Background: an optimization exercise with open tools, aiming at small area. Do not read the settings as production practice.
Only simulation tests tie the RTL to the original design; equivalence was not proved.
Some runs may be left out. An edit can pass the tests and still lose a function that they never use.

File: run.sh
#!/bin/bash
# synth_recipe.tcl (not shown) runs the flow's synth.tcl, then flattens the netlist and writes it again
# the make line also repeats each setting of config.mk as NAME=value (left out here)
make -C /OpenROAD-flow-scripts/flow DESIGN_CONFIG=/design/flow/config.mk WORK_HOME=/design/flow/orfs CLKGATE_MAP_FILE= SYNTH_SCRIPT=/design/flow/synth_recipe.tcl finish
File: config.mk
export PLATFORM = sky130hd
export DESIGN_NAME = SpeedM
export DESIGN_NICKNAME = SpeedM
export VERILOG_FILES = /design/flow/design.v
export SDC_FILE = /design/flow/constraint.sdc
export NUM_CORES = 4
export LEC_CHECK = 0
export CAP_MARGIN = 20
export CORE_MARGIN = 2
export CORE_UTILIZATION = 40
export SLEW_MARGIN = 20
File: constraint.sdc
create_clock -name core_clock -period 8.0 [get_ports {clk120}]
set_input_delay 1.6000 -clock core_clock [delete_from_list [all_inputs] [get_ports {clk120}]]
set_output_delay 1.6000 -clock core_clock [all_outputs]
set_load 0.01 [all_outputs]
File: design.v
`timescale 1ns / 1ps
module SpeedM(
	clk120,
 	rst_n,
 	Hall_a,
 	Hall_b,
 	Hall_c,
 	Speed_Value,
 	sv_h,
 	time_sv
    );
input clk120,rst_n;
input Hall_a,Hall_b,Hall_c;
output reg [30:0] Speed_Value;  
output reg [31:0] sv_h;		 
output reg[30:0] time_sv;		 
wire hallwave;
assign hallwave=(Hall_a^Hall_b)^Hall_c;
reg hallwave1,hallwave2,hallwave3,hallwave4;
always @(posedge clk120 or negedge rst_n)
   if(!rst_n) begin
	  hallwave1 <= 1'b0;
   	  hallwave2 <= 1'b0;
      hallwave3 <= 1'b0;
	  hallwave4 <= 1'b0;
	end
   else  begin
      hallwave1 <= hallwave;
	  hallwave2 <= hallwave1;
	  hallwave3 <= hallwave2;
	  hallwave4 <= hallwave3;
   end
wire hallwave_neg = hallwave4 & ~hallwave3;
wire hallwave_pos = ~hallwave4 & hallwave3;
wire hallwave_pn = hallwave_neg | hallwave_pos;
parameter SV_IDLE_PN = 3'd0,WT_POS_PN = 3'd1,WT_POS2_PN = 3'd2,
          SpeedZero_PN = 3'd3; 
reg[29:0] SVCnt_PN;
reg[29:0] SVMema_PN[1:0];
reg SV_EN_FLAG_PN;
reg [2:0] SVstate_PN;
always @(posedge clk120 or negedge rst_n)			 
  if(!rst_n)
  	begin
  	  SVCnt_PN <=30'd0;
  	  SVMema_PN[0] <= 30'd0;
      SVMema_PN[1] <= 30'd0;
	  SV_EN_FLAG_PN <= 1'b0;			 
	  SVstate_PN <= SV_IDLE_PN;
  	end
  else 
  	begin
  	  case(SVstate_PN)
  		SV_IDLE_PN:
  	    begin
		  if(hallwave_pn) 
		    begin
   		  	  SVstate_PN <= WT_POS_PN;
			  SVCnt_PN <=30'b0;
			end
          else if(SVCnt_PN > 30'd240000)	 
		    begin
			  SVstate_PN <= WT_POS_PN;
			  SVCnt_PN <= 30'd0;
			 end
		  else 
            begin		  
		      SVstate_PN <= SV_IDLE_PN;
			  SVCnt_PN <= SVCnt_PN + 1'b1;		  
            end				
        end
        WT_POS_PN:
        begin
		  if(hallwave_pn)
		    begin
		      SVstate_PN <= WT_POS2_PN;	
			  SVCnt_PN <=30'b0;
            end				
          else if(SVCnt_PN > 30'd240000)  
		    begin
		      SVstate_PN <= SpeedZero_PN;
			  SVCnt_PN <= 30'd0;
			end
		  else
            begin
			   SVstate_PN <= WT_POS_PN;
			   SVCnt_PN <= SVCnt_PN + 1'b1;
			end
		end
		WT_POS2_PN:
	    begin
          if(hallwave_pn)
		  	begin
		  	  SV_EN_FLAG_PN <= 1'b1;
		      SVstate_PN <= WT_POS2_PN;		      
              SVMema_PN[0] <= SVCnt_PN;
              SVMema_PN[1] <= SVMema_PN[0];
	          SVCnt_PN <= 30'd0;
          	end	
          else if(SVCnt_PN > 30'd240000)  
		  	begin 
			  SVCnt_PN <= 30'd0;
			  SVstate_PN <= SpeedZero_PN;
		  	end
		  else 
		  	begin
			  SVCnt_PN <= SVCnt_PN + 1'b1;
			  SVstate_PN <=  WT_POS2_PN;    	
          	end				
       	end
       	SpeedZero_PN:
       	begin
       	  SV_EN_FLAG_PN <= 1'b0;				 
       	  SVstate_PN <= SV_IDLE_PN;      	  
       	end
       	default:
       	begin
       	  SV_EN_FLAG_PN <= 1'b0;				 
       	  SVstate_PN <= SV_IDLE_PN;    	
       	end
      endcase
  	end
parameter Filter_IDLE = 2'd0,FILTER_A = 2'd1;
reg [1:0] Filter_State;
always @ (posedge clk120 or negedge rst_n)
if(!rst_n)
  begin
    Filter_State <= Filter_IDLE; 
    Speed_Value <= 31'd0;
  end
else 
  begin
	case(Filter_State)
	Filter_IDLE:
	  begin	    
	  	if(SV_EN_FLAG_PN == 1'b1)
	  	  Filter_State <= FILTER_A;
	  	else 
	  	  begin
	  		Filter_State <= Filter_IDLE;
	  		Speed_Value <= 31'd0;
	  	  end	  		
	  end
	FILTER_A:
	  begin
	  	Speed_Value <= {1'b0,SVMema_PN[0]} + {1'b0,SVMema_PN[1]};
	  	Filter_State <= Filter_IDLE;	  		
	  end
	default:
      begin
      	Filter_State <= Filter_IDLE;       	    	
      end
    endcase 	
  end
parameter SV_IDLE_H = 3'd0,WT_NEG_H = 3'd1,WT_POS_H = 3'd2,WT_POS2_H = 3'd3; 
parameter COUNT0 = 6'd0,COUNT1 = 6'd1,COUNT2 = 6'd2,COUNT3 = 6'd3, COUNT4 = 6'd4,COUNT5 = 6'd5,COUNT6 = 6'd6,COUNT7 = 6'd7,
		  COUNT8 = 6'd8,COUNT9 = 6'd9,COUNT10 = 6'd10,COUNT11 = 6'd11,COUNT12 = 6'd12,COUNT13 = 6'd13, COUNT14 = 6'd14,COUNT15 = 6'd15,
		  COUNT16 = 6'd16,COUNT17 = 6'd17,COUNT18 = 6'd18,COUNT19 = 6'd19,COUNT20 = 6'd20,COUNT21 = 6'd21,COUNT22 = 6'd22,COUNT23 = 6'd23, 
		  COUNT24 = 6'd24,COUNT25 = 6'd25,COUNT26 = 6'd26,COUNT27 = 6'd27,COUNT28 = 6'd28,COUNT29 = 6'd29,COUNT30 = 6'd30,COUNT31 = 6'd31,
		  COUNT32 = 6'd32,COUNT33 = 6'd33,COUNT34 = 6'd34,COUNT35 = 6'd35;
reg[5:0] cnt_count; 		 
reg [35:0] count_start_flag;
reg[5:0] refresh_flag;
reg[2:0] SVstate_H;
reg[28:0] SVCnt_H;
always @(posedge clk120 or negedge rst_n)			 
  if(!rst_n)
  	begin
  	  cnt_count <= COUNT0;
	  count_start_flag  <= 36'b0; 	   
	  refresh_flag <= 6'd60;
	  SVstate_H <= SV_IDLE_H;
	  SVCnt_H <=29'd0;
  	end
  else 
  	begin
  	  case(SVstate_H)
  		SV_IDLE_H:
  		begin
  		  cnt_count <= COUNT0;
  		  count_start_flag  <= 36'b0;	 
		  refresh_flag <= 6'b111111;	 
		  SVstate_H <= WT_NEG_H;
		  SVCnt_H <=29'd0;
  		end
  		WT_NEG_H:
  	    begin
		  if(hallwave_pn) 
		    begin
   		  	  SVstate_H <= WT_POS_H;
			  SVCnt_H <=29'd0;
			end
          	else if(SVCnt_H > 29'd400008)		 
		    begin
			  SVstate_H <= WT_POS_H;
			  SVCnt_H <= 29'd0;
			 end
		  else 
			  SVCnt_H <= SVCnt_H + 1'b1;			
        end
        WT_POS_H:
        begin
		  if(hallwave_pn)
		    begin
		      SVstate_H <= WT_POS2_H;	
			  SVCnt_H <=29'b0;
            end				
          else if(SVCnt_H > 29'd400008)
		    begin
		      SVstate_H <= SV_IDLE_H;	 
			  SVCnt_H <= 29'd0;
			end
		  else
			   SVCnt_H <= SVCnt_H + 1'b1;
		end
		WT_POS2_H:
		begin
		  case(cnt_count)		 
		  	COUNT0:
		  	begin
		  	  count_start_flag[0]  <= 1'b1;
		  	  if(hallwave_pn)
		  	  	begin
		  	  	  cnt_count <= COUNT1;
		  	  	  SVCnt_H <= 29'd0;
		  	  	  if(count_start_flag[1] == 1'b1) refresh_flag <= 6'd1;  
		  	  	  else refresh_flag <= 6'd60;		 
		  	  	end
		  	  else if(SVCnt_H > 29'd400008)
		  	  	begin 
				  SVCnt_H <= 29'd0;
				  SVstate_H <= SV_IDLE_H;
				end
			  else 
			  	begin
			  	  SVCnt_H <= SVCnt_H + 1'b1;
			  	  refresh_flag <= 6'd60;			  	 	
			  	end 
		  	end
		  	COUNT1:
		  	begin
		  	  count_start_flag[1] <= 1'b1;	 
		  	  if(hallwave_pn)
		  	  	begin
		  	  	  cnt_count <= COUNT2;
		  	  	  SVCnt_H <= 29'd0;
		  	  	  if(count_start_flag[2] == 1'b1) refresh_flag <= 6'd2;  
		  	  	  else refresh_flag <= 6'd60;		 
		  	  	end		  	  	
		  	  else if(SVCnt_H > 29'd400008)
		  	  	begin 
				  SVCnt_H <= 29'd0;
				  SVstate_H <= SV_IDLE_H;
				end
			  else
			  	begin
			  	  SVCnt_H <= SVCnt_H + 1'b1;
			  	  refresh_flag <= 6'd60;			  	 	
			  	end 
		  	end
		  	COUNT2:
		  	begin
		  	  count_start_flag[2] <= 1'b1;	 
		  	  if(hallwave_pn)
		  	  	begin
		  	  	  cnt_count <= COUNT3;
		  	  	  SVCnt_H <= 29'd0;
		  	  	  if(count_start_flag[3] == 1'b1) refresh_flag <= 6'd3;  
		  	  	  else refresh_flag <= 6'd60;		 
		  	  	end		  	  
		  	  else if(SVCnt_H > 29'd400008)
		  	  	begin 
				  SVCnt_H <= 29'd0;
				  SVstate_H <= SV_IDLE_H;
				end
			  else 
				begin
			  	  SVCnt_H <= SVCnt_H + 1'b1;
			  	  refresh_flag <= 6'd60;
			  	end
		  	end
		  	COUNT3:
		  	begin
		  	  count_start_flag[3] <= 1'b1;	 
		  	  if(hallwave_pn)
		  	  	begin
		  	  	  cnt_count <= COUNT4;
		  	  	  SVCnt_H <= 29'd0;
		  	  	  if(count_start_flag[4] == 1'b1) refresh_flag <= 6'd4;  
		  	  	  else refresh_flag <= 6'd60;		 
		  	  	end
		  	  else if(SVCnt_H > 29'd400008)
		  	  	begin 
				  SVCnt_H <= 29'd0;
				  SVstate_H <= SV_IDLE_H;
				end
			  else 
				begin
			  	  SVCnt_H <= SVCnt_H + 1'b1;
			  	  refresh_flag <= 6'd60;
			  	end
		  	end
		  	COUNT4:
		  	begin
		  	  count_start_flag[4] <= 1'b1;	 
		  	  if(hallwave_pn)
		  	  	begin
		  	  	  cnt_count <= COUNT5;
		  	  	  SVCnt_H <= 29'd0;
		  	  	  if(count_start_flag[5] == 1'b1) refresh_flag <= 6'd5;  
		  	  	  else refresh_flag <= 6'd60;		 
		  	  	end
		  	  else if(SVCnt_H > 29'd400008)
		  	  	begin 
				  SVCnt_H <= 29'd0;
				  SVstate_H <= SV_IDLE_H;
				end
			  else 
				begin
			  	  SVCnt_H <= SVCnt_H + 1'b1;
			  	  refresh_flag <= 6'd60;
			  	end
		  	end
		  	COUNT5:
		  	begin
		  	  count_start_flag[5] <= 1'b1;	 
		  	  if(hallwave_pn)
		  	  	begin
		  	  	  cnt_count <= COUNT6;
		  	  	  SVCnt_H <= 29'd0;
		  	  	  if(count_start_flag[6] == 1'b1) refresh_flag <= 6'd6;  
		  	  	  else refresh_flag <= 6'd60;		 
		  	  	end
		  	  else if(SVCnt_H > 29'd400008)
		  	  	begin 
				  SVCnt_H <= 29'd0;
				  SVstate_H <= SV_IDLE_H;
				end
			  else 
				begin
			  	  SVCnt_H <= SVCnt_H + 1'b1;
			  	  refresh_flag <= 6'd60;
			  	end
		  	end
		  	COUNT6:
		  	begin
		  	  count_start_flag[6] <= 1'b1;	 
		  	  if(hallwave_pn)
		  	  	begin
		  	  	  cnt_count <= COUNT7;
		  	  	  SVCnt_H <= 29'd0;
		  	  	  if(count_start_flag[7] == 1'b1) refresh_flag <= 6'd7;  
		  	  	  else refresh_flag <= 6'd60;		 
		  	  	end
		  	  else if(SVCnt_H > 29'd400008)
		  	  	begin 
				  SVCnt_H <= 29'd0;
				  SVstate_H <= SV_IDLE_H;
				end
			  else 
				begin
			  	  SVCnt_H <= SVCnt_H + 1'b1;
			  	  refresh_flag <= 6'd60;
			  	end
		  	end
		  	COUNT7:
		  	begin
		  	  count_start_flag[7] <= 1'b1;	 
		  	  if(hallwave_pn)
		  	  	begin
		  	  	  cnt_count <= COUNT8;
		  	  	  SVCnt_H <= 29'd0;
		  	  	  if(count_start_flag[8] == 1'b1) refresh_flag <= 6'd8;  
		  	  	  else refresh_flag <= 6'd60;		 
		  	  	end
		  	  else if(SVCnt_H > 29'd400008)
		  	  	begin 
				  SVCnt_H <= 29'd0;
				  SVstate_H <= SV_IDLE_H;
				end
			  else 
				begin
			  	  SVCnt_H <= SVCnt_H + 1'b1;
			  	  refresh_flag <= 6'd60;
			  	end
		  	end
		  	COUNT8:
		  	begin
		  	  count_start_flag[8] <= 1'b1;	 
		  	  if(hallwave_pn)
		  	  	begin
		  	  	  cnt_count <= COUNT9;
		  	  	  SVCnt_H <= 29'd0;
		  	  	  if(count_start_flag[9] == 1'b1) refresh_flag <= 6'd9;  
		  	  	  else refresh_flag <= 6'd60;		 
		  	  	end
		  	  else if(SVCnt_H > 29'd400008)
		  	  	begin 
				  SVCnt_H <= 29'd0;
				  SVstate_H <= SV_IDLE_H;
				end
			  else 
				begin
			  	  SVCnt_H <= SVCnt_H + 1'b1;
			  	  refresh_flag <= 6'd60;
			  	end
		  	end
		  	COUNT9:
		  	begin
		  	  count_start_flag[9] <= 1'b1;	 
		  	  if(hallwave_pn)
		  	  	begin
		  	  	  cnt_count <= COUNT10;
		  	  	  SVCnt_H <= 29'd0;
		  	  	  if(count_start_flag[10] == 1'b1) refresh_flag <= 6'd10;  
		  	  	  else refresh_flag <= 6'd60;		 
		  	  	end
		  	  else if(SVCnt_H > 29'd400008)
		  	  	begin 
				  SVCnt_H <= 29'd0;
				  SVstate_H <= SV_IDLE_H;
				end
			  else 
				begin
			  	  SVCnt_H <= SVCnt_H + 1'b1;
			  	  refresh_flag <= 6'd60;
			  	end
		  	end
		  	COUNT10:
		  	begin
		  	  count_start_flag[10] <= 1'b1;	 
		  	  if(hallwave_pn)
		  	  	begin
		  	  	  cnt_count <= COUNT11;
		  	  	  SVCnt_H <= 29'd0;
		  	  	  if(count_start_flag[11] == 1'b1) refresh_flag <= 6'd11;  
		  	  	  else refresh_flag <= 6'd60;		 
		  	  	end
		  	  else if(SVCnt_H > 29'd400008)
		  	  	begin 
				  SVCnt_H <= 29'd0;
				  SVstate_H <= SV_IDLE_H;
				end
			  else 
				begin
			  	  SVCnt_H <= SVCnt_H + 1'b1;
			  	  refresh_flag <= 6'd60;
			  	end
		  	end
		  	COUNT11:
		  	begin
		  	  count_start_flag[11] <= 1'b1;	 
		  	  if(hallwave_pn)
		  	  	begin
		  	  	  cnt_count <= COUNT12;
		  	  	  SVCnt_H <= 29'd0;
		  	  	  if(count_start_flag[12] == 1'b1) refresh_flag <= 6'd12;  
		  	  	  else refresh_flag <= 6'd60;		 
		  	  	end
		  	  else if(SVCnt_H > 29'd400008)
		  	  	begin 
				  SVCnt_H <= 29'd0;
				  SVstate_H <= SV_IDLE_H;
				end
			  else 
				begin
			  	  SVCnt_H <= SVCnt_H + 1'b1;
			  	  refresh_flag <= 6'd60;
			  	end
		  	end
		  	COUNT12:
		  	begin
		  	  count_start_flag[12] <= 1'b1;	 
		  	  if(hallwave_pn)
		  	  	begin
		  	  	  cnt_count <= COUNT13;
		  	  	  SVCnt_H <= 29'd0;
		  	  	  if(count_start_flag[13] == 1'b1) refresh_flag <= 6'd13;  
		  	  	  else refresh_flag <= 6'd60;		 
		  	  	end
		  	  else if(SVCnt_H > 29'd400008)
		  	  	begin 
				  SVCnt_H <= 29'd0;
				  SVstate_H <= SV_IDLE_H;
				end
			  else 
				begin
			  	  SVCnt_H <= SVCnt_H + 1'b1;
			  	  refresh_flag <= 6'd60;
			  	end
		  	end
		  	COUNT13:
		  	begin
		  	  count_start_flag[13] <= 1'b1;	 
		  	  if(hallwave_pn)
		  	  	begin
		  	  	  cnt_count <= COUNT14;
		  	  	  SVCnt_H <= 29'd0;
		  	  	  if(count_start_flag[14] == 1'b1) refresh_flag <= 6'd14;  
		  	  	  else refresh_flag <= 6'd60;		 
		  	  	end
		  	  else if(SVCnt_H > 29'd400008)
		  	  	begin 
				  SVCnt_H <= 29'd0;
				  SVstate_H <= SV_IDLE_H;
				end
			  else 
				begin
			  	  SVCnt_H <= SVCnt_H + 1'b1;
			  	  refresh_flag <= 6'd60;
			  	end
		  	end
		  	COUNT14:
		  	begin
		  	  count_start_flag[14] <= 1'b1;	 
		  	  if(hallwave_pn)
		  	  	begin
		  	  	  cnt_count <= COUNT15;
		  	  	  SVCnt_H <= 29'd0;
		  	  	  if(count_start_flag[15] == 1'b1) refresh_flag <= 6'd15;  
		  	  	  else refresh_flag <= 6'd60;		 
		  	  	end
		  	  else if(SVCnt_H > 29'd400008)
		  	  	begin 
				  SVCnt_H <= 29'd0;
				  SVstate_H <= SV_IDLE_H;
				end
			  else 
				begin
			  	  SVCnt_H <= SVCnt_H + 1'b1;
			  	  refresh_flag <= 6'd60;
			  	end
		  	end
		  	COUNT15:
		  	begin
		  	  count_start_flag[15] <= 1'b1;	 
		  	  if(hallwave_pn)
		  	  	begin
		  	  	  cnt_count <= COUNT16;
		  	  	  SVCnt_H <= 29'd0;
		  	  	  if(count_start_flag[16] == 1'b1) refresh_flag <= 6'd16;  
		  	  	  else refresh_flag <= 6'd60;		 
		  	  	end
		  	  else if(SVCnt_H > 29'd400008)
		  	  	begin 
				  SVCnt_H <= 29'd0;
				  SVstate_H <= SV_IDLE_H;
				end
			  else 
				begin
			  	  SVCnt_H <= SVCnt_H + 1'b1;
			  	  refresh_flag <= 6'd60;
			  	end
		  	end
		  	COUNT16:
		  	begin
		  	  count_start_flag[16] <= 1'b1;	 
		  	  if(hallwave_pn)
		  	  	begin
		  	  	  cnt_count <= COUNT17;
		  	  	  SVCnt_H <= 29'd0;
		  	  	  if(count_start_flag[17] == 1'b1) refresh_flag <= 6'd17;  
		  	  	  else refresh_flag <= 6'd60;		 
		  	  	end
		  	  else if(SVCnt_H > 29'd400008)
		  	  	begin 
				  SVCnt_H <= 29'd0;
				  SVstate_H <= SV_IDLE_H;
				end
			  else 
				begin
			  	  SVCnt_H <= SVCnt_H + 1'b1;
			  	  refresh_flag <= 6'd60;
			  	end
		  	end
		  	COUNT17:
		  	begin
		  	  count_start_flag[17] <= 1'b1;	 
		  	  if(hallwave_pn)
		  	  	begin
		  	  	  cnt_count <= COUNT18;
		  	  	  SVCnt_H <= 29'd0;
		  	  	  if(count_start_flag[18] == 1'b1) refresh_flag <= 6'd18;  
		  	  	  else refresh_flag <= 6'd60;		 
		  	  	end
		  	  else if(SVCnt_H > 29'd400008)
		  	  	begin 
				  SVCnt_H <= 29'd0;
				  SVstate_H <= SV_IDLE_H;
				end
			  else 
				begin
			  	  SVCnt_H <= SVCnt_H + 1'b1;
			  	  refresh_flag <= 6'd60;
			  	end
		  	end
		  	COUNT18:
		  	begin
		  	  count_start_flag[18] <= 1'b1;	 
		  	  if(hallwave_pn)
		  	  	begin
		  	  	  cnt_count <= COUNT19;
		  	  	  SVCnt_H <= 29'd0;
		  	  	  if(count_start_flag[19] == 1'b1) refresh_flag <= 6'd19;  
		  	  	  else refresh_flag <= 6'd60;		 
		  	  	end
		  	  else if(SVCnt_H > 29'd400008)
		  	  	begin 
				  SVCnt_H <= 29'd0;
				  SVstate_H <= SV_IDLE_H;
				end
			  else 
				begin
			  	  SVCnt_H <= SVCnt_H + 1'b1;
			  	  refresh_flag <= 6'd60;
			  	end
		  	end
		  	COUNT19:
		  	begin
		  	  count_start_flag[19] <= 1'b1;	 
		  	  if(hallwave_pn)
		  	  	begin
		  	  	  cnt_count <= COUNT20;
		  	  	  SVCnt_H <= 29'd0;
		  	  	  if(count_start_flag[20] == 1'b1) refresh_flag <= 6'd20;  
		  	  	  else refresh_flag <= 6'd60;		 
		  	  	end
		  	  else if(SVCnt_H > 29'd400008)
		  	  	begin 
				  SVCnt_H <= 29'd0;
				  SVstate_H <= SV_IDLE_H;
				end
			  else 
				begin
			  	  SVCnt_H <= SVCnt_H + 1'b1;
			  	  refresh_flag <= 6'd60;
			  	end
		  	end
		  	COUNT20:
		  	begin
		  	  count_start_flag[20] <= 1'b1;	 
		  	  if(hallwave_pn)
		  	  	begin
		  	  	  cnt_count <= COUNT21;
		  	  	  SVCnt_H <= 29'd0;
		  	  	  if(count_start_flag[21] == 1'b1) refresh_flag <= 6'd21;  
		  	  	  else refresh_flag <= 6'd60;		 
		  	  	end
		  	  else if(SVCnt_H > 29'd400008)
		  	  	begin 
				  SVCnt_H <= 29'd0;
				  SVstate_H <= SV_IDLE_H;
				end
			  else 
				begin
			  	  SVCnt_H <= SVCnt_H + 1'b1;
			  	  refresh_flag <= 6'd60;
			  	end
		  	end
		  	COUNT21:
		  	begin
		  	  count_start_flag[21] <= 1'b1;	 
		  	  if(hallwave_pn)
		  	  	begin
		  	  	  cnt_count <= COUNT22;
		  	  	  SVCnt_H <= 29'd0;
		  	  	  if(count_start_flag[22] == 1'b1) refresh_flag <= 6'd22;  
		  	  	  else refresh_flag <= 6'd60;		 
		  	  	end
		  	  else if(SVCnt_H > 29'd400008)
		  	  	begin 
				  SVCnt_H <= 29'd0;
				  SVstate_H <= SV_IDLE_H;
				end
			  else 
				begin
			  	  SVCnt_H <= SVCnt_H + 1'b1;
			  	  refresh_flag <= 6'd60;
			  	end
		  	end
		  	COUNT22:
		  	begin
		  	  count_start_flag[22] <= 1'b1;	 
		  	  if(hallwave_pn)
		  	  	begin
		  	  	  cnt_count <= COUNT23;
		  	  	  SVCnt_H <= 29'd0;
		  	  	  if(count_start_flag[23] == 1'b1) refresh_flag <= 6'd23;  
		  	  	  else refresh_flag <= 6'd60;		 
		  	  	end
		  	  else if(SVCnt_H > 29'd400008)
		  	  	begin 
				  SVCnt_H <= 29'd0;
				  SVstate_H <= SV_IDLE_H;
				end
			  else 
				begin
			  	  SVCnt_H <= SVCnt_H + 1'b1;
			  	  refresh_flag <= 6'd60;
			  	end
		  	end
		  	COUNT23:
		  	begin
		  	  count_start_flag[23] <= 1'b1;	 
		  	  if(hallwave_pn)
		  	  	begin
		  	  	  cnt_count <= COUNT24;
		  	  	  SVCnt_H <= 29'd0;
		  	  	  if(count_start_flag[24] == 1'b1) refresh_flag <= 6'd24;  
		  	  	  else refresh_flag <= 6'd60;		 
		  	  	end
		  	  else if(SVCnt_H > 29'd400008)
		  	  	begin 
				  SVCnt_H <= 29'd0;
				  SVstate_H <= SV_IDLE_H;
				end
			  else 
				begin
			  	  SVCnt_H <= SVCnt_H + 1'b1;
			  	  refresh_flag <= 6'd60;
			  	end
		  	end
		  	COUNT24:
		  	begin
		  	  count_start_flag[24] <= 1'b1;	 
		  	  if(hallwave_pn)
		  	  	begin
		  	  	  cnt_count <= COUNT25;
		  	  	  SVCnt_H <= 29'd0;
		  	  	  if(count_start_flag[25] == 1'b1) refresh_flag <= 6'd25;  
		  	  	  else refresh_flag <= 6'd60;		 
		  	  	end
		  	  else if(SVCnt_H > 29'd400008)
		  	  	begin 
				  SVCnt_H <= 29'd0;
				  SVstate_H <= SV_IDLE_H;
				end
			  else 
				begin
			  	  SVCnt_H <= SVCnt_H + 1'b1;
			  	  refresh_flag <= 6'd60;
			  	end
		  	end
		  	COUNT25:
		  	begin
		  	  count_start_flag[25] <= 1'b1;	 
		  	  if(hallwave_pn)
		  	  	begin
		  	  	  cnt_count <= COUNT26;
		  	  	  SVCnt_H <= 29'd0;
		  	  	  if(count_start_flag[26] == 1'b1) refresh_flag <= 6'd26;  
		  	  	  else refresh_flag <= 6'd60;		 
		  	  	end
		  	  else if(SVCnt_H > 29'd400008)
		  	  	begin 
				  SVCnt_H <= 29'd0;
				  SVstate_H <= SV_IDLE_H;
				end
			  else 
				begin
			  	  SVCnt_H <= SVCnt_H + 1'b1;
			  	  refresh_flag <= 6'd60;
			  	end
		  	end
		  	COUNT26:
		  	begin
		  	  count_start_flag[26] <= 1'b1;	 
		  	  if(hallwave_pn)
		  	  	begin
		  	  	  cnt_count <= COUNT27;
		  	  	  SVCnt_H <= 29'd0;
		  	  	  if(count_start_flag[27] == 1'b1) refresh_flag <= 6'd27;  
		  	  	  else refresh_flag <= 6'd60;		 
		  	  	end
		  	  else if(SVCnt_H > 29'd400008)
		  	  	begin 
				  SVCnt_H <= 29'd0;
				  SVstate_H <= SV_IDLE_H;
				end
			  else 
				begin
			  	  SVCnt_H <= SVCnt_H + 1'b1;
			  	  refresh_flag <= 6'd60;
			  	end
		  	end
		  	COUNT27:
		  	begin
		  	  count_start_flag[27] <= 1'b1;	 
		  	  if(hallwave_pn)
		  	  	begin
		  	  	  cnt_count <= COUNT28;
		  	  	  SVCnt_H <= 29'd0;
		  	  	  if(count_start_flag[28] == 1'b1) refresh_flag <= 6'd28;  
		  	  	  else refresh_flag <= 6'd60;		 
		  	  	end
		  	  else if(SVCnt_H > 29'd400008)
		  	  	begin 
				  SVCnt_H <= 29'd0;
				  SVstate_H <= SV_IDLE_H;
				end
			  else 
				begin
			  	  SVCnt_H <= SVCnt_H + 1'b1;
			  	  refresh_flag <= 6'd60;
			  	end
		  	end
		  	COUNT28:
		  	begin
		  	  count_start_flag[28] <= 1'b1;	 
		  	  if(hallwave_pn)
		  	  	begin
		  	  	  cnt_count <= COUNT29;
		  	  	  SVCnt_H <= 29'd0;
		  	  	  if(count_start_flag[29] == 1'b1) refresh_flag <= 6'd29;  
		  	  	  else refresh_flag <= 6'd60;		 
		  	  	end
		  	  else if(SVCnt_H > 29'd400008)
		  	  	begin 
				  SVCnt_H <= 29'd0;
				  SVstate_H <= SV_IDLE_H;
				end
			  else 
				begin
			  	  SVCnt_H <= SVCnt_H + 1'b1;
			  	  refresh_flag <= 6'd60;
			  	end
		  	end
		  	COUNT29:
		  	begin
		  	  count_start_flag[29] <= 1'b1;	 
		  	  if(hallwave_pn)
		  	  	begin
		  	  	  cnt_count <= COUNT30;
		  	  	  SVCnt_H <= 29'd0;
		  	  	  if(count_start_flag[30] == 1'b1) refresh_flag <= 6'd30;  
		  	  	  else refresh_flag <= 6'd60;		 
		  	  	end
		  	  else if(SVCnt_H > 29'd400008)
		  	  	begin 
				  SVCnt_H <= 29'd0;
				  SVstate_H <= SV_IDLE_H;
				end
			  else 
				begin
			  	  SVCnt_H <= SVCnt_H + 1'b1;
			  	  refresh_flag <= 6'd60;
			  	end
		  	end
		  	COUNT30:
		  	begin
		  	  count_start_flag[30] <= 1'b1;	 
		  	  if(hallwave_pn)
		  	  	begin
		  	  	  cnt_count <= COUNT31;
		  	  	  SVCnt_H <= 29'd0;
		  	  	  if(count_start_flag[31] == 1'b1) refresh_flag <= 6'd31;  
		  	  	  else refresh_flag <= 6'd60;		 
		  	  	end
		  	  else if(SVCnt_H > 29'd400008)
		  	  	begin 
				  SVCnt_H <= 29'd0;
				  SVstate_H <= SV_IDLE_H;
				end
			  else 
				begin
			  	  SVCnt_H <= SVCnt_H + 1'b1;
			  	  refresh_flag <= 6'd60;
			  	end
		  	end
		  	COUNT31:
		  	begin
		  	  count_start_flag[31] <= 1'b1;	 
		  	  if(hallwave_pn)
		  	  	begin
		  	  	  cnt_count <= COUNT32;
		  	  	  SVCnt_H <= 29'd0;
		  	  	  if(count_start_flag[32] == 1'b1) refresh_flag <= 6'd32;  
		  	  	  else refresh_flag <= 6'd60;		 
		  	  	end
		  	  else if(SVCnt_H > 29'd400008)
		  	  	begin 
				  SVCnt_H <= 29'd0;
				  SVstate_H <= SV_IDLE_H;
				end
			  else 
				begin
			  	  SVCnt_H <= SVCnt_H + 1'b1;
			  	  refresh_flag <= 6'd60;
			  	end
		  	end
		  	COUNT32:
		  	begin
		  	  count_start_flag[32] <= 1'b1;	 
		  	  if(hallwave_pn)
		  	  	begin
		  	  	  cnt_count <= COUNT33;
		  	  	  SVCnt_H <= 29'd0;
		  	  	  if(count_start_flag[33] == 1'b1) refresh_flag <= 6'd33;  
		  	  	  else refresh_flag <= 6'd60;		 
		  	  	end
		  	  else if(SVCnt_H > 29'd400008)
		  	  	begin 
				  SVCnt_H <= 29'd0;
				  SVstate_H <= SV_IDLE_H;
				end
			  else 
				begin
			  	  SVCnt_H <= SVCnt_H + 1'b1;
			  	  refresh_flag <= 6'd60;
			  	end
		  	end
		  	COUNT33:
		  	begin
		  	  count_start_flag[33] <= 1'b1;	 
		  	  if(hallwave_pn)
		  	  	begin
		  	  	  cnt_count <= COUNT34;
		  	  	  SVCnt_H <= 29'd0;
		  	  	  if(count_start_flag[34] == 1'b1) refresh_flag <= 6'd34;  
		  	  	  else refresh_flag <= 6'd60;		 
		  	  	end
		  	  else if(SVCnt_H > 29'd400008)
		  	  	begin 
				  SVCnt_H <= 29'd0;
				  SVstate_H <= SV_IDLE_H;
				end
			  else 
				begin
			  	  SVCnt_H <= SVCnt_H + 1'b1;
			  	  refresh_flag <= 6'd60;
			  	end
		  	end
		  	COUNT34:
		  	begin
		  	  count_start_flag[34] <= 1'b1;	 
		  	  if(hallwave_pn)
		  	  	begin
		  	  	  cnt_count <= COUNT35;
		  	  	  SVCnt_H <= 29'd0;
		  	  	  if(count_start_flag[35] == 1'b1) refresh_flag <= 6'd35;  
		  	  	  else refresh_flag <= 6'd60;		 
		  	  	end
		  	  else if(SVCnt_H > 29'd400008)
		  	  	begin 
				  SVCnt_H <= 29'd0;
				  SVstate_H <= SV_IDLE_H;
				end
			  else 
				begin
			  	  SVCnt_H <= SVCnt_H + 1'b1;
			  	  refresh_flag <= 6'd60;
			  	end
		  	end
		  	COUNT35:
		  	begin
		  	  count_start_flag[35] <= 1'b1;	 
		  	  if(hallwave_pn)
		  	  	begin
		  	  	  cnt_count <= COUNT0;
		  	  	  SVCnt_H <= 29'd0;
		  	  	  if(count_start_flag[0] == 1'b1) refresh_flag <= 6'd0;  
		  	  	  else refresh_flag <= 6'd60;		 
		  	  	end
		  	  else if(SVCnt_H > 29'd400008)
		  	  	begin 
				  SVCnt_H <= 29'd0;
				  SVstate_H <= SV_IDLE_H;
				end
			  else 
				begin
			  	  SVCnt_H <= SVCnt_H + 1'b1;
			  	  refresh_flag <= 6'd60;
			  	end
		  	end
		  	default:
		  	begin
		  	  SVCnt_H <= 29'd0;
			  SVstate_H <= SV_IDLE_H;
			  refresh_flag <= 6'd60;	
		  	end
		  endcase
		end
		default:
		begin
		  SVstate_H <= SV_IDLE_H;
		  SVCnt_H <= 29'd0;			
		end
	  endcase
	end
reg[31:0] count_cnt[35:0];
reg[30:0] sv_h_cnt;		 
reg [35:0] ref_flag;
always @(posedge clk120 or negedge rst_n)
  if(!rst_n)
  	begin
  	  sv_h <= 32'd0;
  	  ref_flag <= 36'b0;
  	  sv_h_cnt <= 31'd0;
  	  time_sv <= 31'd0;
  	end
  else 
  	begin
  	  case(refresh_flag)
  	  	6'd60:
  	  	begin
		  ref_flag <= 36'b0;  	
  	  	end
  	  	6'd0:
  	  	begin
  	  	  ref_flag[0] <= 1'b1;sv_h <= count_cnt[0];time_sv <= sv_h_cnt;
  	  	end
  	  	6'd1:
  	  	begin
  	  	  ref_flag[1] <= 1'b1;sv_h <= count_cnt[1];time_sv <= sv_h_cnt;
  	  	end
  	  	6'd2:
  	  	begin
  	  	  ref_flag[2] <= 1'b1;sv_h <= count_cnt[2];time_sv <= sv_h_cnt;
  	  	end
  	  	6'd3:
  	  	begin
  	  	  ref_flag[3] <= 1'b1;sv_h <= count_cnt[3];time_sv <= sv_h_cnt;
  	  	end
  	  	6'd4:
  	  	begin
  	  	  ref_flag[4] <= 1'b1;sv_h <= count_cnt[4];time_sv <= sv_h_cnt;
  	  	end
  	  	6'd5:
  	  	begin
  	  	  ref_flag[5] <= 1'b1;sv_h <= count_cnt[5];time_sv <= sv_h_cnt;
  	  	end
  	  	6'd6:
  	  	begin
  	  	  ref_flag[6] <= 1'b1;sv_h <= count_cnt[6];time_sv <= sv_h_cnt;
  	  	end
  	  	6'd7:
  	  	begin
  	  	  ref_flag[7] <= 1'b1;sv_h <= count_cnt[7];time_sv <= sv_h_cnt;
  	  	end
  	  	6'd8:
  	  	begin
  	  	  ref_flag[8] <= 1'b1;sv_h <= count_cnt[8];time_sv <= sv_h_cnt;
  	  	end
  	  	6'd9:
  	  	begin
  	  	  ref_flag[9] <= 1'b1;sv_h <= count_cnt[9];time_sv <= sv_h_cnt;
  	  	end
  	  	6'd10:
  	  	begin
  	  	  ref_flag[10] <= 1'b1;sv_h <= count_cnt[10];time_sv <= sv_h_cnt;
  	  	end
  	  	6'd11:
  	  	begin
  	  	  ref_flag[11] <= 1'b1;sv_h <= count_cnt[11];time_sv <= sv_h_cnt;
  	  	end
  	  	6'd12:
  	  	begin
  	  	  ref_flag[12] <= 1'b1;sv_h <= count_cnt[12];time_sv <= sv_h_cnt;
  	  	end
  	  	6'd13:
  	  	begin
  	  	  ref_flag[13] <= 1'b1;sv_h <= count_cnt[13];time_sv <= sv_h_cnt;
  	  	end
  	  	6'd14:
  	  	begin
  	  	  ref_flag[14] <= 1'b1;sv_h <= count_cnt[14];time_sv <= sv_h_cnt;
  	  	end
  	  	6'd15:
  	  	begin
  	  	  ref_flag[15] <= 1'b1;sv_h <= count_cnt[15];time_sv <= sv_h_cnt;
  	  	end
  	  	6'd16:
  	  	begin
  	  	  ref_flag[16] <= 1'b1;sv_h <= count_cnt[16];time_sv <= sv_h_cnt;
  	  	end
  	  	6'd17:
  	  	begin
  	  	  ref_flag[17] <= 1'b1;sv_h <= count_cnt[17];time_sv <= sv_h_cnt;
  	  	end
  	  	6'd18:
  	  	begin
  	  	  ref_flag[18] <= 1'b1;sv_h <= count_cnt[18];time_sv <= sv_h_cnt;
  	  	end
  	  	6'd19:
  	  	begin
  	  	  ref_flag[19] <= 1'b1;sv_h <= count_cnt[19];time_sv <= sv_h_cnt;
  	  	end
  	  	6'd20:
  	  	begin
  	  	  ref_flag[20] <= 1'b1;sv_h <= count_cnt[20];time_sv <= sv_h_cnt;
  	  	end
  	  	6'd21:
  	  	begin
  	  	  ref_flag[21] <= 1'b1;sv_h <= count_cnt[21];time_sv <= sv_h_cnt;
  	  	end
  	  	6'd22:
  	  	begin
  	  	  ref_flag[22] <= 1'b1;sv_h <= count_cnt[22];time_sv <= sv_h_cnt;
  	  	end
  	  	6'd23:
  	  	begin
  	  	  ref_flag[23] <= 1'b1;sv_h <= count_cnt[23];time_sv <= sv_h_cnt;
  	  	end
  	  	6'd24:
  	  	begin
  	  	  ref_flag[24] <= 1'b1;sv_h <= count_cnt[24];time_sv <= sv_h_cnt;
  	  	end
  	  	6'd25:
  	  	begin
  	  	  ref_flag[25] <= 1'b1;sv_h <= count_cnt[25];time_sv <= sv_h_cnt;
  	  	end
  	  	6'd26:
  	  	begin
  	  	  ref_flag[26] <= 1'b1;sv_h <= count_cnt[26];time_sv <= sv_h_cnt;
  	  	end
  	  	6'd27:
  	  	begin
  	  	  ref_flag[27] <= 1'b1;sv_h <= count_cnt[27];time_sv <= sv_h_cnt;
  	  	end
  	  	6'd28:
  	  	begin
  	  	  ref_flag[28] <= 1'b1;sv_h <= count_cnt[28];time_sv <= sv_h_cnt;
  	  	end
  	  	6'd29:
  	  	begin
  	  	  ref_flag[29] <= 1'b1;sv_h <= count_cnt[29];time_sv <= sv_h_cnt;
  	  	end
  	  	6'd30:
  	  	begin
  	  	  ref_flag[30] <= 1'b1;sv_h <= count_cnt[30];time_sv <= sv_h_cnt;
  	  	end
  	  	6'd31:
  	  	begin
  	  	  ref_flag[31] <= 1'b1;sv_h <= count_cnt[31];time_sv <= sv_h_cnt;
  	  	end
  	  	6'd32:
  	  	begin
  	  	  ref_flag[32] <= 1'b1;sv_h <= count_cnt[32];time_sv <= sv_h_cnt;
  	  	end
  	  	6'd33:
  	  	begin
  	  	  ref_flag[33] <= 1'b1;sv_h <= count_cnt[33];time_sv <= sv_h_cnt;
  	  	end
  	  	6'd34:
  	  	begin
  	  	  ref_flag[34] <= 1'b1;sv_h <= count_cnt[34];time_sv <= sv_h_cnt;
  	  	end
  	  	6'd35:
  	  	begin
  	  	  ref_flag[35] <= 1'b1;sv_h <= count_cnt[35];time_sv <= sv_h_cnt;
  	  	end
  	  	6'b111111:
  	  	begin
  	  	  ref_flag <= 36'b0;
	  	  sv_h <= 32'd0;
  	  	end
  	  	default:begin
  	  	  ref_flag <= 36'b0;
	  	  sv_h <= 32'd0;
  	  	end
  	  endcase
  	  sv_h_cnt <= sv_h_cnt + 1'b1;  		
  	end
always @(posedge clk120 or negedge rst_n)
  if(!rst_n)
  	count_cnt[0] <= 32'd0;	  	  	
  else 
  	begin
  	  if(count_start_flag[0] == 1'b1)
  	  	begin if(ref_flag[0] == 1'b1)   count_cnt[0] <= 32'd0;		  	  	  
  	  	  else count_cnt[0] <= count_cnt[0] + 1'b1;
  	  	end
  	  else 
  	  	count_cnt[0] <= 32'd0;	
	end
always @(posedge clk120 or negedge rst_n)
  if(!rst_n)
  	count_cnt[1] <= 32'd0;	  	  	
  else 
  	begin
  	  if(count_start_flag[1] == 1'b1)
  	  	begin if(ref_flag[1] == 1'b1)   count_cnt[1] <= 32'd0;		  	  	  
  	  	  else count_cnt[1] <= count_cnt[1] + 1'b1;
  	  	end
  	  else 
  	  	count_cnt[1] <= 32'd0;	
	end
always @(posedge clk120 or negedge rst_n)
  if(!rst_n)
  	count_cnt[2] <= 32'd0;	  	  	
  else 
  	begin
  	  if(count_start_flag[2] == 1'b1)
  	  	begin if(ref_flag[2] == 1'b1)   count_cnt[2] <= 32'd0;		  	  	  
  	  	  else count_cnt[2] <= count_cnt[2] + 1'b1;
  	  	end
  	  else 
  	  	count_cnt[2] <= 32'd0;	
	end
always @(posedge clk120 or negedge rst_n)
  if(!rst_n)
  	count_cnt[3] <= 32'd0;	  	  	
  else 
  	begin
  	  if(count_start_flag[3] == 1'b1)
  	  	begin if(ref_flag[3] == 1'b1)   count_cnt[3] <= 32'd0;		  	  	  
  	  	  else count_cnt[3] <= count_cnt[3] + 1'b1;
  	  	end
  	  else 
  	  	count_cnt[3] <= 32'd0;	
	end
always @(posedge clk120 or negedge rst_n)
  if(!rst_n)
  	count_cnt[4] <= 32'd0;	  	  	
  else 
  	begin
  	  if(count_start_flag[4] == 1'b1)
  	  	begin if(ref_flag[4] == 1'b1)   count_cnt[4] <= 32'd0;		  	  	  
  	  	  else count_cnt[4] <= count_cnt[4] + 1'b1;
  	  	end
  	  else 
  	  	count_cnt[4] <= 32'd0;	
	end
always @(posedge clk120 or negedge rst_n)
  if(!rst_n)
  	count_cnt[5] <= 32'd0;	  	  	
  else 
  	begin
  	  if(count_start_flag[5] == 1'b1)
  	  	begin if(ref_flag[5] == 1'b1)   count_cnt[5] <= 32'd0;		  	  	  
  	  	  else count_cnt[5] <= count_cnt[5] + 1'b1;
  	  	end
  	  else 
  	  	count_cnt[5] <= 32'd0;	
	end
always @(posedge clk120 or negedge rst_n)
  if(!rst_n)
  	count_cnt[6] <= 32'd0;	  	  	
  else 
  	begin
  	  if(count_start_flag[6] == 1'b1)
  	  	begin if(ref_flag[6] == 1'b1)   count_cnt[6] <= 32'd0;		  	  	  
  	  	  else count_cnt[6] <= count_cnt[6] + 1'b1;
  	  	end
  	  else 
  	  	count_cnt[6] <= 32'd0;	
	end
always @(posedge clk120 or negedge rst_n)
  if(!rst_n)
  	count_cnt[7] <= 32'd0;	  	  	
  else 
  	begin
  	  if(count_start_flag[7] == 1'b1)
  	  	begin if(ref_flag[7] == 1'b1)   count_cnt[7] <= 32'd0;		  	  	  
  	  	  else count_cnt[7] <= count_cnt[7] + 1'b1;
  	  	end
  	  else 
  	  	count_cnt[7] <= 32'd0;	
	end
always @(posedge clk120 or negedge rst_n)
  if(!rst_n)
  	count_cnt[8] <= 32'd0;	  	  	
  else 
  	begin
  	  if(count_start_flag[8] == 1'b1)
  	  	begin if(ref_flag[8] == 1'b1)   count_cnt[8] <= 32'd0;		  	  	  
  	  	  else count_cnt[8] <= count_cnt[8] + 1'b1;
  	  	end
  	  else 
  	  	count_cnt[8] <= 32'd0;	
	end
always @(posedge clk120 or negedge rst_n)
  if(!rst_n)
  	count_cnt[9] <= 32'd0;	  	  	
  else 
  	begin
  	  if(count_start_flag[9] == 1'b1)
  	  	begin if(ref_flag[9] == 1'b1)   count_cnt[9] <= 32'd0;		  	  	  
  	  	  else count_cnt[9] <= count_cnt[9] + 1'b1;
  	  	end
  	  else 
  	  	count_cnt[9] <= 32'd0;	
	end
always @(posedge clk120 or negedge rst_n)
  if(!rst_n)
  	count_cnt[10] <= 32'd0;	  	  	
  else 
  	begin
  	  if(count_start_flag[10] == 1'b1)
  	  	begin if(ref_flag[10] == 1'b1)   count_cnt[10] <= 32'd0;		  	  	  
  	  	  else count_cnt[10] <= count_cnt[10] + 1'b1;
  	  	end
  	  else 
  	  	count_cnt[10] <= 32'd0;	
	end
always @(posedge clk120 or negedge rst_n)
  if(!rst_n)
  	count_cnt[11] <= 32'd0;	  	  	
  else 
  	begin
  	  if(count_start_flag[11] == 1'b1)
  	  	begin if(ref_flag[11] == 1'b1)   count_cnt[11] <= 32'd0;		  	  	  
  	  	  else count_cnt[11] <= count_cnt[11] + 1'b1;
  	  	end
  	  else 
  	  	count_cnt[11] <= 32'd0;	
	end
always @(posedge clk120 or negedge rst_n)
  if(!rst_n)
  	count_cnt[12] <= 32'd0;	  	  	
  else 
  	begin
  	  if(count_start_flag[12] == 1'b1)
  	  	begin if(ref_flag[12] == 1'b1)   count_cnt[12] <= 32'd0;		  	  	  
  	  	  else count_cnt[12] <= count_cnt[12] + 1'b1;
  	  	end
  	  else 
  	  	count_cnt[12] <= 32'd0;	
	end
always @(posedge clk120 or negedge rst_n)
  if(!rst_n)
  	count_cnt[13] <= 32'd0;	  	  	
  else 
  	begin
  	  if(count_start_flag[13] == 1'b1)
  	  	begin if(ref_flag[13] == 1'b1)   count_cnt[13] <= 32'd0;		  	  	  
  	  	  else count_cnt[13] <= count_cnt[13] + 1'b1;
  	  	end
  	  else 
  	  	count_cnt[13] <= 32'd0;	
	end
always @(posedge clk120 or negedge rst_n)
  if(!rst_n)
  	count_cnt[14] <= 32'd0;	  	  	
  else 
  	begin
  	  if(count_start_flag[14] == 1'b1)
  	  	begin if(ref_flag[14] == 1'b1)   count_cnt[14] <= 32'd0;		  	  	  
  	  	  else count_cnt[14] <= count_cnt[14] + 1'b1;
  	  	end
  	  else 
  	  	count_cnt[14] <= 32'd0;	
	end
always @(posedge clk120 or negedge rst_n)
  if(!rst_n)
  	count_cnt[15] <= 32'd0;	  	  	
  else 
  	begin
  	  if(count_start_flag[15] == 1'b1)
  	  	begin if(ref_flag[15] == 1'b1)   count_cnt[15] <= 32'd0;		  	  	  
  	  	  else count_cnt[15] <= count_cnt[15] + 1'b1;
  	  	end
  	  else 
  	  	count_cnt[15] <= 32'd0;	
	end
always @(posedge clk120 or negedge rst_n)
  if(!rst_n)
  	count_cnt[16] <= 32'd0;	  	  	
  else 
  	begin
  	  if(count_start_flag[16] == 1'b1)
  	  	begin if(ref_flag[16] == 1'b1)   count_cnt[16] <= 32'd0;		  	  	  
  	  	  else count_cnt[16] <= count_cnt[16] + 1'b1;
  	  	end
  	  else 
  	  	count_cnt[16] <= 32'd0;	
	end
always @(posedge clk120 or negedge rst_n)
  if(!rst_n)
  	count_cnt[17] <= 32'd0;	  	  	
  else 
  	begin
  	  if(count_start_flag[17] == 1'b1)
  	  	begin if(ref_flag[17] == 1'b1)   count_cnt[17] <= 32'd0;		  	  	  
  	  	  else count_cnt[17] <= count_cnt[17] + 1'b1;
  	  	end
  	  else 
  	  	count_cnt[17] <= 32'd0;	
	end
always @(posedge clk120 or negedge rst_n)
  if(!rst_n)
  	count_cnt[18] <= 32'd0;	  	  	
  else 
  	begin
  	  if(count_start_flag[18] == 1'b1)
  	  	begin if(ref_flag[18] == 1'b1)   count_cnt[18] <= 32'd0;		  	  	  
  	  	  else count_cnt[18] <= count_cnt[18] + 1'b1;
  	  	end
  	  else 
  	  	count_cnt[18] <= 32'd0;	
	end
always @(posedge clk120 or negedge rst_n)
  if(!rst_n)
  	count_cnt[19] <= 32'd0;	  	  	
  else 
  	begin
  	  if(count_start_flag[19] == 1'b1)
  	  	begin if(ref_flag[19] == 1'b1)   count_cnt[19] <= 32'd0;		  	  	  
  	  	  else count_cnt[19] <= count_cnt[19] + 1'b1;
  	  	end
  	  else 
  	  	count_cnt[19] <= 32'd0;	
	end
always @(posedge clk120 or negedge rst_n)
  if(!rst_n)
  	count_cnt[20] <= 32'd0;	  	  	
  else 
  	begin
  	  if(count_start_flag[20] == 1'b1)
  	  	begin if(ref_flag[20] == 1'b1)   count_cnt[20] <= 32'd0;		  	  	  
  	  	  else count_cnt[20] <= count_cnt[20] + 1'b1;
  	  	end
  	  else 
  	  	count_cnt[20] <= 32'd0;	
	end
always @(posedge clk120 or negedge rst_n)
  if(!rst_n)
  	count_cnt[21] <= 32'd0;	  	  	
  else 
  	begin
  	  if(count_start_flag[21] == 1'b1)
  	  	begin if(ref_flag[21] == 1'b1)   count_cnt[21] <= 32'd0;		  	  	  
  	  	  else count_cnt[21] <= count_cnt[21] + 1'b1;
  	  	end
  	  else 
  	  	count_cnt[21] <= 32'd0;	
	end
always @(posedge clk120 or negedge rst_n)
  if(!rst_n)
  	count_cnt[22] <= 32'd0;	  	  	
  else 
  	begin
  	  if(count_start_flag[22] == 1'b1)
  	  	begin if(ref_flag[22] == 1'b1)   count_cnt[22] <= 32'd0;		  	  	  
  	  	  else count_cnt[22] <= count_cnt[22] + 1'b1;
  	  	end
  	  else 
  	  	count_cnt[22] <= 32'd0;	
	end
always @(posedge clk120 or negedge rst_n)
  if(!rst_n)
  	count_cnt[23] <= 32'd0;	  	  	
  else 
  	begin
  	  if(count_start_flag[23] == 1'b1)
  	  	begin if(ref_flag[23] == 1'b1)   count_cnt[23] <= 32'd0;		  	  	  
  	  	  else count_cnt[23] <= count_cnt[23] + 1'b1;
  	  	end
  	  else 
  	  	count_cnt[23] <= 32'd0;	
	end
always @(posedge clk120 or negedge rst_n)
  if(!rst_n)
  	count_cnt[24] <= 32'd0;	  	  	
  else 
  	begin
  	  if(count_start_flag[24] == 1'b1)
  	  	begin if(ref_flag[24] == 1'b1)   count_cnt[24] <= 32'd0;		  	  	  
  	  	  else count_cnt[24] <= count_cnt[24] + 1'b1;
  	  	end
  	  else 
  	  	count_cnt[24] <= 32'd0;	
	end
always @(posedge clk120 or negedge rst_n)
  if(!rst_n)
  	count_cnt[25] <= 32'd0;	  	  	
  else 
  	begin
  	  if(count_start_flag[25] == 1'b1)
  	  	begin if(ref_flag[25] == 1'b1)   count_cnt[25] <= 32'd0;		  	  	  
  	  	  else count_cnt[25] <= count_cnt[25] + 1'b1;
  	  	end
  	  else 
  	  	count_cnt[25] <= 32'd0;	
	end
always @(posedge clk120 or negedge rst_n)
  if(!rst_n)
  	count_cnt[26] <= 32'd0;	  	  	
  else 
  	begin
  	  if(count_start_flag[26] == 1'b1)
  	  	begin if(ref_flag[26] == 1'b1)   count_cnt[26] <= 32'd0;		  	  	  
  	  	  else count_cnt[26] <= count_cnt[26] + 1'b1;
  	  	end
  	  else 
  	  	count_cnt[26] <= 32'd0;	
	end
always @(posedge clk120 or negedge rst_n)
  if(!rst_n)
  	count_cnt[27] <= 32'd0;	  	  	
  else 
  	begin
  	  if(count_start_flag[27] == 1'b1)
  	  	begin if(ref_flag[27] == 1'b1)   count_cnt[27] <= 32'd0;		  	  	  
  	  	  else count_cnt[27] <= count_cnt[27] + 1'b1;
  	  	end
  	  else 
  	  	count_cnt[27] <= 32'd0;	
	end
always @(posedge clk120 or negedge rst_n)
  if(!rst_n)
  	count_cnt[28] <= 32'd0;	  	  	
  else 
  	begin
  	  if(count_start_flag[28] == 1'b1)
  	  	begin if(ref_flag[28] == 1'b1)   count_cnt[28] <= 32'd0;		  	  	  
  	  	  else count_cnt[28] <= count_cnt[28] + 1'b1;
  	  	end
  	  else 
  	  	count_cnt[28] <= 32'd0;	
	end
always @(posedge clk120 or negedge rst_n)
  if(!rst_n)
  	count_cnt[29] <= 32'd0;	  	  	
  else 
  	begin
  	  if(count_start_flag[29] == 1'b1)
  	  	begin if(ref_flag[29] == 1'b1)   count_cnt[29] <= 32'd0;		  	  	  
  	  	  else count_cnt[29] <= count_cnt[29] + 1'b1;
  	  	end
  	  else 
  	  	count_cnt[29] <= 32'd0;	
	end
always @(posedge clk120 or negedge rst_n)
  if(!rst_n)
  	count_cnt[30] <= 32'd0;	  	  	
  else 
  	begin
  	  if(count_start_flag[30] == 1'b1)
  	  	begin if(ref_flag[30] == 1'b1)   count_cnt[30] <= 32'd0;		  	  	  
  	  	  else count_cnt[30] <= count_cnt[30] + 1'b1;
  	  	end
  	  else 
  	  	count_cnt[30] <= 32'd0;	
	end
always @(posedge clk120 or negedge rst_n)
  if(!rst_n)
  	count_cnt[31] <= 32'd0;	  	  	
  else 
  	begin
  	  if(count_start_flag[31] == 1'b1)
  	  	begin if(ref_flag[31] == 1'b1)   count_cnt[31] <= 32'd0;		  	  	  
  	  	  else count_cnt[31] <= count_cnt[31] + 1'b1;
  	  	end
  	  else 
  	  	count_cnt[31] <= 32'd0;	
	end
always @(posedge clk120 or negedge rst_n)
  if(!rst_n)
  	count_cnt[32] <= 32'd0;	  	  	
  else 
  	begin
  	  if(count_start_flag[32] == 1'b1)
  	  	begin if(ref_flag[32] == 1'b1)   count_cnt[32] <= 32'd0;		  	  	  
  	  	  else count_cnt[32] <= count_cnt[32] + 1'b1;
  	  	end
  	  else 
  	  	count_cnt[32] <= 32'd0;	
	end
always @(posedge clk120 or negedge rst_n)
  if(!rst_n)
  	count_cnt[33] <= 32'd0;	  	  	
  else 
  	begin
  	  if(count_start_flag[33] == 1'b1)
  	  	begin if(ref_flag[33] == 1'b1)   count_cnt[33] <= 32'd0;		  	  	  
  	  	  else count_cnt[33] <= count_cnt[33] + 1'b1;
  	  	end
  	  else 
  	  	count_cnt[33] <= 32'd0;	
	end
always @(posedge clk120 or negedge rst_n)
  if(!rst_n)
  	count_cnt[34] <= 32'd0;	  	  	
  else 
  	begin
  	  if(count_start_flag[34] == 1'b1)
  	  	begin if(ref_flag[34] == 1'b1)   count_cnt[34] <= 32'd0;		  	  	  
  	  	  else count_cnt[34] <= count_cnt[34] + 1'b1;
  	  	end
  	  else 
  	  	count_cnt[34] <= 32'd0;	
	end
always @(posedge clk120 or negedge rst_n)
  if(!rst_n)
  	count_cnt[35] <= 32'd0;	  	  	
  else 
  	begin
  	  if(count_start_flag[35] == 1'b1)
  	  	begin if(ref_flag[35] == 1'b1)   count_cnt[35] <= 32'd0;		  	  	  
  	  	  else count_cnt[35] <= count_cnt[35] + 1'b1;
  	  	end
  	  else 
  	  	count_cnt[35] <= 32'd0;	
	end
endmodule
Figure 1. Met1 routing (run 1).
Bar = 100 µm.
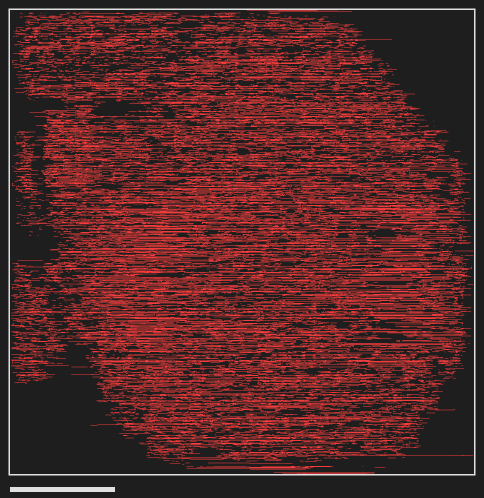
- nets with wire on the layer: 7680
- longest straight run: 130 µm
- main direction: horizontal
- share of all routed wire: 40%
- wire length on this layer: 125 mm
drt total wl: 315.4 mm
met1 Track Usage GR: 40.89%
via count: 64503

Figure 2. Met2 routing (run 1).
Bar = 100 µm.
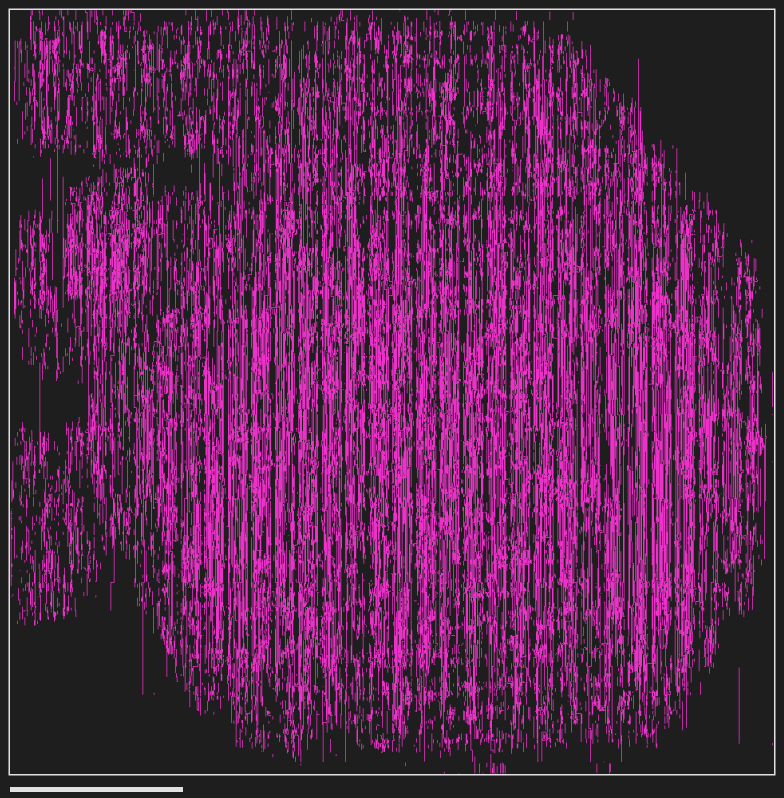
- nets with wire on the layer: 6717
- wire length on this layer: 138 mm
- main direction: vertical
met2 Track Usage GR: 49.08%

Figure 3. Signal wires on met3 (run 1).
Cells faint in the background.
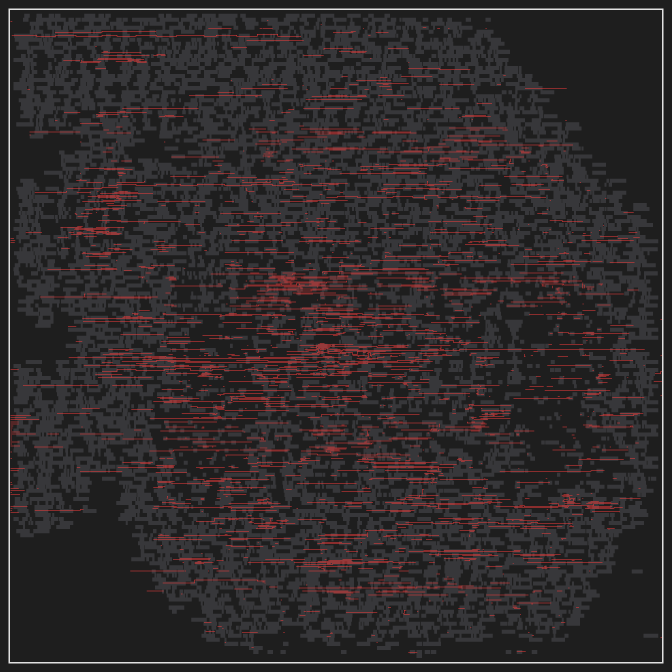
- main direction: horizontal
- nets with wire on the layer: 879
- wire length on this layer: 19400 µm
met3 usage: 4.351%

Figure 4. The metal 4 layer (run 1).
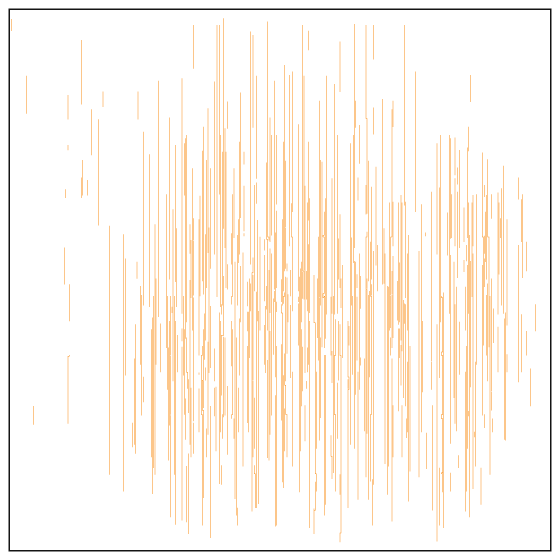
- share of all routed wire: 10%
- wire length on this layer: 32.7 mm
- longest straight run: 246 µm

==> key figures, run 1 <==
Outcome
  • Status: timing/DRC/antenna clean

Synthesis
  • Mean post-synth cell area: 9.462 µm²
  • Synth top area cells: dfrtp_1 (49%), xor2_1 (6.9%), nor2_1 (6.4%)
  • Synth Area in Adders: 1.193%
  • Synth Area in Compound Gates: 11.84%
  • Mux cell area share after synthesis: 1.544%
  • Register area share after synthesis: 48.99%
  • Area leader, netlist: dfrtp_1
  • Synth unique cells: 83
  • Ys Warns: 3
  • Post-synth ARST share: 100.0%
  • Area share of the largest cell type after synthesis: 48.85%
  • Most common cell in the netlist: dfrtp_1
  • Primary FF master, synth: dfrtp_1
  • Synth cell count leaders: dfrtp_1 (1487), nor2_1 (1296), xor2_1 (596)
  • Synthesized flop and latch total: 1491
  • Dominant combinational cell family by area after synthesis: simple AND/OR/NAND/NOR gates
  • Synth Area in XOR/XNOR: 11.10%

Critical path
  • Startpoint types: flop
  • Worst Reg-to-Reg Cells: 9
  • CP bufs+invs: 1
  • CP arrival: 4.56 ns
  • CP Class: flop to flop
  • CP Capture Type: flop
  • CP max FO: 41
  • CP max stage delay: 0.97 ns
  • Largest delay share family, worst path: simple AND/OR/NAND/NOR gates
  • Worst path slowest cell: dfstp_2

Global routing
  • GRT Overall Usage: 32.34%
  • First-pass GRT wire length: 450.6 mm
  • Largest net degree at the start of global routing: 169

Job
  • Maxcap violations: 0

Detailed routing
  • Post-DRT Antenna Nets: 0
  • DR iter-0 viols: 7104
  • 1st-pass router iterations: 9
  • Via-per-instance ratio: 5.986
  • DRC: 0
  • Routed WL per cell: 29.27 µm

Floorplanning
  • Starting density of the core: 40.18%
  • IO Pins: 99
  • FP Rows: 160
  • Die Wd: 440.4 µm
  • Die ar.: 193900 µm²

CTS
  • Clk latency of the worst-skew pair: 0.87 ns
  • Max clock buf depth: 3
  • Post-CTS setup buffer count: 0
  • CTS Hold Buffers Added: 0
  • CTS tree: done
  • Htree depth: 4
  • Worst-path clk slew: 0.05 ns

STA
  • F_max: 0.2576 GHz
  • Relative slew slack: 22.43%
  • Endpoints failing setup: 0
  • Crit path time final: 3.882 ns
  • Final Hold Fails: 0
  • Final Skew: 0.05566 ns
  • Final slew viol count: 0
  • Unrepaired setup endpoints after global routing: no
  • Period utilization: 48.53%

Layout
  • P&R area growth vs syn: 13.32%
  • Final std cells w/o fill: 10775
  • Share of cells above drive strength 1: 8.003%
  • Fill cell count: 17972
  • # nets final: 8195

Placement
  • Buffers on Ports: 98
  • Inst Count DP: 10454
==> run 1: per-layer routing <==
metal	share of wire (%)	up-vias	track usage [%]	wire length (µm)
li1	-	28542	-	-
met1	40	32226	40.89	124800
met2	44	2833	49.08	138400
met3	6.2	900	4.351	19440
met4	10	2	27.47	32710
met5	0.0044	-	0	14
==> run 1: kinds of logic after synthesis <==
group,count (synthesis)
AO/OA/AOI/OAI,1322
XOR/XNOR,965
adder cells (fa/ha/maj),72
buffers and inverters,566
flip-flops,1491
multiplexers,102
other,1
AND/OR/NAND/NOR,3531
==> run 1: layout make-up <==
cell class,count,share of cell area [%]
Sequential cell,1491,43.23
Multi-Input combinational cell,6003,42.90
Clock buffer,254,5.855
Antenna cell,5,0.01450
Timing Repair Buffer,225,2.386
Clock inverter,59,0.9857
Inverter,227,0.9871
Tap cell,2511,3.640
==> run 1: flip-flops by register name, summed over array words and instances (netlist names), 30 cells and up <==
register	flops
SVMema_PN	60
sv_h_cnt	31
Speed_Value	31
count_cnt	1152
sv_h	32
SVCnt_PN	30
ref_flag	36
count_start_flag	36
time_sv	31
==> run 1: per-stage QoR <==
step	util [%]	cell area, µm²
2_1_floorplan	-	76210
3_3_place_gp	42.37	80320
3_5_place_dp	42.37	80330
4_1_cts	45.49	86240
5_1_grt	45.52	86310
6_report	45.53	86320
==> run 1: path summary, 6_finish.rpt <==
check	end	startpoint	slack (ns)
hold reg to reg	hallwave2	hallwave1	0.35
max in group asynchronous	count_cnt[16][27]	rst_n	5.40
setup reg to reg	sv_h[31]	refresh_flag[5]	4.12
setup / recovery	sv_h[31]	refresh_flag[5]	4.12
hold / removal	hallwave2	hallwave1	0.35
min in group asynchronous	count_cnt[4][25]	rst_n	0.74
==> run 1: placed cells by master (no fill, tap or decap), drive strengths merged, types with 14 or more instances in the layout <==
| cell type | instances |
|---|---|
| clkinv | 30 |
| nor4 | 101 |
| a222oi | 34 |
| a22o | 148 |
| and3 | 141 |
| dfrtp | 1487 |
| nand2 | 591 |
| a22oi | 328 |
| a31oi | 23 |
| or2 | 60 |
| o21ai | 284 |
| or4 | 21 |
| nand3 | 542 |
| o31ai | 16 |
| clkdlybuf4s50 | 97 |
| inv | 233 |
| nor3 | 85 |
| clkbuf | 254 |
| o22ai | 18 |
| nor2b | 18 |
| or3 | 229 |
| nor2 | 1296 |
| mux2 | 84 |
| ha | 71 |
| and4 | 72 |
| a21o | 20 |
| buf | 128 |
| xnor2 | 369 |
| a221oi | 99 |
| nand4 | 246 |
| a21oi | 266 |
| nand2b | 76 |
| mux2i | 14 |
| xor2 | 596 |
| bufinv | 16 |
| and2 | 28 |
## Run 2: files that changed since run 1, shown whole
==> design.v <==
`timescale 1ns / 1ps
module SpeedM(
	clk120,
	rst_n,
	Hall_a,
	Hall_b,
	Hall_c,
	Speed_Value,
	sv_h,
	time_sv
    );
input clk120,rst_n;
input Hall_a,Hall_b,Hall_c;
output [30:0] Speed_Value;
output [31:0] sv_h;
output reg [30:0] time_sv;
wire hallwave = (Hall_a ^ Hall_b) ^ Hall_c;
reg hallwave1, hallwave2, hallwave3, hallwave4;
always @(posedge clk120 or negedge rst_n)
  if (!rst_n) begin
    hallwave1 <= 1'b0;
    hallwave2 <= 1'b0;
    hallwave3 <= 1'b0;
    hallwave4 <= 1'b0;
  end else begin
    hallwave1 <= hallwave;
    hallwave2 <= hallwave1;
    hallwave3 <= hallwave2;
    hallwave4 <= hallwave3;
  end
wire hallwave_pn = hallwave4 ^ hallwave3;
localparam SV_IDLE_PN = 2'd0, WT_POS_PN = 2'd1, WT_POS2_PN = 2'd2, SpeedZero_PN = 2'd3;
reg [17:0] SVCnt_PN;
reg [17:0] SVMema0, SVMema1;
reg        SV_EN_FLAG_PN;
reg [1:0]  SVstate_PN;
wire pn_timeout = (SVCnt_PN > 18'd240000);
always @(posedge clk120 or negedge rst_n)
  if (!rst_n) begin
    SVCnt_PN <= 18'd0;
    SVMema0 <= 18'd0;
    SVMema1 <= 18'd0;
    SV_EN_FLAG_PN <= 1'b0;
    SVstate_PN <= SV_IDLE_PN;
  end else begin
    case (SVstate_PN)
      SV_IDLE_PN, WT_POS_PN: begin
        if (hallwave_pn) begin
          SVstate_PN <= (SVstate_PN == SV_IDLE_PN) ? WT_POS_PN : WT_POS2_PN;
          SVCnt_PN <= 18'd0;
        end else if (pn_timeout) begin
          SVstate_PN <= (SVstate_PN == SV_IDLE_PN) ? WT_POS_PN : SpeedZero_PN;
          SVCnt_PN <= 18'd0;
        end else
          SVCnt_PN <= SVCnt_PN + 1'b1;
      end
      WT_POS2_PN: begin
        if (hallwave_pn) begin
          SV_EN_FLAG_PN <= 1'b1;
          SVMema0 <= SVCnt_PN;
          SVMema1 <= SVMema0;
          SVCnt_PN <= 18'd0;
        end else if (pn_timeout) begin
          SVCnt_PN <= 18'd0;
          SVstate_PN <= SpeedZero_PN;
        end else
          SVCnt_PN <= SVCnt_PN + 1'b1;
      end
      default: begin
        SV_EN_FLAG_PN <= 1'b0;
        SVstate_PN <= SV_IDLE_PN;
      end
    endcase
  end
reg        Filter_State;
reg [18:0] SpeedV;
always @(posedge clk120 or negedge rst_n)
  if (!rst_n) begin
    Filter_State <= 1'b0;
    SpeedV <= 19'd0;
  end else if (Filter_State) begin
    SpeedV <= {1'b0, SVMema0} + {1'b0, SVMema1};
    Filter_State <= 1'b0;
  end else if (SV_EN_FLAG_PN)
    Filter_State <= 1'b1;
  else
    SpeedV <= 19'd0;
assign Speed_Value = {12'd0, SpeedV};
localparam SV_IDLE_H = 2'd0, WT_NEG_H = 2'd1, WT_POS_H = 2'd2, WT_POS2_H = 2'd3;
reg [1:0]  SVstate_H;
reg [18:0] SVCnt_H;
reg [5:0]  cnt_count;    
reg        lapped;       
reg        first;        
reg        rep;          
reg        clr;          
reg [35:0] ref_flag;     
reg [30:0] sv_h_cnt;     
reg [23:0] sv_hr;
wire h_timeout = (SVCnt_H > 19'd400008);
wire last_pos  = (cnt_count == 6'd35);
always @(posedge clk120 or negedge rst_n)
  if (!rst_n) begin
    SVstate_H <= SV_IDLE_H;
    SVCnt_H <= 19'd0;
    cnt_count <= 6'd0;
    lapped <= 1'b0;
    first <= 1'b0;
    rep <= 1'b0;
    clr <= 1'b0;
  end else begin
    first <= 1'b0;
    rep <= 1'b0;
    clr <= (SVstate_H != WT_POS2_H);
    case (SVstate_H)
      SV_IDLE_H: begin
        cnt_count <= 6'd0;
        lapped <= 1'b0;
        SVCnt_H <= 19'd0;
        SVstate_H <= WT_NEG_H;
      end
      WT_NEG_H: begin
        if (hallwave_pn || h_timeout) begin
          SVstate_H <= WT_POS_H;
          SVCnt_H <= 19'd0;
        end else
          SVCnt_H <= SVCnt_H + 1'b1;
      end
      WT_POS_H: begin
        if (hallwave_pn) begin
          SVstate_H <= WT_POS2_H;
          SVCnt_H <= 19'd0;
          first <= 1'b1;
        end else if (h_timeout) begin
          SVstate_H <= SV_IDLE_H;
          SVCnt_H <= 19'd0;
        end else
          SVCnt_H <= SVCnt_H + 1'b1;
      end
      default: begin
        if (hallwave_pn) begin
          SVCnt_H <= 19'd0;
          cnt_count <= last_pos ? 6'd0 : cnt_count + 1'b1;
          if (last_pos) lapped <= 1'b1;
          if (last_pos || lapped) rep <= 1'b1;
          else first <= 1'b1;
        end else if (h_timeout) begin
          SVCnt_H <= 19'd0;
          SVstate_H <= SV_IDLE_H;
        end else
          SVCnt_H <= SVCnt_H + 1'b1;
      end
    endcase
  end
reg [23:0] wstart [0:35];
wire [23:0] now_next = sv_h_cnt[23:0] + 1'b1;
integer i;
always @(posedge clk120)
  for (i = 0; i < 36; i = i + 1)
    if (ref_flag[i] || (first && cnt_count == i))
      wstart[i] <= now_next;
wire [23:0] win_count = sv_h_cnt[23:0] - wstart[cnt_count];
always @(posedge clk120 or negedge rst_n)
  if (!rst_n) begin
    sv_hr <= 24'd0;
    ref_flag <= 36'b0;
    sv_h_cnt <= 31'd0;
    time_sv <= 31'd0;
  end else begin
    if (rep) begin
      ref_flag[cnt_count] <= 1'b1;
      sv_hr <= win_count;
      time_sv <= sv_h_cnt;
    end else begin
      ref_flag <= 36'b0;
      if (clr) sv_hr <= 24'd0;
    end
    sv_h_cnt <= sv_h_cnt + 1'b1;
  end
assign sv_h = {8'd0, sv_hr};
endmodule
==> run 2 against run 1 <==
Compared with the run above:
- critical path depth increased by 11
- design area is 42% lower
- worst setup slack worse by 2.5 ns
- die area fell by 43%
- wire length shrank 56%
- synthesized cell count decreased by 64%
- critical endpoint is now sv_hr[23]
- highest routed layer is now met4
==> key figures, run 2 <==
Critical path
  • CP bufs+invs: 3
  • Largest delay share family, worst path: simple AND/OR/NAND/NOR gates
  • Reg2reg end: sv_hr[23]
  • CP Depth: 20
  • Startpoint types: flop
  • CP startpoint: cnt_count[0]
  • CP max FO: 19
  • Worst Reg-to-Reg Cells: 20
  • Worst-path cell chain: inv_1, ha_1, or3b_1, nor2_2, buf_4, buf_4, a22oi_1, nand2_1, nor4_1, o2111ai_1, mux2i_1, ha_1, nand4_1, or3_1, a211o_1, a31oi_1, o21ai_0, o21ai_0, xnor2_1, o21ai_1
  • Worst r2r src: cnt_count[0]
  • Worst R2R Setup Slack: 1.62 ns
  • CP max stage delay: 0.74 ns
  • CP Class: flop to flop
  • CP arrival: 6.95 ns
  • CP Capture Type: flop
  • Worst path slowest cell: nor2_2
  • CP endpoint: sv_hr[23]
  • Worst EP required: 8.57 ns

CTS
  • Clk latency of the worst-skew pair: 0.70 ns
  • Max clock buf depth: 3
  • CTS Hold Buffers Added: 0
  • Number of CTS-inserted buffers: 106
  • Clk sinks: 1098
  • Post-CTS setup buffer count: 0
  • Root Buffer: clkbuf_16
  • Gates resized, CTS repair: 0
  • CTS tree: done
  • Htree depth: 3
  • Worst-path clk slew: 0.07 ns

Synthesis
  • Register area share after synthesis: 73.13%
  • Cells after Synth: 2876
  • Ys Warns: 2
  • Mean post-synth cell area: 15.12 µm²
  • Synthesized flop and latch total: 1098
  • Post-synth ARST share: 21.31%
  • Synth top area cells: edfxtp_1 (60%), dfrtp_1 (13%), a22oi_1 (6.6%)
  • Synth unique cells: 89
  • Primary FF master, synth: edfxtp_1
  • Cell Area, Synth: 43490 µm²
  • Synth cell count leaders: edfxtp_1 (864), a22oi_1 (380), dfrtp_1 (234)
  • Area share of the largest cell type after synthesis: 59.66%
  • Number of synthesized flops with an enable pin: 864
  • Most common cell in the netlist: edfxtp_1
  • Area leader, netlist: edfxtp_1

STA
  • Final slew viol count: 0
  • Final Skew: 0.05511 ns
  • Worst Max-Slew Pin Slew: 1.171 ns
  • Period utilization: 79.72%
  • Endpoints failing setup: 0
  • Fin Setup TNS: 0 ns
  • Crit path time final: 6.377 ns
  • Worst Slack Setup Final: 1.623 ns
  • Relative slew slack: 21.91%
  • Final Hold Fails: 0
  • Unrepaired setup endpoints after global routing: no
  • F_max: 0.1568 GHz

Detailed routing
  • Routed WL per cell: 30.78 µm
  • 1st-pass router iterations: 6
  • DR iter-0 viols: 4063
  • Post-DRT Antenna Nets: 0
  • DRC: 0
  • Via-per-instance ratio: 6.171

Layout
  • Largest Register: wstart
  • Most common cell after layout, fill and taps aside: edfxtp_1
  • Largest registers: wstart: 864 flops, ref_flag: 36 flops
  • Share of cells above drive strength 1: 13.81%
  • # nets final: 3126
  • Commonest non-fill, non-tap cells in the layout: edfxtp_1 (864), a22oi_1 (380), dfrtp_1 (233)
  • Antenna diodes: 0
  • P&R area growth vs syn: 15.32%
  • Largest register FFs: 864

Floorplanning
  • Height of the chip: 333.7 µm
  • FP Rows: 120
  • Starting density of the core: 40.45%
  • IO Pins: 99
  • Die Wd: 333.7 µm
  • CORE AREA: 107500 µm²
  • Die ar.: 111400 µm²

Global routing
  • Antenna violations before repair: 2
  • Vias in the first global route: 27011
  • GRT Overall Usage: 24.78%
  • Largest net degree at the start of global routing: 126
  • First-pass GRT wire length: 198.4 mm
  • Grt ovf: 0

Outcome
  • Status: timing/DRC/antenna clean

Job
  • Maxcap violations: 0

Min path
  • Hold WC Path Type: flop to flop
  • Hold Crit Depth: 0

Placement
  • Buffers on Ports: 78
  • Post-detail-place hpwl: 82.32 mm
  • Routability cong.: 0.8890
  • Pre-CTS setup slack: 1.774 ns
-- run 2: cell count changes in the layout (fill, tap and decap cells not counted), sizes merged, moves of 391 or more --
cell    previous run  this run
xor2             596        34
edfxtp             0       864
nand2            591       200
nand3            542        39
dfrtp           1487       234
nor2            1296       169
-- run 2: layer usage --
layer | up-vias | share of wire [%] | global-route usage (%)
met5 | - | 0 | 0
met1 | 14378 | 38 | 33.38
met4 | 0 | 3.8 | 9.047
met3 | 301 | 11 | 5.578
li1 | 11576 | - | -
met2 | 1842 | 46 | 39.48
-- run 2: worst register-to-register path: cells and delay by family, from the launching register on --
kind	cells	cell delay, ns
xor+xnor	1	0.15
buf+inv	3	0.86
simple gates	6	1.96
fa+ha+maj	2	0.99
compound gates	7	1.65
flops	1	0.47
mux	1	0.19
-- run 2: final cells by class --
type	instances	area, µm²
clock buffer	131	2808
clock inverter	68	730.7
fill	9097	57360
inverter	39	146.4
multi-input combinational	1607	11090
sequential	1098	31800
tap	1403	1755
timing repair buffer	207	1819
-- run 2: worst min path at each step --
| stage | start | to |
|---|---|---|
| 4_1_cts | hallwave1 | hallwave2 |
| 5_1_grt | hallwave1 | hallwave2 |
| 3_5_place_dp | hallwave1 | hallwave2 |
| 6_report | hallwave1 | hallwave2 |
| 2_1_floorplan | hallwave1 | hallwave2 |
| 3_3_place_gp | hallwave1 | hallwave2 |
-- run 2: logic make-up after synthesis --
kind of cell,synth area share (%)
AO/OA/AOI/OAI,11.73
XOR/XNOR,1.692
adder cells (fa/ha/maj),1.818
buffers and inverters,2.259
flip-flops,73.13
multiplexers,1.801
other,0.008623
AND/OR/NAND/NOR,7.561
-- run 2: through the flow --
stage	hold WS [ns]	std cells	util [%]	area, µm²
CTS	0.3508	4550	46.58	50080
global placement	0.3349	4351	43.29	46530
global route	0.3668	4553	46.65	50150
finish	0.3478	4553	46.65	50150
floorplan	0.3312	2895	-	43560
detailed placement	0.3373	4351	43.29	46540
Figure 5. The metal 4 layer (run 2).
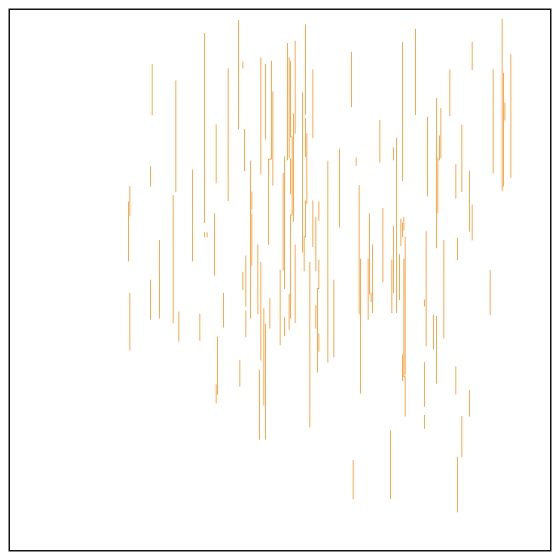
- wire length on this layer: 5350 µm
- nets with wire on the layer: 71
- longest straight run: 124 µm
drt total wl: 140.1 mm
via count: 28097

Figure 6. Met2 routing (run 2).
Bar = 100 µm.
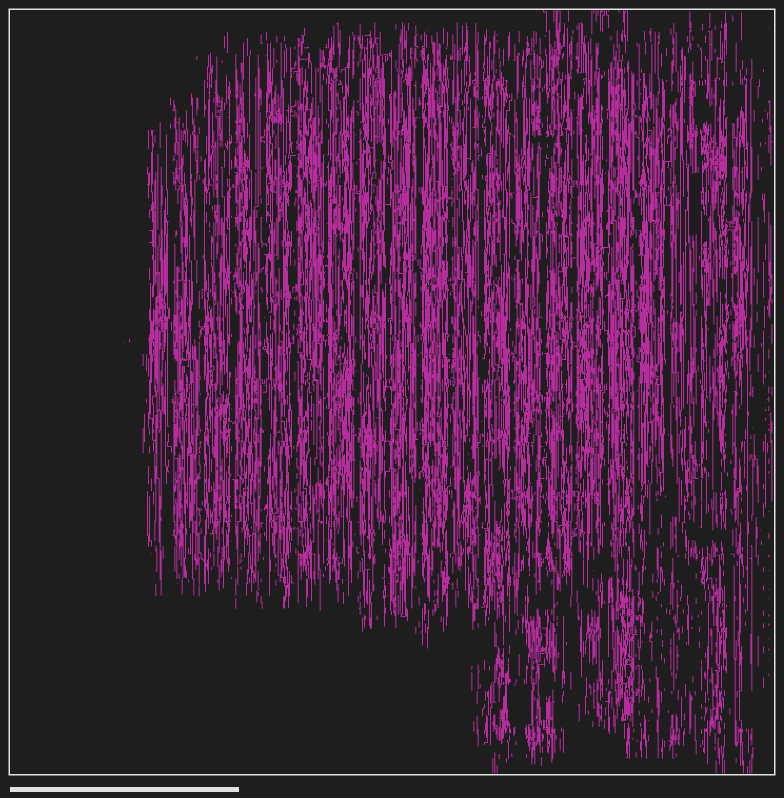
- share of all routed wire: 46%
- wire length on this layer: 64.9 mm
met2 Track Usage GR: 39.48%

--- run 3 (changed files replaced; the others as in run 2) ---
==> design.v <==
`timescale 1ns / 1ps
module SpeedM(
	clk120,
	rst_n,
	Hall_a,
	Hall_b,
	Hall_c,
	Speed_Value,
	sv_h,
	time_sv
    );
input clk120,rst_n;
input Hall_a,Hall_b,Hall_c;
output [30:0] Speed_Value;
output [31:0] sv_h;
output reg [30:0] time_sv;
wire hallwave = (Hall_a ^ Hall_b) ^ Hall_c;
reg hallwave1, hallwave2, hallwave3, hallwave4;
always @(posedge clk120 or negedge rst_n)
  if (!rst_n) begin
    hallwave1 <= 1'b0;
    hallwave2 <= 1'b0;
    hallwave3 <= 1'b0;
    hallwave4 <= 1'b0;
  end else begin
    hallwave1 <= hallwave;
    hallwave2 <= hallwave1;
    hallwave3 <= hallwave2;
    hallwave4 <= hallwave3;
  end
wire hallwave_pn = hallwave4 ^ hallwave3;
localparam SV_IDLE_PN = 2'd0, WT_POS_PN = 2'd1, WT_POS2_PN = 2'd2, SpeedZero_PN = 2'd3;
reg [17:0] SVCnt_PN;
reg [17:0] SVMema0, SVMema1;
reg        SV_EN_FLAG_PN;
reg [1:0]  SVstate_PN;
wire pn_timeout = (SVCnt_PN > 18'd240000);
always @(posedge clk120 or negedge rst_n)
  if (!rst_n) begin
    SVCnt_PN <= 18'd0;
    SVMema0 <= 18'd0;
    SV_EN_FLAG_PN <= 1'b0;
    SVstate_PN <= SV_IDLE_PN;
  end else begin
    case (SVstate_PN)
      SV_IDLE_PN, WT_POS_PN: begin
        if (hallwave_pn) begin
          SVstate_PN <= (SVstate_PN == SV_IDLE_PN) ? WT_POS_PN : WT_POS2_PN;
          SVCnt_PN <= 18'd0;
        end else if (pn_timeout) begin
          SVstate_PN <= (SVstate_PN == SV_IDLE_PN) ? WT_POS_PN : SpeedZero_PN;
          SVCnt_PN <= 18'd0;
        end else
          SVCnt_PN <= SVCnt_PN + 1'b1;
      end
      WT_POS2_PN: begin
        if (hallwave_pn) begin
          SV_EN_FLAG_PN <= 1'b1;
          SVMema0 <= SVCnt_PN;
          SVCnt_PN <= 18'd0;
        end else if (pn_timeout) begin
          SVCnt_PN <= 18'd0;
          SVstate_PN <= SpeedZero_PN;
        end else
          SVCnt_PN <= SVCnt_PN + 1'b1;
      end
      default: begin
        SV_EN_FLAG_PN <= 1'b0;
        SVstate_PN <= SV_IDLE_PN;
      end
    endcase
  end
always @(posedge clk120)
  if (SVstate_PN == WT_POS2_PN && hallwave_pn)
    SVMema1 <= SVMema0;
reg        Filter_State;
reg [18:0] SpeedV;
always @(posedge clk120 or negedge rst_n)
  if (!rst_n) begin
    Filter_State <= 1'b0;
    SpeedV <= 19'd0;
  end else if (Filter_State) begin
    SpeedV <= {1'b0, SVMema0} + {1'b0, SVMema1};
    Filter_State <= 1'b0;
  end else if (SV_EN_FLAG_PN)
    Filter_State <= 1'b1;
  else
    SpeedV <= 19'd0;
assign Speed_Value = {12'd0, SpeedV};
localparam SV_IDLE_H = 2'd0, WT_NEG_H = 2'd1, WT_POS_H = 2'd2, WT_POS2_H = 2'd3;
reg [1:0]  SVstate_H;
reg [5:0]  cnt_count;    
reg        lapped;       
reg        first;        
reg        rep;          
reg        clr;          
reg [5:0]  runlen;       
reg [30:0] sv_h_cnt;     
reg [23:0] sv_hr;
reg [18:0] since;
wire last_pos  = (cnt_count == 6'd35);
wire run_on   = (runlen != 6'd0);    
wire run_full = (runlen == 6'd36);   
wire h_timeout = (SVstate_H != WT_POS2_H) ? (since > 19'd400009) :
                 !(first || rep || run_on) && (lapped ? (since > 19'd400007) : (since > 19'd400008));
always @(posedge clk120 or negedge rst_n)
  if (!rst_n) begin
    SVstate_H <= SV_IDLE_H;
    rep <= 1'b0;
  end else begin
    rep <= 1'b0;
    case (SVstate_H)
      SV_IDLE_H: SVstate_H <= WT_NEG_H;
      WT_NEG_H:  if (hallwave_pn || h_timeout) SVstate_H <= WT_POS_H;
      WT_POS_H: begin
        if (hallwave_pn) SVstate_H <= WT_POS2_H;
        else if (h_timeout) SVstate_H <= SV_IDLE_H;
      end
      default: begin
        if (hallwave_pn) begin
          if (last_pos || lapped) rep <= 1'b1;
        end else if (h_timeout)
          SVstate_H <= SV_IDLE_H;
      end
    endcase
  end
always @(posedge clk120) begin
  first <= 1'b0;
  clr <= (SVstate_H != WT_POS2_H);
  case (SVstate_H)
    SV_IDLE_H: begin
      cnt_count <= 6'd0;
      lapped <= 1'b0;
    end
    WT_POS_H:
      if (hallwave_pn) first <= 1'b1;
    WT_POS2_H:
      if (hallwave_pn) begin
        cnt_count <= last_pos ? 6'd0 : cnt_count + 1'b1;
        if (last_pos) lapped <= 1'b1;
        if (!(last_pos || lapped)) first <= 1'b1;
      end
    default: ;
  endcase
end
always @(posedge clk120)
  if (rep) begin
    if (!run_full) runlen <= runlen + 1'b1;
  end else
    runlen <= 6'd0;
localparam [18:0] MEMBER = 19'h7ffff;
reg [18:0] ring [0:35];
reg [23:0] wcnt;         
wire adv = (SVstate_H == WT_POS2_H) && hallwave_pn;    
wire        ring_we = first | rep;
wire [18:0] ring_wd = first ? since : (run_on ? MEMBER : since + 1'b1);
integer i;
always @(posedge clk120) begin
  if (adv) begin
    for (i = 0; i < 34; i = i + 1)
      ring[i] <= ring[i + 1];
    ring[34] <= ring_we ? ring_wd : ring[35];
    ring[35] <= ring[0];
  end else if (ring_we)
    ring[35] <= ring_wd;
end
reg [35:1] zt;
reg [5:0]  zc;
always @* begin
  zt[35] = 1'b0;
  zt[1] = &ring[1][18:16];
  for (i = 2; i < 35; i = i + 1)
    zt[i] = zt[i - 1] & (&ring[i][18:16]);
  zc = 6'd0;
  for (i = 1; i < 35; i = i + 1)
    if (zt[i] && !zt[i + 1])
      zc = zc | i;
end
wire        rd_member = &ring[0][18:16];
wire [23:0] rd_diff   = rd_member ? 24'd0 : {5'd0, ring[0]} + {18'd0, zc};
always @(posedge clk120) begin
  if (first && cnt_count == 6'd0)
    wcnt <= 24'd0;
  else if ((rep && runlen >= 6'd35) || run_full)
    wcnt <= 24'd0;
  else if (rep)
    wcnt <= wcnt + 1'b1 - rd_diff;
  else
    wcnt <= wcnt + 1'b1;
  if (SVstate_H != WT_POS2_H) begin
    if (SVstate_H == SV_IDLE_H || hallwave_pn || h_timeout)
      since <= 19'd1;
    else
      since <= since + 1'b1;
  end else if (first || (run_on && !rep))
    since <= 19'd1;
  else
    since <= since + 1'b1;
end
always @(posedge clk120 or negedge rst_n)
  if (!rst_n) begin
    sv_hr <= 24'd0;
    sv_h_cnt <= 31'd0;
    time_sv <= 31'd0;
  end else begin
    if (rep) begin
      sv_hr <= wcnt;
      time_sv <= sv_h_cnt;
    end else if (clr)
      sv_hr <= 24'd0;
    sv_h_cnt <= sv_h_cnt + 1'b1;
  end
assign sv_h = {8'd0, sv_hr};
endmodule
==> run 3 against run 2 <==
Compared with the run above:
- still clean
- hold slack better by 0.0036 ns
- worst setup slack worse by 0.19 ns
- register-to-register slack got worse by 0.19 ns
==> key figures, run 3 <==
Synthesis
  • Synthesized flop and latch total: 912
  • Synth unique cells: 74
  • Cell Area, Synth: 33790 µm²
  • Synth top area cells: edfxtp_1 (61%), dfrtp_1 (11%), dfxtp_1 (4.1%)
  • Most common cell in the netlist: edfxtp_1
  • Synth cell count leaders: edfxtp_1 (690), dfrtp_1 (152), nor2_1 (141)
  • Number of synthesized flops with an enable pin: 690
  • Cells after Synth: 2098
  • Area share of the largest cell type after synthesis: 61.32%
  • Primary FF master, synth: edfxtp_1
  • Mean post-synth cell area: 16.11 µm²
  • Area leader, netlist: edfxtp_1
  • Post-synth ARST share: 16.67%
  • Ys Warns: 2
  • Register area share after synthesis: 76.72%

Layout
  • Final std cells w/o fill: 3451
  • Design area: 39090 µm²
  • P&R area growth vs syn: 15.68%
  • Share of cells above drive strength 1: 10.84%
  • Largest register FFs: 684
  • Largest registers: ring: 684 flops, sv_h_cnt: 31 flops, time_sv: 31 flops
  • Commonest non-fill, non-tap cells in the layout: edfxtp_1 (690), dfrtp_1 (151), nor2_1 (141)
  • # nets final: 2308
  • Largest Register: ring
  • Fill cell count: 7082
  • Most common cell after layout, fill and taps aside: edfxtp_1

Detailed routing
  • Via-per-instance ratio: 4.936
  • DRC: 0
  • DR iter-0 viols: 1499
  • Routed WL per cell: 16.23 µm
  • 1st-pass router iterations: 7
  • Post-DRT Antenna Nets: 0

Placement
  • Inst Count DP: 3274
  • Buffers on Ports: 78
  • Post-detail-place hpwl: 33.51 mm
  • Routability cong.: 0.7971
  • Pre-CTS setup slack: 1.483 ns
  • Post-place instance area: 35890 µm²

CTS
  • Gates resized, CTS repair: 0
  • CTS tree: done
  • CTS Hold Buffers Added: 0
  • Max clock buf depth: 3
  • Worst-path clk slew: 0.06 ns
  • Clk latency of the worst-skew pair: 0.66 ns
  • Post-CTS setup buffer count: 0

STA
  • Relative slew slack: 36.57%
  • Worst Slack Setup Final: 1.429 ns
  • Endpoints failing setup: 0
  • Final Skew: 0.02973 ns
  • Period utilization: 82.14%
  • F_max: 0.1522 GHz
  • Worst Max-Slew Pin Slew: 0.9442 ns
  • Final Hold Fails: 0
  • Crit path time final: 6.571 ns
  • Final slew viol count: 0
  • Unrepaired setup endpoints after global routing: no

Outcome
  • Status: timing/DRC/antenna clean

Global routing
  • First-pass GRT wire length: 89.71 mm
  • Met1 Track Usage GR: 19.12%
  • Grt peak-use layer: met1
  • Vias in the first global route: 16594
  • Largest net degree at the start of global routing: 187
  • Antenna violations before repair: 2
  • GRT Overall Usage: 12.79%
  • Met2 Track Usage GR: 18.73%
  • Grt ovf: 0

Floorplanning
  • Die ar.: 86820 µm²
  • FP Rows: 106
  • IO Pins: 99
  • Height of the chip: 294.7 µm
  • Starting density of the core: 40.38%
  • Die Wd: 294.7 µm
  • CORE AREA: 83690 µm²

Critical path
  • CP Class: flop to flop
  • CP arrival: 7.10 ns
  • Worst EP required: 8.53 ns
  • Startpoint types: flop
  • CP Capture Type: flop
  • CP max FO: 7

Job
  • Maxcap violations: 0

Min path
  • Hold WC Path Type: flop to flop
==> run 3: cell families (layout without fill, tap and decap cells) <==
kind of cell | count (synthesis) | count (layout) | share of synthesized area (%)
buf+inv | 107 | 306 | 1.437
other cells | 2 | 22 | 0.02222
fa+ha+maj | 67 | 67 | 2.547
flops | 912 | 912 | 76.72
simple gates | 526 | 526 | 7.783
mux | 69 | 69 | 2.288
xor+xnor | 126 | 126 | 3.266
compound gates | 289 | 289 | 5.939
==> run 3: cell type report <==
cell class	instances	area [µm²]	share of cell area, %
Sequential cell	912	25930	66.33
Multi-Input combinational cell	1098	7475	19.12
Clock buffer	114	2446	6.257
Tap cell	1134	1419	3.629
Timing Repair Buffer	93	943.4	2.413
Clock inverter	61	732.0	1.872
Inverter	38	146.4	0.3745
Antenna cell	1	2.502	0.006401
==> run 3: worst max-delay path: stages, from the launching register on <==
cell	delay (ns)
edfxtp_1	0.34
nand3_1	0.18
nor4_4	0.48
nand4_1	0.22
or2_1	0.36
nor4_2	0.35
nand2_1	0.16
o31ai_1	0.22
ha_1	0.21
inv_1	0.05
fa_1	0.39
nor2b_1	0.13
o21ai_0	0.12
a21boi_0	0.19
o21ai_0	0.15
a21oi_1	0.30
nand3_1	0.13
xnor2_1	0.16
nand2_1	0.08
ha_1	0.37
a21o_1	0.23
or4_1	0.43
o311a_1	0.33
o2111a_1	0.27
nor3b_1	0.24
mux2_2	0.37
==> run 3: per-stage QoR <==
stage / utilization [%] / hold WS, ns / TNS, ns
5_1_grt: 46.71 / 0.3568 / 0
6_report: 46.71 / 0.3514 / 0
3_3_place_gp: 42.89 / 0.3394 / 0
4_1_cts: 46.68 / 0.3541 / 0
2_1_floorplan: - / 0.3312 / -2256.86
3_5_place_dp: 42.89 / 0.3393 / 0
==> run 3: final timing paths <==
| path | start | slack [ns] | depth (start not counted) | to |
|---|---|---|---|---|
| setup reg to reg | ring[1][18] | 1.43 | 25 | wcnt[21] |
| setup / recovery | ring[1][18] | 1.43 | 25 | wcnt[21] |
| min in group asynchronous | rst_n | 0.97 | 1 | sv_h_cnt[22] |
| max in group asynchronous | rst_n | 5.79 | 2 | rep |
| hold / removal | hallwave1 | 0.35 | 0 | hallwave2 |
| hold reg to reg | hallwave1 | 0.35 | 0 | hallwave2 |
==> run 3: layer usage <==
| metal | wire length, µm | vias to the layer above |
|---|---|---|
| met2 | 24600 | 308 |
| met5 | 0 | - |
| met3 | 2206 | 97 |
| met1 | 27980 | 8499 |
| met4 | 1225 | 0 |
| li1 | - | 8130 |
Figure 7. Signal wires on met3 (run 3).
Cells faint in the background.
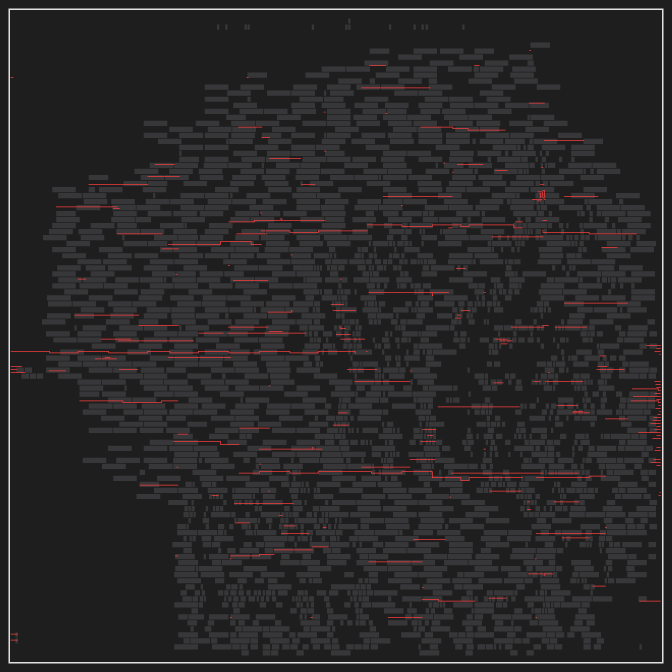
- share of all routed wire: 3.9%
- main direction: horizontal
via count: 17034
drt total wl: 56.01 mm
met3 usage: 2.609%

Figure 8. Clock tree branches (run 3).
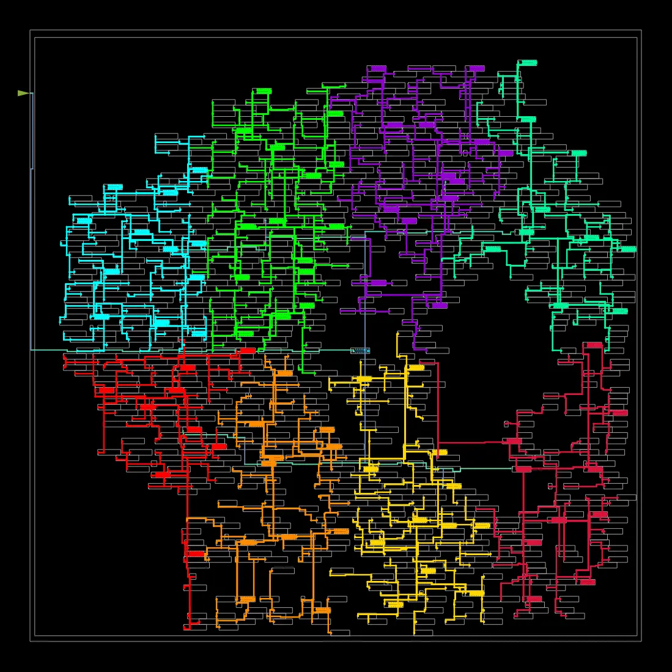
htree depth: 3
clk sinks: 912
Root Buffer: clkbuf_16
final sequential cell count: 912
number of CTS-inserted buffers: 93

==> run 3 -> run 4 <==
==> flow/run.sh (new file) <==
#!/bin/bash
# Standard ORFS layout (standard.sh, standard synthesis unchanged) with
# two changes: clock tree synthesis without dummy loads, and port buffers of
# the smallest buffer cell. Each tool's output is in the ORFS logs; make's own
# output goes to make_finish.log here.
set -euo pipefail
cd "$(dirname "$0")/.."
export CTS_ARGS="-sink_clustering_enable -repair_clock_nets -dont_use_dummy_load -sink_clustering_size 30 -sink_clustering_max_diameter 80 -buf_list sky130_fd_sc_hd__clkbuf_16"
export BUFFER_PORTS_ARGS="-buffer_cell sky130_fd_sc_hd__buf_1"
bash standard.sh finish > make_finish.log 2>&1
==> standard.sh (new file) <==
#!/bin/bash
# synth_recipe.tcl (not shown) runs the flow's synth.tcl, then flattens the netlist and writes it again
# the make line also repeats each setting of config.mk as NAME=value (left out here)
make -C /OpenROAD-flow-scripts/flow DESIGN_CONFIG=/design/flow/config.mk WORK_HOME=/design/flow/orfs CLKGATE_MAP_FILE= SYNTH_SCRIPT=/design/flow/synth_recipe.tcl "${@:-finish}"
--- a/config.mk
+++ b/config.mk
@@ -10,2 +10,6 @@
 export CORE_UTILIZATION = 40
+export CTS_BUF_LIST = sky130_fd_sc_hd__clkbuf_16
+export CTS_CLUSTER_DIAMETER = 80
+export CTS_CLUSTER_SIZE = 30
+export GPL_TIMING_DRIVEN = 0
 export SLEW_MARGIN = 20
removed: run.sh
==> run 4 against run 3 <==
Compared with the run above:
- still clean
- register-to-register slack got worse by 0.44 ns
- first-iteration DRC count down 22%
- via count increased by 0.12%
- maximum frequency decreased by 6.3%
- critical path depth rose by 1
- non-clock buffer count up 79
- sequential cell count stayed put
- clock-buffer cell count decreased by 73
- global-route usage rose by 0.056 points
- hold slack gained 0.0035 ns
- critical path type unchanged
==> key figures, run 4 <==
Outcome
  • Status: timing/DRC/antenna clean

Detailed routing
  • DRC: 0
  • Post-DRT Antenna Nets: 0
  • Via-per-instance ratio: 5.015
  • DR iter-0 viols: 1166
  • 1st-pass router iterations: 5
  • Routed WL per cell: 16.62 µm

Synthesis
  • Most common cell in the netlist: edfxtp_1
  • Ys Warns: 2
  • Cells after Synth: 2098
  • Synth cell count leaders: edfxtp_1 (690), dfrtp_1 (152), nor2_1 (141)
  • Synth top area cells: edfxtp_1 (61%), dfrtp_1 (11%), dfxtp_1 (4.1%)
  • Number of synthesized flops with an enable pin: 690
  • Mean post-synth cell area: 16.11 µm²
  • Primary FF master, synth: edfxtp_1
  • Synthesized flop and latch total: 912
  • Register area share after synthesis: 76.72%
  • Area share of the largest cell type after synthesis: 61.32%
  • Post-synth ARST share: 16.67%
  • Area leader, netlist: edfxtp_1
  • Synth unique cells: 74
  • Cell Area, Synth: 33790 µm²

Placement
  • Post-place instance area: 36130 µm²
  • Post-detail-place hpwl: 37.68 mm
  • Buffers on Ports: 78
  • Pre-CTS setup slack: 0.9601 ns
  • Routability cong.: 0.8126

STA
  • Relative slew slack: 28.54%
  • Period utilization: 87.62%
  • Final slew viol count: 0
  • Unrepaired setup endpoints after global routing: no
  • Final Hold Fails: 0
  • Endpoints failing setup: 0
  • F_max: 0.1427 GHz
  • Worst Slack Setup Final: 0.9903 ns
  • Worst Max-Slew Pin Slew: 1.063 ns
  • Final Skew: 0.07029 ns
  • Fin Setup TNS: 0 ns
  • Crit path time final: 7.010 ns

Layout
  • Largest registers: ring: 684 flops, sv_h_cnt: 31 flops, time_sv: 31 flops
  • Commonest non-fill, non-tap cells in the layout: edfxtp_1 (690), dfrtp_1 (152), nor2_1 (141)
  • Largest register FFs: 684
  • Most common cell after layout, fill and taps aside: edfxtp_1
  • P&R area growth vs syn: 10.01%
  • Design area: 37170 µm²
  • Share of cells above drive strength 1: 8.094%
  • # nets final: 2335
  • Largest Register: ring

Global routing
  • GRT Overall Usage: 12.84%
  • First-pass GRT wire length: 89.69 mm
  • Grt ovf: 0
  • Vias in the first global route: 16486
  • Antenna violations before repair: 4
  • Largest net degree at the start of global routing: 40

CTS
  • Root Buffer: clkbuf_16
  • CTS Hold Buffers Added: 0
  • Clk sinks: 912
  • Htree depth: 2
  • Gates resized, CTS repair: 0
  • Post-CTS setup buffer count: 0
  • CTS tree: done
  • Max clock buf depth: 3
  • Worst-path clk slew: 0.10 ns
  • Clk latency of the worst-skew pair: 0.62 ns
  • Number of CTS-inserted buffers: 41

Critical path
  • Worst Reg-to-Reg Cells: 26
  • Startpoint types: flop
  • Worst EP required: 8.48 ns
  • CP max FO: 7
  • CP Capture Type: flop
  • CP Class: flop to flop
  • CP arrival: 7.49 ns

Job
  • Maxcap violations: 0

Min path
  • Hold Crit Depth: 0
  • Hold WC Path Type: flop to flop

Floorplanning
  • CORE AREA: 83690 µm²
  • Die ar.: 86820 µm²
  • Starting density of the core: 40.38%
  • Height of the chip: 294.7 µm
  • Die Wd: 294.7 µm
  • FP Rows: 106
  • IO Pins: 99
run 4: area by class of cell:
cell class                      count  area [µm²]
Antenna cell                        6       15.01
Buffer                             69       362.8
Clock buffer                       41        1026
Fill cell                        7304       46510
Inverter                           38       146.4
Multi-Input combinational cell   1098        7463
Sequential cell                   912       25920
Tap cell                         1134        1419
Timing Repair Buffer              103       817.0
run 4: per-stage QoR:
stage	hold slack [ns]	std cells	utilization [%]
after floorplan	0.3312	2117	-
after global routing	0.3805	3395	44.40
after detailed placement	0.3347	3354	43.18
final	0.3550	3401	44.42
after CTS	0.3594	3395	44.40
after global placement	0.3434	3329	42.55
run 4: final timing paths:
check,startpoint,slack [ns],end
max in group asynchronous,rst_n,6.15,hallwave2
min in group asynchronous,rst_n,0.94,sv_h_cnt[30]
max,ring[5][18],0.99,wcnt[21]
max reg2reg,ring[5][18],0.99,wcnt[21]
min,hallwave2,0.35,hallwave3
min reg2reg,hallwave2,0.35,hallwave3
run 4: layer usage:
layer / up-vias / global-route usage (%) / share of wire, %
li1: 8108 / - / -
met1: 8626 / 19.08 / 50
met2: 262 / 19.81 / 45
met3: 57 / 2.006 / 3.8
met4: 2 / 3.136 / 1.7
met5: - / 0 / 0.012
run 4: critical path: stages (launching register included):
cell and delay (ns):
edfxtp_1 0.36, nand3_1 0.15, nor4_2 0.51, nand4_1 0.25
or2_1 0.26, buf_2 0.17, nor4_2 0.31, nand2_1 0.18
o31ai_1 0.41, ha_1 0.24, inv_1 0.05, fa_1 0.40
nor2b_1 0.13, o21ai_0 0.12, a21boi_0 0.22, o21ai_0 0.17
a21oi_1 0.32, nand3_1 0.13, xnor2_1 0.20, nand2_1 0.08
ha_1 0.35, a21o_1 0.23, or4_1 0.43, o311a_1 0.35
o2111a_1 0.28, nor3b_1 0.20, mux2_2 0.36
run 4: kinds of logic (layout without fill, tap and decap cells):
group           Yosys count  after routing  synth area share [%]
other cells               2             27               0.02222
compound gates          289            289                 5.939
fa+ha+maj                67             67                 2.547
buf+inv                 107            251                 1.437
xor+xnor                126            126                 3.266
flops                   912            912                 76.72
mux                      69             69                 2.288
simple gates            526            526                 7.783
Figure 9. The metal 4 layer (run 4).
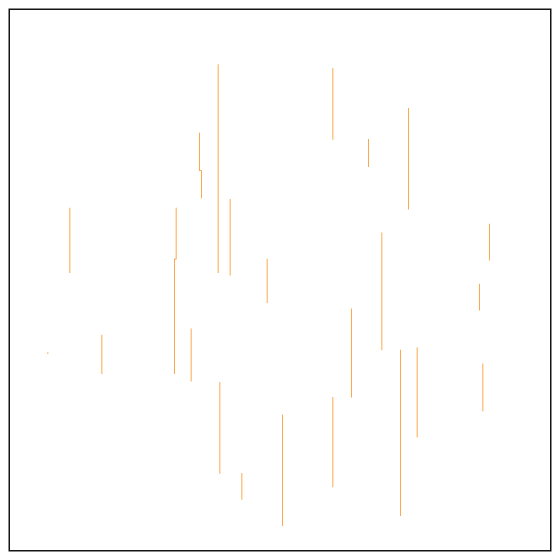
- nets with wire on the layer: 11
- longest straight run: 114 µm
- share of all routed wire: 1.7%
via count: 17055
drt total wl: 56.51 mm

Figure 10. Signal wires on met3 (run 4).
Cells faint in the background.
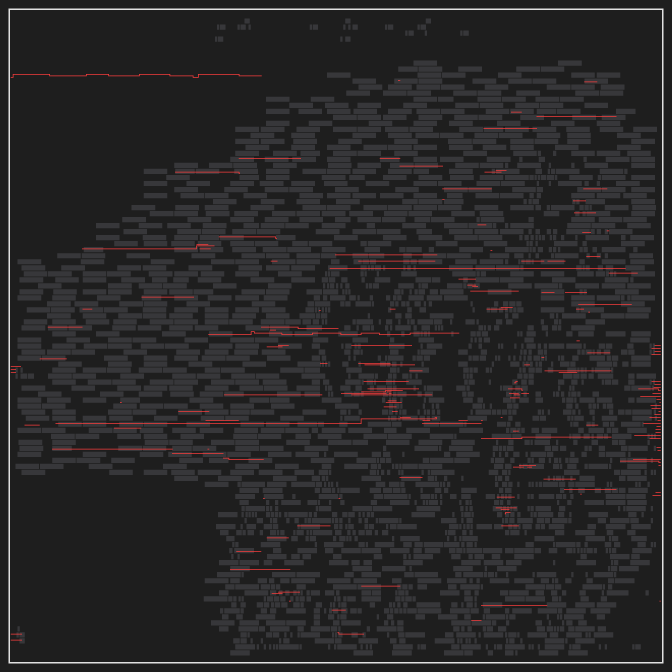
- share of all routed wire: 3.8%
- nets with wire on the layer: 123
met3 usage: 2.006%

==> run 4 -> run 5 <==
==> flow/run.sh (replaced) <==
#!/bin/bash
# The standard ORFS layout (standard.sh, with the standard synthesis
# unchanged) with three changes:
#  - after the floorplan, OpenROAD's restructure re-maps the combinational
#    logic for area (registers untouched), with a Liberty file that leaves out
#    the platform's don't-use cells;
#  - clock tree synthesis without dummy loads, larger sink clusters;
#  - port buffers of the smallest buffer cell.
# Each step's output goes to a log file in this folder (and ORFS's own logs).
set -euo pipefail
cd "$(dirname "$0")/.."
export CTS_ARGS="-sink_clustering_enable -repair_clock_nets -dont_use_dummy_load -sink_clustering_size 30 -sink_clustering_max_diameter 80 -buf_list sky130_fd_sc_hd__clkbuf_16"
export BUFFER_PORTS_ARGS="-buffer_cell sky130_fd_sc_hd__buf_1"
bash standard.sh floorplan > make_floorplan.log 2>&1
mkdir -p rsz_work
export RES=$PWD/orfs/results/sky130hd/SpeedM/base
export RSZ_WORK=$PWD/rsz_work
export RSZ_LIB=$PWD/rsz_work/lib_no_dont_use.lib
python3 flow/filter_lib.py "$FLOW_HOME/platforms/sky130hd/config.mk" \
  "$FLOW_HOME/platforms/sky130hd/lib/sky130_fd_sc_hd__tt_025C_1v80.lib" "$RSZ_LIB" > filter_lib.log 2>&1
openroad -no_init -exit flow/restructure.tcl > restructure.log 2>&1
rm -f "$RSZ_LIB"
bash standard.sh finish > make_finish.log 2>&1
==> flow/filter_lib.py (new file) <==
"""Write a copy of a Liberty file without the platform's don't-use cells.

usage: python3 filter_lib.py PLATFORM_CONFIG_MK IN.lib OUT.lib
"""
import fnmatch
import re
import sys

cfg, src, dst = sys.argv[1:4]
text = open(cfg).read()
m = re.search(r'DONT_USE_CELLS \+= \\(.*?)\n\s*\n', text, re.S)
patterns = m.group(1).replace('\\', ' ').split()
lib = open(src).read()
out = []
pos = 0
dropped = 0
for cm in re.finditer(r'\n\s*cell\s*\(\s*"?([\w]+)"?\s*\)\s*\{', lib):
    if cm.start() < pos:
        continue
    name = cm.group(1)
    if not any(fnmatch.fnmatch(name, p) for p in patterns):
        continue
    # find the matching closing brace of this cell group
    depth = 0
    i = cm.end() - 1
    while True:
        c = lib[i]
        if c == '{':
            depth += 1
        elif c == '}':
            depth -= 1
            if depth == 0:
                break
        i += 1
    out.append(lib[pos:cm.start()])
    pos = i + 1
    dropped += 1
out.append(lib[pos:])
open(dst, 'w').write(''.join(out))
print(f"dropped {dropped} don't-use cells")
==> flow/restructure.tcl (new file) <==
# Area recovery on the combinational logic of the floorplanned design:
# OpenROAD's restructure (ABC) re-maps the logic cones between registers;
# registers, ports and the floorplan are left as they are.
set plat $::env(FLOW_HOME)/platforms/sky130hd
set res $::env(RES)
read_liberty $plat/lib/sky130_fd_sc_hd__tt_025C_1v80.lib
read_db $res/2_floorplan.odb
read_sdc $res/2_floorplan.sdc
source $plat/setRC.tcl
report_design_area
restructure -target area -liberty_file $::env(RSZ_LIB) \
  -tielo_port sky130_fd_sc_hd__conb_1/LO -tiehi_port sky130_fd_sc_hd__conb_1/HI \
  -work_dir $::env(RSZ_WORK)
report_design_area
write_db $res/2_floorplan.odb
--- a/config.mk
+++ b/config.mk
@@ -9,3 +9,3 @@
 export CORE_MARGIN = 2
-export CORE_UTILIZATION = 40
+export CORE_UTILIZATION = 60
 export CTS_BUF_LIST = sky130_fd_sc_hd__clkbuf_16
==> run 5 against run 4 <==
Compared with the run above:
- via count decreased by 7.8%
- worst setup slack got worse by 0.33 ns
- area after synthesis unchanged
- highest routed layer is now met4
- utilization increased by 19 points
- sequential share of layout area increased by 4.4 points
- clock skew decreased by 0.030 ns
==> key figures, run 5 <==
STA
  • Final Skew: 0.04022 ns
  • Endpoints failing setup: 0
  • Hold slack: 0.3615 ns
  • Final Hold Fails: 0
  • Relative slew slack: 41.85%
  • F_max: 0.1363 GHz
  • Period utilization: 91.69%
  • Crit path time final: 7.335 ns

Critical path
  • CP max FO: 5
  • Startpoint types: flop
  • Worst EP required: 8.49 ns
  • Worst path slowest cell: or4_1
  • CP arrival: 7.83 ns
  • CP max stage delay: 0.52 ns
  • CP Capture Type: flop
  • CP Class: flop to flop
  • Most frequent CP cell: nor2_1

Global routing
  • Largest net degree at the start of global routing: 54
  • Vias in the first global route: 15105
  • Antenna violations before repair: 0
  • Grt ovf: 0
  • First-pass GRT wire length: 79.19 mm
  • GRT Overall Usage: 17.14%

Placement
  • Post-detail-place hpwl: 31.55 mm
  • Buffers on Ports: 78
  • Routability cong.: 0.8030
  • Post-place instance area: 33790 µm²

Layout
  • Antenna diodes: 0
  • Largest register FFs: 684
  • Most common cell after layout, fill and taps aside: edfxtp_1
  • Commonest non-fill, non-tap cells in the layout: edfxtp_1 (690), clkinv_1 (198), dfrtp_1 (151)
  • Largest registers: ring: 684 flops, sv_h_cnt: 31 flops, time_sv: 31 flops
  • Largest Register: ring
  • Multi-input logic area: 5177 µm²
  • Seq. cell area: 25930 µm²
  • Share of cells above drive strength 1: 5.705%
  • # nets final: 2163
  • P&R area growth vs syn: 3.488%
  • Design area: 34970 µm²
  • Fill cell count: 4027

Detailed routing
  • Routed WL per cell: 16.99 µm
  • Via-per-instance ratio: 5.413
  • 1st-pass router iterations: 6
  • Post-DRT Antenna Nets: 0
  • DR iter-0 viols: 1238
  • DRC: 0

CTS
  • Worst-path clk slew: 0.11 ns
  • Clk sinks: 912
  • Clk latency of the worst-skew pair: 0.60 ns
  • Number of CTS-inserted buffers: 39
  • CTS Hold Buffers Added: 0
  • Htree depth: 2
  • Root Buffer: clkbuf_16
  • CTS tree: done
  • Max clock buf depth: 3

Synthesis
  • Primary FF master, synth: edfxtp_1
  • Mean post-synth cell area: 16.11 µm²
  • Cell Area, Synth: 33790 µm²
  • Number of synthesized flops with an enable pin: 690
  • Synthesized flop and latch total: 912
  • Cells after Synth: 2098
  • Register area share after synthesis: 76.72%
  • Area leader, netlist: edfxtp_1
  • Area share of the largest cell type after synthesis: 61.32%
  • Synth cell count leaders: edfxtp_1 (690), dfrtp_1 (152), nor2_1 (141)
  • Post-synth ARST share: 16.67%
  • Ys Warns: 2
  • Most common cell in the netlist: edfxtp_1
  • Synth top area cells: edfxtp_1 (61%), dfrtp_1 (11%), dfxtp_1 (4.1%)
  • Synth unique cells: 74

Floorplanning
  • FP Rows: 86
  • Starting density of the core: 60.98%
  • Die ar.: 58240 µm²
  • Height of the chip: 241.3 µm
  • CORE AREA: 55420 µm²
  • Die Wd: 241.3 µm

Job
  • Maxcap violations: 0

Outcome
  • Status: timing/DRC/antenna clean

Min path
  • Hold WC Path Type: flop to flop
[run 5: cell counts after synthesis]
Identical to the previous run, type by type.
[run 5: worst paths after layout]
| check | endpoint | slack [ns] | cells after the start | startpoint |
|---|---|---|---|---|
| max | wcnt[23] | 0.66 | 37 | ring[21][18] |
| min | hallwave3 | 0.36 | 0 | hallwave2 |
| min reg2reg | hallwave3 | 0.36 | 0 | hallwave2 |
| max reg2reg | wcnt[23] | 0.66 | 37 | ring[21][18] |
| min in group asynchronous | sv_h_cnt[2] | 0.89 | 1 | rst_n |
| max in group asynchronous | SVCnt_PN[16] | 5.98 | 5 | rst_n |
[run 5: through the flow]
step	setup TNS [ns]	util, %	setup WS, ns	std cells
after floorplan	-2256.86	-	-3.388	2117
after global placement	-	59.42	-53.11	2818
after detailed placement	-0.3294	60.98	-0.2473	2858
after CTS	0	62.81	0.05024	2898
after global routing	-0.02172	63.11	-0.01315	2904
final	0	63.11	0.6646	2904
[run 5: layout make-up]
class / instances / area share [%]
plain buffers: 3 / 0.03220
well taps: 748 / 2.676
flip-flops and latches: 912 / 74.15
inverters: 201 / 2.161
clock buffers: 39 / 2.791
repair buffers: 125 / 3.388
multi-input cells: 876 / 14.81
[run 5: repair_timing]
item,in CTS,in global routing
gates resized for setup,5,35
endpoints found under the setup margin,3,10
pin swaps,1,9
setup buffers,1,6
[run 5: cells by family after synthesis]
logic type / synth area share [%]
XOR/XNOR: 3.266
multiplexers: 2.288
AO/OA/AOI/OAI: 5.939
adder cells (fa/ha/maj): 2.547
flip-flops: 76.72
AND/OR/NAND/NOR: 7.783
buffers and inverters: 1.437
other: 0.02222
[run 5: worst max-delay path, delay by kind of cell (launching register included)]
kind            cells  cell delay [ns]
flops               1             0.37
buf+inv             1             0.09
compound gates     15             2.83
simple gates       21             3.93
[run 5: metal layers]
layer,vias to the layer above,track usage [%],part of all wire (%)
li1,7693,-,-
met1,7781,26.40,49
met2,192,26.04,46
met3,54,2.427,3.4
met4,0,4.545,2.0
met5,-,0,0
Figure 11. Signal wires on met3 (run 5).
Cells faint in the background.
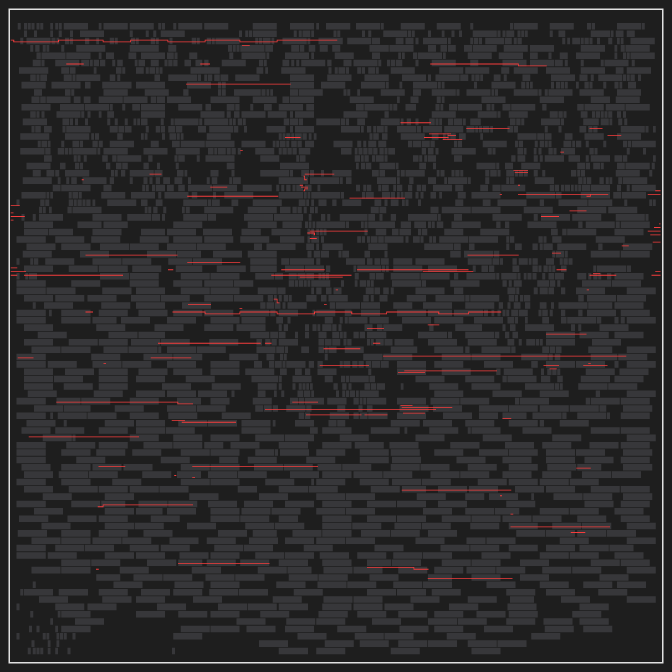
- wire length on this layer: 1680 µm
- longest straight run: 89.7 µm
- main direction: horizontal
- nets with wire on the layer: 81
- share of all routed wire: 3.4%
via count: 15720
met3 usage: 2.427%

Figure 12. Met1 routing (run 5).
Bar = 50 µm.
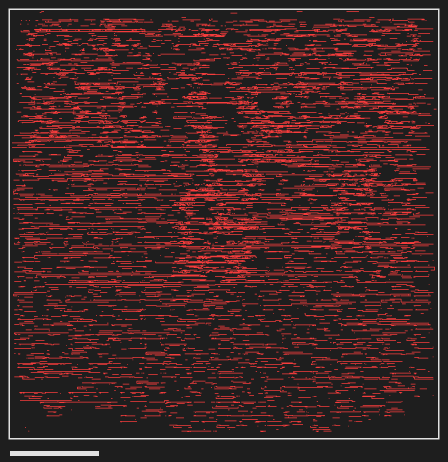
- wire length on this layer: 24.1 mm
- share of all routed wire: 49%
- nets with wire on the layer: 2060
met1 Track Usage GR: 26.40%
drt total wl: 49.33 mm

==> run 5 -> run 6 <==
--- a/config.mk
+++ b/config.mk
@@ -9,3 +9,3 @@
 export CORE_MARGIN = 2
-export CORE_UTILIZATION = 60
+export CORE_UTILIZATION = 40
 export CTS_BUF_LIST = sky130_fd_sc_hd__clkbuf_16
==> run 6 against run 5 <==
Compared with the run above:
- utilization fell by 21 points
- critical path type unchanged
- sequential cell count did not move
- worst setup slack improved by 0.040 ns
==> key figures, run 6 <==
Outcome
  • Status: timing/DRC/antenna clean

Critical path
  • CP max FO: 5
  • CP max stage delay: 0.51 ns
  • Worst EP required: 8.51 ns
  • Startpoint types: flop
  • Worst path slowest cell: or4_4
  • CP Capture Type: flop
  • CP Class: flop to flop
  • CP arrival: 7.80 ns
  • Most frequent CP cell: nand2_1

Floorplanning
  • Height of the chip: 294.7 µm
  • Starting density of the core: 40.38%
  • Die ar.: 86820 µm²
  • CORE AREA: 83690 µm²
  • IO Pins: 99
  • Die Wd: 294.7 µm
  • FP Rows: 106

Layout
  • # nets final: 2157
  • Largest Register: ring
  • P&R area growth vs syn: 4.587%
  • Multi-input logic area: 5182 µm²
  • Largest register FFs: 684
  • Final std cells w/o fill: 3285
  • Largest registers: ring: 684 flops, sv_h_cnt: 31 flops, time_sv: 31 flops
  • Most common cell after layout, fill and taps aside: edfxtp_1
  • Seq. cell area: 25930 µm²
  • Fill cell count: 7391
  • Design area: 35340 µm²
  • Commonest non-fill, non-tap cells in the layout: edfxtp_1 (690), clkinv_1 (198), dfrtp_1 (151)
  • Share of cells above drive strength 1: 5.395%

Placement
  • Post-detail-place hpwl: 33.21 mm
  • Routability cong.: 0.7874
  • Buffers on Ports: 78
  • Inst Count DP: 3241
  • Pre-CTS setup slack: -0.5704 ns
  • Post-place instance area: 34210 µm²

STA
  • F_max: 0.1371 GHz
  • Final Hold Fails: 0
  • Period utilization: 91.19%
  • Worst Max-Slew Pin Slew: 0.9755 ns
  • Endpoints failing setup: 0
  • Final slew viol count: 0
  • Final Skew: 0.04860 ns
  • Fin Setup TNS: 0 ns
  • Relative slew slack: 34.73%
  • Crit path time final: 7.295 ns
  • Worst Slack Setup Final: 0.7046 ns

Global routing
  • First-pass GRT wire length: 81.97 mm
  • Largest net degree at the start of global routing: 66
  • GRT Overall Usage: 11.60%
  • Vias in the first global route: 15582
  • Antenna violations before repair: 0
  • Grt ovf: 0

CTS
  • Root Buffer: clkbuf_16
  • Clk latency of the worst-skew pair: 0.58 ns
  • CTS tree: done
  • Max clock buf depth: 3
  • Clk sinks: 912
  • Worst-path clk slew: 0.11 ns

Synthesis
  • Synth unique cells: 74
  • Mean post-synth cell area: 16.11 µm²
  • Register area share after synthesis: 76.72%
  • Post-synth ARST share: 16.67%
  • Synth top area cells: edfxtp_1 (61%), dfrtp_1 (11%), dfxtp_1 (4.1%)
  • Primary FF master, synth: edfxtp_1
  • Cell Area, Synth: 33790 µm²
  • Most common cell in the netlist: edfxtp_1
  • Synthesized flop and latch total: 912
  • Ys Warns: 2
  • Area leader, netlist: edfxtp_1
  • Synth cell count leaders: edfxtp_1 (690), dfrtp_1 (152), nor2_1 (141)
  • Area share of the largest cell type after synthesis: 61.32%
  • Cells after Synth: 2098
  • Number of synthesized flops with an enable pin: 690

Detailed routing
  • Via-per-instance ratio: 4.917
  • DRC: 0
  • Routed WL per cell: 15.70 µm
  • 1st-pass router iterations: 6
  • Post-DRT Antenna Nets: 0
  • DR iter-0 viols: 1373

Min path
  • Hold WC Path Type: flop to flop

Job
  • Maxcap violations: 0
## run 6: cell counts after synthesis
No cell type changed its count.
## run 6: cells by family after synthesis
family	Yosys count	share of synthesized area, %
xor gates and xnor gates	126	3.266
muxes	69	2.288
DFF	912	76.72
and+or+nand+nor	526	7.783
adders and majority gates	67	2.547
other	2	0.02222
buffers and inverters	107	1.437
AOI/OAI and AO/OA	289	5.939
## run 6: layer usage
metal	share of wire (%)	vias up	track usage [%]
met2	44	316	17.65
met3	5.3	75	2.443
met4	2.1	0	3.298
met5	0	-	0
met1	48	8066	16.82
li1	-	7694	-
## run 6: per-stage QoR
stage | hold WS (ns) | util, %
finish | 0.3654 | 42.23
global route | 0.3756 | 42.23
CTS | 0.3685 | 42.06
detailed placement | 0.3434 | 40.87
global placement | 0.3384 | 39.92
floorplan | 0.3312 | -
## run 6: cell type report
class                           count  area share (%)
Antenna cell                        1        0.007080
Buffer                              3         0.03186
Clock buffer                       38           2.691
Inverter                          201           2.142
Multi-Input combinational cell    876           14.66
Sequential cell                   912           73.37
Tap cell                         1134           4.015
Timing Repair Buffer              120           3.084
## run 6: worst paths after layout
check / slack (ns) / end / depth (start not counted) / startpoint
worst min register to register: 0.37 / hallwave3 / 0 / hallwave2
max in group asynchronous: 6.01 / SVCnt_PN[3] / 4 / rst_n
worst min-delay path: 0.37 / hallwave3 / 0 / hallwave2
min in group asynchronous: 0.97 / sv_hr[14] / 1 / rst_n
worst max register to register: 0.70 / wcnt[23] / 40 / ring[22][18]
worst max-delay path: 0.70 / wcnt[23] / 40 / ring[22][18]
## run 6: worst max-delay path: cells and delay by family (launching register included)
family / cells / cell delay (ns)
AO/OA/AOI/OAI: 9 / 1.85
buffers and inverters: 3 / 0.28
AND/OR/NAND/NOR: 28 / 4.71
flip-flops: 1 / 0.38
## run 6: timing repair
action                                  in CTS  in global routing
buffers inserted                             1                  4
hold buffers                                 0                  0
gates resized for setup                      6                 34
endpoints found under the setup margin       5                 10
pin swaps                                    1                  7
cloned                                       0                  0
Figure 13. Clock tree branches (run 6).
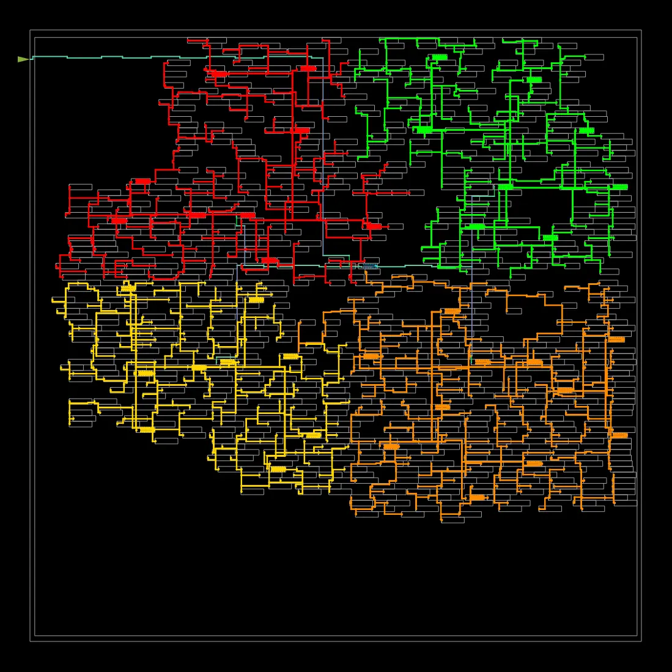
number of CTS-inserted buffers: 38
htree depth: 2

Figure 14. Signal wires on met3 (run 6).
Cells faint in the background.
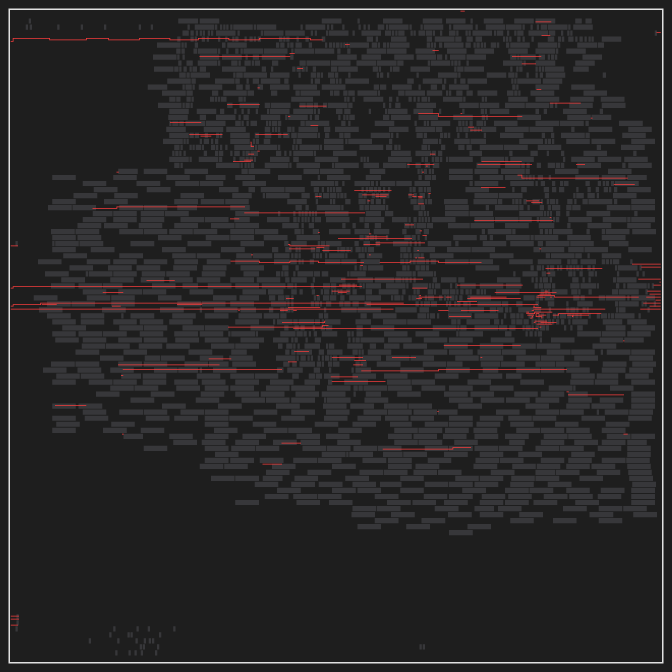
- longest straight run: 173 µm
- nets with wire on the layer: 117
via count: 16151
drt total wl: 51.56 mm
met3 usage: 2.443%

==> run 6 -> run 7 <==
--- a/config.mk
+++ b/config.mk
@@ -7,3 +7,3 @@
 export LEC_CHECK = 0
-export CAP_MARGIN = 20
+export CAP_MARGIN = 10
 export CORE_MARGIN = 2
@@ -14,2 +14,2 @@
 export GPL_TIMING_DRIVEN = 0
-export SLEW_MARGIN = 20
+export SLEW_MARGIN = 10
==> run 7 against run 6 <==
Compared with the run above:
- clock skew increased by 0.0049 ns
- largest cell class unchanged
- worst setup slack worse by 0.060 ns
- critical path type unchanged
- sequential cell count is the same
- non-clock buffer count unchanged
- synthesized cell count unchanged
- still clean
- area after synthesis unchanged
- register-to-register slack got worse by 0.06 ns
- cell count about the same
==> key figures, run 7 <==
Synthesis
  • Register area share after synthesis: 76.72%
  • Ys Warns: 2
  • Synthesized flop and latch total: 912
  • Area leader, netlist: edfxtp_1
  • Cell Area, Synth: 33790 µm²
  • Area share of the largest cell type after synthesis: 61.32%
  • Post-synth ARST share: 16.67%
  • Most common cell in the netlist: edfxtp_1
  • Synth unique cells: 74
  • Number of synthesized flops with an enable pin: 690
  • Mean post-synth cell area: 16.11 µm²
  • Primary FF master, synth: edfxtp_1
  • Synth top area cells: edfxtp_1 (61%), dfrtp_1 (11%), dfxtp_1 (4.1%)
  • Cells after Synth: 2098

Layout
  • Largest register FFs: 684
  • P&R area growth vs syn: 4.458%
  • Largest Register: ring
  • Commonest non-fill, non-tap cells in the layout: edfxtp_1 (690), clkinv_1 (197), dfrtp_1 (151)
  • # nets final: 2156
  • Share of cells above drive strength 1: 5.537%
  • Antenna diodes: 0

Detailed routing
  • Via-per-instance ratio: 4.897
  • DR iter-0 viols: 1225
  • DRC: 0
  • Post-DRT Antenna Nets: 0
  • Routed WL per cell: 15.68 µm
  • 1st-pass router iterations: 5

Placement
  • Post-detail-place hpwl: 32.95 mm
  • Buffers on Ports: 78
  • Inst Count DP: 3237
  • Pre-CTS setup slack: -0.5542 ns

CTS
  • Worst-path clk slew: 0.11 ns
  • Root Buffer: clkbuf_16
  • CTS tree: done
  • CTS Hold Buffers Added: 0
  • Clk sinks: 912
  • Clk latency of the worst-skew pair: 0.60 ns
  • Max clock buf depth: 3

Critical path
  • Worst Reg-to-Reg Cells: 44
  • CP Capture Type: flop
  • CP Class: flop to flop
  • Most frequent CP cell: nand2_1
  • CP max stage delay: 0.52 ns
  • CP max FO: 5
  • CP arrival: 7.87 ns
  • Worst path slowest cell: or4_4
  • Startpoint types: flop
  • Worst EP required: 8.52 ns
  • Worst r2r src: ring[22][18]

STA
  • Final slew viol count: 0
  • Final Skew: 0.05349 ns
  • Endpoints failing setup: 0
  • Worst Slack Setup Final: 0.6446 ns
  • F_max: 0.1360 GHz
  • Period utilization: 91.94%
  • Final Hold Fails: 0
  • Fin Setup TNS: 0 ns

Floorplanning
  • Die Wd: 294.7 µm
  • Height of the chip: 294.7 µm
  • CORE AREA: 83690 µm²
  • Die ar.: 86820 µm²
  • Starting density of the core: 40.38%
  • FP Rows: 106

Min path
  • Hold Crit Depth: 0
  • Hold WC Path Type: flop to flop
  • Hold endpoint: hallwave3
  • HP Start: hallwave2

Global routing
  • Grt peak-use layer: met2
  • Met2 Track Usage GR: 17.75%
  • Vias in the first global route: 15679
  • Grt ovf: 0
  • First-pass GRT wire length: 81.54 mm
  • Largest net degree at the start of global routing: 68
  • GRT Overall Usage: 11.53%

Outcome
  • Status: timing/DRC/antenna clean

Job
  • Maxcap violations: 0
## run 7: cell families (layout without fill, tap and decap cells)
family	after synthesis	in the layout	synth area share, %
flops	912	912	76.72
mux	69	0	2.288
simple gates	526	346	7.783
buf+inv	107	361	1.437
fa+ha+maj	67	0	2.547
compound gates	289	474	5.939
xor+xnor	126	15	3.266
other cells	2	41	0.02222
## run 7: layout make-up
cell class / count / area, µm²
multi-input combinational: 876 / 5211
fill: 7387 / 48390
buffer: 3 / 11.26
tap: 1134 / 1419
inverter: 201 / 758.2
sequential: 912 / 25930
clock buffer: 37 / 925.9
timing repair buffer: 120 / 1044
## run 7: how the worst max path moves through the flow
stage,from,endpoint,slack [ns],cells after the start
after floorplan,SVstate_H[1],ring[0][0],-3.39,5
after global placement,hallwave3,cnt_count[0],-51.86,5
after detailed placement,ring[22][18],wcnt[23],-0.55,44
after CTS,ring[22][18],wcnt[23],0.04,44
after global routing,ring[21][18],wcnt[23],-0.08,44
final,ring[22][18],wcnt[23],0.64,44
## run 7: worst max-delay path: cells and delay by family (launching register included)
kind                   cells  cell delay, ns
AO/OA/AOI/OAI             13            1.99
buffers and inverters      3            0.23
flip-flops                 1            0.37
AND/OR/NAND/NOR           28            4.69
## run 7: stage by stage
stage                     util (%)  hold WS [ns]  cell area (µm²)
after floorplan                  -        0.3312            33900
after global placement       39.92        0.3384            33410
after detailed placement     40.78        0.3379            34130
after CTS                    41.94        0.3628            35100
after global routing         42.18        0.3806            35300
final                        42.18        0.3600            35300
## run 7: repair_timing
item | 4_1_cts | 5_1_grt
pin swaps | 1 | 10
resized for setup | 7 | 37
endpoints found under the setup margin | 5 | 9
gates cloned | 0 | 0
buffers inserted | 1 | 8
## run 7: layer usage
metal  wire length, µm  part of all wire, %
met1             24930                   48
met2             22980                   45
met3              2533                  4.9
met4              1028                  2.0
met5                 0                    0
Figure 15. Clock tree branches (run 7).
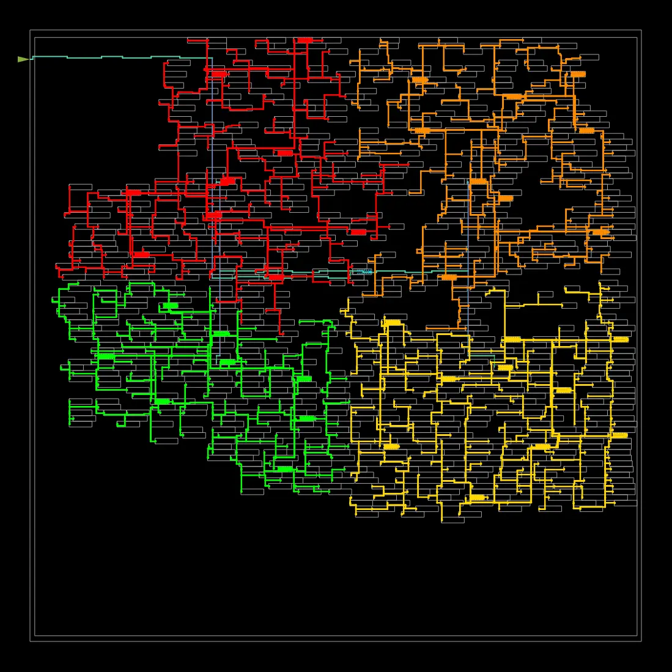
number of CTS-inserted buffers: 37

Figure 16. Met1 routing (run 7).
Bar = 100 µm.
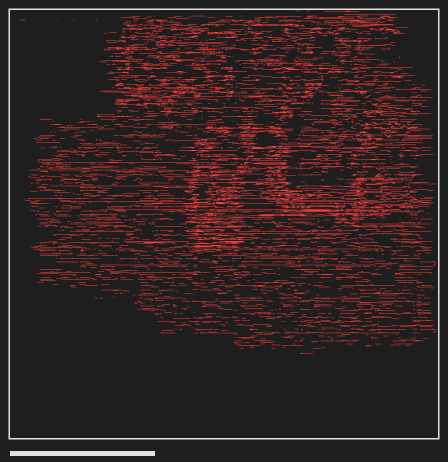
- main direction: horizontal
- nets with wire on the layer: 2057
- share of all routed wire: 48%
- longest straight run: 119 µm
- wire length on this layer: 24.9 mm
drt total wl: 51.47 mm
met1 Track Usage GR: 16.62%
via count: 16078

==> run 7 -> run 8 <==
--- a/design.v
+++ b/design.v
@@ -103,4 +103,4 @@
 wire run_full = (runlen == 6'd36);   
-wire h_timeout = (SVstate_H != WT_POS2_H) ? (since > 19'd400009) :
-                 !(first || rep || run_on) && (lapped ? (since > 19'd400007) : (since > 19'd400008));
+wire h_timeout = (SVstate_H != WT_POS2_H) ? (since > 19'd400008) :
+                 !(first || rep || run_on) && (since > 19'd400007);
 always @(posedge clk120 or negedge rst_n)
@@ -151,3 +151,3 @@
 localparam [18:0] MEMBER = 19'h7ffff;
-reg [18:0] ring [0:35];
+reg [18:0] ring [0:34];
 reg [23:0] wcnt;         
@@ -155,3 +155,3 @@
 wire        ring_we = first | rep;
-wire [18:0] ring_wd = first ? since : (run_on ? MEMBER : since + 1'b1);
+wire [18:0] ring_wd = run_on ? MEMBER : since;
 integer i;
@@ -161,8 +161,7 @@
       ring[i] <= ring[i + 1];
-    ring[34] <= ring_we ? ring_wd : ring[35];
-    ring[35] <= ring[0];
+    ring[34] <= ring_we ? ring_wd : ring[0];
   end else if (ring_we)
-    ring[35] <= ring_wd;
-end
-reg [35:1] zt;
+    ring[0] <= ring_wd;
+end
+reg [35:1] zt;    
 reg [5:0]  zc;
@@ -179,3 +178,3 @@
 wire        rd_member = &ring[0][18:16];
-wire [23:0] rd_diff   = rd_member ? 24'd0 : {5'd0, ring[0]} + {18'd0, zc};
+wire        bump = adv && last_pos && !lapped;
 always @(posedge clk120) begin
@@ -185,4 +184,4 @@
     wcnt <= 24'd0;
-  else if (rep)
-    wcnt <= wcnt + 1'b1 - rd_diff;
+  else if (rep && !rd_member)
+    wcnt <= wcnt - {5'd0, ring[0]} - {18'd0, zc};
   else
@@ -191,9 +190,11 @@
     if (SVstate_H == SV_IDLE_H || hallwave_pn || h_timeout)
-      since <= 19'd1;
+      since <= 19'd0;
     else
       since <= since + 1'b1;
-  end else if (first || (run_on && !rep))
+  end else if (first)
+    since <= {18'd0, bump};
+  else if (run_on && !rep)
     since <= 19'd1;
   else
-    since <= since + 1'b1;
+    since <= since + {bump, !bump};
 end
--- a/config.mk
+++ b/config.mk
@@ -7,3 +7,3 @@
 export LEC_CHECK = 0
-export CAP_MARGIN = 10
+export CAP_MARGIN = 20
 export CORE_MARGIN = 2
@@ -14,2 +14,2 @@
 export GPL_TIMING_DRIVEN = 0
-export SLEW_MARGIN = 10
+export SLEW_MARGIN = 20
==> run 8 against run 7 <==
Compared with the run above:
- die area down 1.7%
- clock-buffer cell count up 4
- sequential share of layout area down 0.43 points
- wire length shrank 0.52%
- synthesized cell count grew 1.3%
- hold slack got worse by 0.020 ns
- maximum frequency is 9.5% higher
- via count decreased by 0.60%
- critical path type unchanged
==> key figures, run 8 <==
Outcome
  • Status: timing/DRC/antenna clean

Detailed routing
  • DR iter-0 viols: 1133
  • Post-DRT Antenna Nets: 0
  • DRC: 0
  • 1st-pass router iterations: 7
  • Via-per-instance ratio: 4.922

Floorplanning
  • CORE AREA: 82110 µm²
  • Starting density of the core: 40.44%
  • IO Pins: 99
  • Die ar.: 85330 µm²
  • Height of the chip: 292.1 µm
  • Die Wd: 292.1 µm
  • FP Rows: 105

Critical path
  • CP arrival: 7.16 ns
  • CP startpoint: ring[1][17]
  • CP Class: flop to flop
  • Worst r2r src: ring[1][17]
  • Worst EP required: 8.44 ns
  • Startpoint types: flop
  • CP Capture Type: flop
  • CP max FO: 4
  • Worst path slowest cell: edfxtp_1

Synthesis
  • Cell Area, Synth: 33210 µm²
  • Synth unique cells: 76
  • Most common cell in the netlist: edfxtp_1
  • Register area share after synthesis: 76.36%
  • Synth top area cells: edfxtp_1 (61%), dfrtp_1 (11%), dfxtp_1 (4.2%)
  • Post-synth ARST share: 17.02%
  • Primary FF master, synth: edfxtp_1
  • Area leader, netlist: edfxtp_1
  • Synth cell count leaders: edfxtp_1 (671), dfrtp_1 (152), nor2_1 (147)
  • Area share of the largest cell type after synthesis: 60.68%
  • Cells after Synth: 2126

Job
  • Maxcap violations: 0

Global routing
  • Vias in the first global route: 15600
  • GRT Overall Usage: 11.83%
  • First-pass GRT wire length: 82.46 mm
  • Grt ovf: 0

CTS
  • CTS tree: done
  • Number of CTS-inserted buffers: 41
  • Clk sinks: 893
  • Worst-path clk slew: 0.10 ns
  • Root Buffer: clkbuf_16
  • Max clock buf depth: 3

Layout
  • Largest register FFs: 665
  • Commonest non-fill, non-tap cells in the layout: edfxtp_1 (671), clkinv_1 (211), nor2_1 (174)
  • Largest registers: ring: 665 flops, sv_h_cnt: 31 flops, time_sv: 31 flops
  • P&R area growth vs syn: 4.559%
  • # nets final: 2183
  • Largest Register: ring
  • Final core occ: 42.28%

STA
  • Unrepaired setup endpoints after global routing: no
  • Worst Slack Setup Final: 1.282 ns
  • Final Hold Fails: 0
  • Relative slew slack: 32.04%
  • Period utilization: 83.97%
  • F_max: 0.1489 GHz

Min path
  • HP Start: ring[16][12]
  • Hold Crit Depth: 0

Placement
  • Buffers on Ports: 78
  • Routability cong.: 0.8266
  • Pre-CTS setup slack: 1.317 ns
-- run 8: stage by stage --
stage / instances / hold WS [ns] / area (µm²) / TNS (ns)
after floorplan: 2145 / 0.3312 / 33310 / -2006.37
after global placement: 3168 / 0.3387 / 32880 / -
after detailed placement: 3205 / 0.3418 / 33690 / 0
after CTS: 3246 / 0.3365 / 34720 / 0
after global routing: 3246 / 0.3464 / 34720 / 0
final: 3247 / 0.3399 / 34720 / 0
-- run 8: layout make-up --
cell class                      count  area, µm²
Antenna cell                        1      2.502
Clock buffer                       41       1026
Buffer                              3      11.26
Timing Repair Buffer              115       1066
Fill cell                        7283      47390
Sequential cell                   893      25350
Multi-Input combinational cell    912       5124
Tap cell                         1070       1339
Inverter                          212      797.0
-- run 8: final timing paths --
kind                           endpoint  slack, ns
setup / recovery               wcnt[21]       1.28
hold / removal             ring[15][12]       0.34
setup reg to reg               wcnt[21]       1.28
hold reg to reg            ring[15][12]       0.34
max in group asynchronous   time_sv[26]       6.04
min in group asynchronous     SpeedV[8]       0.98
-- run 8: worst max-delay path, delay by kind of cell (launching register included) --
family                 cells  cell delay [ns]
AO/OA/AOI/OAI             12             2.88
buffers and inverters      3             0.30
flip-flops                 1             0.44
AND/OR/NAND/NOR           20             2.94
-- run 8: layer usage --
metal  share of wire (%)  track usage, %
met4                 2.3           3.357
met2                  45           18.48
met3                 3.1           1.659
met1                  50           17.32
met5                   0               0
-- run 8: cells by family (layout without fill, tap and decap cells) --
kind of cell,count (synthesis),after routing,share of synthesized area (%)
flops,893,893,76.36
simple gates,498,400,7.257
compound gates,323,452,6.131
buf+inv,163,371,2.080
xor+xnor,94,19,2.479
fa+ha+maj,82,0,3.271
mux,72,1,2.415
other cells,1,41,0.01129
Figure 17. Signal wires on met3 (run 8).
Cells faint in the background.
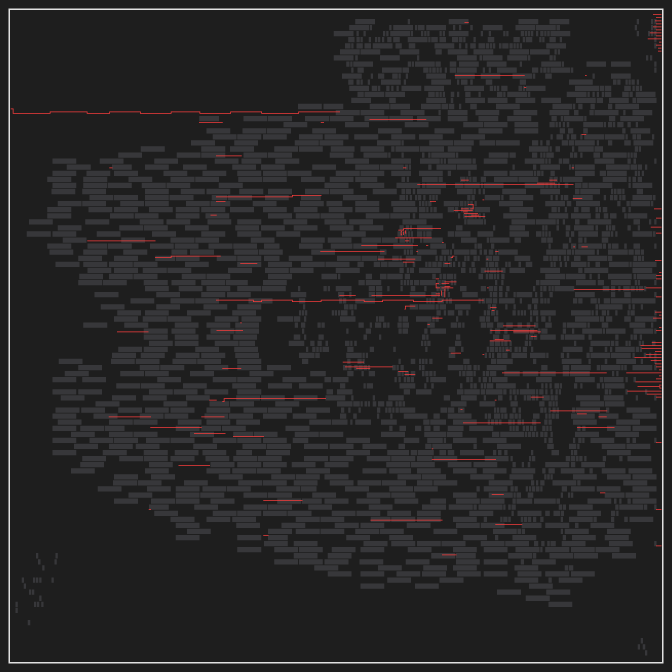
- main direction: horizontal
- longest straight run: 69.7 µm
- share of all routed wire: 3.1%
- nets with wire on the layer: 112
met3 usage: 1.659%
drt total wl: 51.20 mm
via count: 15981

Figure 18. Met1 routing (run 8).
Bar = 100 µm.
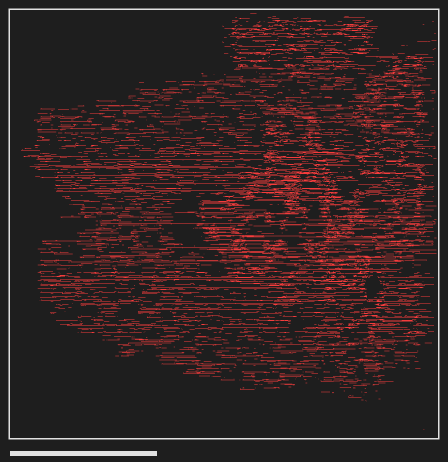
- wire length on this layer: 25.4 mm
- longest straight run: 155 µm
- main direction: horizontal
met1 Track Usage GR: 17.32%

==> run 8 -> run 9 <==
--- a/design.v
+++ b/design.v
@@ -96,3 +96,3 @@
 reg        clr;          
-reg [5:0]  runlen;       
+reg        run_on;       
 reg [30:0] sv_h_cnt;     
@@ -101,4 +101,2 @@
 wire last_pos  = (cnt_count == 6'd35);
-wire run_on   = (runlen != 6'd0);    
-wire run_full = (runlen == 6'd36);   
 wire h_timeout = (SVstate_H != WT_POS2_H) ? (since > 19'd400008) :
@@ -146,6 +144,3 @@
 always @(posedge clk120)
-  if (rep) begin
-    if (!run_full) runlen <= runlen + 1'b1;
-  end else
-    runlen <= 6'd0;
+  run_on <= rep;
 localparam [18:0] MEMBER = 19'h7ffff;
@@ -178,7 +173,8 @@
 wire        rd_member = &ring[0][18:16];
+wire        run_full = run_on && zt[34] && (rep || rd_member);
 wire        bump = adv && last_pos && !lapped;
 always @(posedge clk120) begin
-  if (first && cnt_count == 6'd0)
+  if (first && clr)                  
     wcnt <= 24'd0;
-  else if ((rep && runlen >= 6'd35) || run_full)
+  else if (run_full)
     wcnt <= 24'd0;
--- a/flow/run.sh
+++ b/flow/run.sh
@@ -7,3 +7,5 @@
 #  - clock tree synthesis without dummy loads, larger sink clusters;
-#  - port buffers of the smallest buffer cell.
+#  - port buffers of the smallest buffer cell;
+#  - before ORFS's repair_design, location-clustered buffer trees for the
+#    high-fanout signal nets (flow/fanout_tree.tcl, an ORFS PRE_RESIZE hook).
 # Each step's output goes to a log file in this folder (and ORFS's own logs).
@@ -13,2 +15,3 @@
 export BUFFER_PORTS_ARGS="-buffer_cell sky130_fd_sc_hd__buf_1"
+export PRE_RESIZE_TCL="$PWD/flow/fanout_tree.tcl"
 bash standard.sh floorplan > make_floorplan.log 2>&1
==> flow/fanout_tree.tcl (new file) <==
# Buffer trees for the high-fanout signal nets, built before ORFS's own
# repair_design (which then fixes whatever is left): the loads of each net with
# at least 80 of them are split into clusters of at most 175 by recursive
# bisection of their locations, and each cluster gets one buffer placed at its
# centre. Clock nets are left to clock tree synthesis.
proc tree_bisect { items depth } {
  if { $depth == 0 || [llength $items] < 2 } { return [list $items] }
  set xs {}; set ys {}
  foreach it $items { lappend xs [lindex $it 0]; lappend ys [lindex $it 1] }
  set w [expr {[tcl::mathfunc::max {*}$xs] - [tcl::mathfunc::min {*}$xs]}]
  set h [expr {[tcl::mathfunc::max {*}$ys] - [tcl::mathfunc::min {*}$ys]}]
  set items [lsort -integer -index [expr {$w >= $h ? 0 : 1}] $items]
  set n [expr {[llength $items] / 2}]
  return [concat [tree_bisect [lrange $items 0 [expr {$n - 1}]] [expr {$depth - 1}]] \
                 [tree_bisect [lrange $items $n end] [expr {$depth - 1}]]]
}
set tree_nets {}
foreach net [get_nets *] {
  set loads {}
  set clock 0
  foreach pin [get_pins -of_objects $net] {
    if { [get_property $pin direction] != "input" } { continue }
    if { [get_property $pin lib_pin_name] == "CLK" } { set clock 1 }
    lappend loads $pin
  }
  if { !$clock && [llength $loads] >= 80 } { lappend tree_nets [list $net $loads] }
}
foreach entry $tree_nets {
  lassign $entry net loads
  set n [llength $loads]
  set depth 0
  while { $n > 175 * (1 << $depth) } { incr depth }
  set cell [expr {$n > 120 * (1 << $depth) ? "sky130_fd_sc_hd__buf_16" : "sky130_fd_sc_hd__buf_8"}]
  set items {}
  foreach pin $loads {
    lassign [[sta::sta_to_db_inst [get_cells -of_objects $pin]] getLocation] x y
    lappend items [list $x $y $pin]
  }
  set k 0
  foreach grp [tree_bisect $items $depth] {
    set pins {}; set sx 0; set sy 0
    foreach it $grp { lappend pins [lindex $it 2]; incr sx [lindex $it 0]; incr sy [lindex $it 1] }
    set cx [ord::dbu_to_microns [expr {$sx / [llength $grp]}]]
    set cy [ord::dbu_to_microns [expr {$sy / [llength $grp]}]]
    insert_buffer -buffer_cell $cell -net $net -load_pins $pins -location [list $cx $cy]
    incr k
  }
  puts "fanout tree: [get_full_name $net]: $n loads, $k x $cell"
}
==> run 9 against run 8 <==
Compared with the run above:
- largest cell class unchanged
- critical endpoint is now wcnt[22]
- sequential share of layout area grew 1.5 points
- hold slack gained 0.0099 ns
- area after synthesis shrank 1.2%
- maximum frequency shrank 8.7%
- global-route usage is essentially flat
- die area shrank 1.2%
- critical path depth shrank 7
==> key figures, run 9 <==
Placement
  • Post-detail-place hpwl: 31.34 mm
  • Inst Count DP: 3111
  • Buffers on Ports: 78

Global routing
  • Antenna violations before repair: 2
  • Grt ovf: 0
  • Largest net degree at the start of global routing: 168
  • First-pass GRT wire length: 81.41 mm
  • GRT Overall Usage: 11.87%

Critical path
  • Worst r2r src: ring[1][18]
  • CP Capture Type: flop
  • Worst R2R Setup Slack: 0.64 ns
  • CP max stage delay: 0.47 ns
  • Worst path slowest cell: nor4_4
  • CP Class: flop to flop
  • Worst EP required: 8.51 ns
  • Worst Reg-to-Reg Cells: 28
  • CP arrival: 7.87 ns
  • Reg2reg end: wcnt[22]
  • Startpoint types: flop

Layout
  • Largest register FFs: 665
  • Most common cell after layout, fill and taps aside: edfxtp_1
  • Final std cells w/o fill: 3149
  • Largest registers: ring: 665 flops, sv_h_cnt: 31 flops, time_sv: 31 flops
  • Largest Register: ring
  • Commonest non-fill, non-tap cells in the layout: edfxtp_1 (671), clkinv_1 (207), nor2_1 (159)
  • # nets final: 2086
  • P&R area growth vs syn: 3.280%
  • Share of cells above drive strength 1: 2.982%

STA
  • Final Skew: 0.05449 ns
  • Relative slew slack: 27.93%
  • Unrepaired setup endpoints after global routing: no
  • Crit path time final: 7.358 ns
  • Final Hold Fails: 0
  • Period utilization: 91.97%

Floorplanning
  • Die ar.: 84310 µm²
  • FP Rows: 105
  • CORE AREA: 81580 µm²
  • Height of the chip: 290.4 µm

Detailed routing
  • Via-per-instance ratio: 5.002
  • DRC: 0
  • Post-DRT Antenna Nets: 0
  • 1st-pass router iterations: 5
  • DR iter-0 viols: 1346
  • Routed WL per cell: 16.34 µm

Synthesis
  • Area leader, netlist: edfxtp_1
  • Ys Warns: 2
  • Register area share after synthesis: 76.99%
  • Area share of the largest cell type after synthesis: 61.43%
  • Cell Area, Synth: 32800 µm²
  • Most common cell in the netlist: edfxtp_1
  • Synth cell count leaders: edfxtp_1 (671), dfrtp_1 (152), nor2_1 (151)
  • Synth unique cells: 71
  • Primary FF master, synth: edfxtp_1
  • Number of synthesized flops with an enable pin: 671
  • Mean post-synth cell area: 15.80 µm²
  • Synth top area cells: edfxtp_1 (61%), dfrtp_1 (12%), dfxtp_1 (4.0%)

CTS
  • Clk latency of the worst-skew pair: 0.59 ns
  • CTS tree: done
  • Max clock buf depth: 3
  • Htree depth: 2
  • Post-CTS setup buffer count: 0
  • Worst-path clk slew: 0.11 ns

Min path
  • Hold Crit Depth: 0
  • Hold endpoint: hallwave3
  • HP Start: hallwave2
  • Hold WC Path Type: flop to flop

Outcome
  • Status: timing/DRC/antenna clean
-- run 9: cells by family (layout without fill, tap and decap cells) --
| group | after synthesis | count (layout) | synth area share, % |
|---|---|---|---|
| xor+xnor | 91 | 16 | 2.430 |
| buf+inv | 156 | 340 | 2.087 |
| flops | 888 | 888 | 76.99 |
| mux | 65 | 0 | 2.232 |
| fa+ha+maj | 79 | 0 | 3.197 |
| simple gates | 481 | 345 | 6.981 |
| other cells | 1 | 40 | 0.01143 |
| compound gates | 315 | 450 | 6.069 |
-- run 9: critical path, delay by kind of cell (launching register included) --
| kind | cells | cell delay (ns) |
|---|---|---|
| AO/OA/AOI/OAI | 15 | 3.98 |
| buffers and inverters | 3 | 0.37 |
| AND/OR/NAND/NOR | 10 | 2.47 |
| flip-flops | 1 | 0.44 |
-- run 9: how the worst max path moves through the flow --
stage | from | cells past startpoint | slack, ns | end
6_report | ring[1][18] | 28 | 0.64 | wcnt[22]
5_1_grt | ring[1][18] | 28 | 0.0004 | wcnt[22]
4_1_cts | ring[1][16] | 28 | 0.16 | wcnt[22]
3_5_place_dp | ring[1][18] | 28 | -0.11 | wcnt[22]
3_3_place_gp | hallwave3 | 17 | -51.50 | since[16]
2_1_floorplan | SVstate_H[1] | 5 | -3.11 | ring[10][0]
-- run 9: timing repair --
| item | CTS | global route |
|---|---|---|
| endpoints found under the setup margin | 3 | 8 |
| hold buffers | 0 | 0 |
| resized for setup | 1 | 3 |
-- run 9: routing by layer --
layer | vias up | global-route usage (%) | share of wire [%]
met2 | 320 | 18.42 | 45
met5 | - | 0 | 0
met1 | 7855 | 17.25 | 48
met4 | 0 | 3.328 | 2.0
li1 | 7507 | - | -
met3 | 70 | 2.080 | 4.6
-- run 9: layout make-up --
| cell class | count | area, µm² |
|---|---|---|
| Tap cell | 1070 | 1339 |
| Buffer | 3 | 11.26 |
| Sequential cell | 888 | 25260 |
| Multi-Input combinational cell | 851 | 5005 |
| Timing Repair Buffer | 91 | 529.3 |
| Inverter | 208 | 785.8 |
| Clock buffer | 38 | 950.9 |
| Fill cell | 7241 | 47710 |
-- run 9: through the flow --
step | TNS [ns] | area, µm² | hold slack, ns | utilization (%) | setup WS, ns
after floorplan | -2012.24 | 32910 | 0.3312 | - | -3.115
after global placement | - | 32610 | 0.3361 | 39.97 | -51.50
after detailed placement | -0.1422 | 32900 | 0.3347 | 40.32 | -0.1148
after CTS | 0 | 33850 | 0.3470 | 41.50 | 0.1585
after global routing | 0 | 33880 | 0.3563 | 41.52 | 0.0004023
final | 0 | 33880 | 0.3498 | 41.52 | 0.6421
Figure 19. Clock tree branches (run 9).
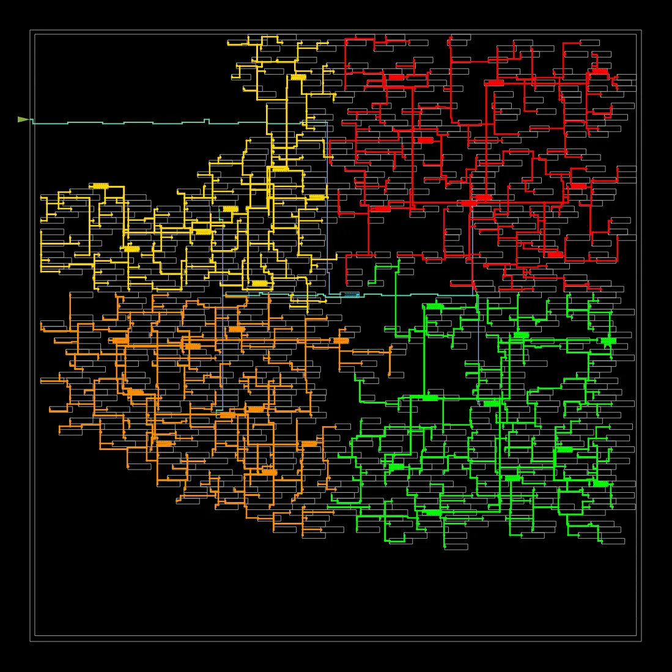
final sequential cell count: 888
clk sinks: 888
number of CTS-inserted buffers: 38

Figure 20. Met1 routing (run 9).
Bar = 100 µm.
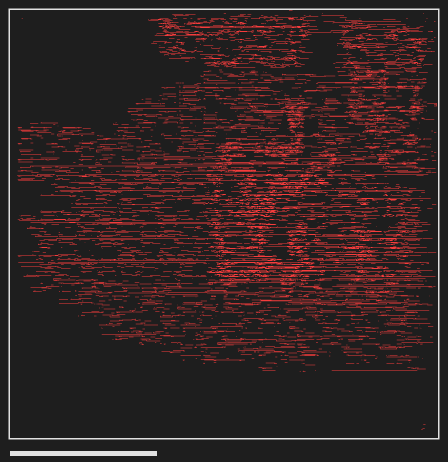
- wire length on this layer: 24.9 mm
- nets with wire on the layer: 1980
- main direction: horizontal
- share of all routed wire: 48%
- longest straight run: 127 µm
drt total wl: 51.46 mm
via count: 15752
met1 Track Usage GR: 17.25%

==> run 9 -> run 10 <==
--- a/flow/run.sh
+++ b/flow/run.sh
@@ -2,3 +2,3 @@
 # The standard ORFS layout (standard.sh, with the standard synthesis
-# unchanged) with three changes:
+# unchanged) with four changes:
 #  - after the floorplan, OpenROAD's restructure re-maps the combinational
==> run 10 against run 9 <==
Compared with the run above:
- global-route usage did not move
- sequential share of layout area did not move
- synthesized cell count did not move
- non-clock buffer count did not move
==> key figures, run 10 <==
Outcome
  • Status: timing/DRC/antenna clean

STA
  • Endpoints failing setup: 0
  • Worst Max-Slew Pin Slew: 1.080 ns
  • Unrepaired setup endpoints after global routing: no
  • Final slew viol count: 0
  • Fin Setup TNS: 0 ns
  • Final Skew: 0.05449 ns
  • Period utilization: 91.97%
  • Relative slew slack: 27.93%
  • Worst Slack Setup Final: 0.6421 ns
  • Crit path time final: 7.358 ns
  • F_max: 0.1359 GHz
  • Final Hold Fails: 0

Detailed routing
  • Via-per-instance ratio: 5.002
  • Via count: 15752
  • Drt total wl: 51.46 mm
  • Routed WL per cell: 16.34 µm
  • Post-DRT Antenna Nets: 0
  • DR iter-0 viols: 1346
  • DRC: 0
  • 1st-pass router iterations: 5

Critical path
  • Reg2reg end: wcnt[22]
  • CP Class: flop to flop
  • Worst r2r src: ring[1][18]
  • Worst R2R Setup Slack: 0.64 ns
  • Worst EP required: 8.51 ns
  • Worst path slowest cell: nor4_4
  • Worst Reg-to-Reg Cells: 28
  • CP arrival: 7.87 ns
  • CP Capture Type: flop
  • Startpoint types: flop
  • CP max stage delay: 0.47 ns
  • CP max FO: 5

CTS
  • Max clock buf depth: 3
  • Htree depth: 2
  • CTS Hold Buffers Added: 0
  • Gates resized, CTS repair: 1
  • Clk latency of the worst-skew pair: 0.59 ns
  • CTS tree: done
  • Worst-path clk slew: 0.11 ns
  • Root Buffer: clkbuf_16
  • Number of CTS-inserted buffers: 38
  • Post-CTS setup buffer count: 0
  • Clk sinks: 888

Global routing
  • Antenna violations before repair: 2
  • GRT Overall Usage: 11.87%
  • Grt ovf: 0
  • First-pass GRT wire length: 81.41 mm
  • Largest net degree at the start of global routing: 168
  • Vias in the first global route: 15199

Floorplanning
  • Starting density of the core: 40.20%
  • Die Wd: 290.4 µm
  • CORE AREA: 81580 µm²
  • Height of the chip: 290.4 µm
  • IO Pins: 99
  • FP Rows: 105
  • Die ar.: 84310 µm²

Layout
  • Final core occ: 41.52%
  • Final std cells w/o fill: 3149
  • Most common cell after layout, fill and taps aside: edfxtp_1
  • Largest register FFs: 665
  • P&R area growth vs syn: 3.280%
  • Antenna diodes: 0
  • Commonest non-fill, non-tap cells in the layout: edfxtp_1 (671), clkinv_1 (207), nor2_1 (159)
  • Largest Register: ring
  • # nets final: 2086
  • Share of cells above drive strength 1: 2.982%
  • Largest registers: ring: 665 flops, sv_h_cnt: 31 flops, time_sv: 31 flops

Placement
  • Post-detail-place hpwl: 31.34 mm
  • Routability cong.: 0.8763
  • Pre-CTS setup slack: -0.1148 ns
  • Buffers on Ports: 78
  • Inst Count DP: 3111

Min path
  • Hold Crit Depth: 0
  • Hold endpoint: hallwave3
  • Hold WC Path Type: flop to flop
  • HP Start: hallwave2

Synthesis
  • Cells after Synth: 2076
  • Most common cell in the netlist: edfxtp_1
  • Area share of the largest cell type after synthesis: 61.43%
  • Ys Warns: 2
  • Mean post-synth cell area: 15.80 µm²
  • Number of synthesized flops with an enable pin: 671
  • Synthesized flop and latch total: 888
  • Cell Area, Synth: 32800 µm²
  • Post-synth ARST share: 17.12%
  • Register area share after synthesis: 76.99%
  • Synth unique cells: 71
  • Primary FF master, synth: edfxtp_1
  • Synth cell count leaders: edfxtp_1 (671), dfrtp_1 (152), nor2_1 (151)
  • Synth top area cells: edfxtp_1 (61%), dfrtp_1 (12%), dfxtp_1 (4.0%)
  • Area leader, netlist: edfxtp_1

Job
  • Maxcap violations: 0
[run 10: cell counts after synthesis]
No cell type changed its count.
[run 10: logic make-up after synthesis]
group,share of synthesized area [%]
XOR/XNOR,2.430
AND/OR/NAND/NOR,6.981
buffers and inverters,2.087
multiplexers,2.232
other,0.01143
flip-flops,76.99
adder cells (fa/ha/maj),3.197
AO/OA/AOI/OAI,6.069
[run 10: per-stage QoR]
step,hold WS (ns),area (µm²)
after CTS,0.3470,33850
after global routing,0.3563,33880
after global placement,0.3361,32610
final,0.3498,33880
after floorplan,0.3312,32910
after detailed placement,0.3347,32900
[run 10: final cells by class]
| class | instances | area, µm² |
|---|---|---|
| multi-input cells | 851 | 5005 |
| inverters | 208 | 785.8 |
| flip-flops and latches | 888 | 25260 |
| fillers | 7241 | 47710 |
| clock buffers | 38 | 950.9 |
| well taps | 1070 | 1339 |
| repair buffers | 91 | 529.3 |
| plain buffers | 3 | 11.26 |
[run 10: how the worst max path moves through the flow]
stage / start / end / slack [ns] / cells after the start
finish: ring[1][18] / wcnt[22] / 0.64 / 28
global route: ring[1][18] / wcnt[22] / 0.0004 / 28
CTS: ring[1][16] / wcnt[22] / 0.16 / 28
detailed placement: ring[1][18] / wcnt[22] / -0.11 / 28
global placement: hallwave3 / since[16] / -51.50 / 17
floorplan: SVstate_H[1] / ring[10][0] / -3.11 / 5
[run 10: routing by layer]
layer	global-route usage (%)	part of all wire [%]	vias to the layer above
met2	18.42	45	320
met5	0	0	-
li1	-	-	7507
met4	3.328	2.0	0
met1	17.25	48	7855
met3	2.080	4.6	70
[run 10: critical path, delay by kind of cell (launching register included)]
family | cells | cell delay, ns
buf+inv | 3 | 0.37
compound gates | 15 | 3.98
simple gates | 10 | 2.47
flops | 1 | 0.44
Figure 21. Signal wires on met3 (run 10).
Cells faint in the background.
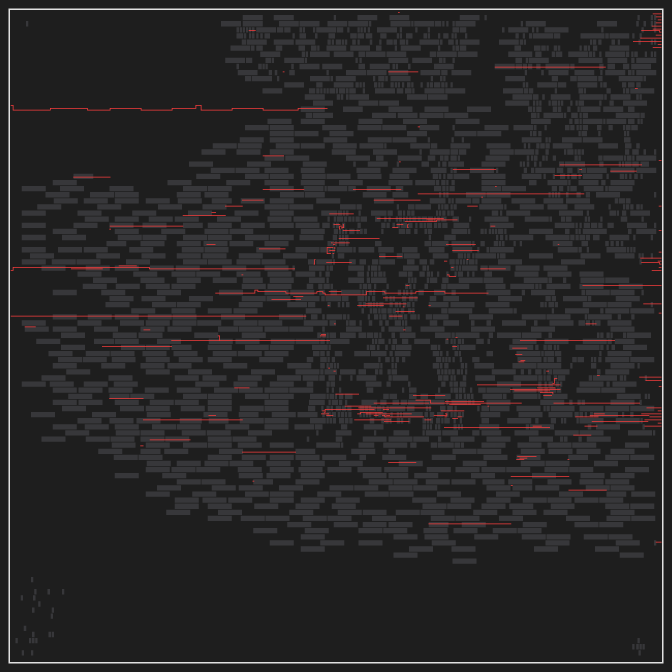
- main direction: horizontal
- nets with wire on the layer: 136
met3 usage: 2.080%

Figure 22. The metal 4 layer (run 10).
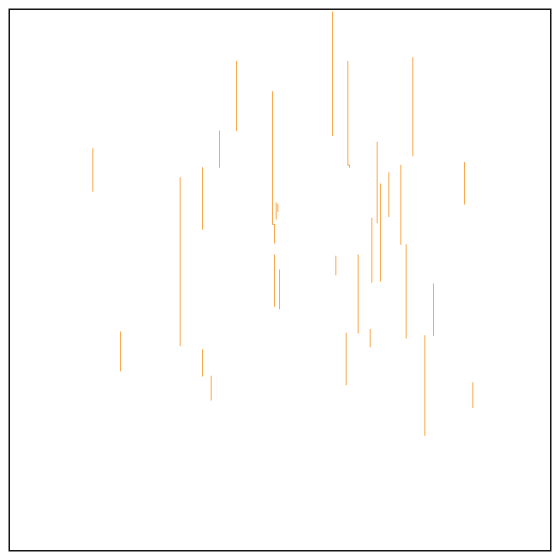
- longest straight run: 90.4 µm
- wire length on this layer: 1030 µm
- nets with wire on the layer: 17

==> run 10 -> run 11 <==
--- a/flow/run.sh
+++ b/flow/run.sh
@@ -13,3 +13,3 @@
 cd "$(dirname "$0")/.."
-export CTS_ARGS="-sink_clustering_enable -repair_clock_nets -dont_use_dummy_load -sink_clustering_size 30 -sink_clustering_max_diameter 80 -buf_list sky130_fd_sc_hd__clkbuf_16"
+export CTS_ARGS="-sink_clustering_enable -repair_clock_nets -dont_use_dummy_load -sink_clustering_size 30 -sink_clustering_max_diameter 100 -buf_list sky130_fd_sc_hd__clkbuf_16"
 export BUFFER_PORTS_ARGS="-buffer_cell sky130_fd_sc_hd__buf_1"
--- a/config.mk
+++ b/config.mk
@@ -11,3 +11,3 @@
 export CTS_BUF_LIST = sky130_fd_sc_hd__clkbuf_16
-export CTS_CLUSTER_DIAMETER = 80
+export CTS_CLUSTER_DIAMETER = 100
 export CTS_CLUSTER_SIZE = 30
==> run 11 against run 10 <==
Compared with the run above:
- global-route usage about the same
- clock-buffer cell count shrank 2
- hold slack better by 0.0090 ns
- register-to-register slack worse by 0.02 ns
- die area unchanged
- clock skew rose by 0.021 ns
- cell count stayed put
- via count about the same
- area after synthesis is the same
- largest cell class unchanged
==> key figures, run 11 <==
CTS
  • Max clock buf depth: 3
  • Root Buffer: clkbuf_16
  • Clk sinks: 888
  • CTS tree: done
  • Clk latency of the worst-skew pair: 0.58 ns
  • Worst-path clk slew: 0.11 ns
  • Htree depth: 2
  • Post-CTS setup buffer count: 0

Critical path
  • CP arrival: 7.88 ns
  • CP startpoint: ring[1][16]
  • Startpoint types: flop
  • Largest delay share family, worst path: compound AO/OA/AOI/OAI gates
  • Worst r2r src: ring[1][16]
  • Worst EP required: 8.50 ns
  • Reg2reg end: wcnt[22]
  • CP Depth: 28
  • CP max stage delay: 0.47 ns
  • CP Capture Type: flop
  • CP max FO: 5
  • CP endpoint: wcnt[22]
  • CP bufs+invs: 3
  • Worst path slowest cell: nor4_4
  • Worst Reg-to-Reg Cells: 28
  • CP Class: flop to flop
  • Worst R2R Setup Slack: 0.62 ns

Floorplanning
  • Height of the chip: 290.4 µm
  • Die ar.: 84310 µm²
  • Die Wd: 290.4 µm
  • FP Rows: 105
  • Starting density of the core: 40.20%
  • IO Pins: 99
  • CORE AREA: 81580 µm²

Synthesis
  • Synth cell count leaders: edfxtp_1 (671), dfrtp_1 (152), nor2_1 (151)
  • Cell Area, Synth: 32800 µm²
  • Synth unique cells: 71
  • Most common cell in the netlist: edfxtp_1
  • Synth top area cells: edfxtp_1 (61%), dfrtp_1 (12%), dfxtp_1 (4.0%)
  • Cells after Synth: 2076
  • Area leader, netlist: edfxtp_1
  • Synthesized flop and latch total: 888
  • Post-synth ARST share: 17.12%
  • Register area share after synthesis: 76.99%
  • Area share of the largest cell type after synthesis: 61.43%
  • Number of synthesized flops with an enable pin: 671
  • Ys Warns: 2
  • Mean post-synth cell area: 15.80 µm²
  • Primary FF master, synth: edfxtp_1

Layout
  • Fill cell count: 7247
  • Largest register FFs: 665
  • Share of cells above drive strength 1: 2.889%
  • Largest Register: ring
  • # nets final: 2084
  • Commonest non-fill, non-tap cells in the layout: edfxtp_1 (671), clkinv_1 (207), nor2_1 (159)
  • P&R area growth vs syn: 3.143%
  • Largest registers: ring: 665 flops, sv_h_cnt: 31 flops, time_sv: 31 flops
  • Most common cell after layout, fill and taps aside: edfxtp_1

STA
  • Relative slew slack: 25.24%
  • Period utilization: 92.24%
  • Worst Max-Slew Pin Slew: 1.120 ns
  • Worst Slack Setup Final: 0.6207 ns
  • Unrepaired setup endpoints after global routing: no
  • F_max: 0.1355 GHz
  • Crit path time final: 7.379 ns
  • Endpoints failing setup: 0
  • Final slew viol count: 0
  • Final Hold Fails: 0
  • Final Skew: 0.07552 ns
  • Hold slack: 0.3587 ns
  • Fin Setup TNS: 0 ns

Global routing
  • First-pass GRT wire length: 81.23 mm
  • Vias in the first global route: 15185
  • Grt ovf: 0
  • Antenna violations before repair: 2
  • Largest net degree at the start of global routing: 168
  • GRT Overall Usage: 11.84%

Detailed routing
  • Routed WL per cell: 16.32 µm
  • Via-per-instance ratio: 5.002
  • DR iter-0 viols: 1372
  • 1st-pass router iterations: 5
  • Post-DRT Antenna Nets: 0
  • DRC: 0

Placement
  • Post-detail-place hpwl: 31.34 mm
  • Buffers on Ports: 78
  • Routability cong.: 0.8763
  • Pre-CTS setup slack: -0.1148 ns

Outcome
  • Status: timing/DRC/antenna clean

Job
  • Maxcap violations: 0

Min path
  • Hold WC Path Type: flop to flop
## run 11: changes by cell type in the layout (fill, tap and decap cells not counted), sizes merged
cell,previous run,this run
clkbuf,38,36
diode,0,2
## run 11: what timing repair did
| item | in CTS | in global routing |
|---|---|---|
| gates resized for setup | 1 | 3 |
| endpoints found under the setup margin | 3 | 7 |
| hold buffers | 0 | 0 |
## run 11: logic make-up (layout without fill, tap and decap cells)
family | after synthesis | after routing | synth area share [%]
compound gates | 315 | 450 | 6.069
buf+inv | 156 | 338 | 2.087
fa+ha+maj | 79 | 0 | 3.197
xor+xnor | 91 | 16 | 2.430
flops | 888 | 888 | 76.99
other cells | 1 | 42 | 0.01143
mux | 65 | 0 | 2.232
simple gates | 481 | 345 | 6.981
## run 11: worst reg2reg max path, delay by kind of cell (launching register included)
| family | cells | cell delay [ns] |
|---|---|---|
| buf+inv | 3 | 0.38 |
| compound gates | 15 | 4.01 |
| flops | 1 | 0.45 |
| simple gates | 10 | 2.47 |
## run 11: metal layers
| metal | wire length (µm) | vias up | global-route usage (%) | share of wire, % |
|---|---|---|---|---|
| met1 | 24410 | 7850 | 17.09 | 48 |
| met5 | 0 | - | 0 | 0 |
| met3 | 2484 | 75 | 2.134 | 4.8 |
| li1 | - | 7505 | - | - |
| met2 | 23330 | 320 | 18.44 | 45 |
| met4 | 1161 | 0 | 3.328 | 2.3 |
## run 11: worst min path at each step
| stage | slack [ns] | endpoint | start | cells after the start |
|---|---|---|---|---|
| 2_1_floorplan | 0.33 | hallwave2 | hallwave1 | 0 |
| 3_3_place_gp | 0.34 | hallwave2 | hallwave1 | 0 |
| 3_5_place_dp | 0.33 | hallwave2 | hallwave1 | 0 |
| 4_1_cts | 0.36 | hallwave2 | hallwave1 | 0 |
| 5_1_grt | 0.36 | ring[25][13] | ring[26][13] | 0 |
| 6_report | 0.36 | hallwave2 | hallwave1 | 0 |
## run 11: final cells by class
type                       count  area [µm²]  area share (%)
clock buffer                  36       900.9           2.663
tap                         1070        1339           3.957
buffer                         3       11.26         0.03329
antenna                        2       5.005         0.01479
timing repair buffer          91       529.3           1.564
sequential                   888       25260           74.65
multi-input combinational    851        5005           14.79
inverter                     208       785.8           2.323
## run 11: through the flow
stage	std cells	cell area (µm²)	util, %
2_1_floorplan	2095	32910	-
3_3_place_gp	3098	32610	39.97
3_5_place_dp	3111	32900	40.32
4_1_cts	3147	33800	41.43
5_1_grt	3147	33830	41.46
6_report	3149	33830	41.47
Figure 23. Clock tree branches (run 11).
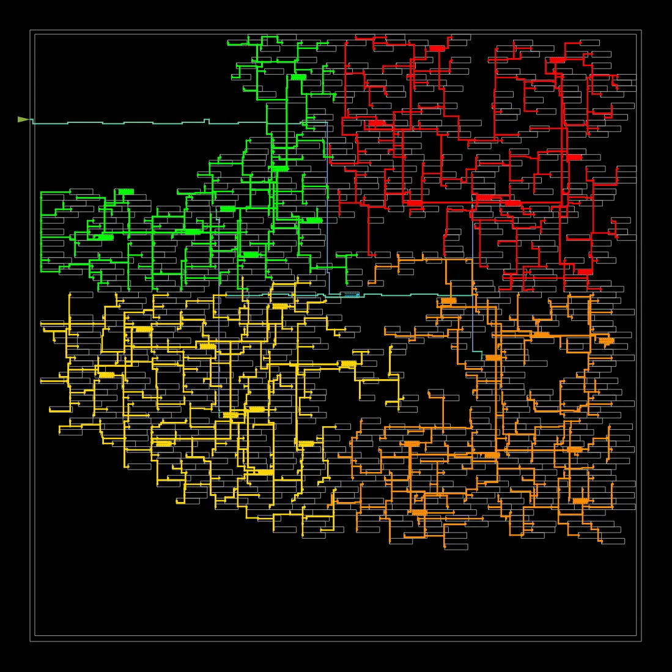
number of CTS-inserted buffers: 36

Figure 24. Signal wires on met3 (run 11).
Cells faint in the background.
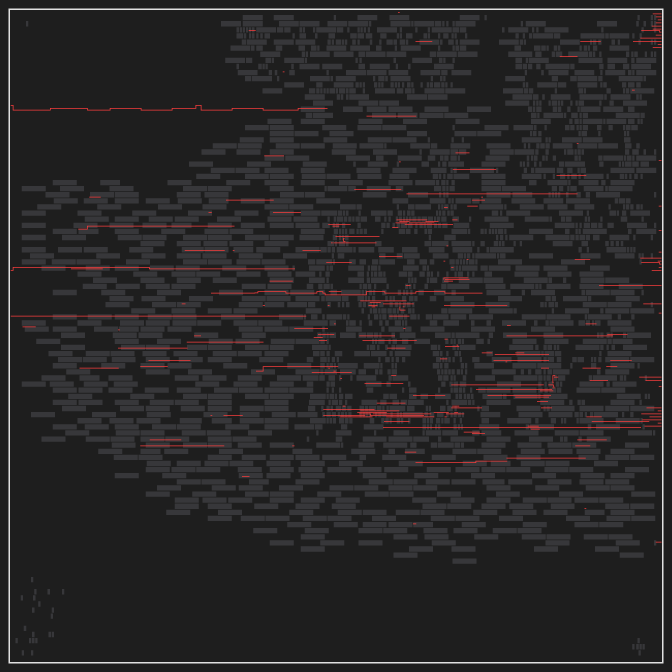
- share of all routed wire: 4.8%
- wire length on this layer: 2480 µm
- longest straight run: 131 µm
drt total wl: 51.39 mm
via count: 15750
met3 usage: 2.134%

==> run 11 -> run 12 <==
--- a/design.v
+++ b/design.v
@@ -149,13 +149,11 @@
 wire adv = (SVstate_H == WT_POS2_H) && hallwave_pn;    
-wire        ring_we = first | rep;
+wire        ring_we = first | rep;                      
 wire [18:0] ring_wd = run_on ? MEMBER : since;
 integer i;
-always @(posedge clk120) begin
-  if (adv) begin
+always @(posedge clk120)
+  if (ring_we) begin
     for (i = 0; i < 34; i = i + 1)
       ring[i] <= ring[i + 1];
-    ring[34] <= ring_we ? ring_wd : ring[0];
-  end else if (ring_we)
-    ring[0] <= ring_wd;
-end
+    ring[34] <= ring_wd;
+  end
 reg [35:1] zt;    
==> run 12 against run 11 <==
Compared with the run above:
- non-clock buffer count down 2
- worst setup slack better by 0.096 ns
- still clean
- utilization down 0.20 points
- area after synthesis up 0.27%
- clock skew down 0.0074 ns
- critical path depth up 2
- sequential share of layout area up 0.81 points
- wire length down 7.0%
==> key figures, run 12 <==
Layout
  • Antenna diodes: 0
  • Commonest non-fill, non-tap cells in the layout: edfxtp_1 (690), nor2_1 (186), clkinv_1 (167)
  • P&R area growth vs syn: 2.541%
  • Most common cell after layout, fill and taps aside: edfxtp_1
  • Largest register FFs: 665
  • # nets final: 2046
  • Largest registers: ring: 665 flops, sv_h_cnt: 31 flops, time_sv: 31 flops
  • Share of cells above drive strength 1: 2.697%
  • Fill cell count: 7312
  • Design area: 33720 µm²
  • Largest Register: ring

Critical path
  • Most frequent CP cell: nor2_1
  • Worst r2r src: ring[10][18]
  • CP arrival: 7.81 ns
  • CP Class: flop to flop
  • CP Capture Type: flop
  • CP max stage delay: 0.53 ns
  • Startpoint types: flop
  • Worst path slowest cell: nor4_1
  • Worst EP required: 8.52 ns
  • CP startpoint: ring[10][18]
  • CP max FO: 4

Placement
  • Post-detail-place hpwl: 29.37 mm
  • Post-place instance area: 32800 µm²
  • Buffers on Ports: 78
  • Routability cong.: 0.7982

Synthesis
  • Synth cell count leaders: edfxtp_1 (690), dfrtp_1 (152), nor2_1 (101)
  • Area share of the largest cell type after synthesis: 63.00%
  • Ys Warns: 2
  • Cells after Synth: 2012
  • Most common cell in the netlist: edfxtp_1
  • Cell Area, Synth: 32890 µm²
  • Number of synthesized flops with an enable pin: 690
  • Synthesized flop and latch total: 888
  • Mean post-synth cell area: 16.35 µm²
  • Synth top area cells: edfxtp_1 (63%), dfrtp_1 (12%), dfxtp_1 (2.8%)
  • Register area share after synthesis: 77.37%
  • Primary FF master, synth: edfxtp_1
  • Synth unique cells: 88
  • Area leader, netlist: edfxtp_1
  • Post-synth ARST share: 17.12%

Detailed routing
  • 1st-pass router iterations: 5
  • Via-per-instance ratio: 4.963
  • Routed WL per cell: 15.37 µm
  • DRC: 0
  • Post-DRT Antenna Nets: 0
  • DR iter-0 viols: 1362

Min path
  • Hold WC Path Type: flop to flop
  • HP Start: hallwave2

CTS
  • Root Buffer: clkbuf_16
  • CTS tree: done
  • Clk latency of the worst-skew pair: 0.57 ns
  • Clk sinks: 888
  • Max clock buf depth: 3
  • Post-CTS setup buffer count: 0
  • Worst-path clk slew: 0.11 ns
  • Number of CTS-inserted buffers: 36
  • CTS Hold Buffers Added: 0
  • Htree depth: 2

Floorplanning
  • Die ar.: 84530 µm²
  • Starting density of the core: 40.25%
  • CORE AREA: 81720 µm²
  • FP Rows: 105
  • IO Pins: 99
  • Height of the chip: 290.7 µm
  • Die Wd: 290.7 µm

STA
  • Hold slack: 0.3654 ns
  • Final Hold Fails: 0
  • Crit path time final: 7.283 ns
  • Final Skew: 0.06809 ns
  • Unrepaired setup endpoints after global routing: no
  • Endpoints failing setup: 0
  • Relative slew slack: 37.38%
  • Worst Max-Slew Pin Slew: 0.9371 ns
  • Final slew viol count: 0
  • Period utilization: 91.04%
  • F_max: 0.1373 GHz

Global routing
  • Largest net degree at the start of global routing: 168
  • First-pass GRT wire length: 76.29 mm
  • Antenna violations before repair: 0
  • Grt ovf: 0
  • Vias in the first global route: 15023
  • GRT Overall Usage: 10.86%

Outcome
  • Status: timing/DRC/antenna clean

Job
  • Maxcap violations: 0
[run 12: repair_timing]
action	CTS	global route
hold endpoints to repair	0	0
gates resized for setup	1	2
endpoints found under the setup margin	1	5
[run 12: routing by layer]
layer  GRT usage, %  routed length (µm)  up-vias
met4          3.071                 937        0
met3          1.774                2088       62
met5              0                   0        -
met2          17.52               22580      325
li1               -                   -     7361
met1          15.28               22170     7682
[run 12: path summary, 6_finish.rpt]
kind / cells past startpoint / slack (ns) / endpoint
worst max register to register: 30 / 0.72 / wcnt[19]
worst min register to register: 0 / 0.37 / hallwave3
worst min-delay path: 0 / 0.37 / hallwave3
max in group asynchronous: 2 / 5.78 / SpeedV[9]
worst max-delay path: 30 / 0.72 / wcnt[19]
min in group asynchronous: 2 / 1.57 / sv_h_cnt[2]
[run 12: logic make-up (layout without fill, tap and decap cells)]
kind of cell | Yosys count | after routing | share of synthesized area [%]
DFF | 888 | 888 | 77.37
xor gates and xnor gates | 81 | 17 | 2.157
AOI/OAI and AO/OA | 301 | 378 | 6.437
and+or+nand+nor | 470 | 420 | 7.209
buffers and inverters | 142 | 296 | 1.933
adders and majority gates | 79 | 0 | 3.188
muxes | 50 | 0 | 1.697
other | 1 | 40 | 0.01140
[run 12: cell type report]
type	count	area [µm²]	area share (%)
timing repair buffer	89	515.5	1.529
clock buffer	36	900.9	2.671
inverter	168	631.9	1.874
multi-input combinational	855	4877	14.46
sequential	888	25450	75.46
buffer	3	11.26	0.03339
tap	1070	1339	3.970
[run 12: stage by stage]
step	worst slack, ns	utilization (%)	cells	setup TNS [ns]
2_1_floorplan	1.681	-	2031	0
3_5_place_dp	-0.03205	40.14	3073	-0.03205
4_1_cts	0.3412	41.25	3109	0
6_report	0.7168	41.27	3109	0
5_1_grt	0.03188	41.27	3109	0
3_3_place_gp	-16.33	39.81	3062	-
[run 12: critical path, delay by kind of cell (launching register included)]
family	cells	cell delay, ns
AOI/OAI and AO/OA	9	2.23
buffers and inverters	2	0.36
DFF	1	0.38
and+or+nand+nor	19	4.26
Figure 25. Met1 routing (run 12).
Bar = 100 µm.
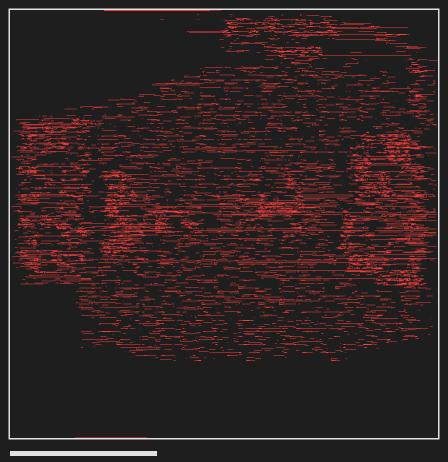
- wire length on this layer: 22.2 mm
- longest straight run: 78.7 µm
- nets with wire on the layer: 1941
- share of all routed wire: 46%
met1 Track Usage GR: 15.28%
drt total wl: 47.77 mm
via count: 15430

Figure 26. Clock tree branches (run 12).
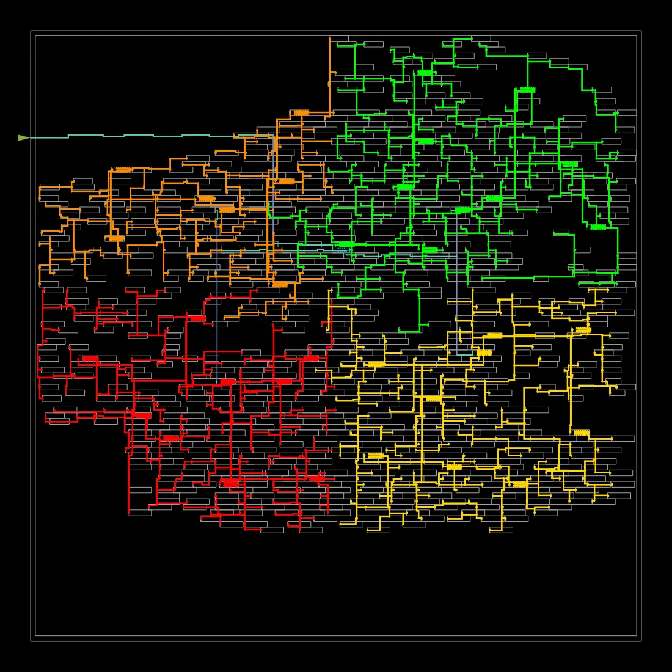


==> layout pictures side by side <==
Met1 routing.
Bar = 100 µm.
image #1
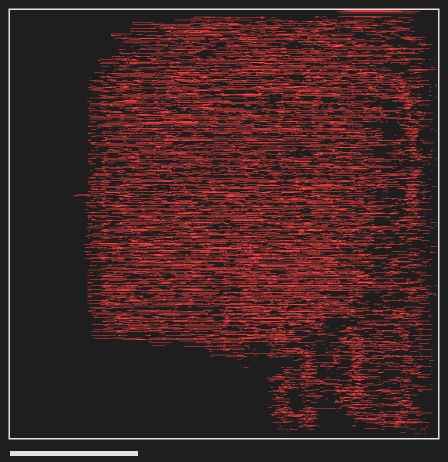
image #2
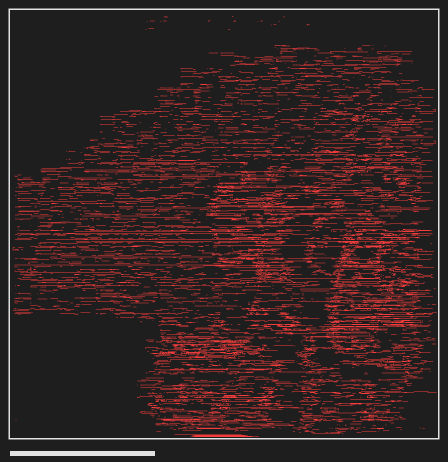
image #3
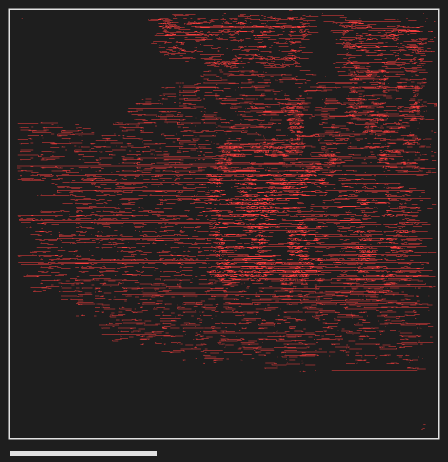
image #4
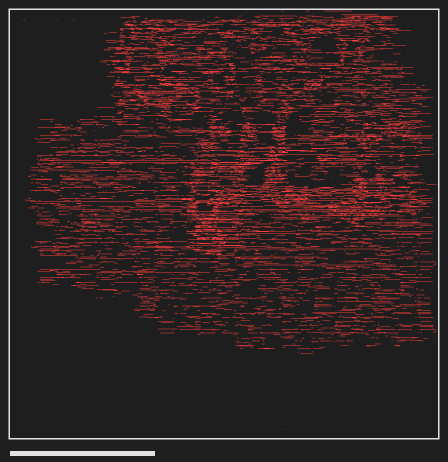
- largest die: image #1
Run 4 is image #2.
Run 11 is image #3.
Run 2 is image #1.
Run 6 is image #4.

Key to image #3:
- main direction: horizontal
- nets with wire on the layer: 1977
- share of all routed wire: 48%
- wire length on this layer: 24.4 mm


==> gallery <==
Met2 routing.
Plate I
Bar = 100 µm.
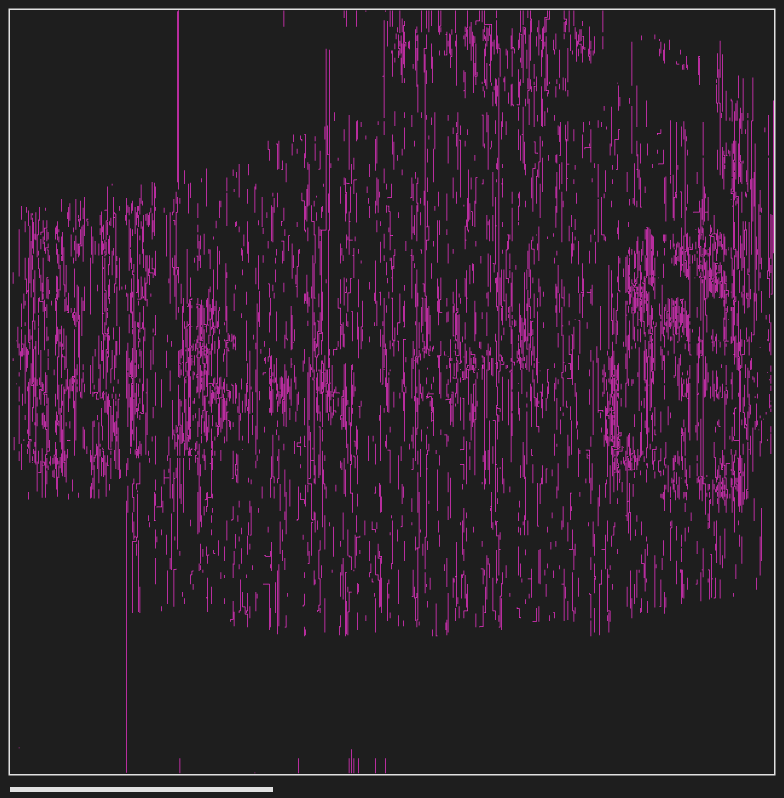
Plate II
Bar = 100 µm.
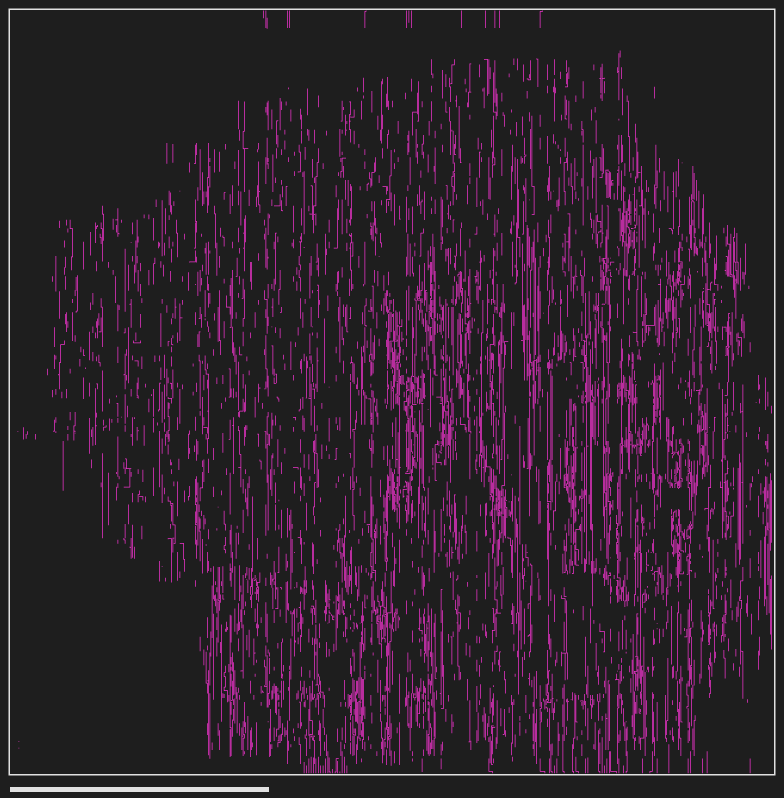
Plate III
Bar = 50 µm.
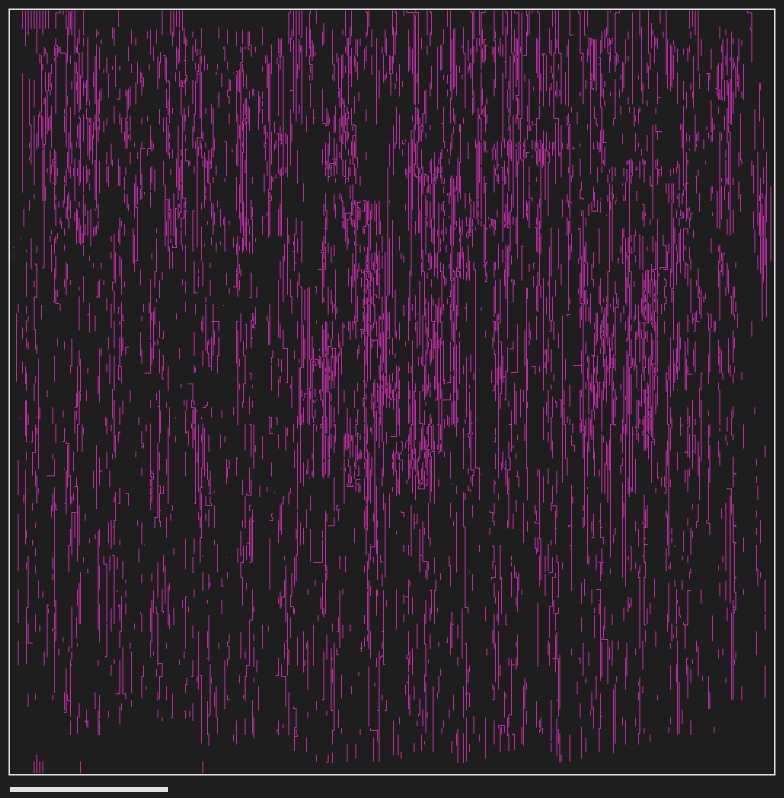
Plate IV
Bar = 100 µm.
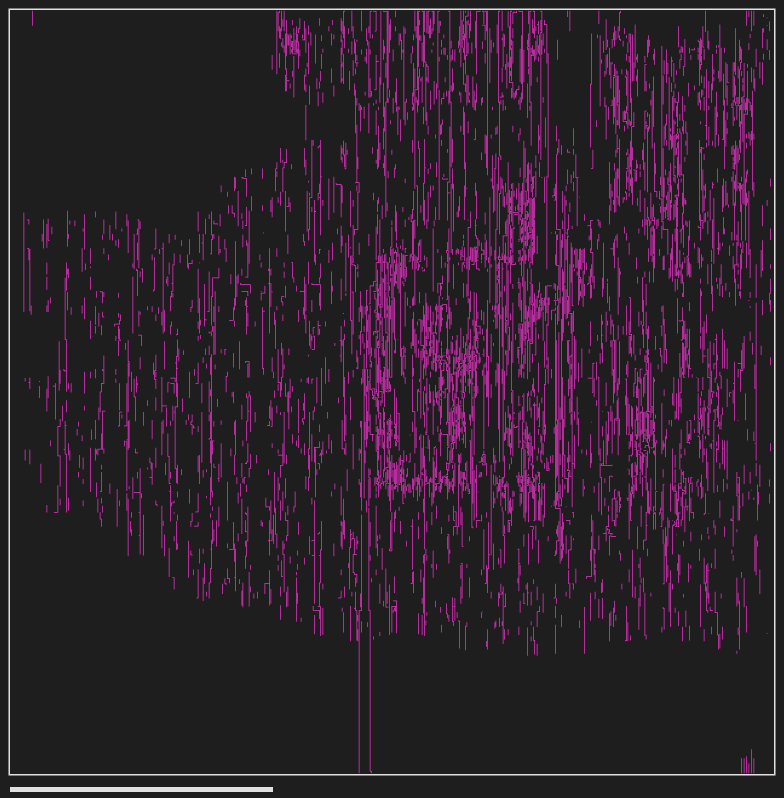
For run 5, see Plate III.
For run 3, see Plate II.
For run 12, see Plate I.
For run 11, see Plate IV.
The one with the smallest die is Plate III.

Key to Plate II:
- main direction: vertical
- nets with wire on the layer: 2016

[static timing again, ports no longer ideal]
The results above use ideal ports. As a check the final layouts listed here were re-extracted and re-timed, cells and wires unchanged.
Step 1 (the two cells are an assumption about what drives the block):
set clk [get_ports {clk120}]
set_driving_cell -lib_cell sky130_fd_sc_hd__clkbuf_16 $clk
set_driving_cell -lib_cell sky130_fd_sc_hd__buf_2 [delete_from_list [all_inputs] $clk]
Step 2 times the ports against the registers' clock, not the clock port: input delays grow and output delays shrink by t, the midpoint of the rising clock arrivals with the driver on.
Slacks: no drivers / after step 1 / after step 2; pairs: no drivers / after step 1.
run | t (ns) | setup WS [ns] | worst setup path after step 2 | slew at the worst register clock pin (ns) | cell pins on the clock port's net
run 1 | 0.944 | 4.118 / 4.091 / 4.118 | register to register | 0.07 / 0.07 | 1
run 2 | 0.759 | 1.623 / 1.623 / 1.623 | register to register | 0.07 / 0.07 | 1
run 3 | 0.699 | 1.429 / 1.429 / 1.429 | register to register | 0.06 / 0.06 | 1
run 4 | 0.632 | 0.990 / 0.990 / 0.990 | register to register | 0.11 / 0.11 | 1
run 5 | 0.635 | 0.665 / 0.665 / 0.665 | register to register | 0.11 / 0.11 | 1
run 6 | 0.631 | 0.705 / 0.705 / 0.705 | register to register | 0.11 / 0.11 | 1
run 7 | 0.633 | 0.645 / 0.645 / 0.645 | register to register | 0.12 / 0.12 | 1
run 8 | 0.617 | 1.282 / 1.282 / 1.282 | register to register | 0.11 / 0.11 | 1
run 9 | 0.627 | 0.642 / 0.642 / 0.642 | register to register | 0.11 / 0.11 | 1
run 10 | 0.627 | 0.642 / 0.642 / 0.642 | register to register | 0.11 / 0.11 | 1
run 11 | 0.607 | 0.621 / 0.621 / 0.621 | register to register | 0.11 / 0.11 | 1
run 12 | 0.594 | 0.717 / 0.717 / 0.717 | register to register | 0.11 / 0.11 | 1
After both steps every run listed still meets setup and hold.
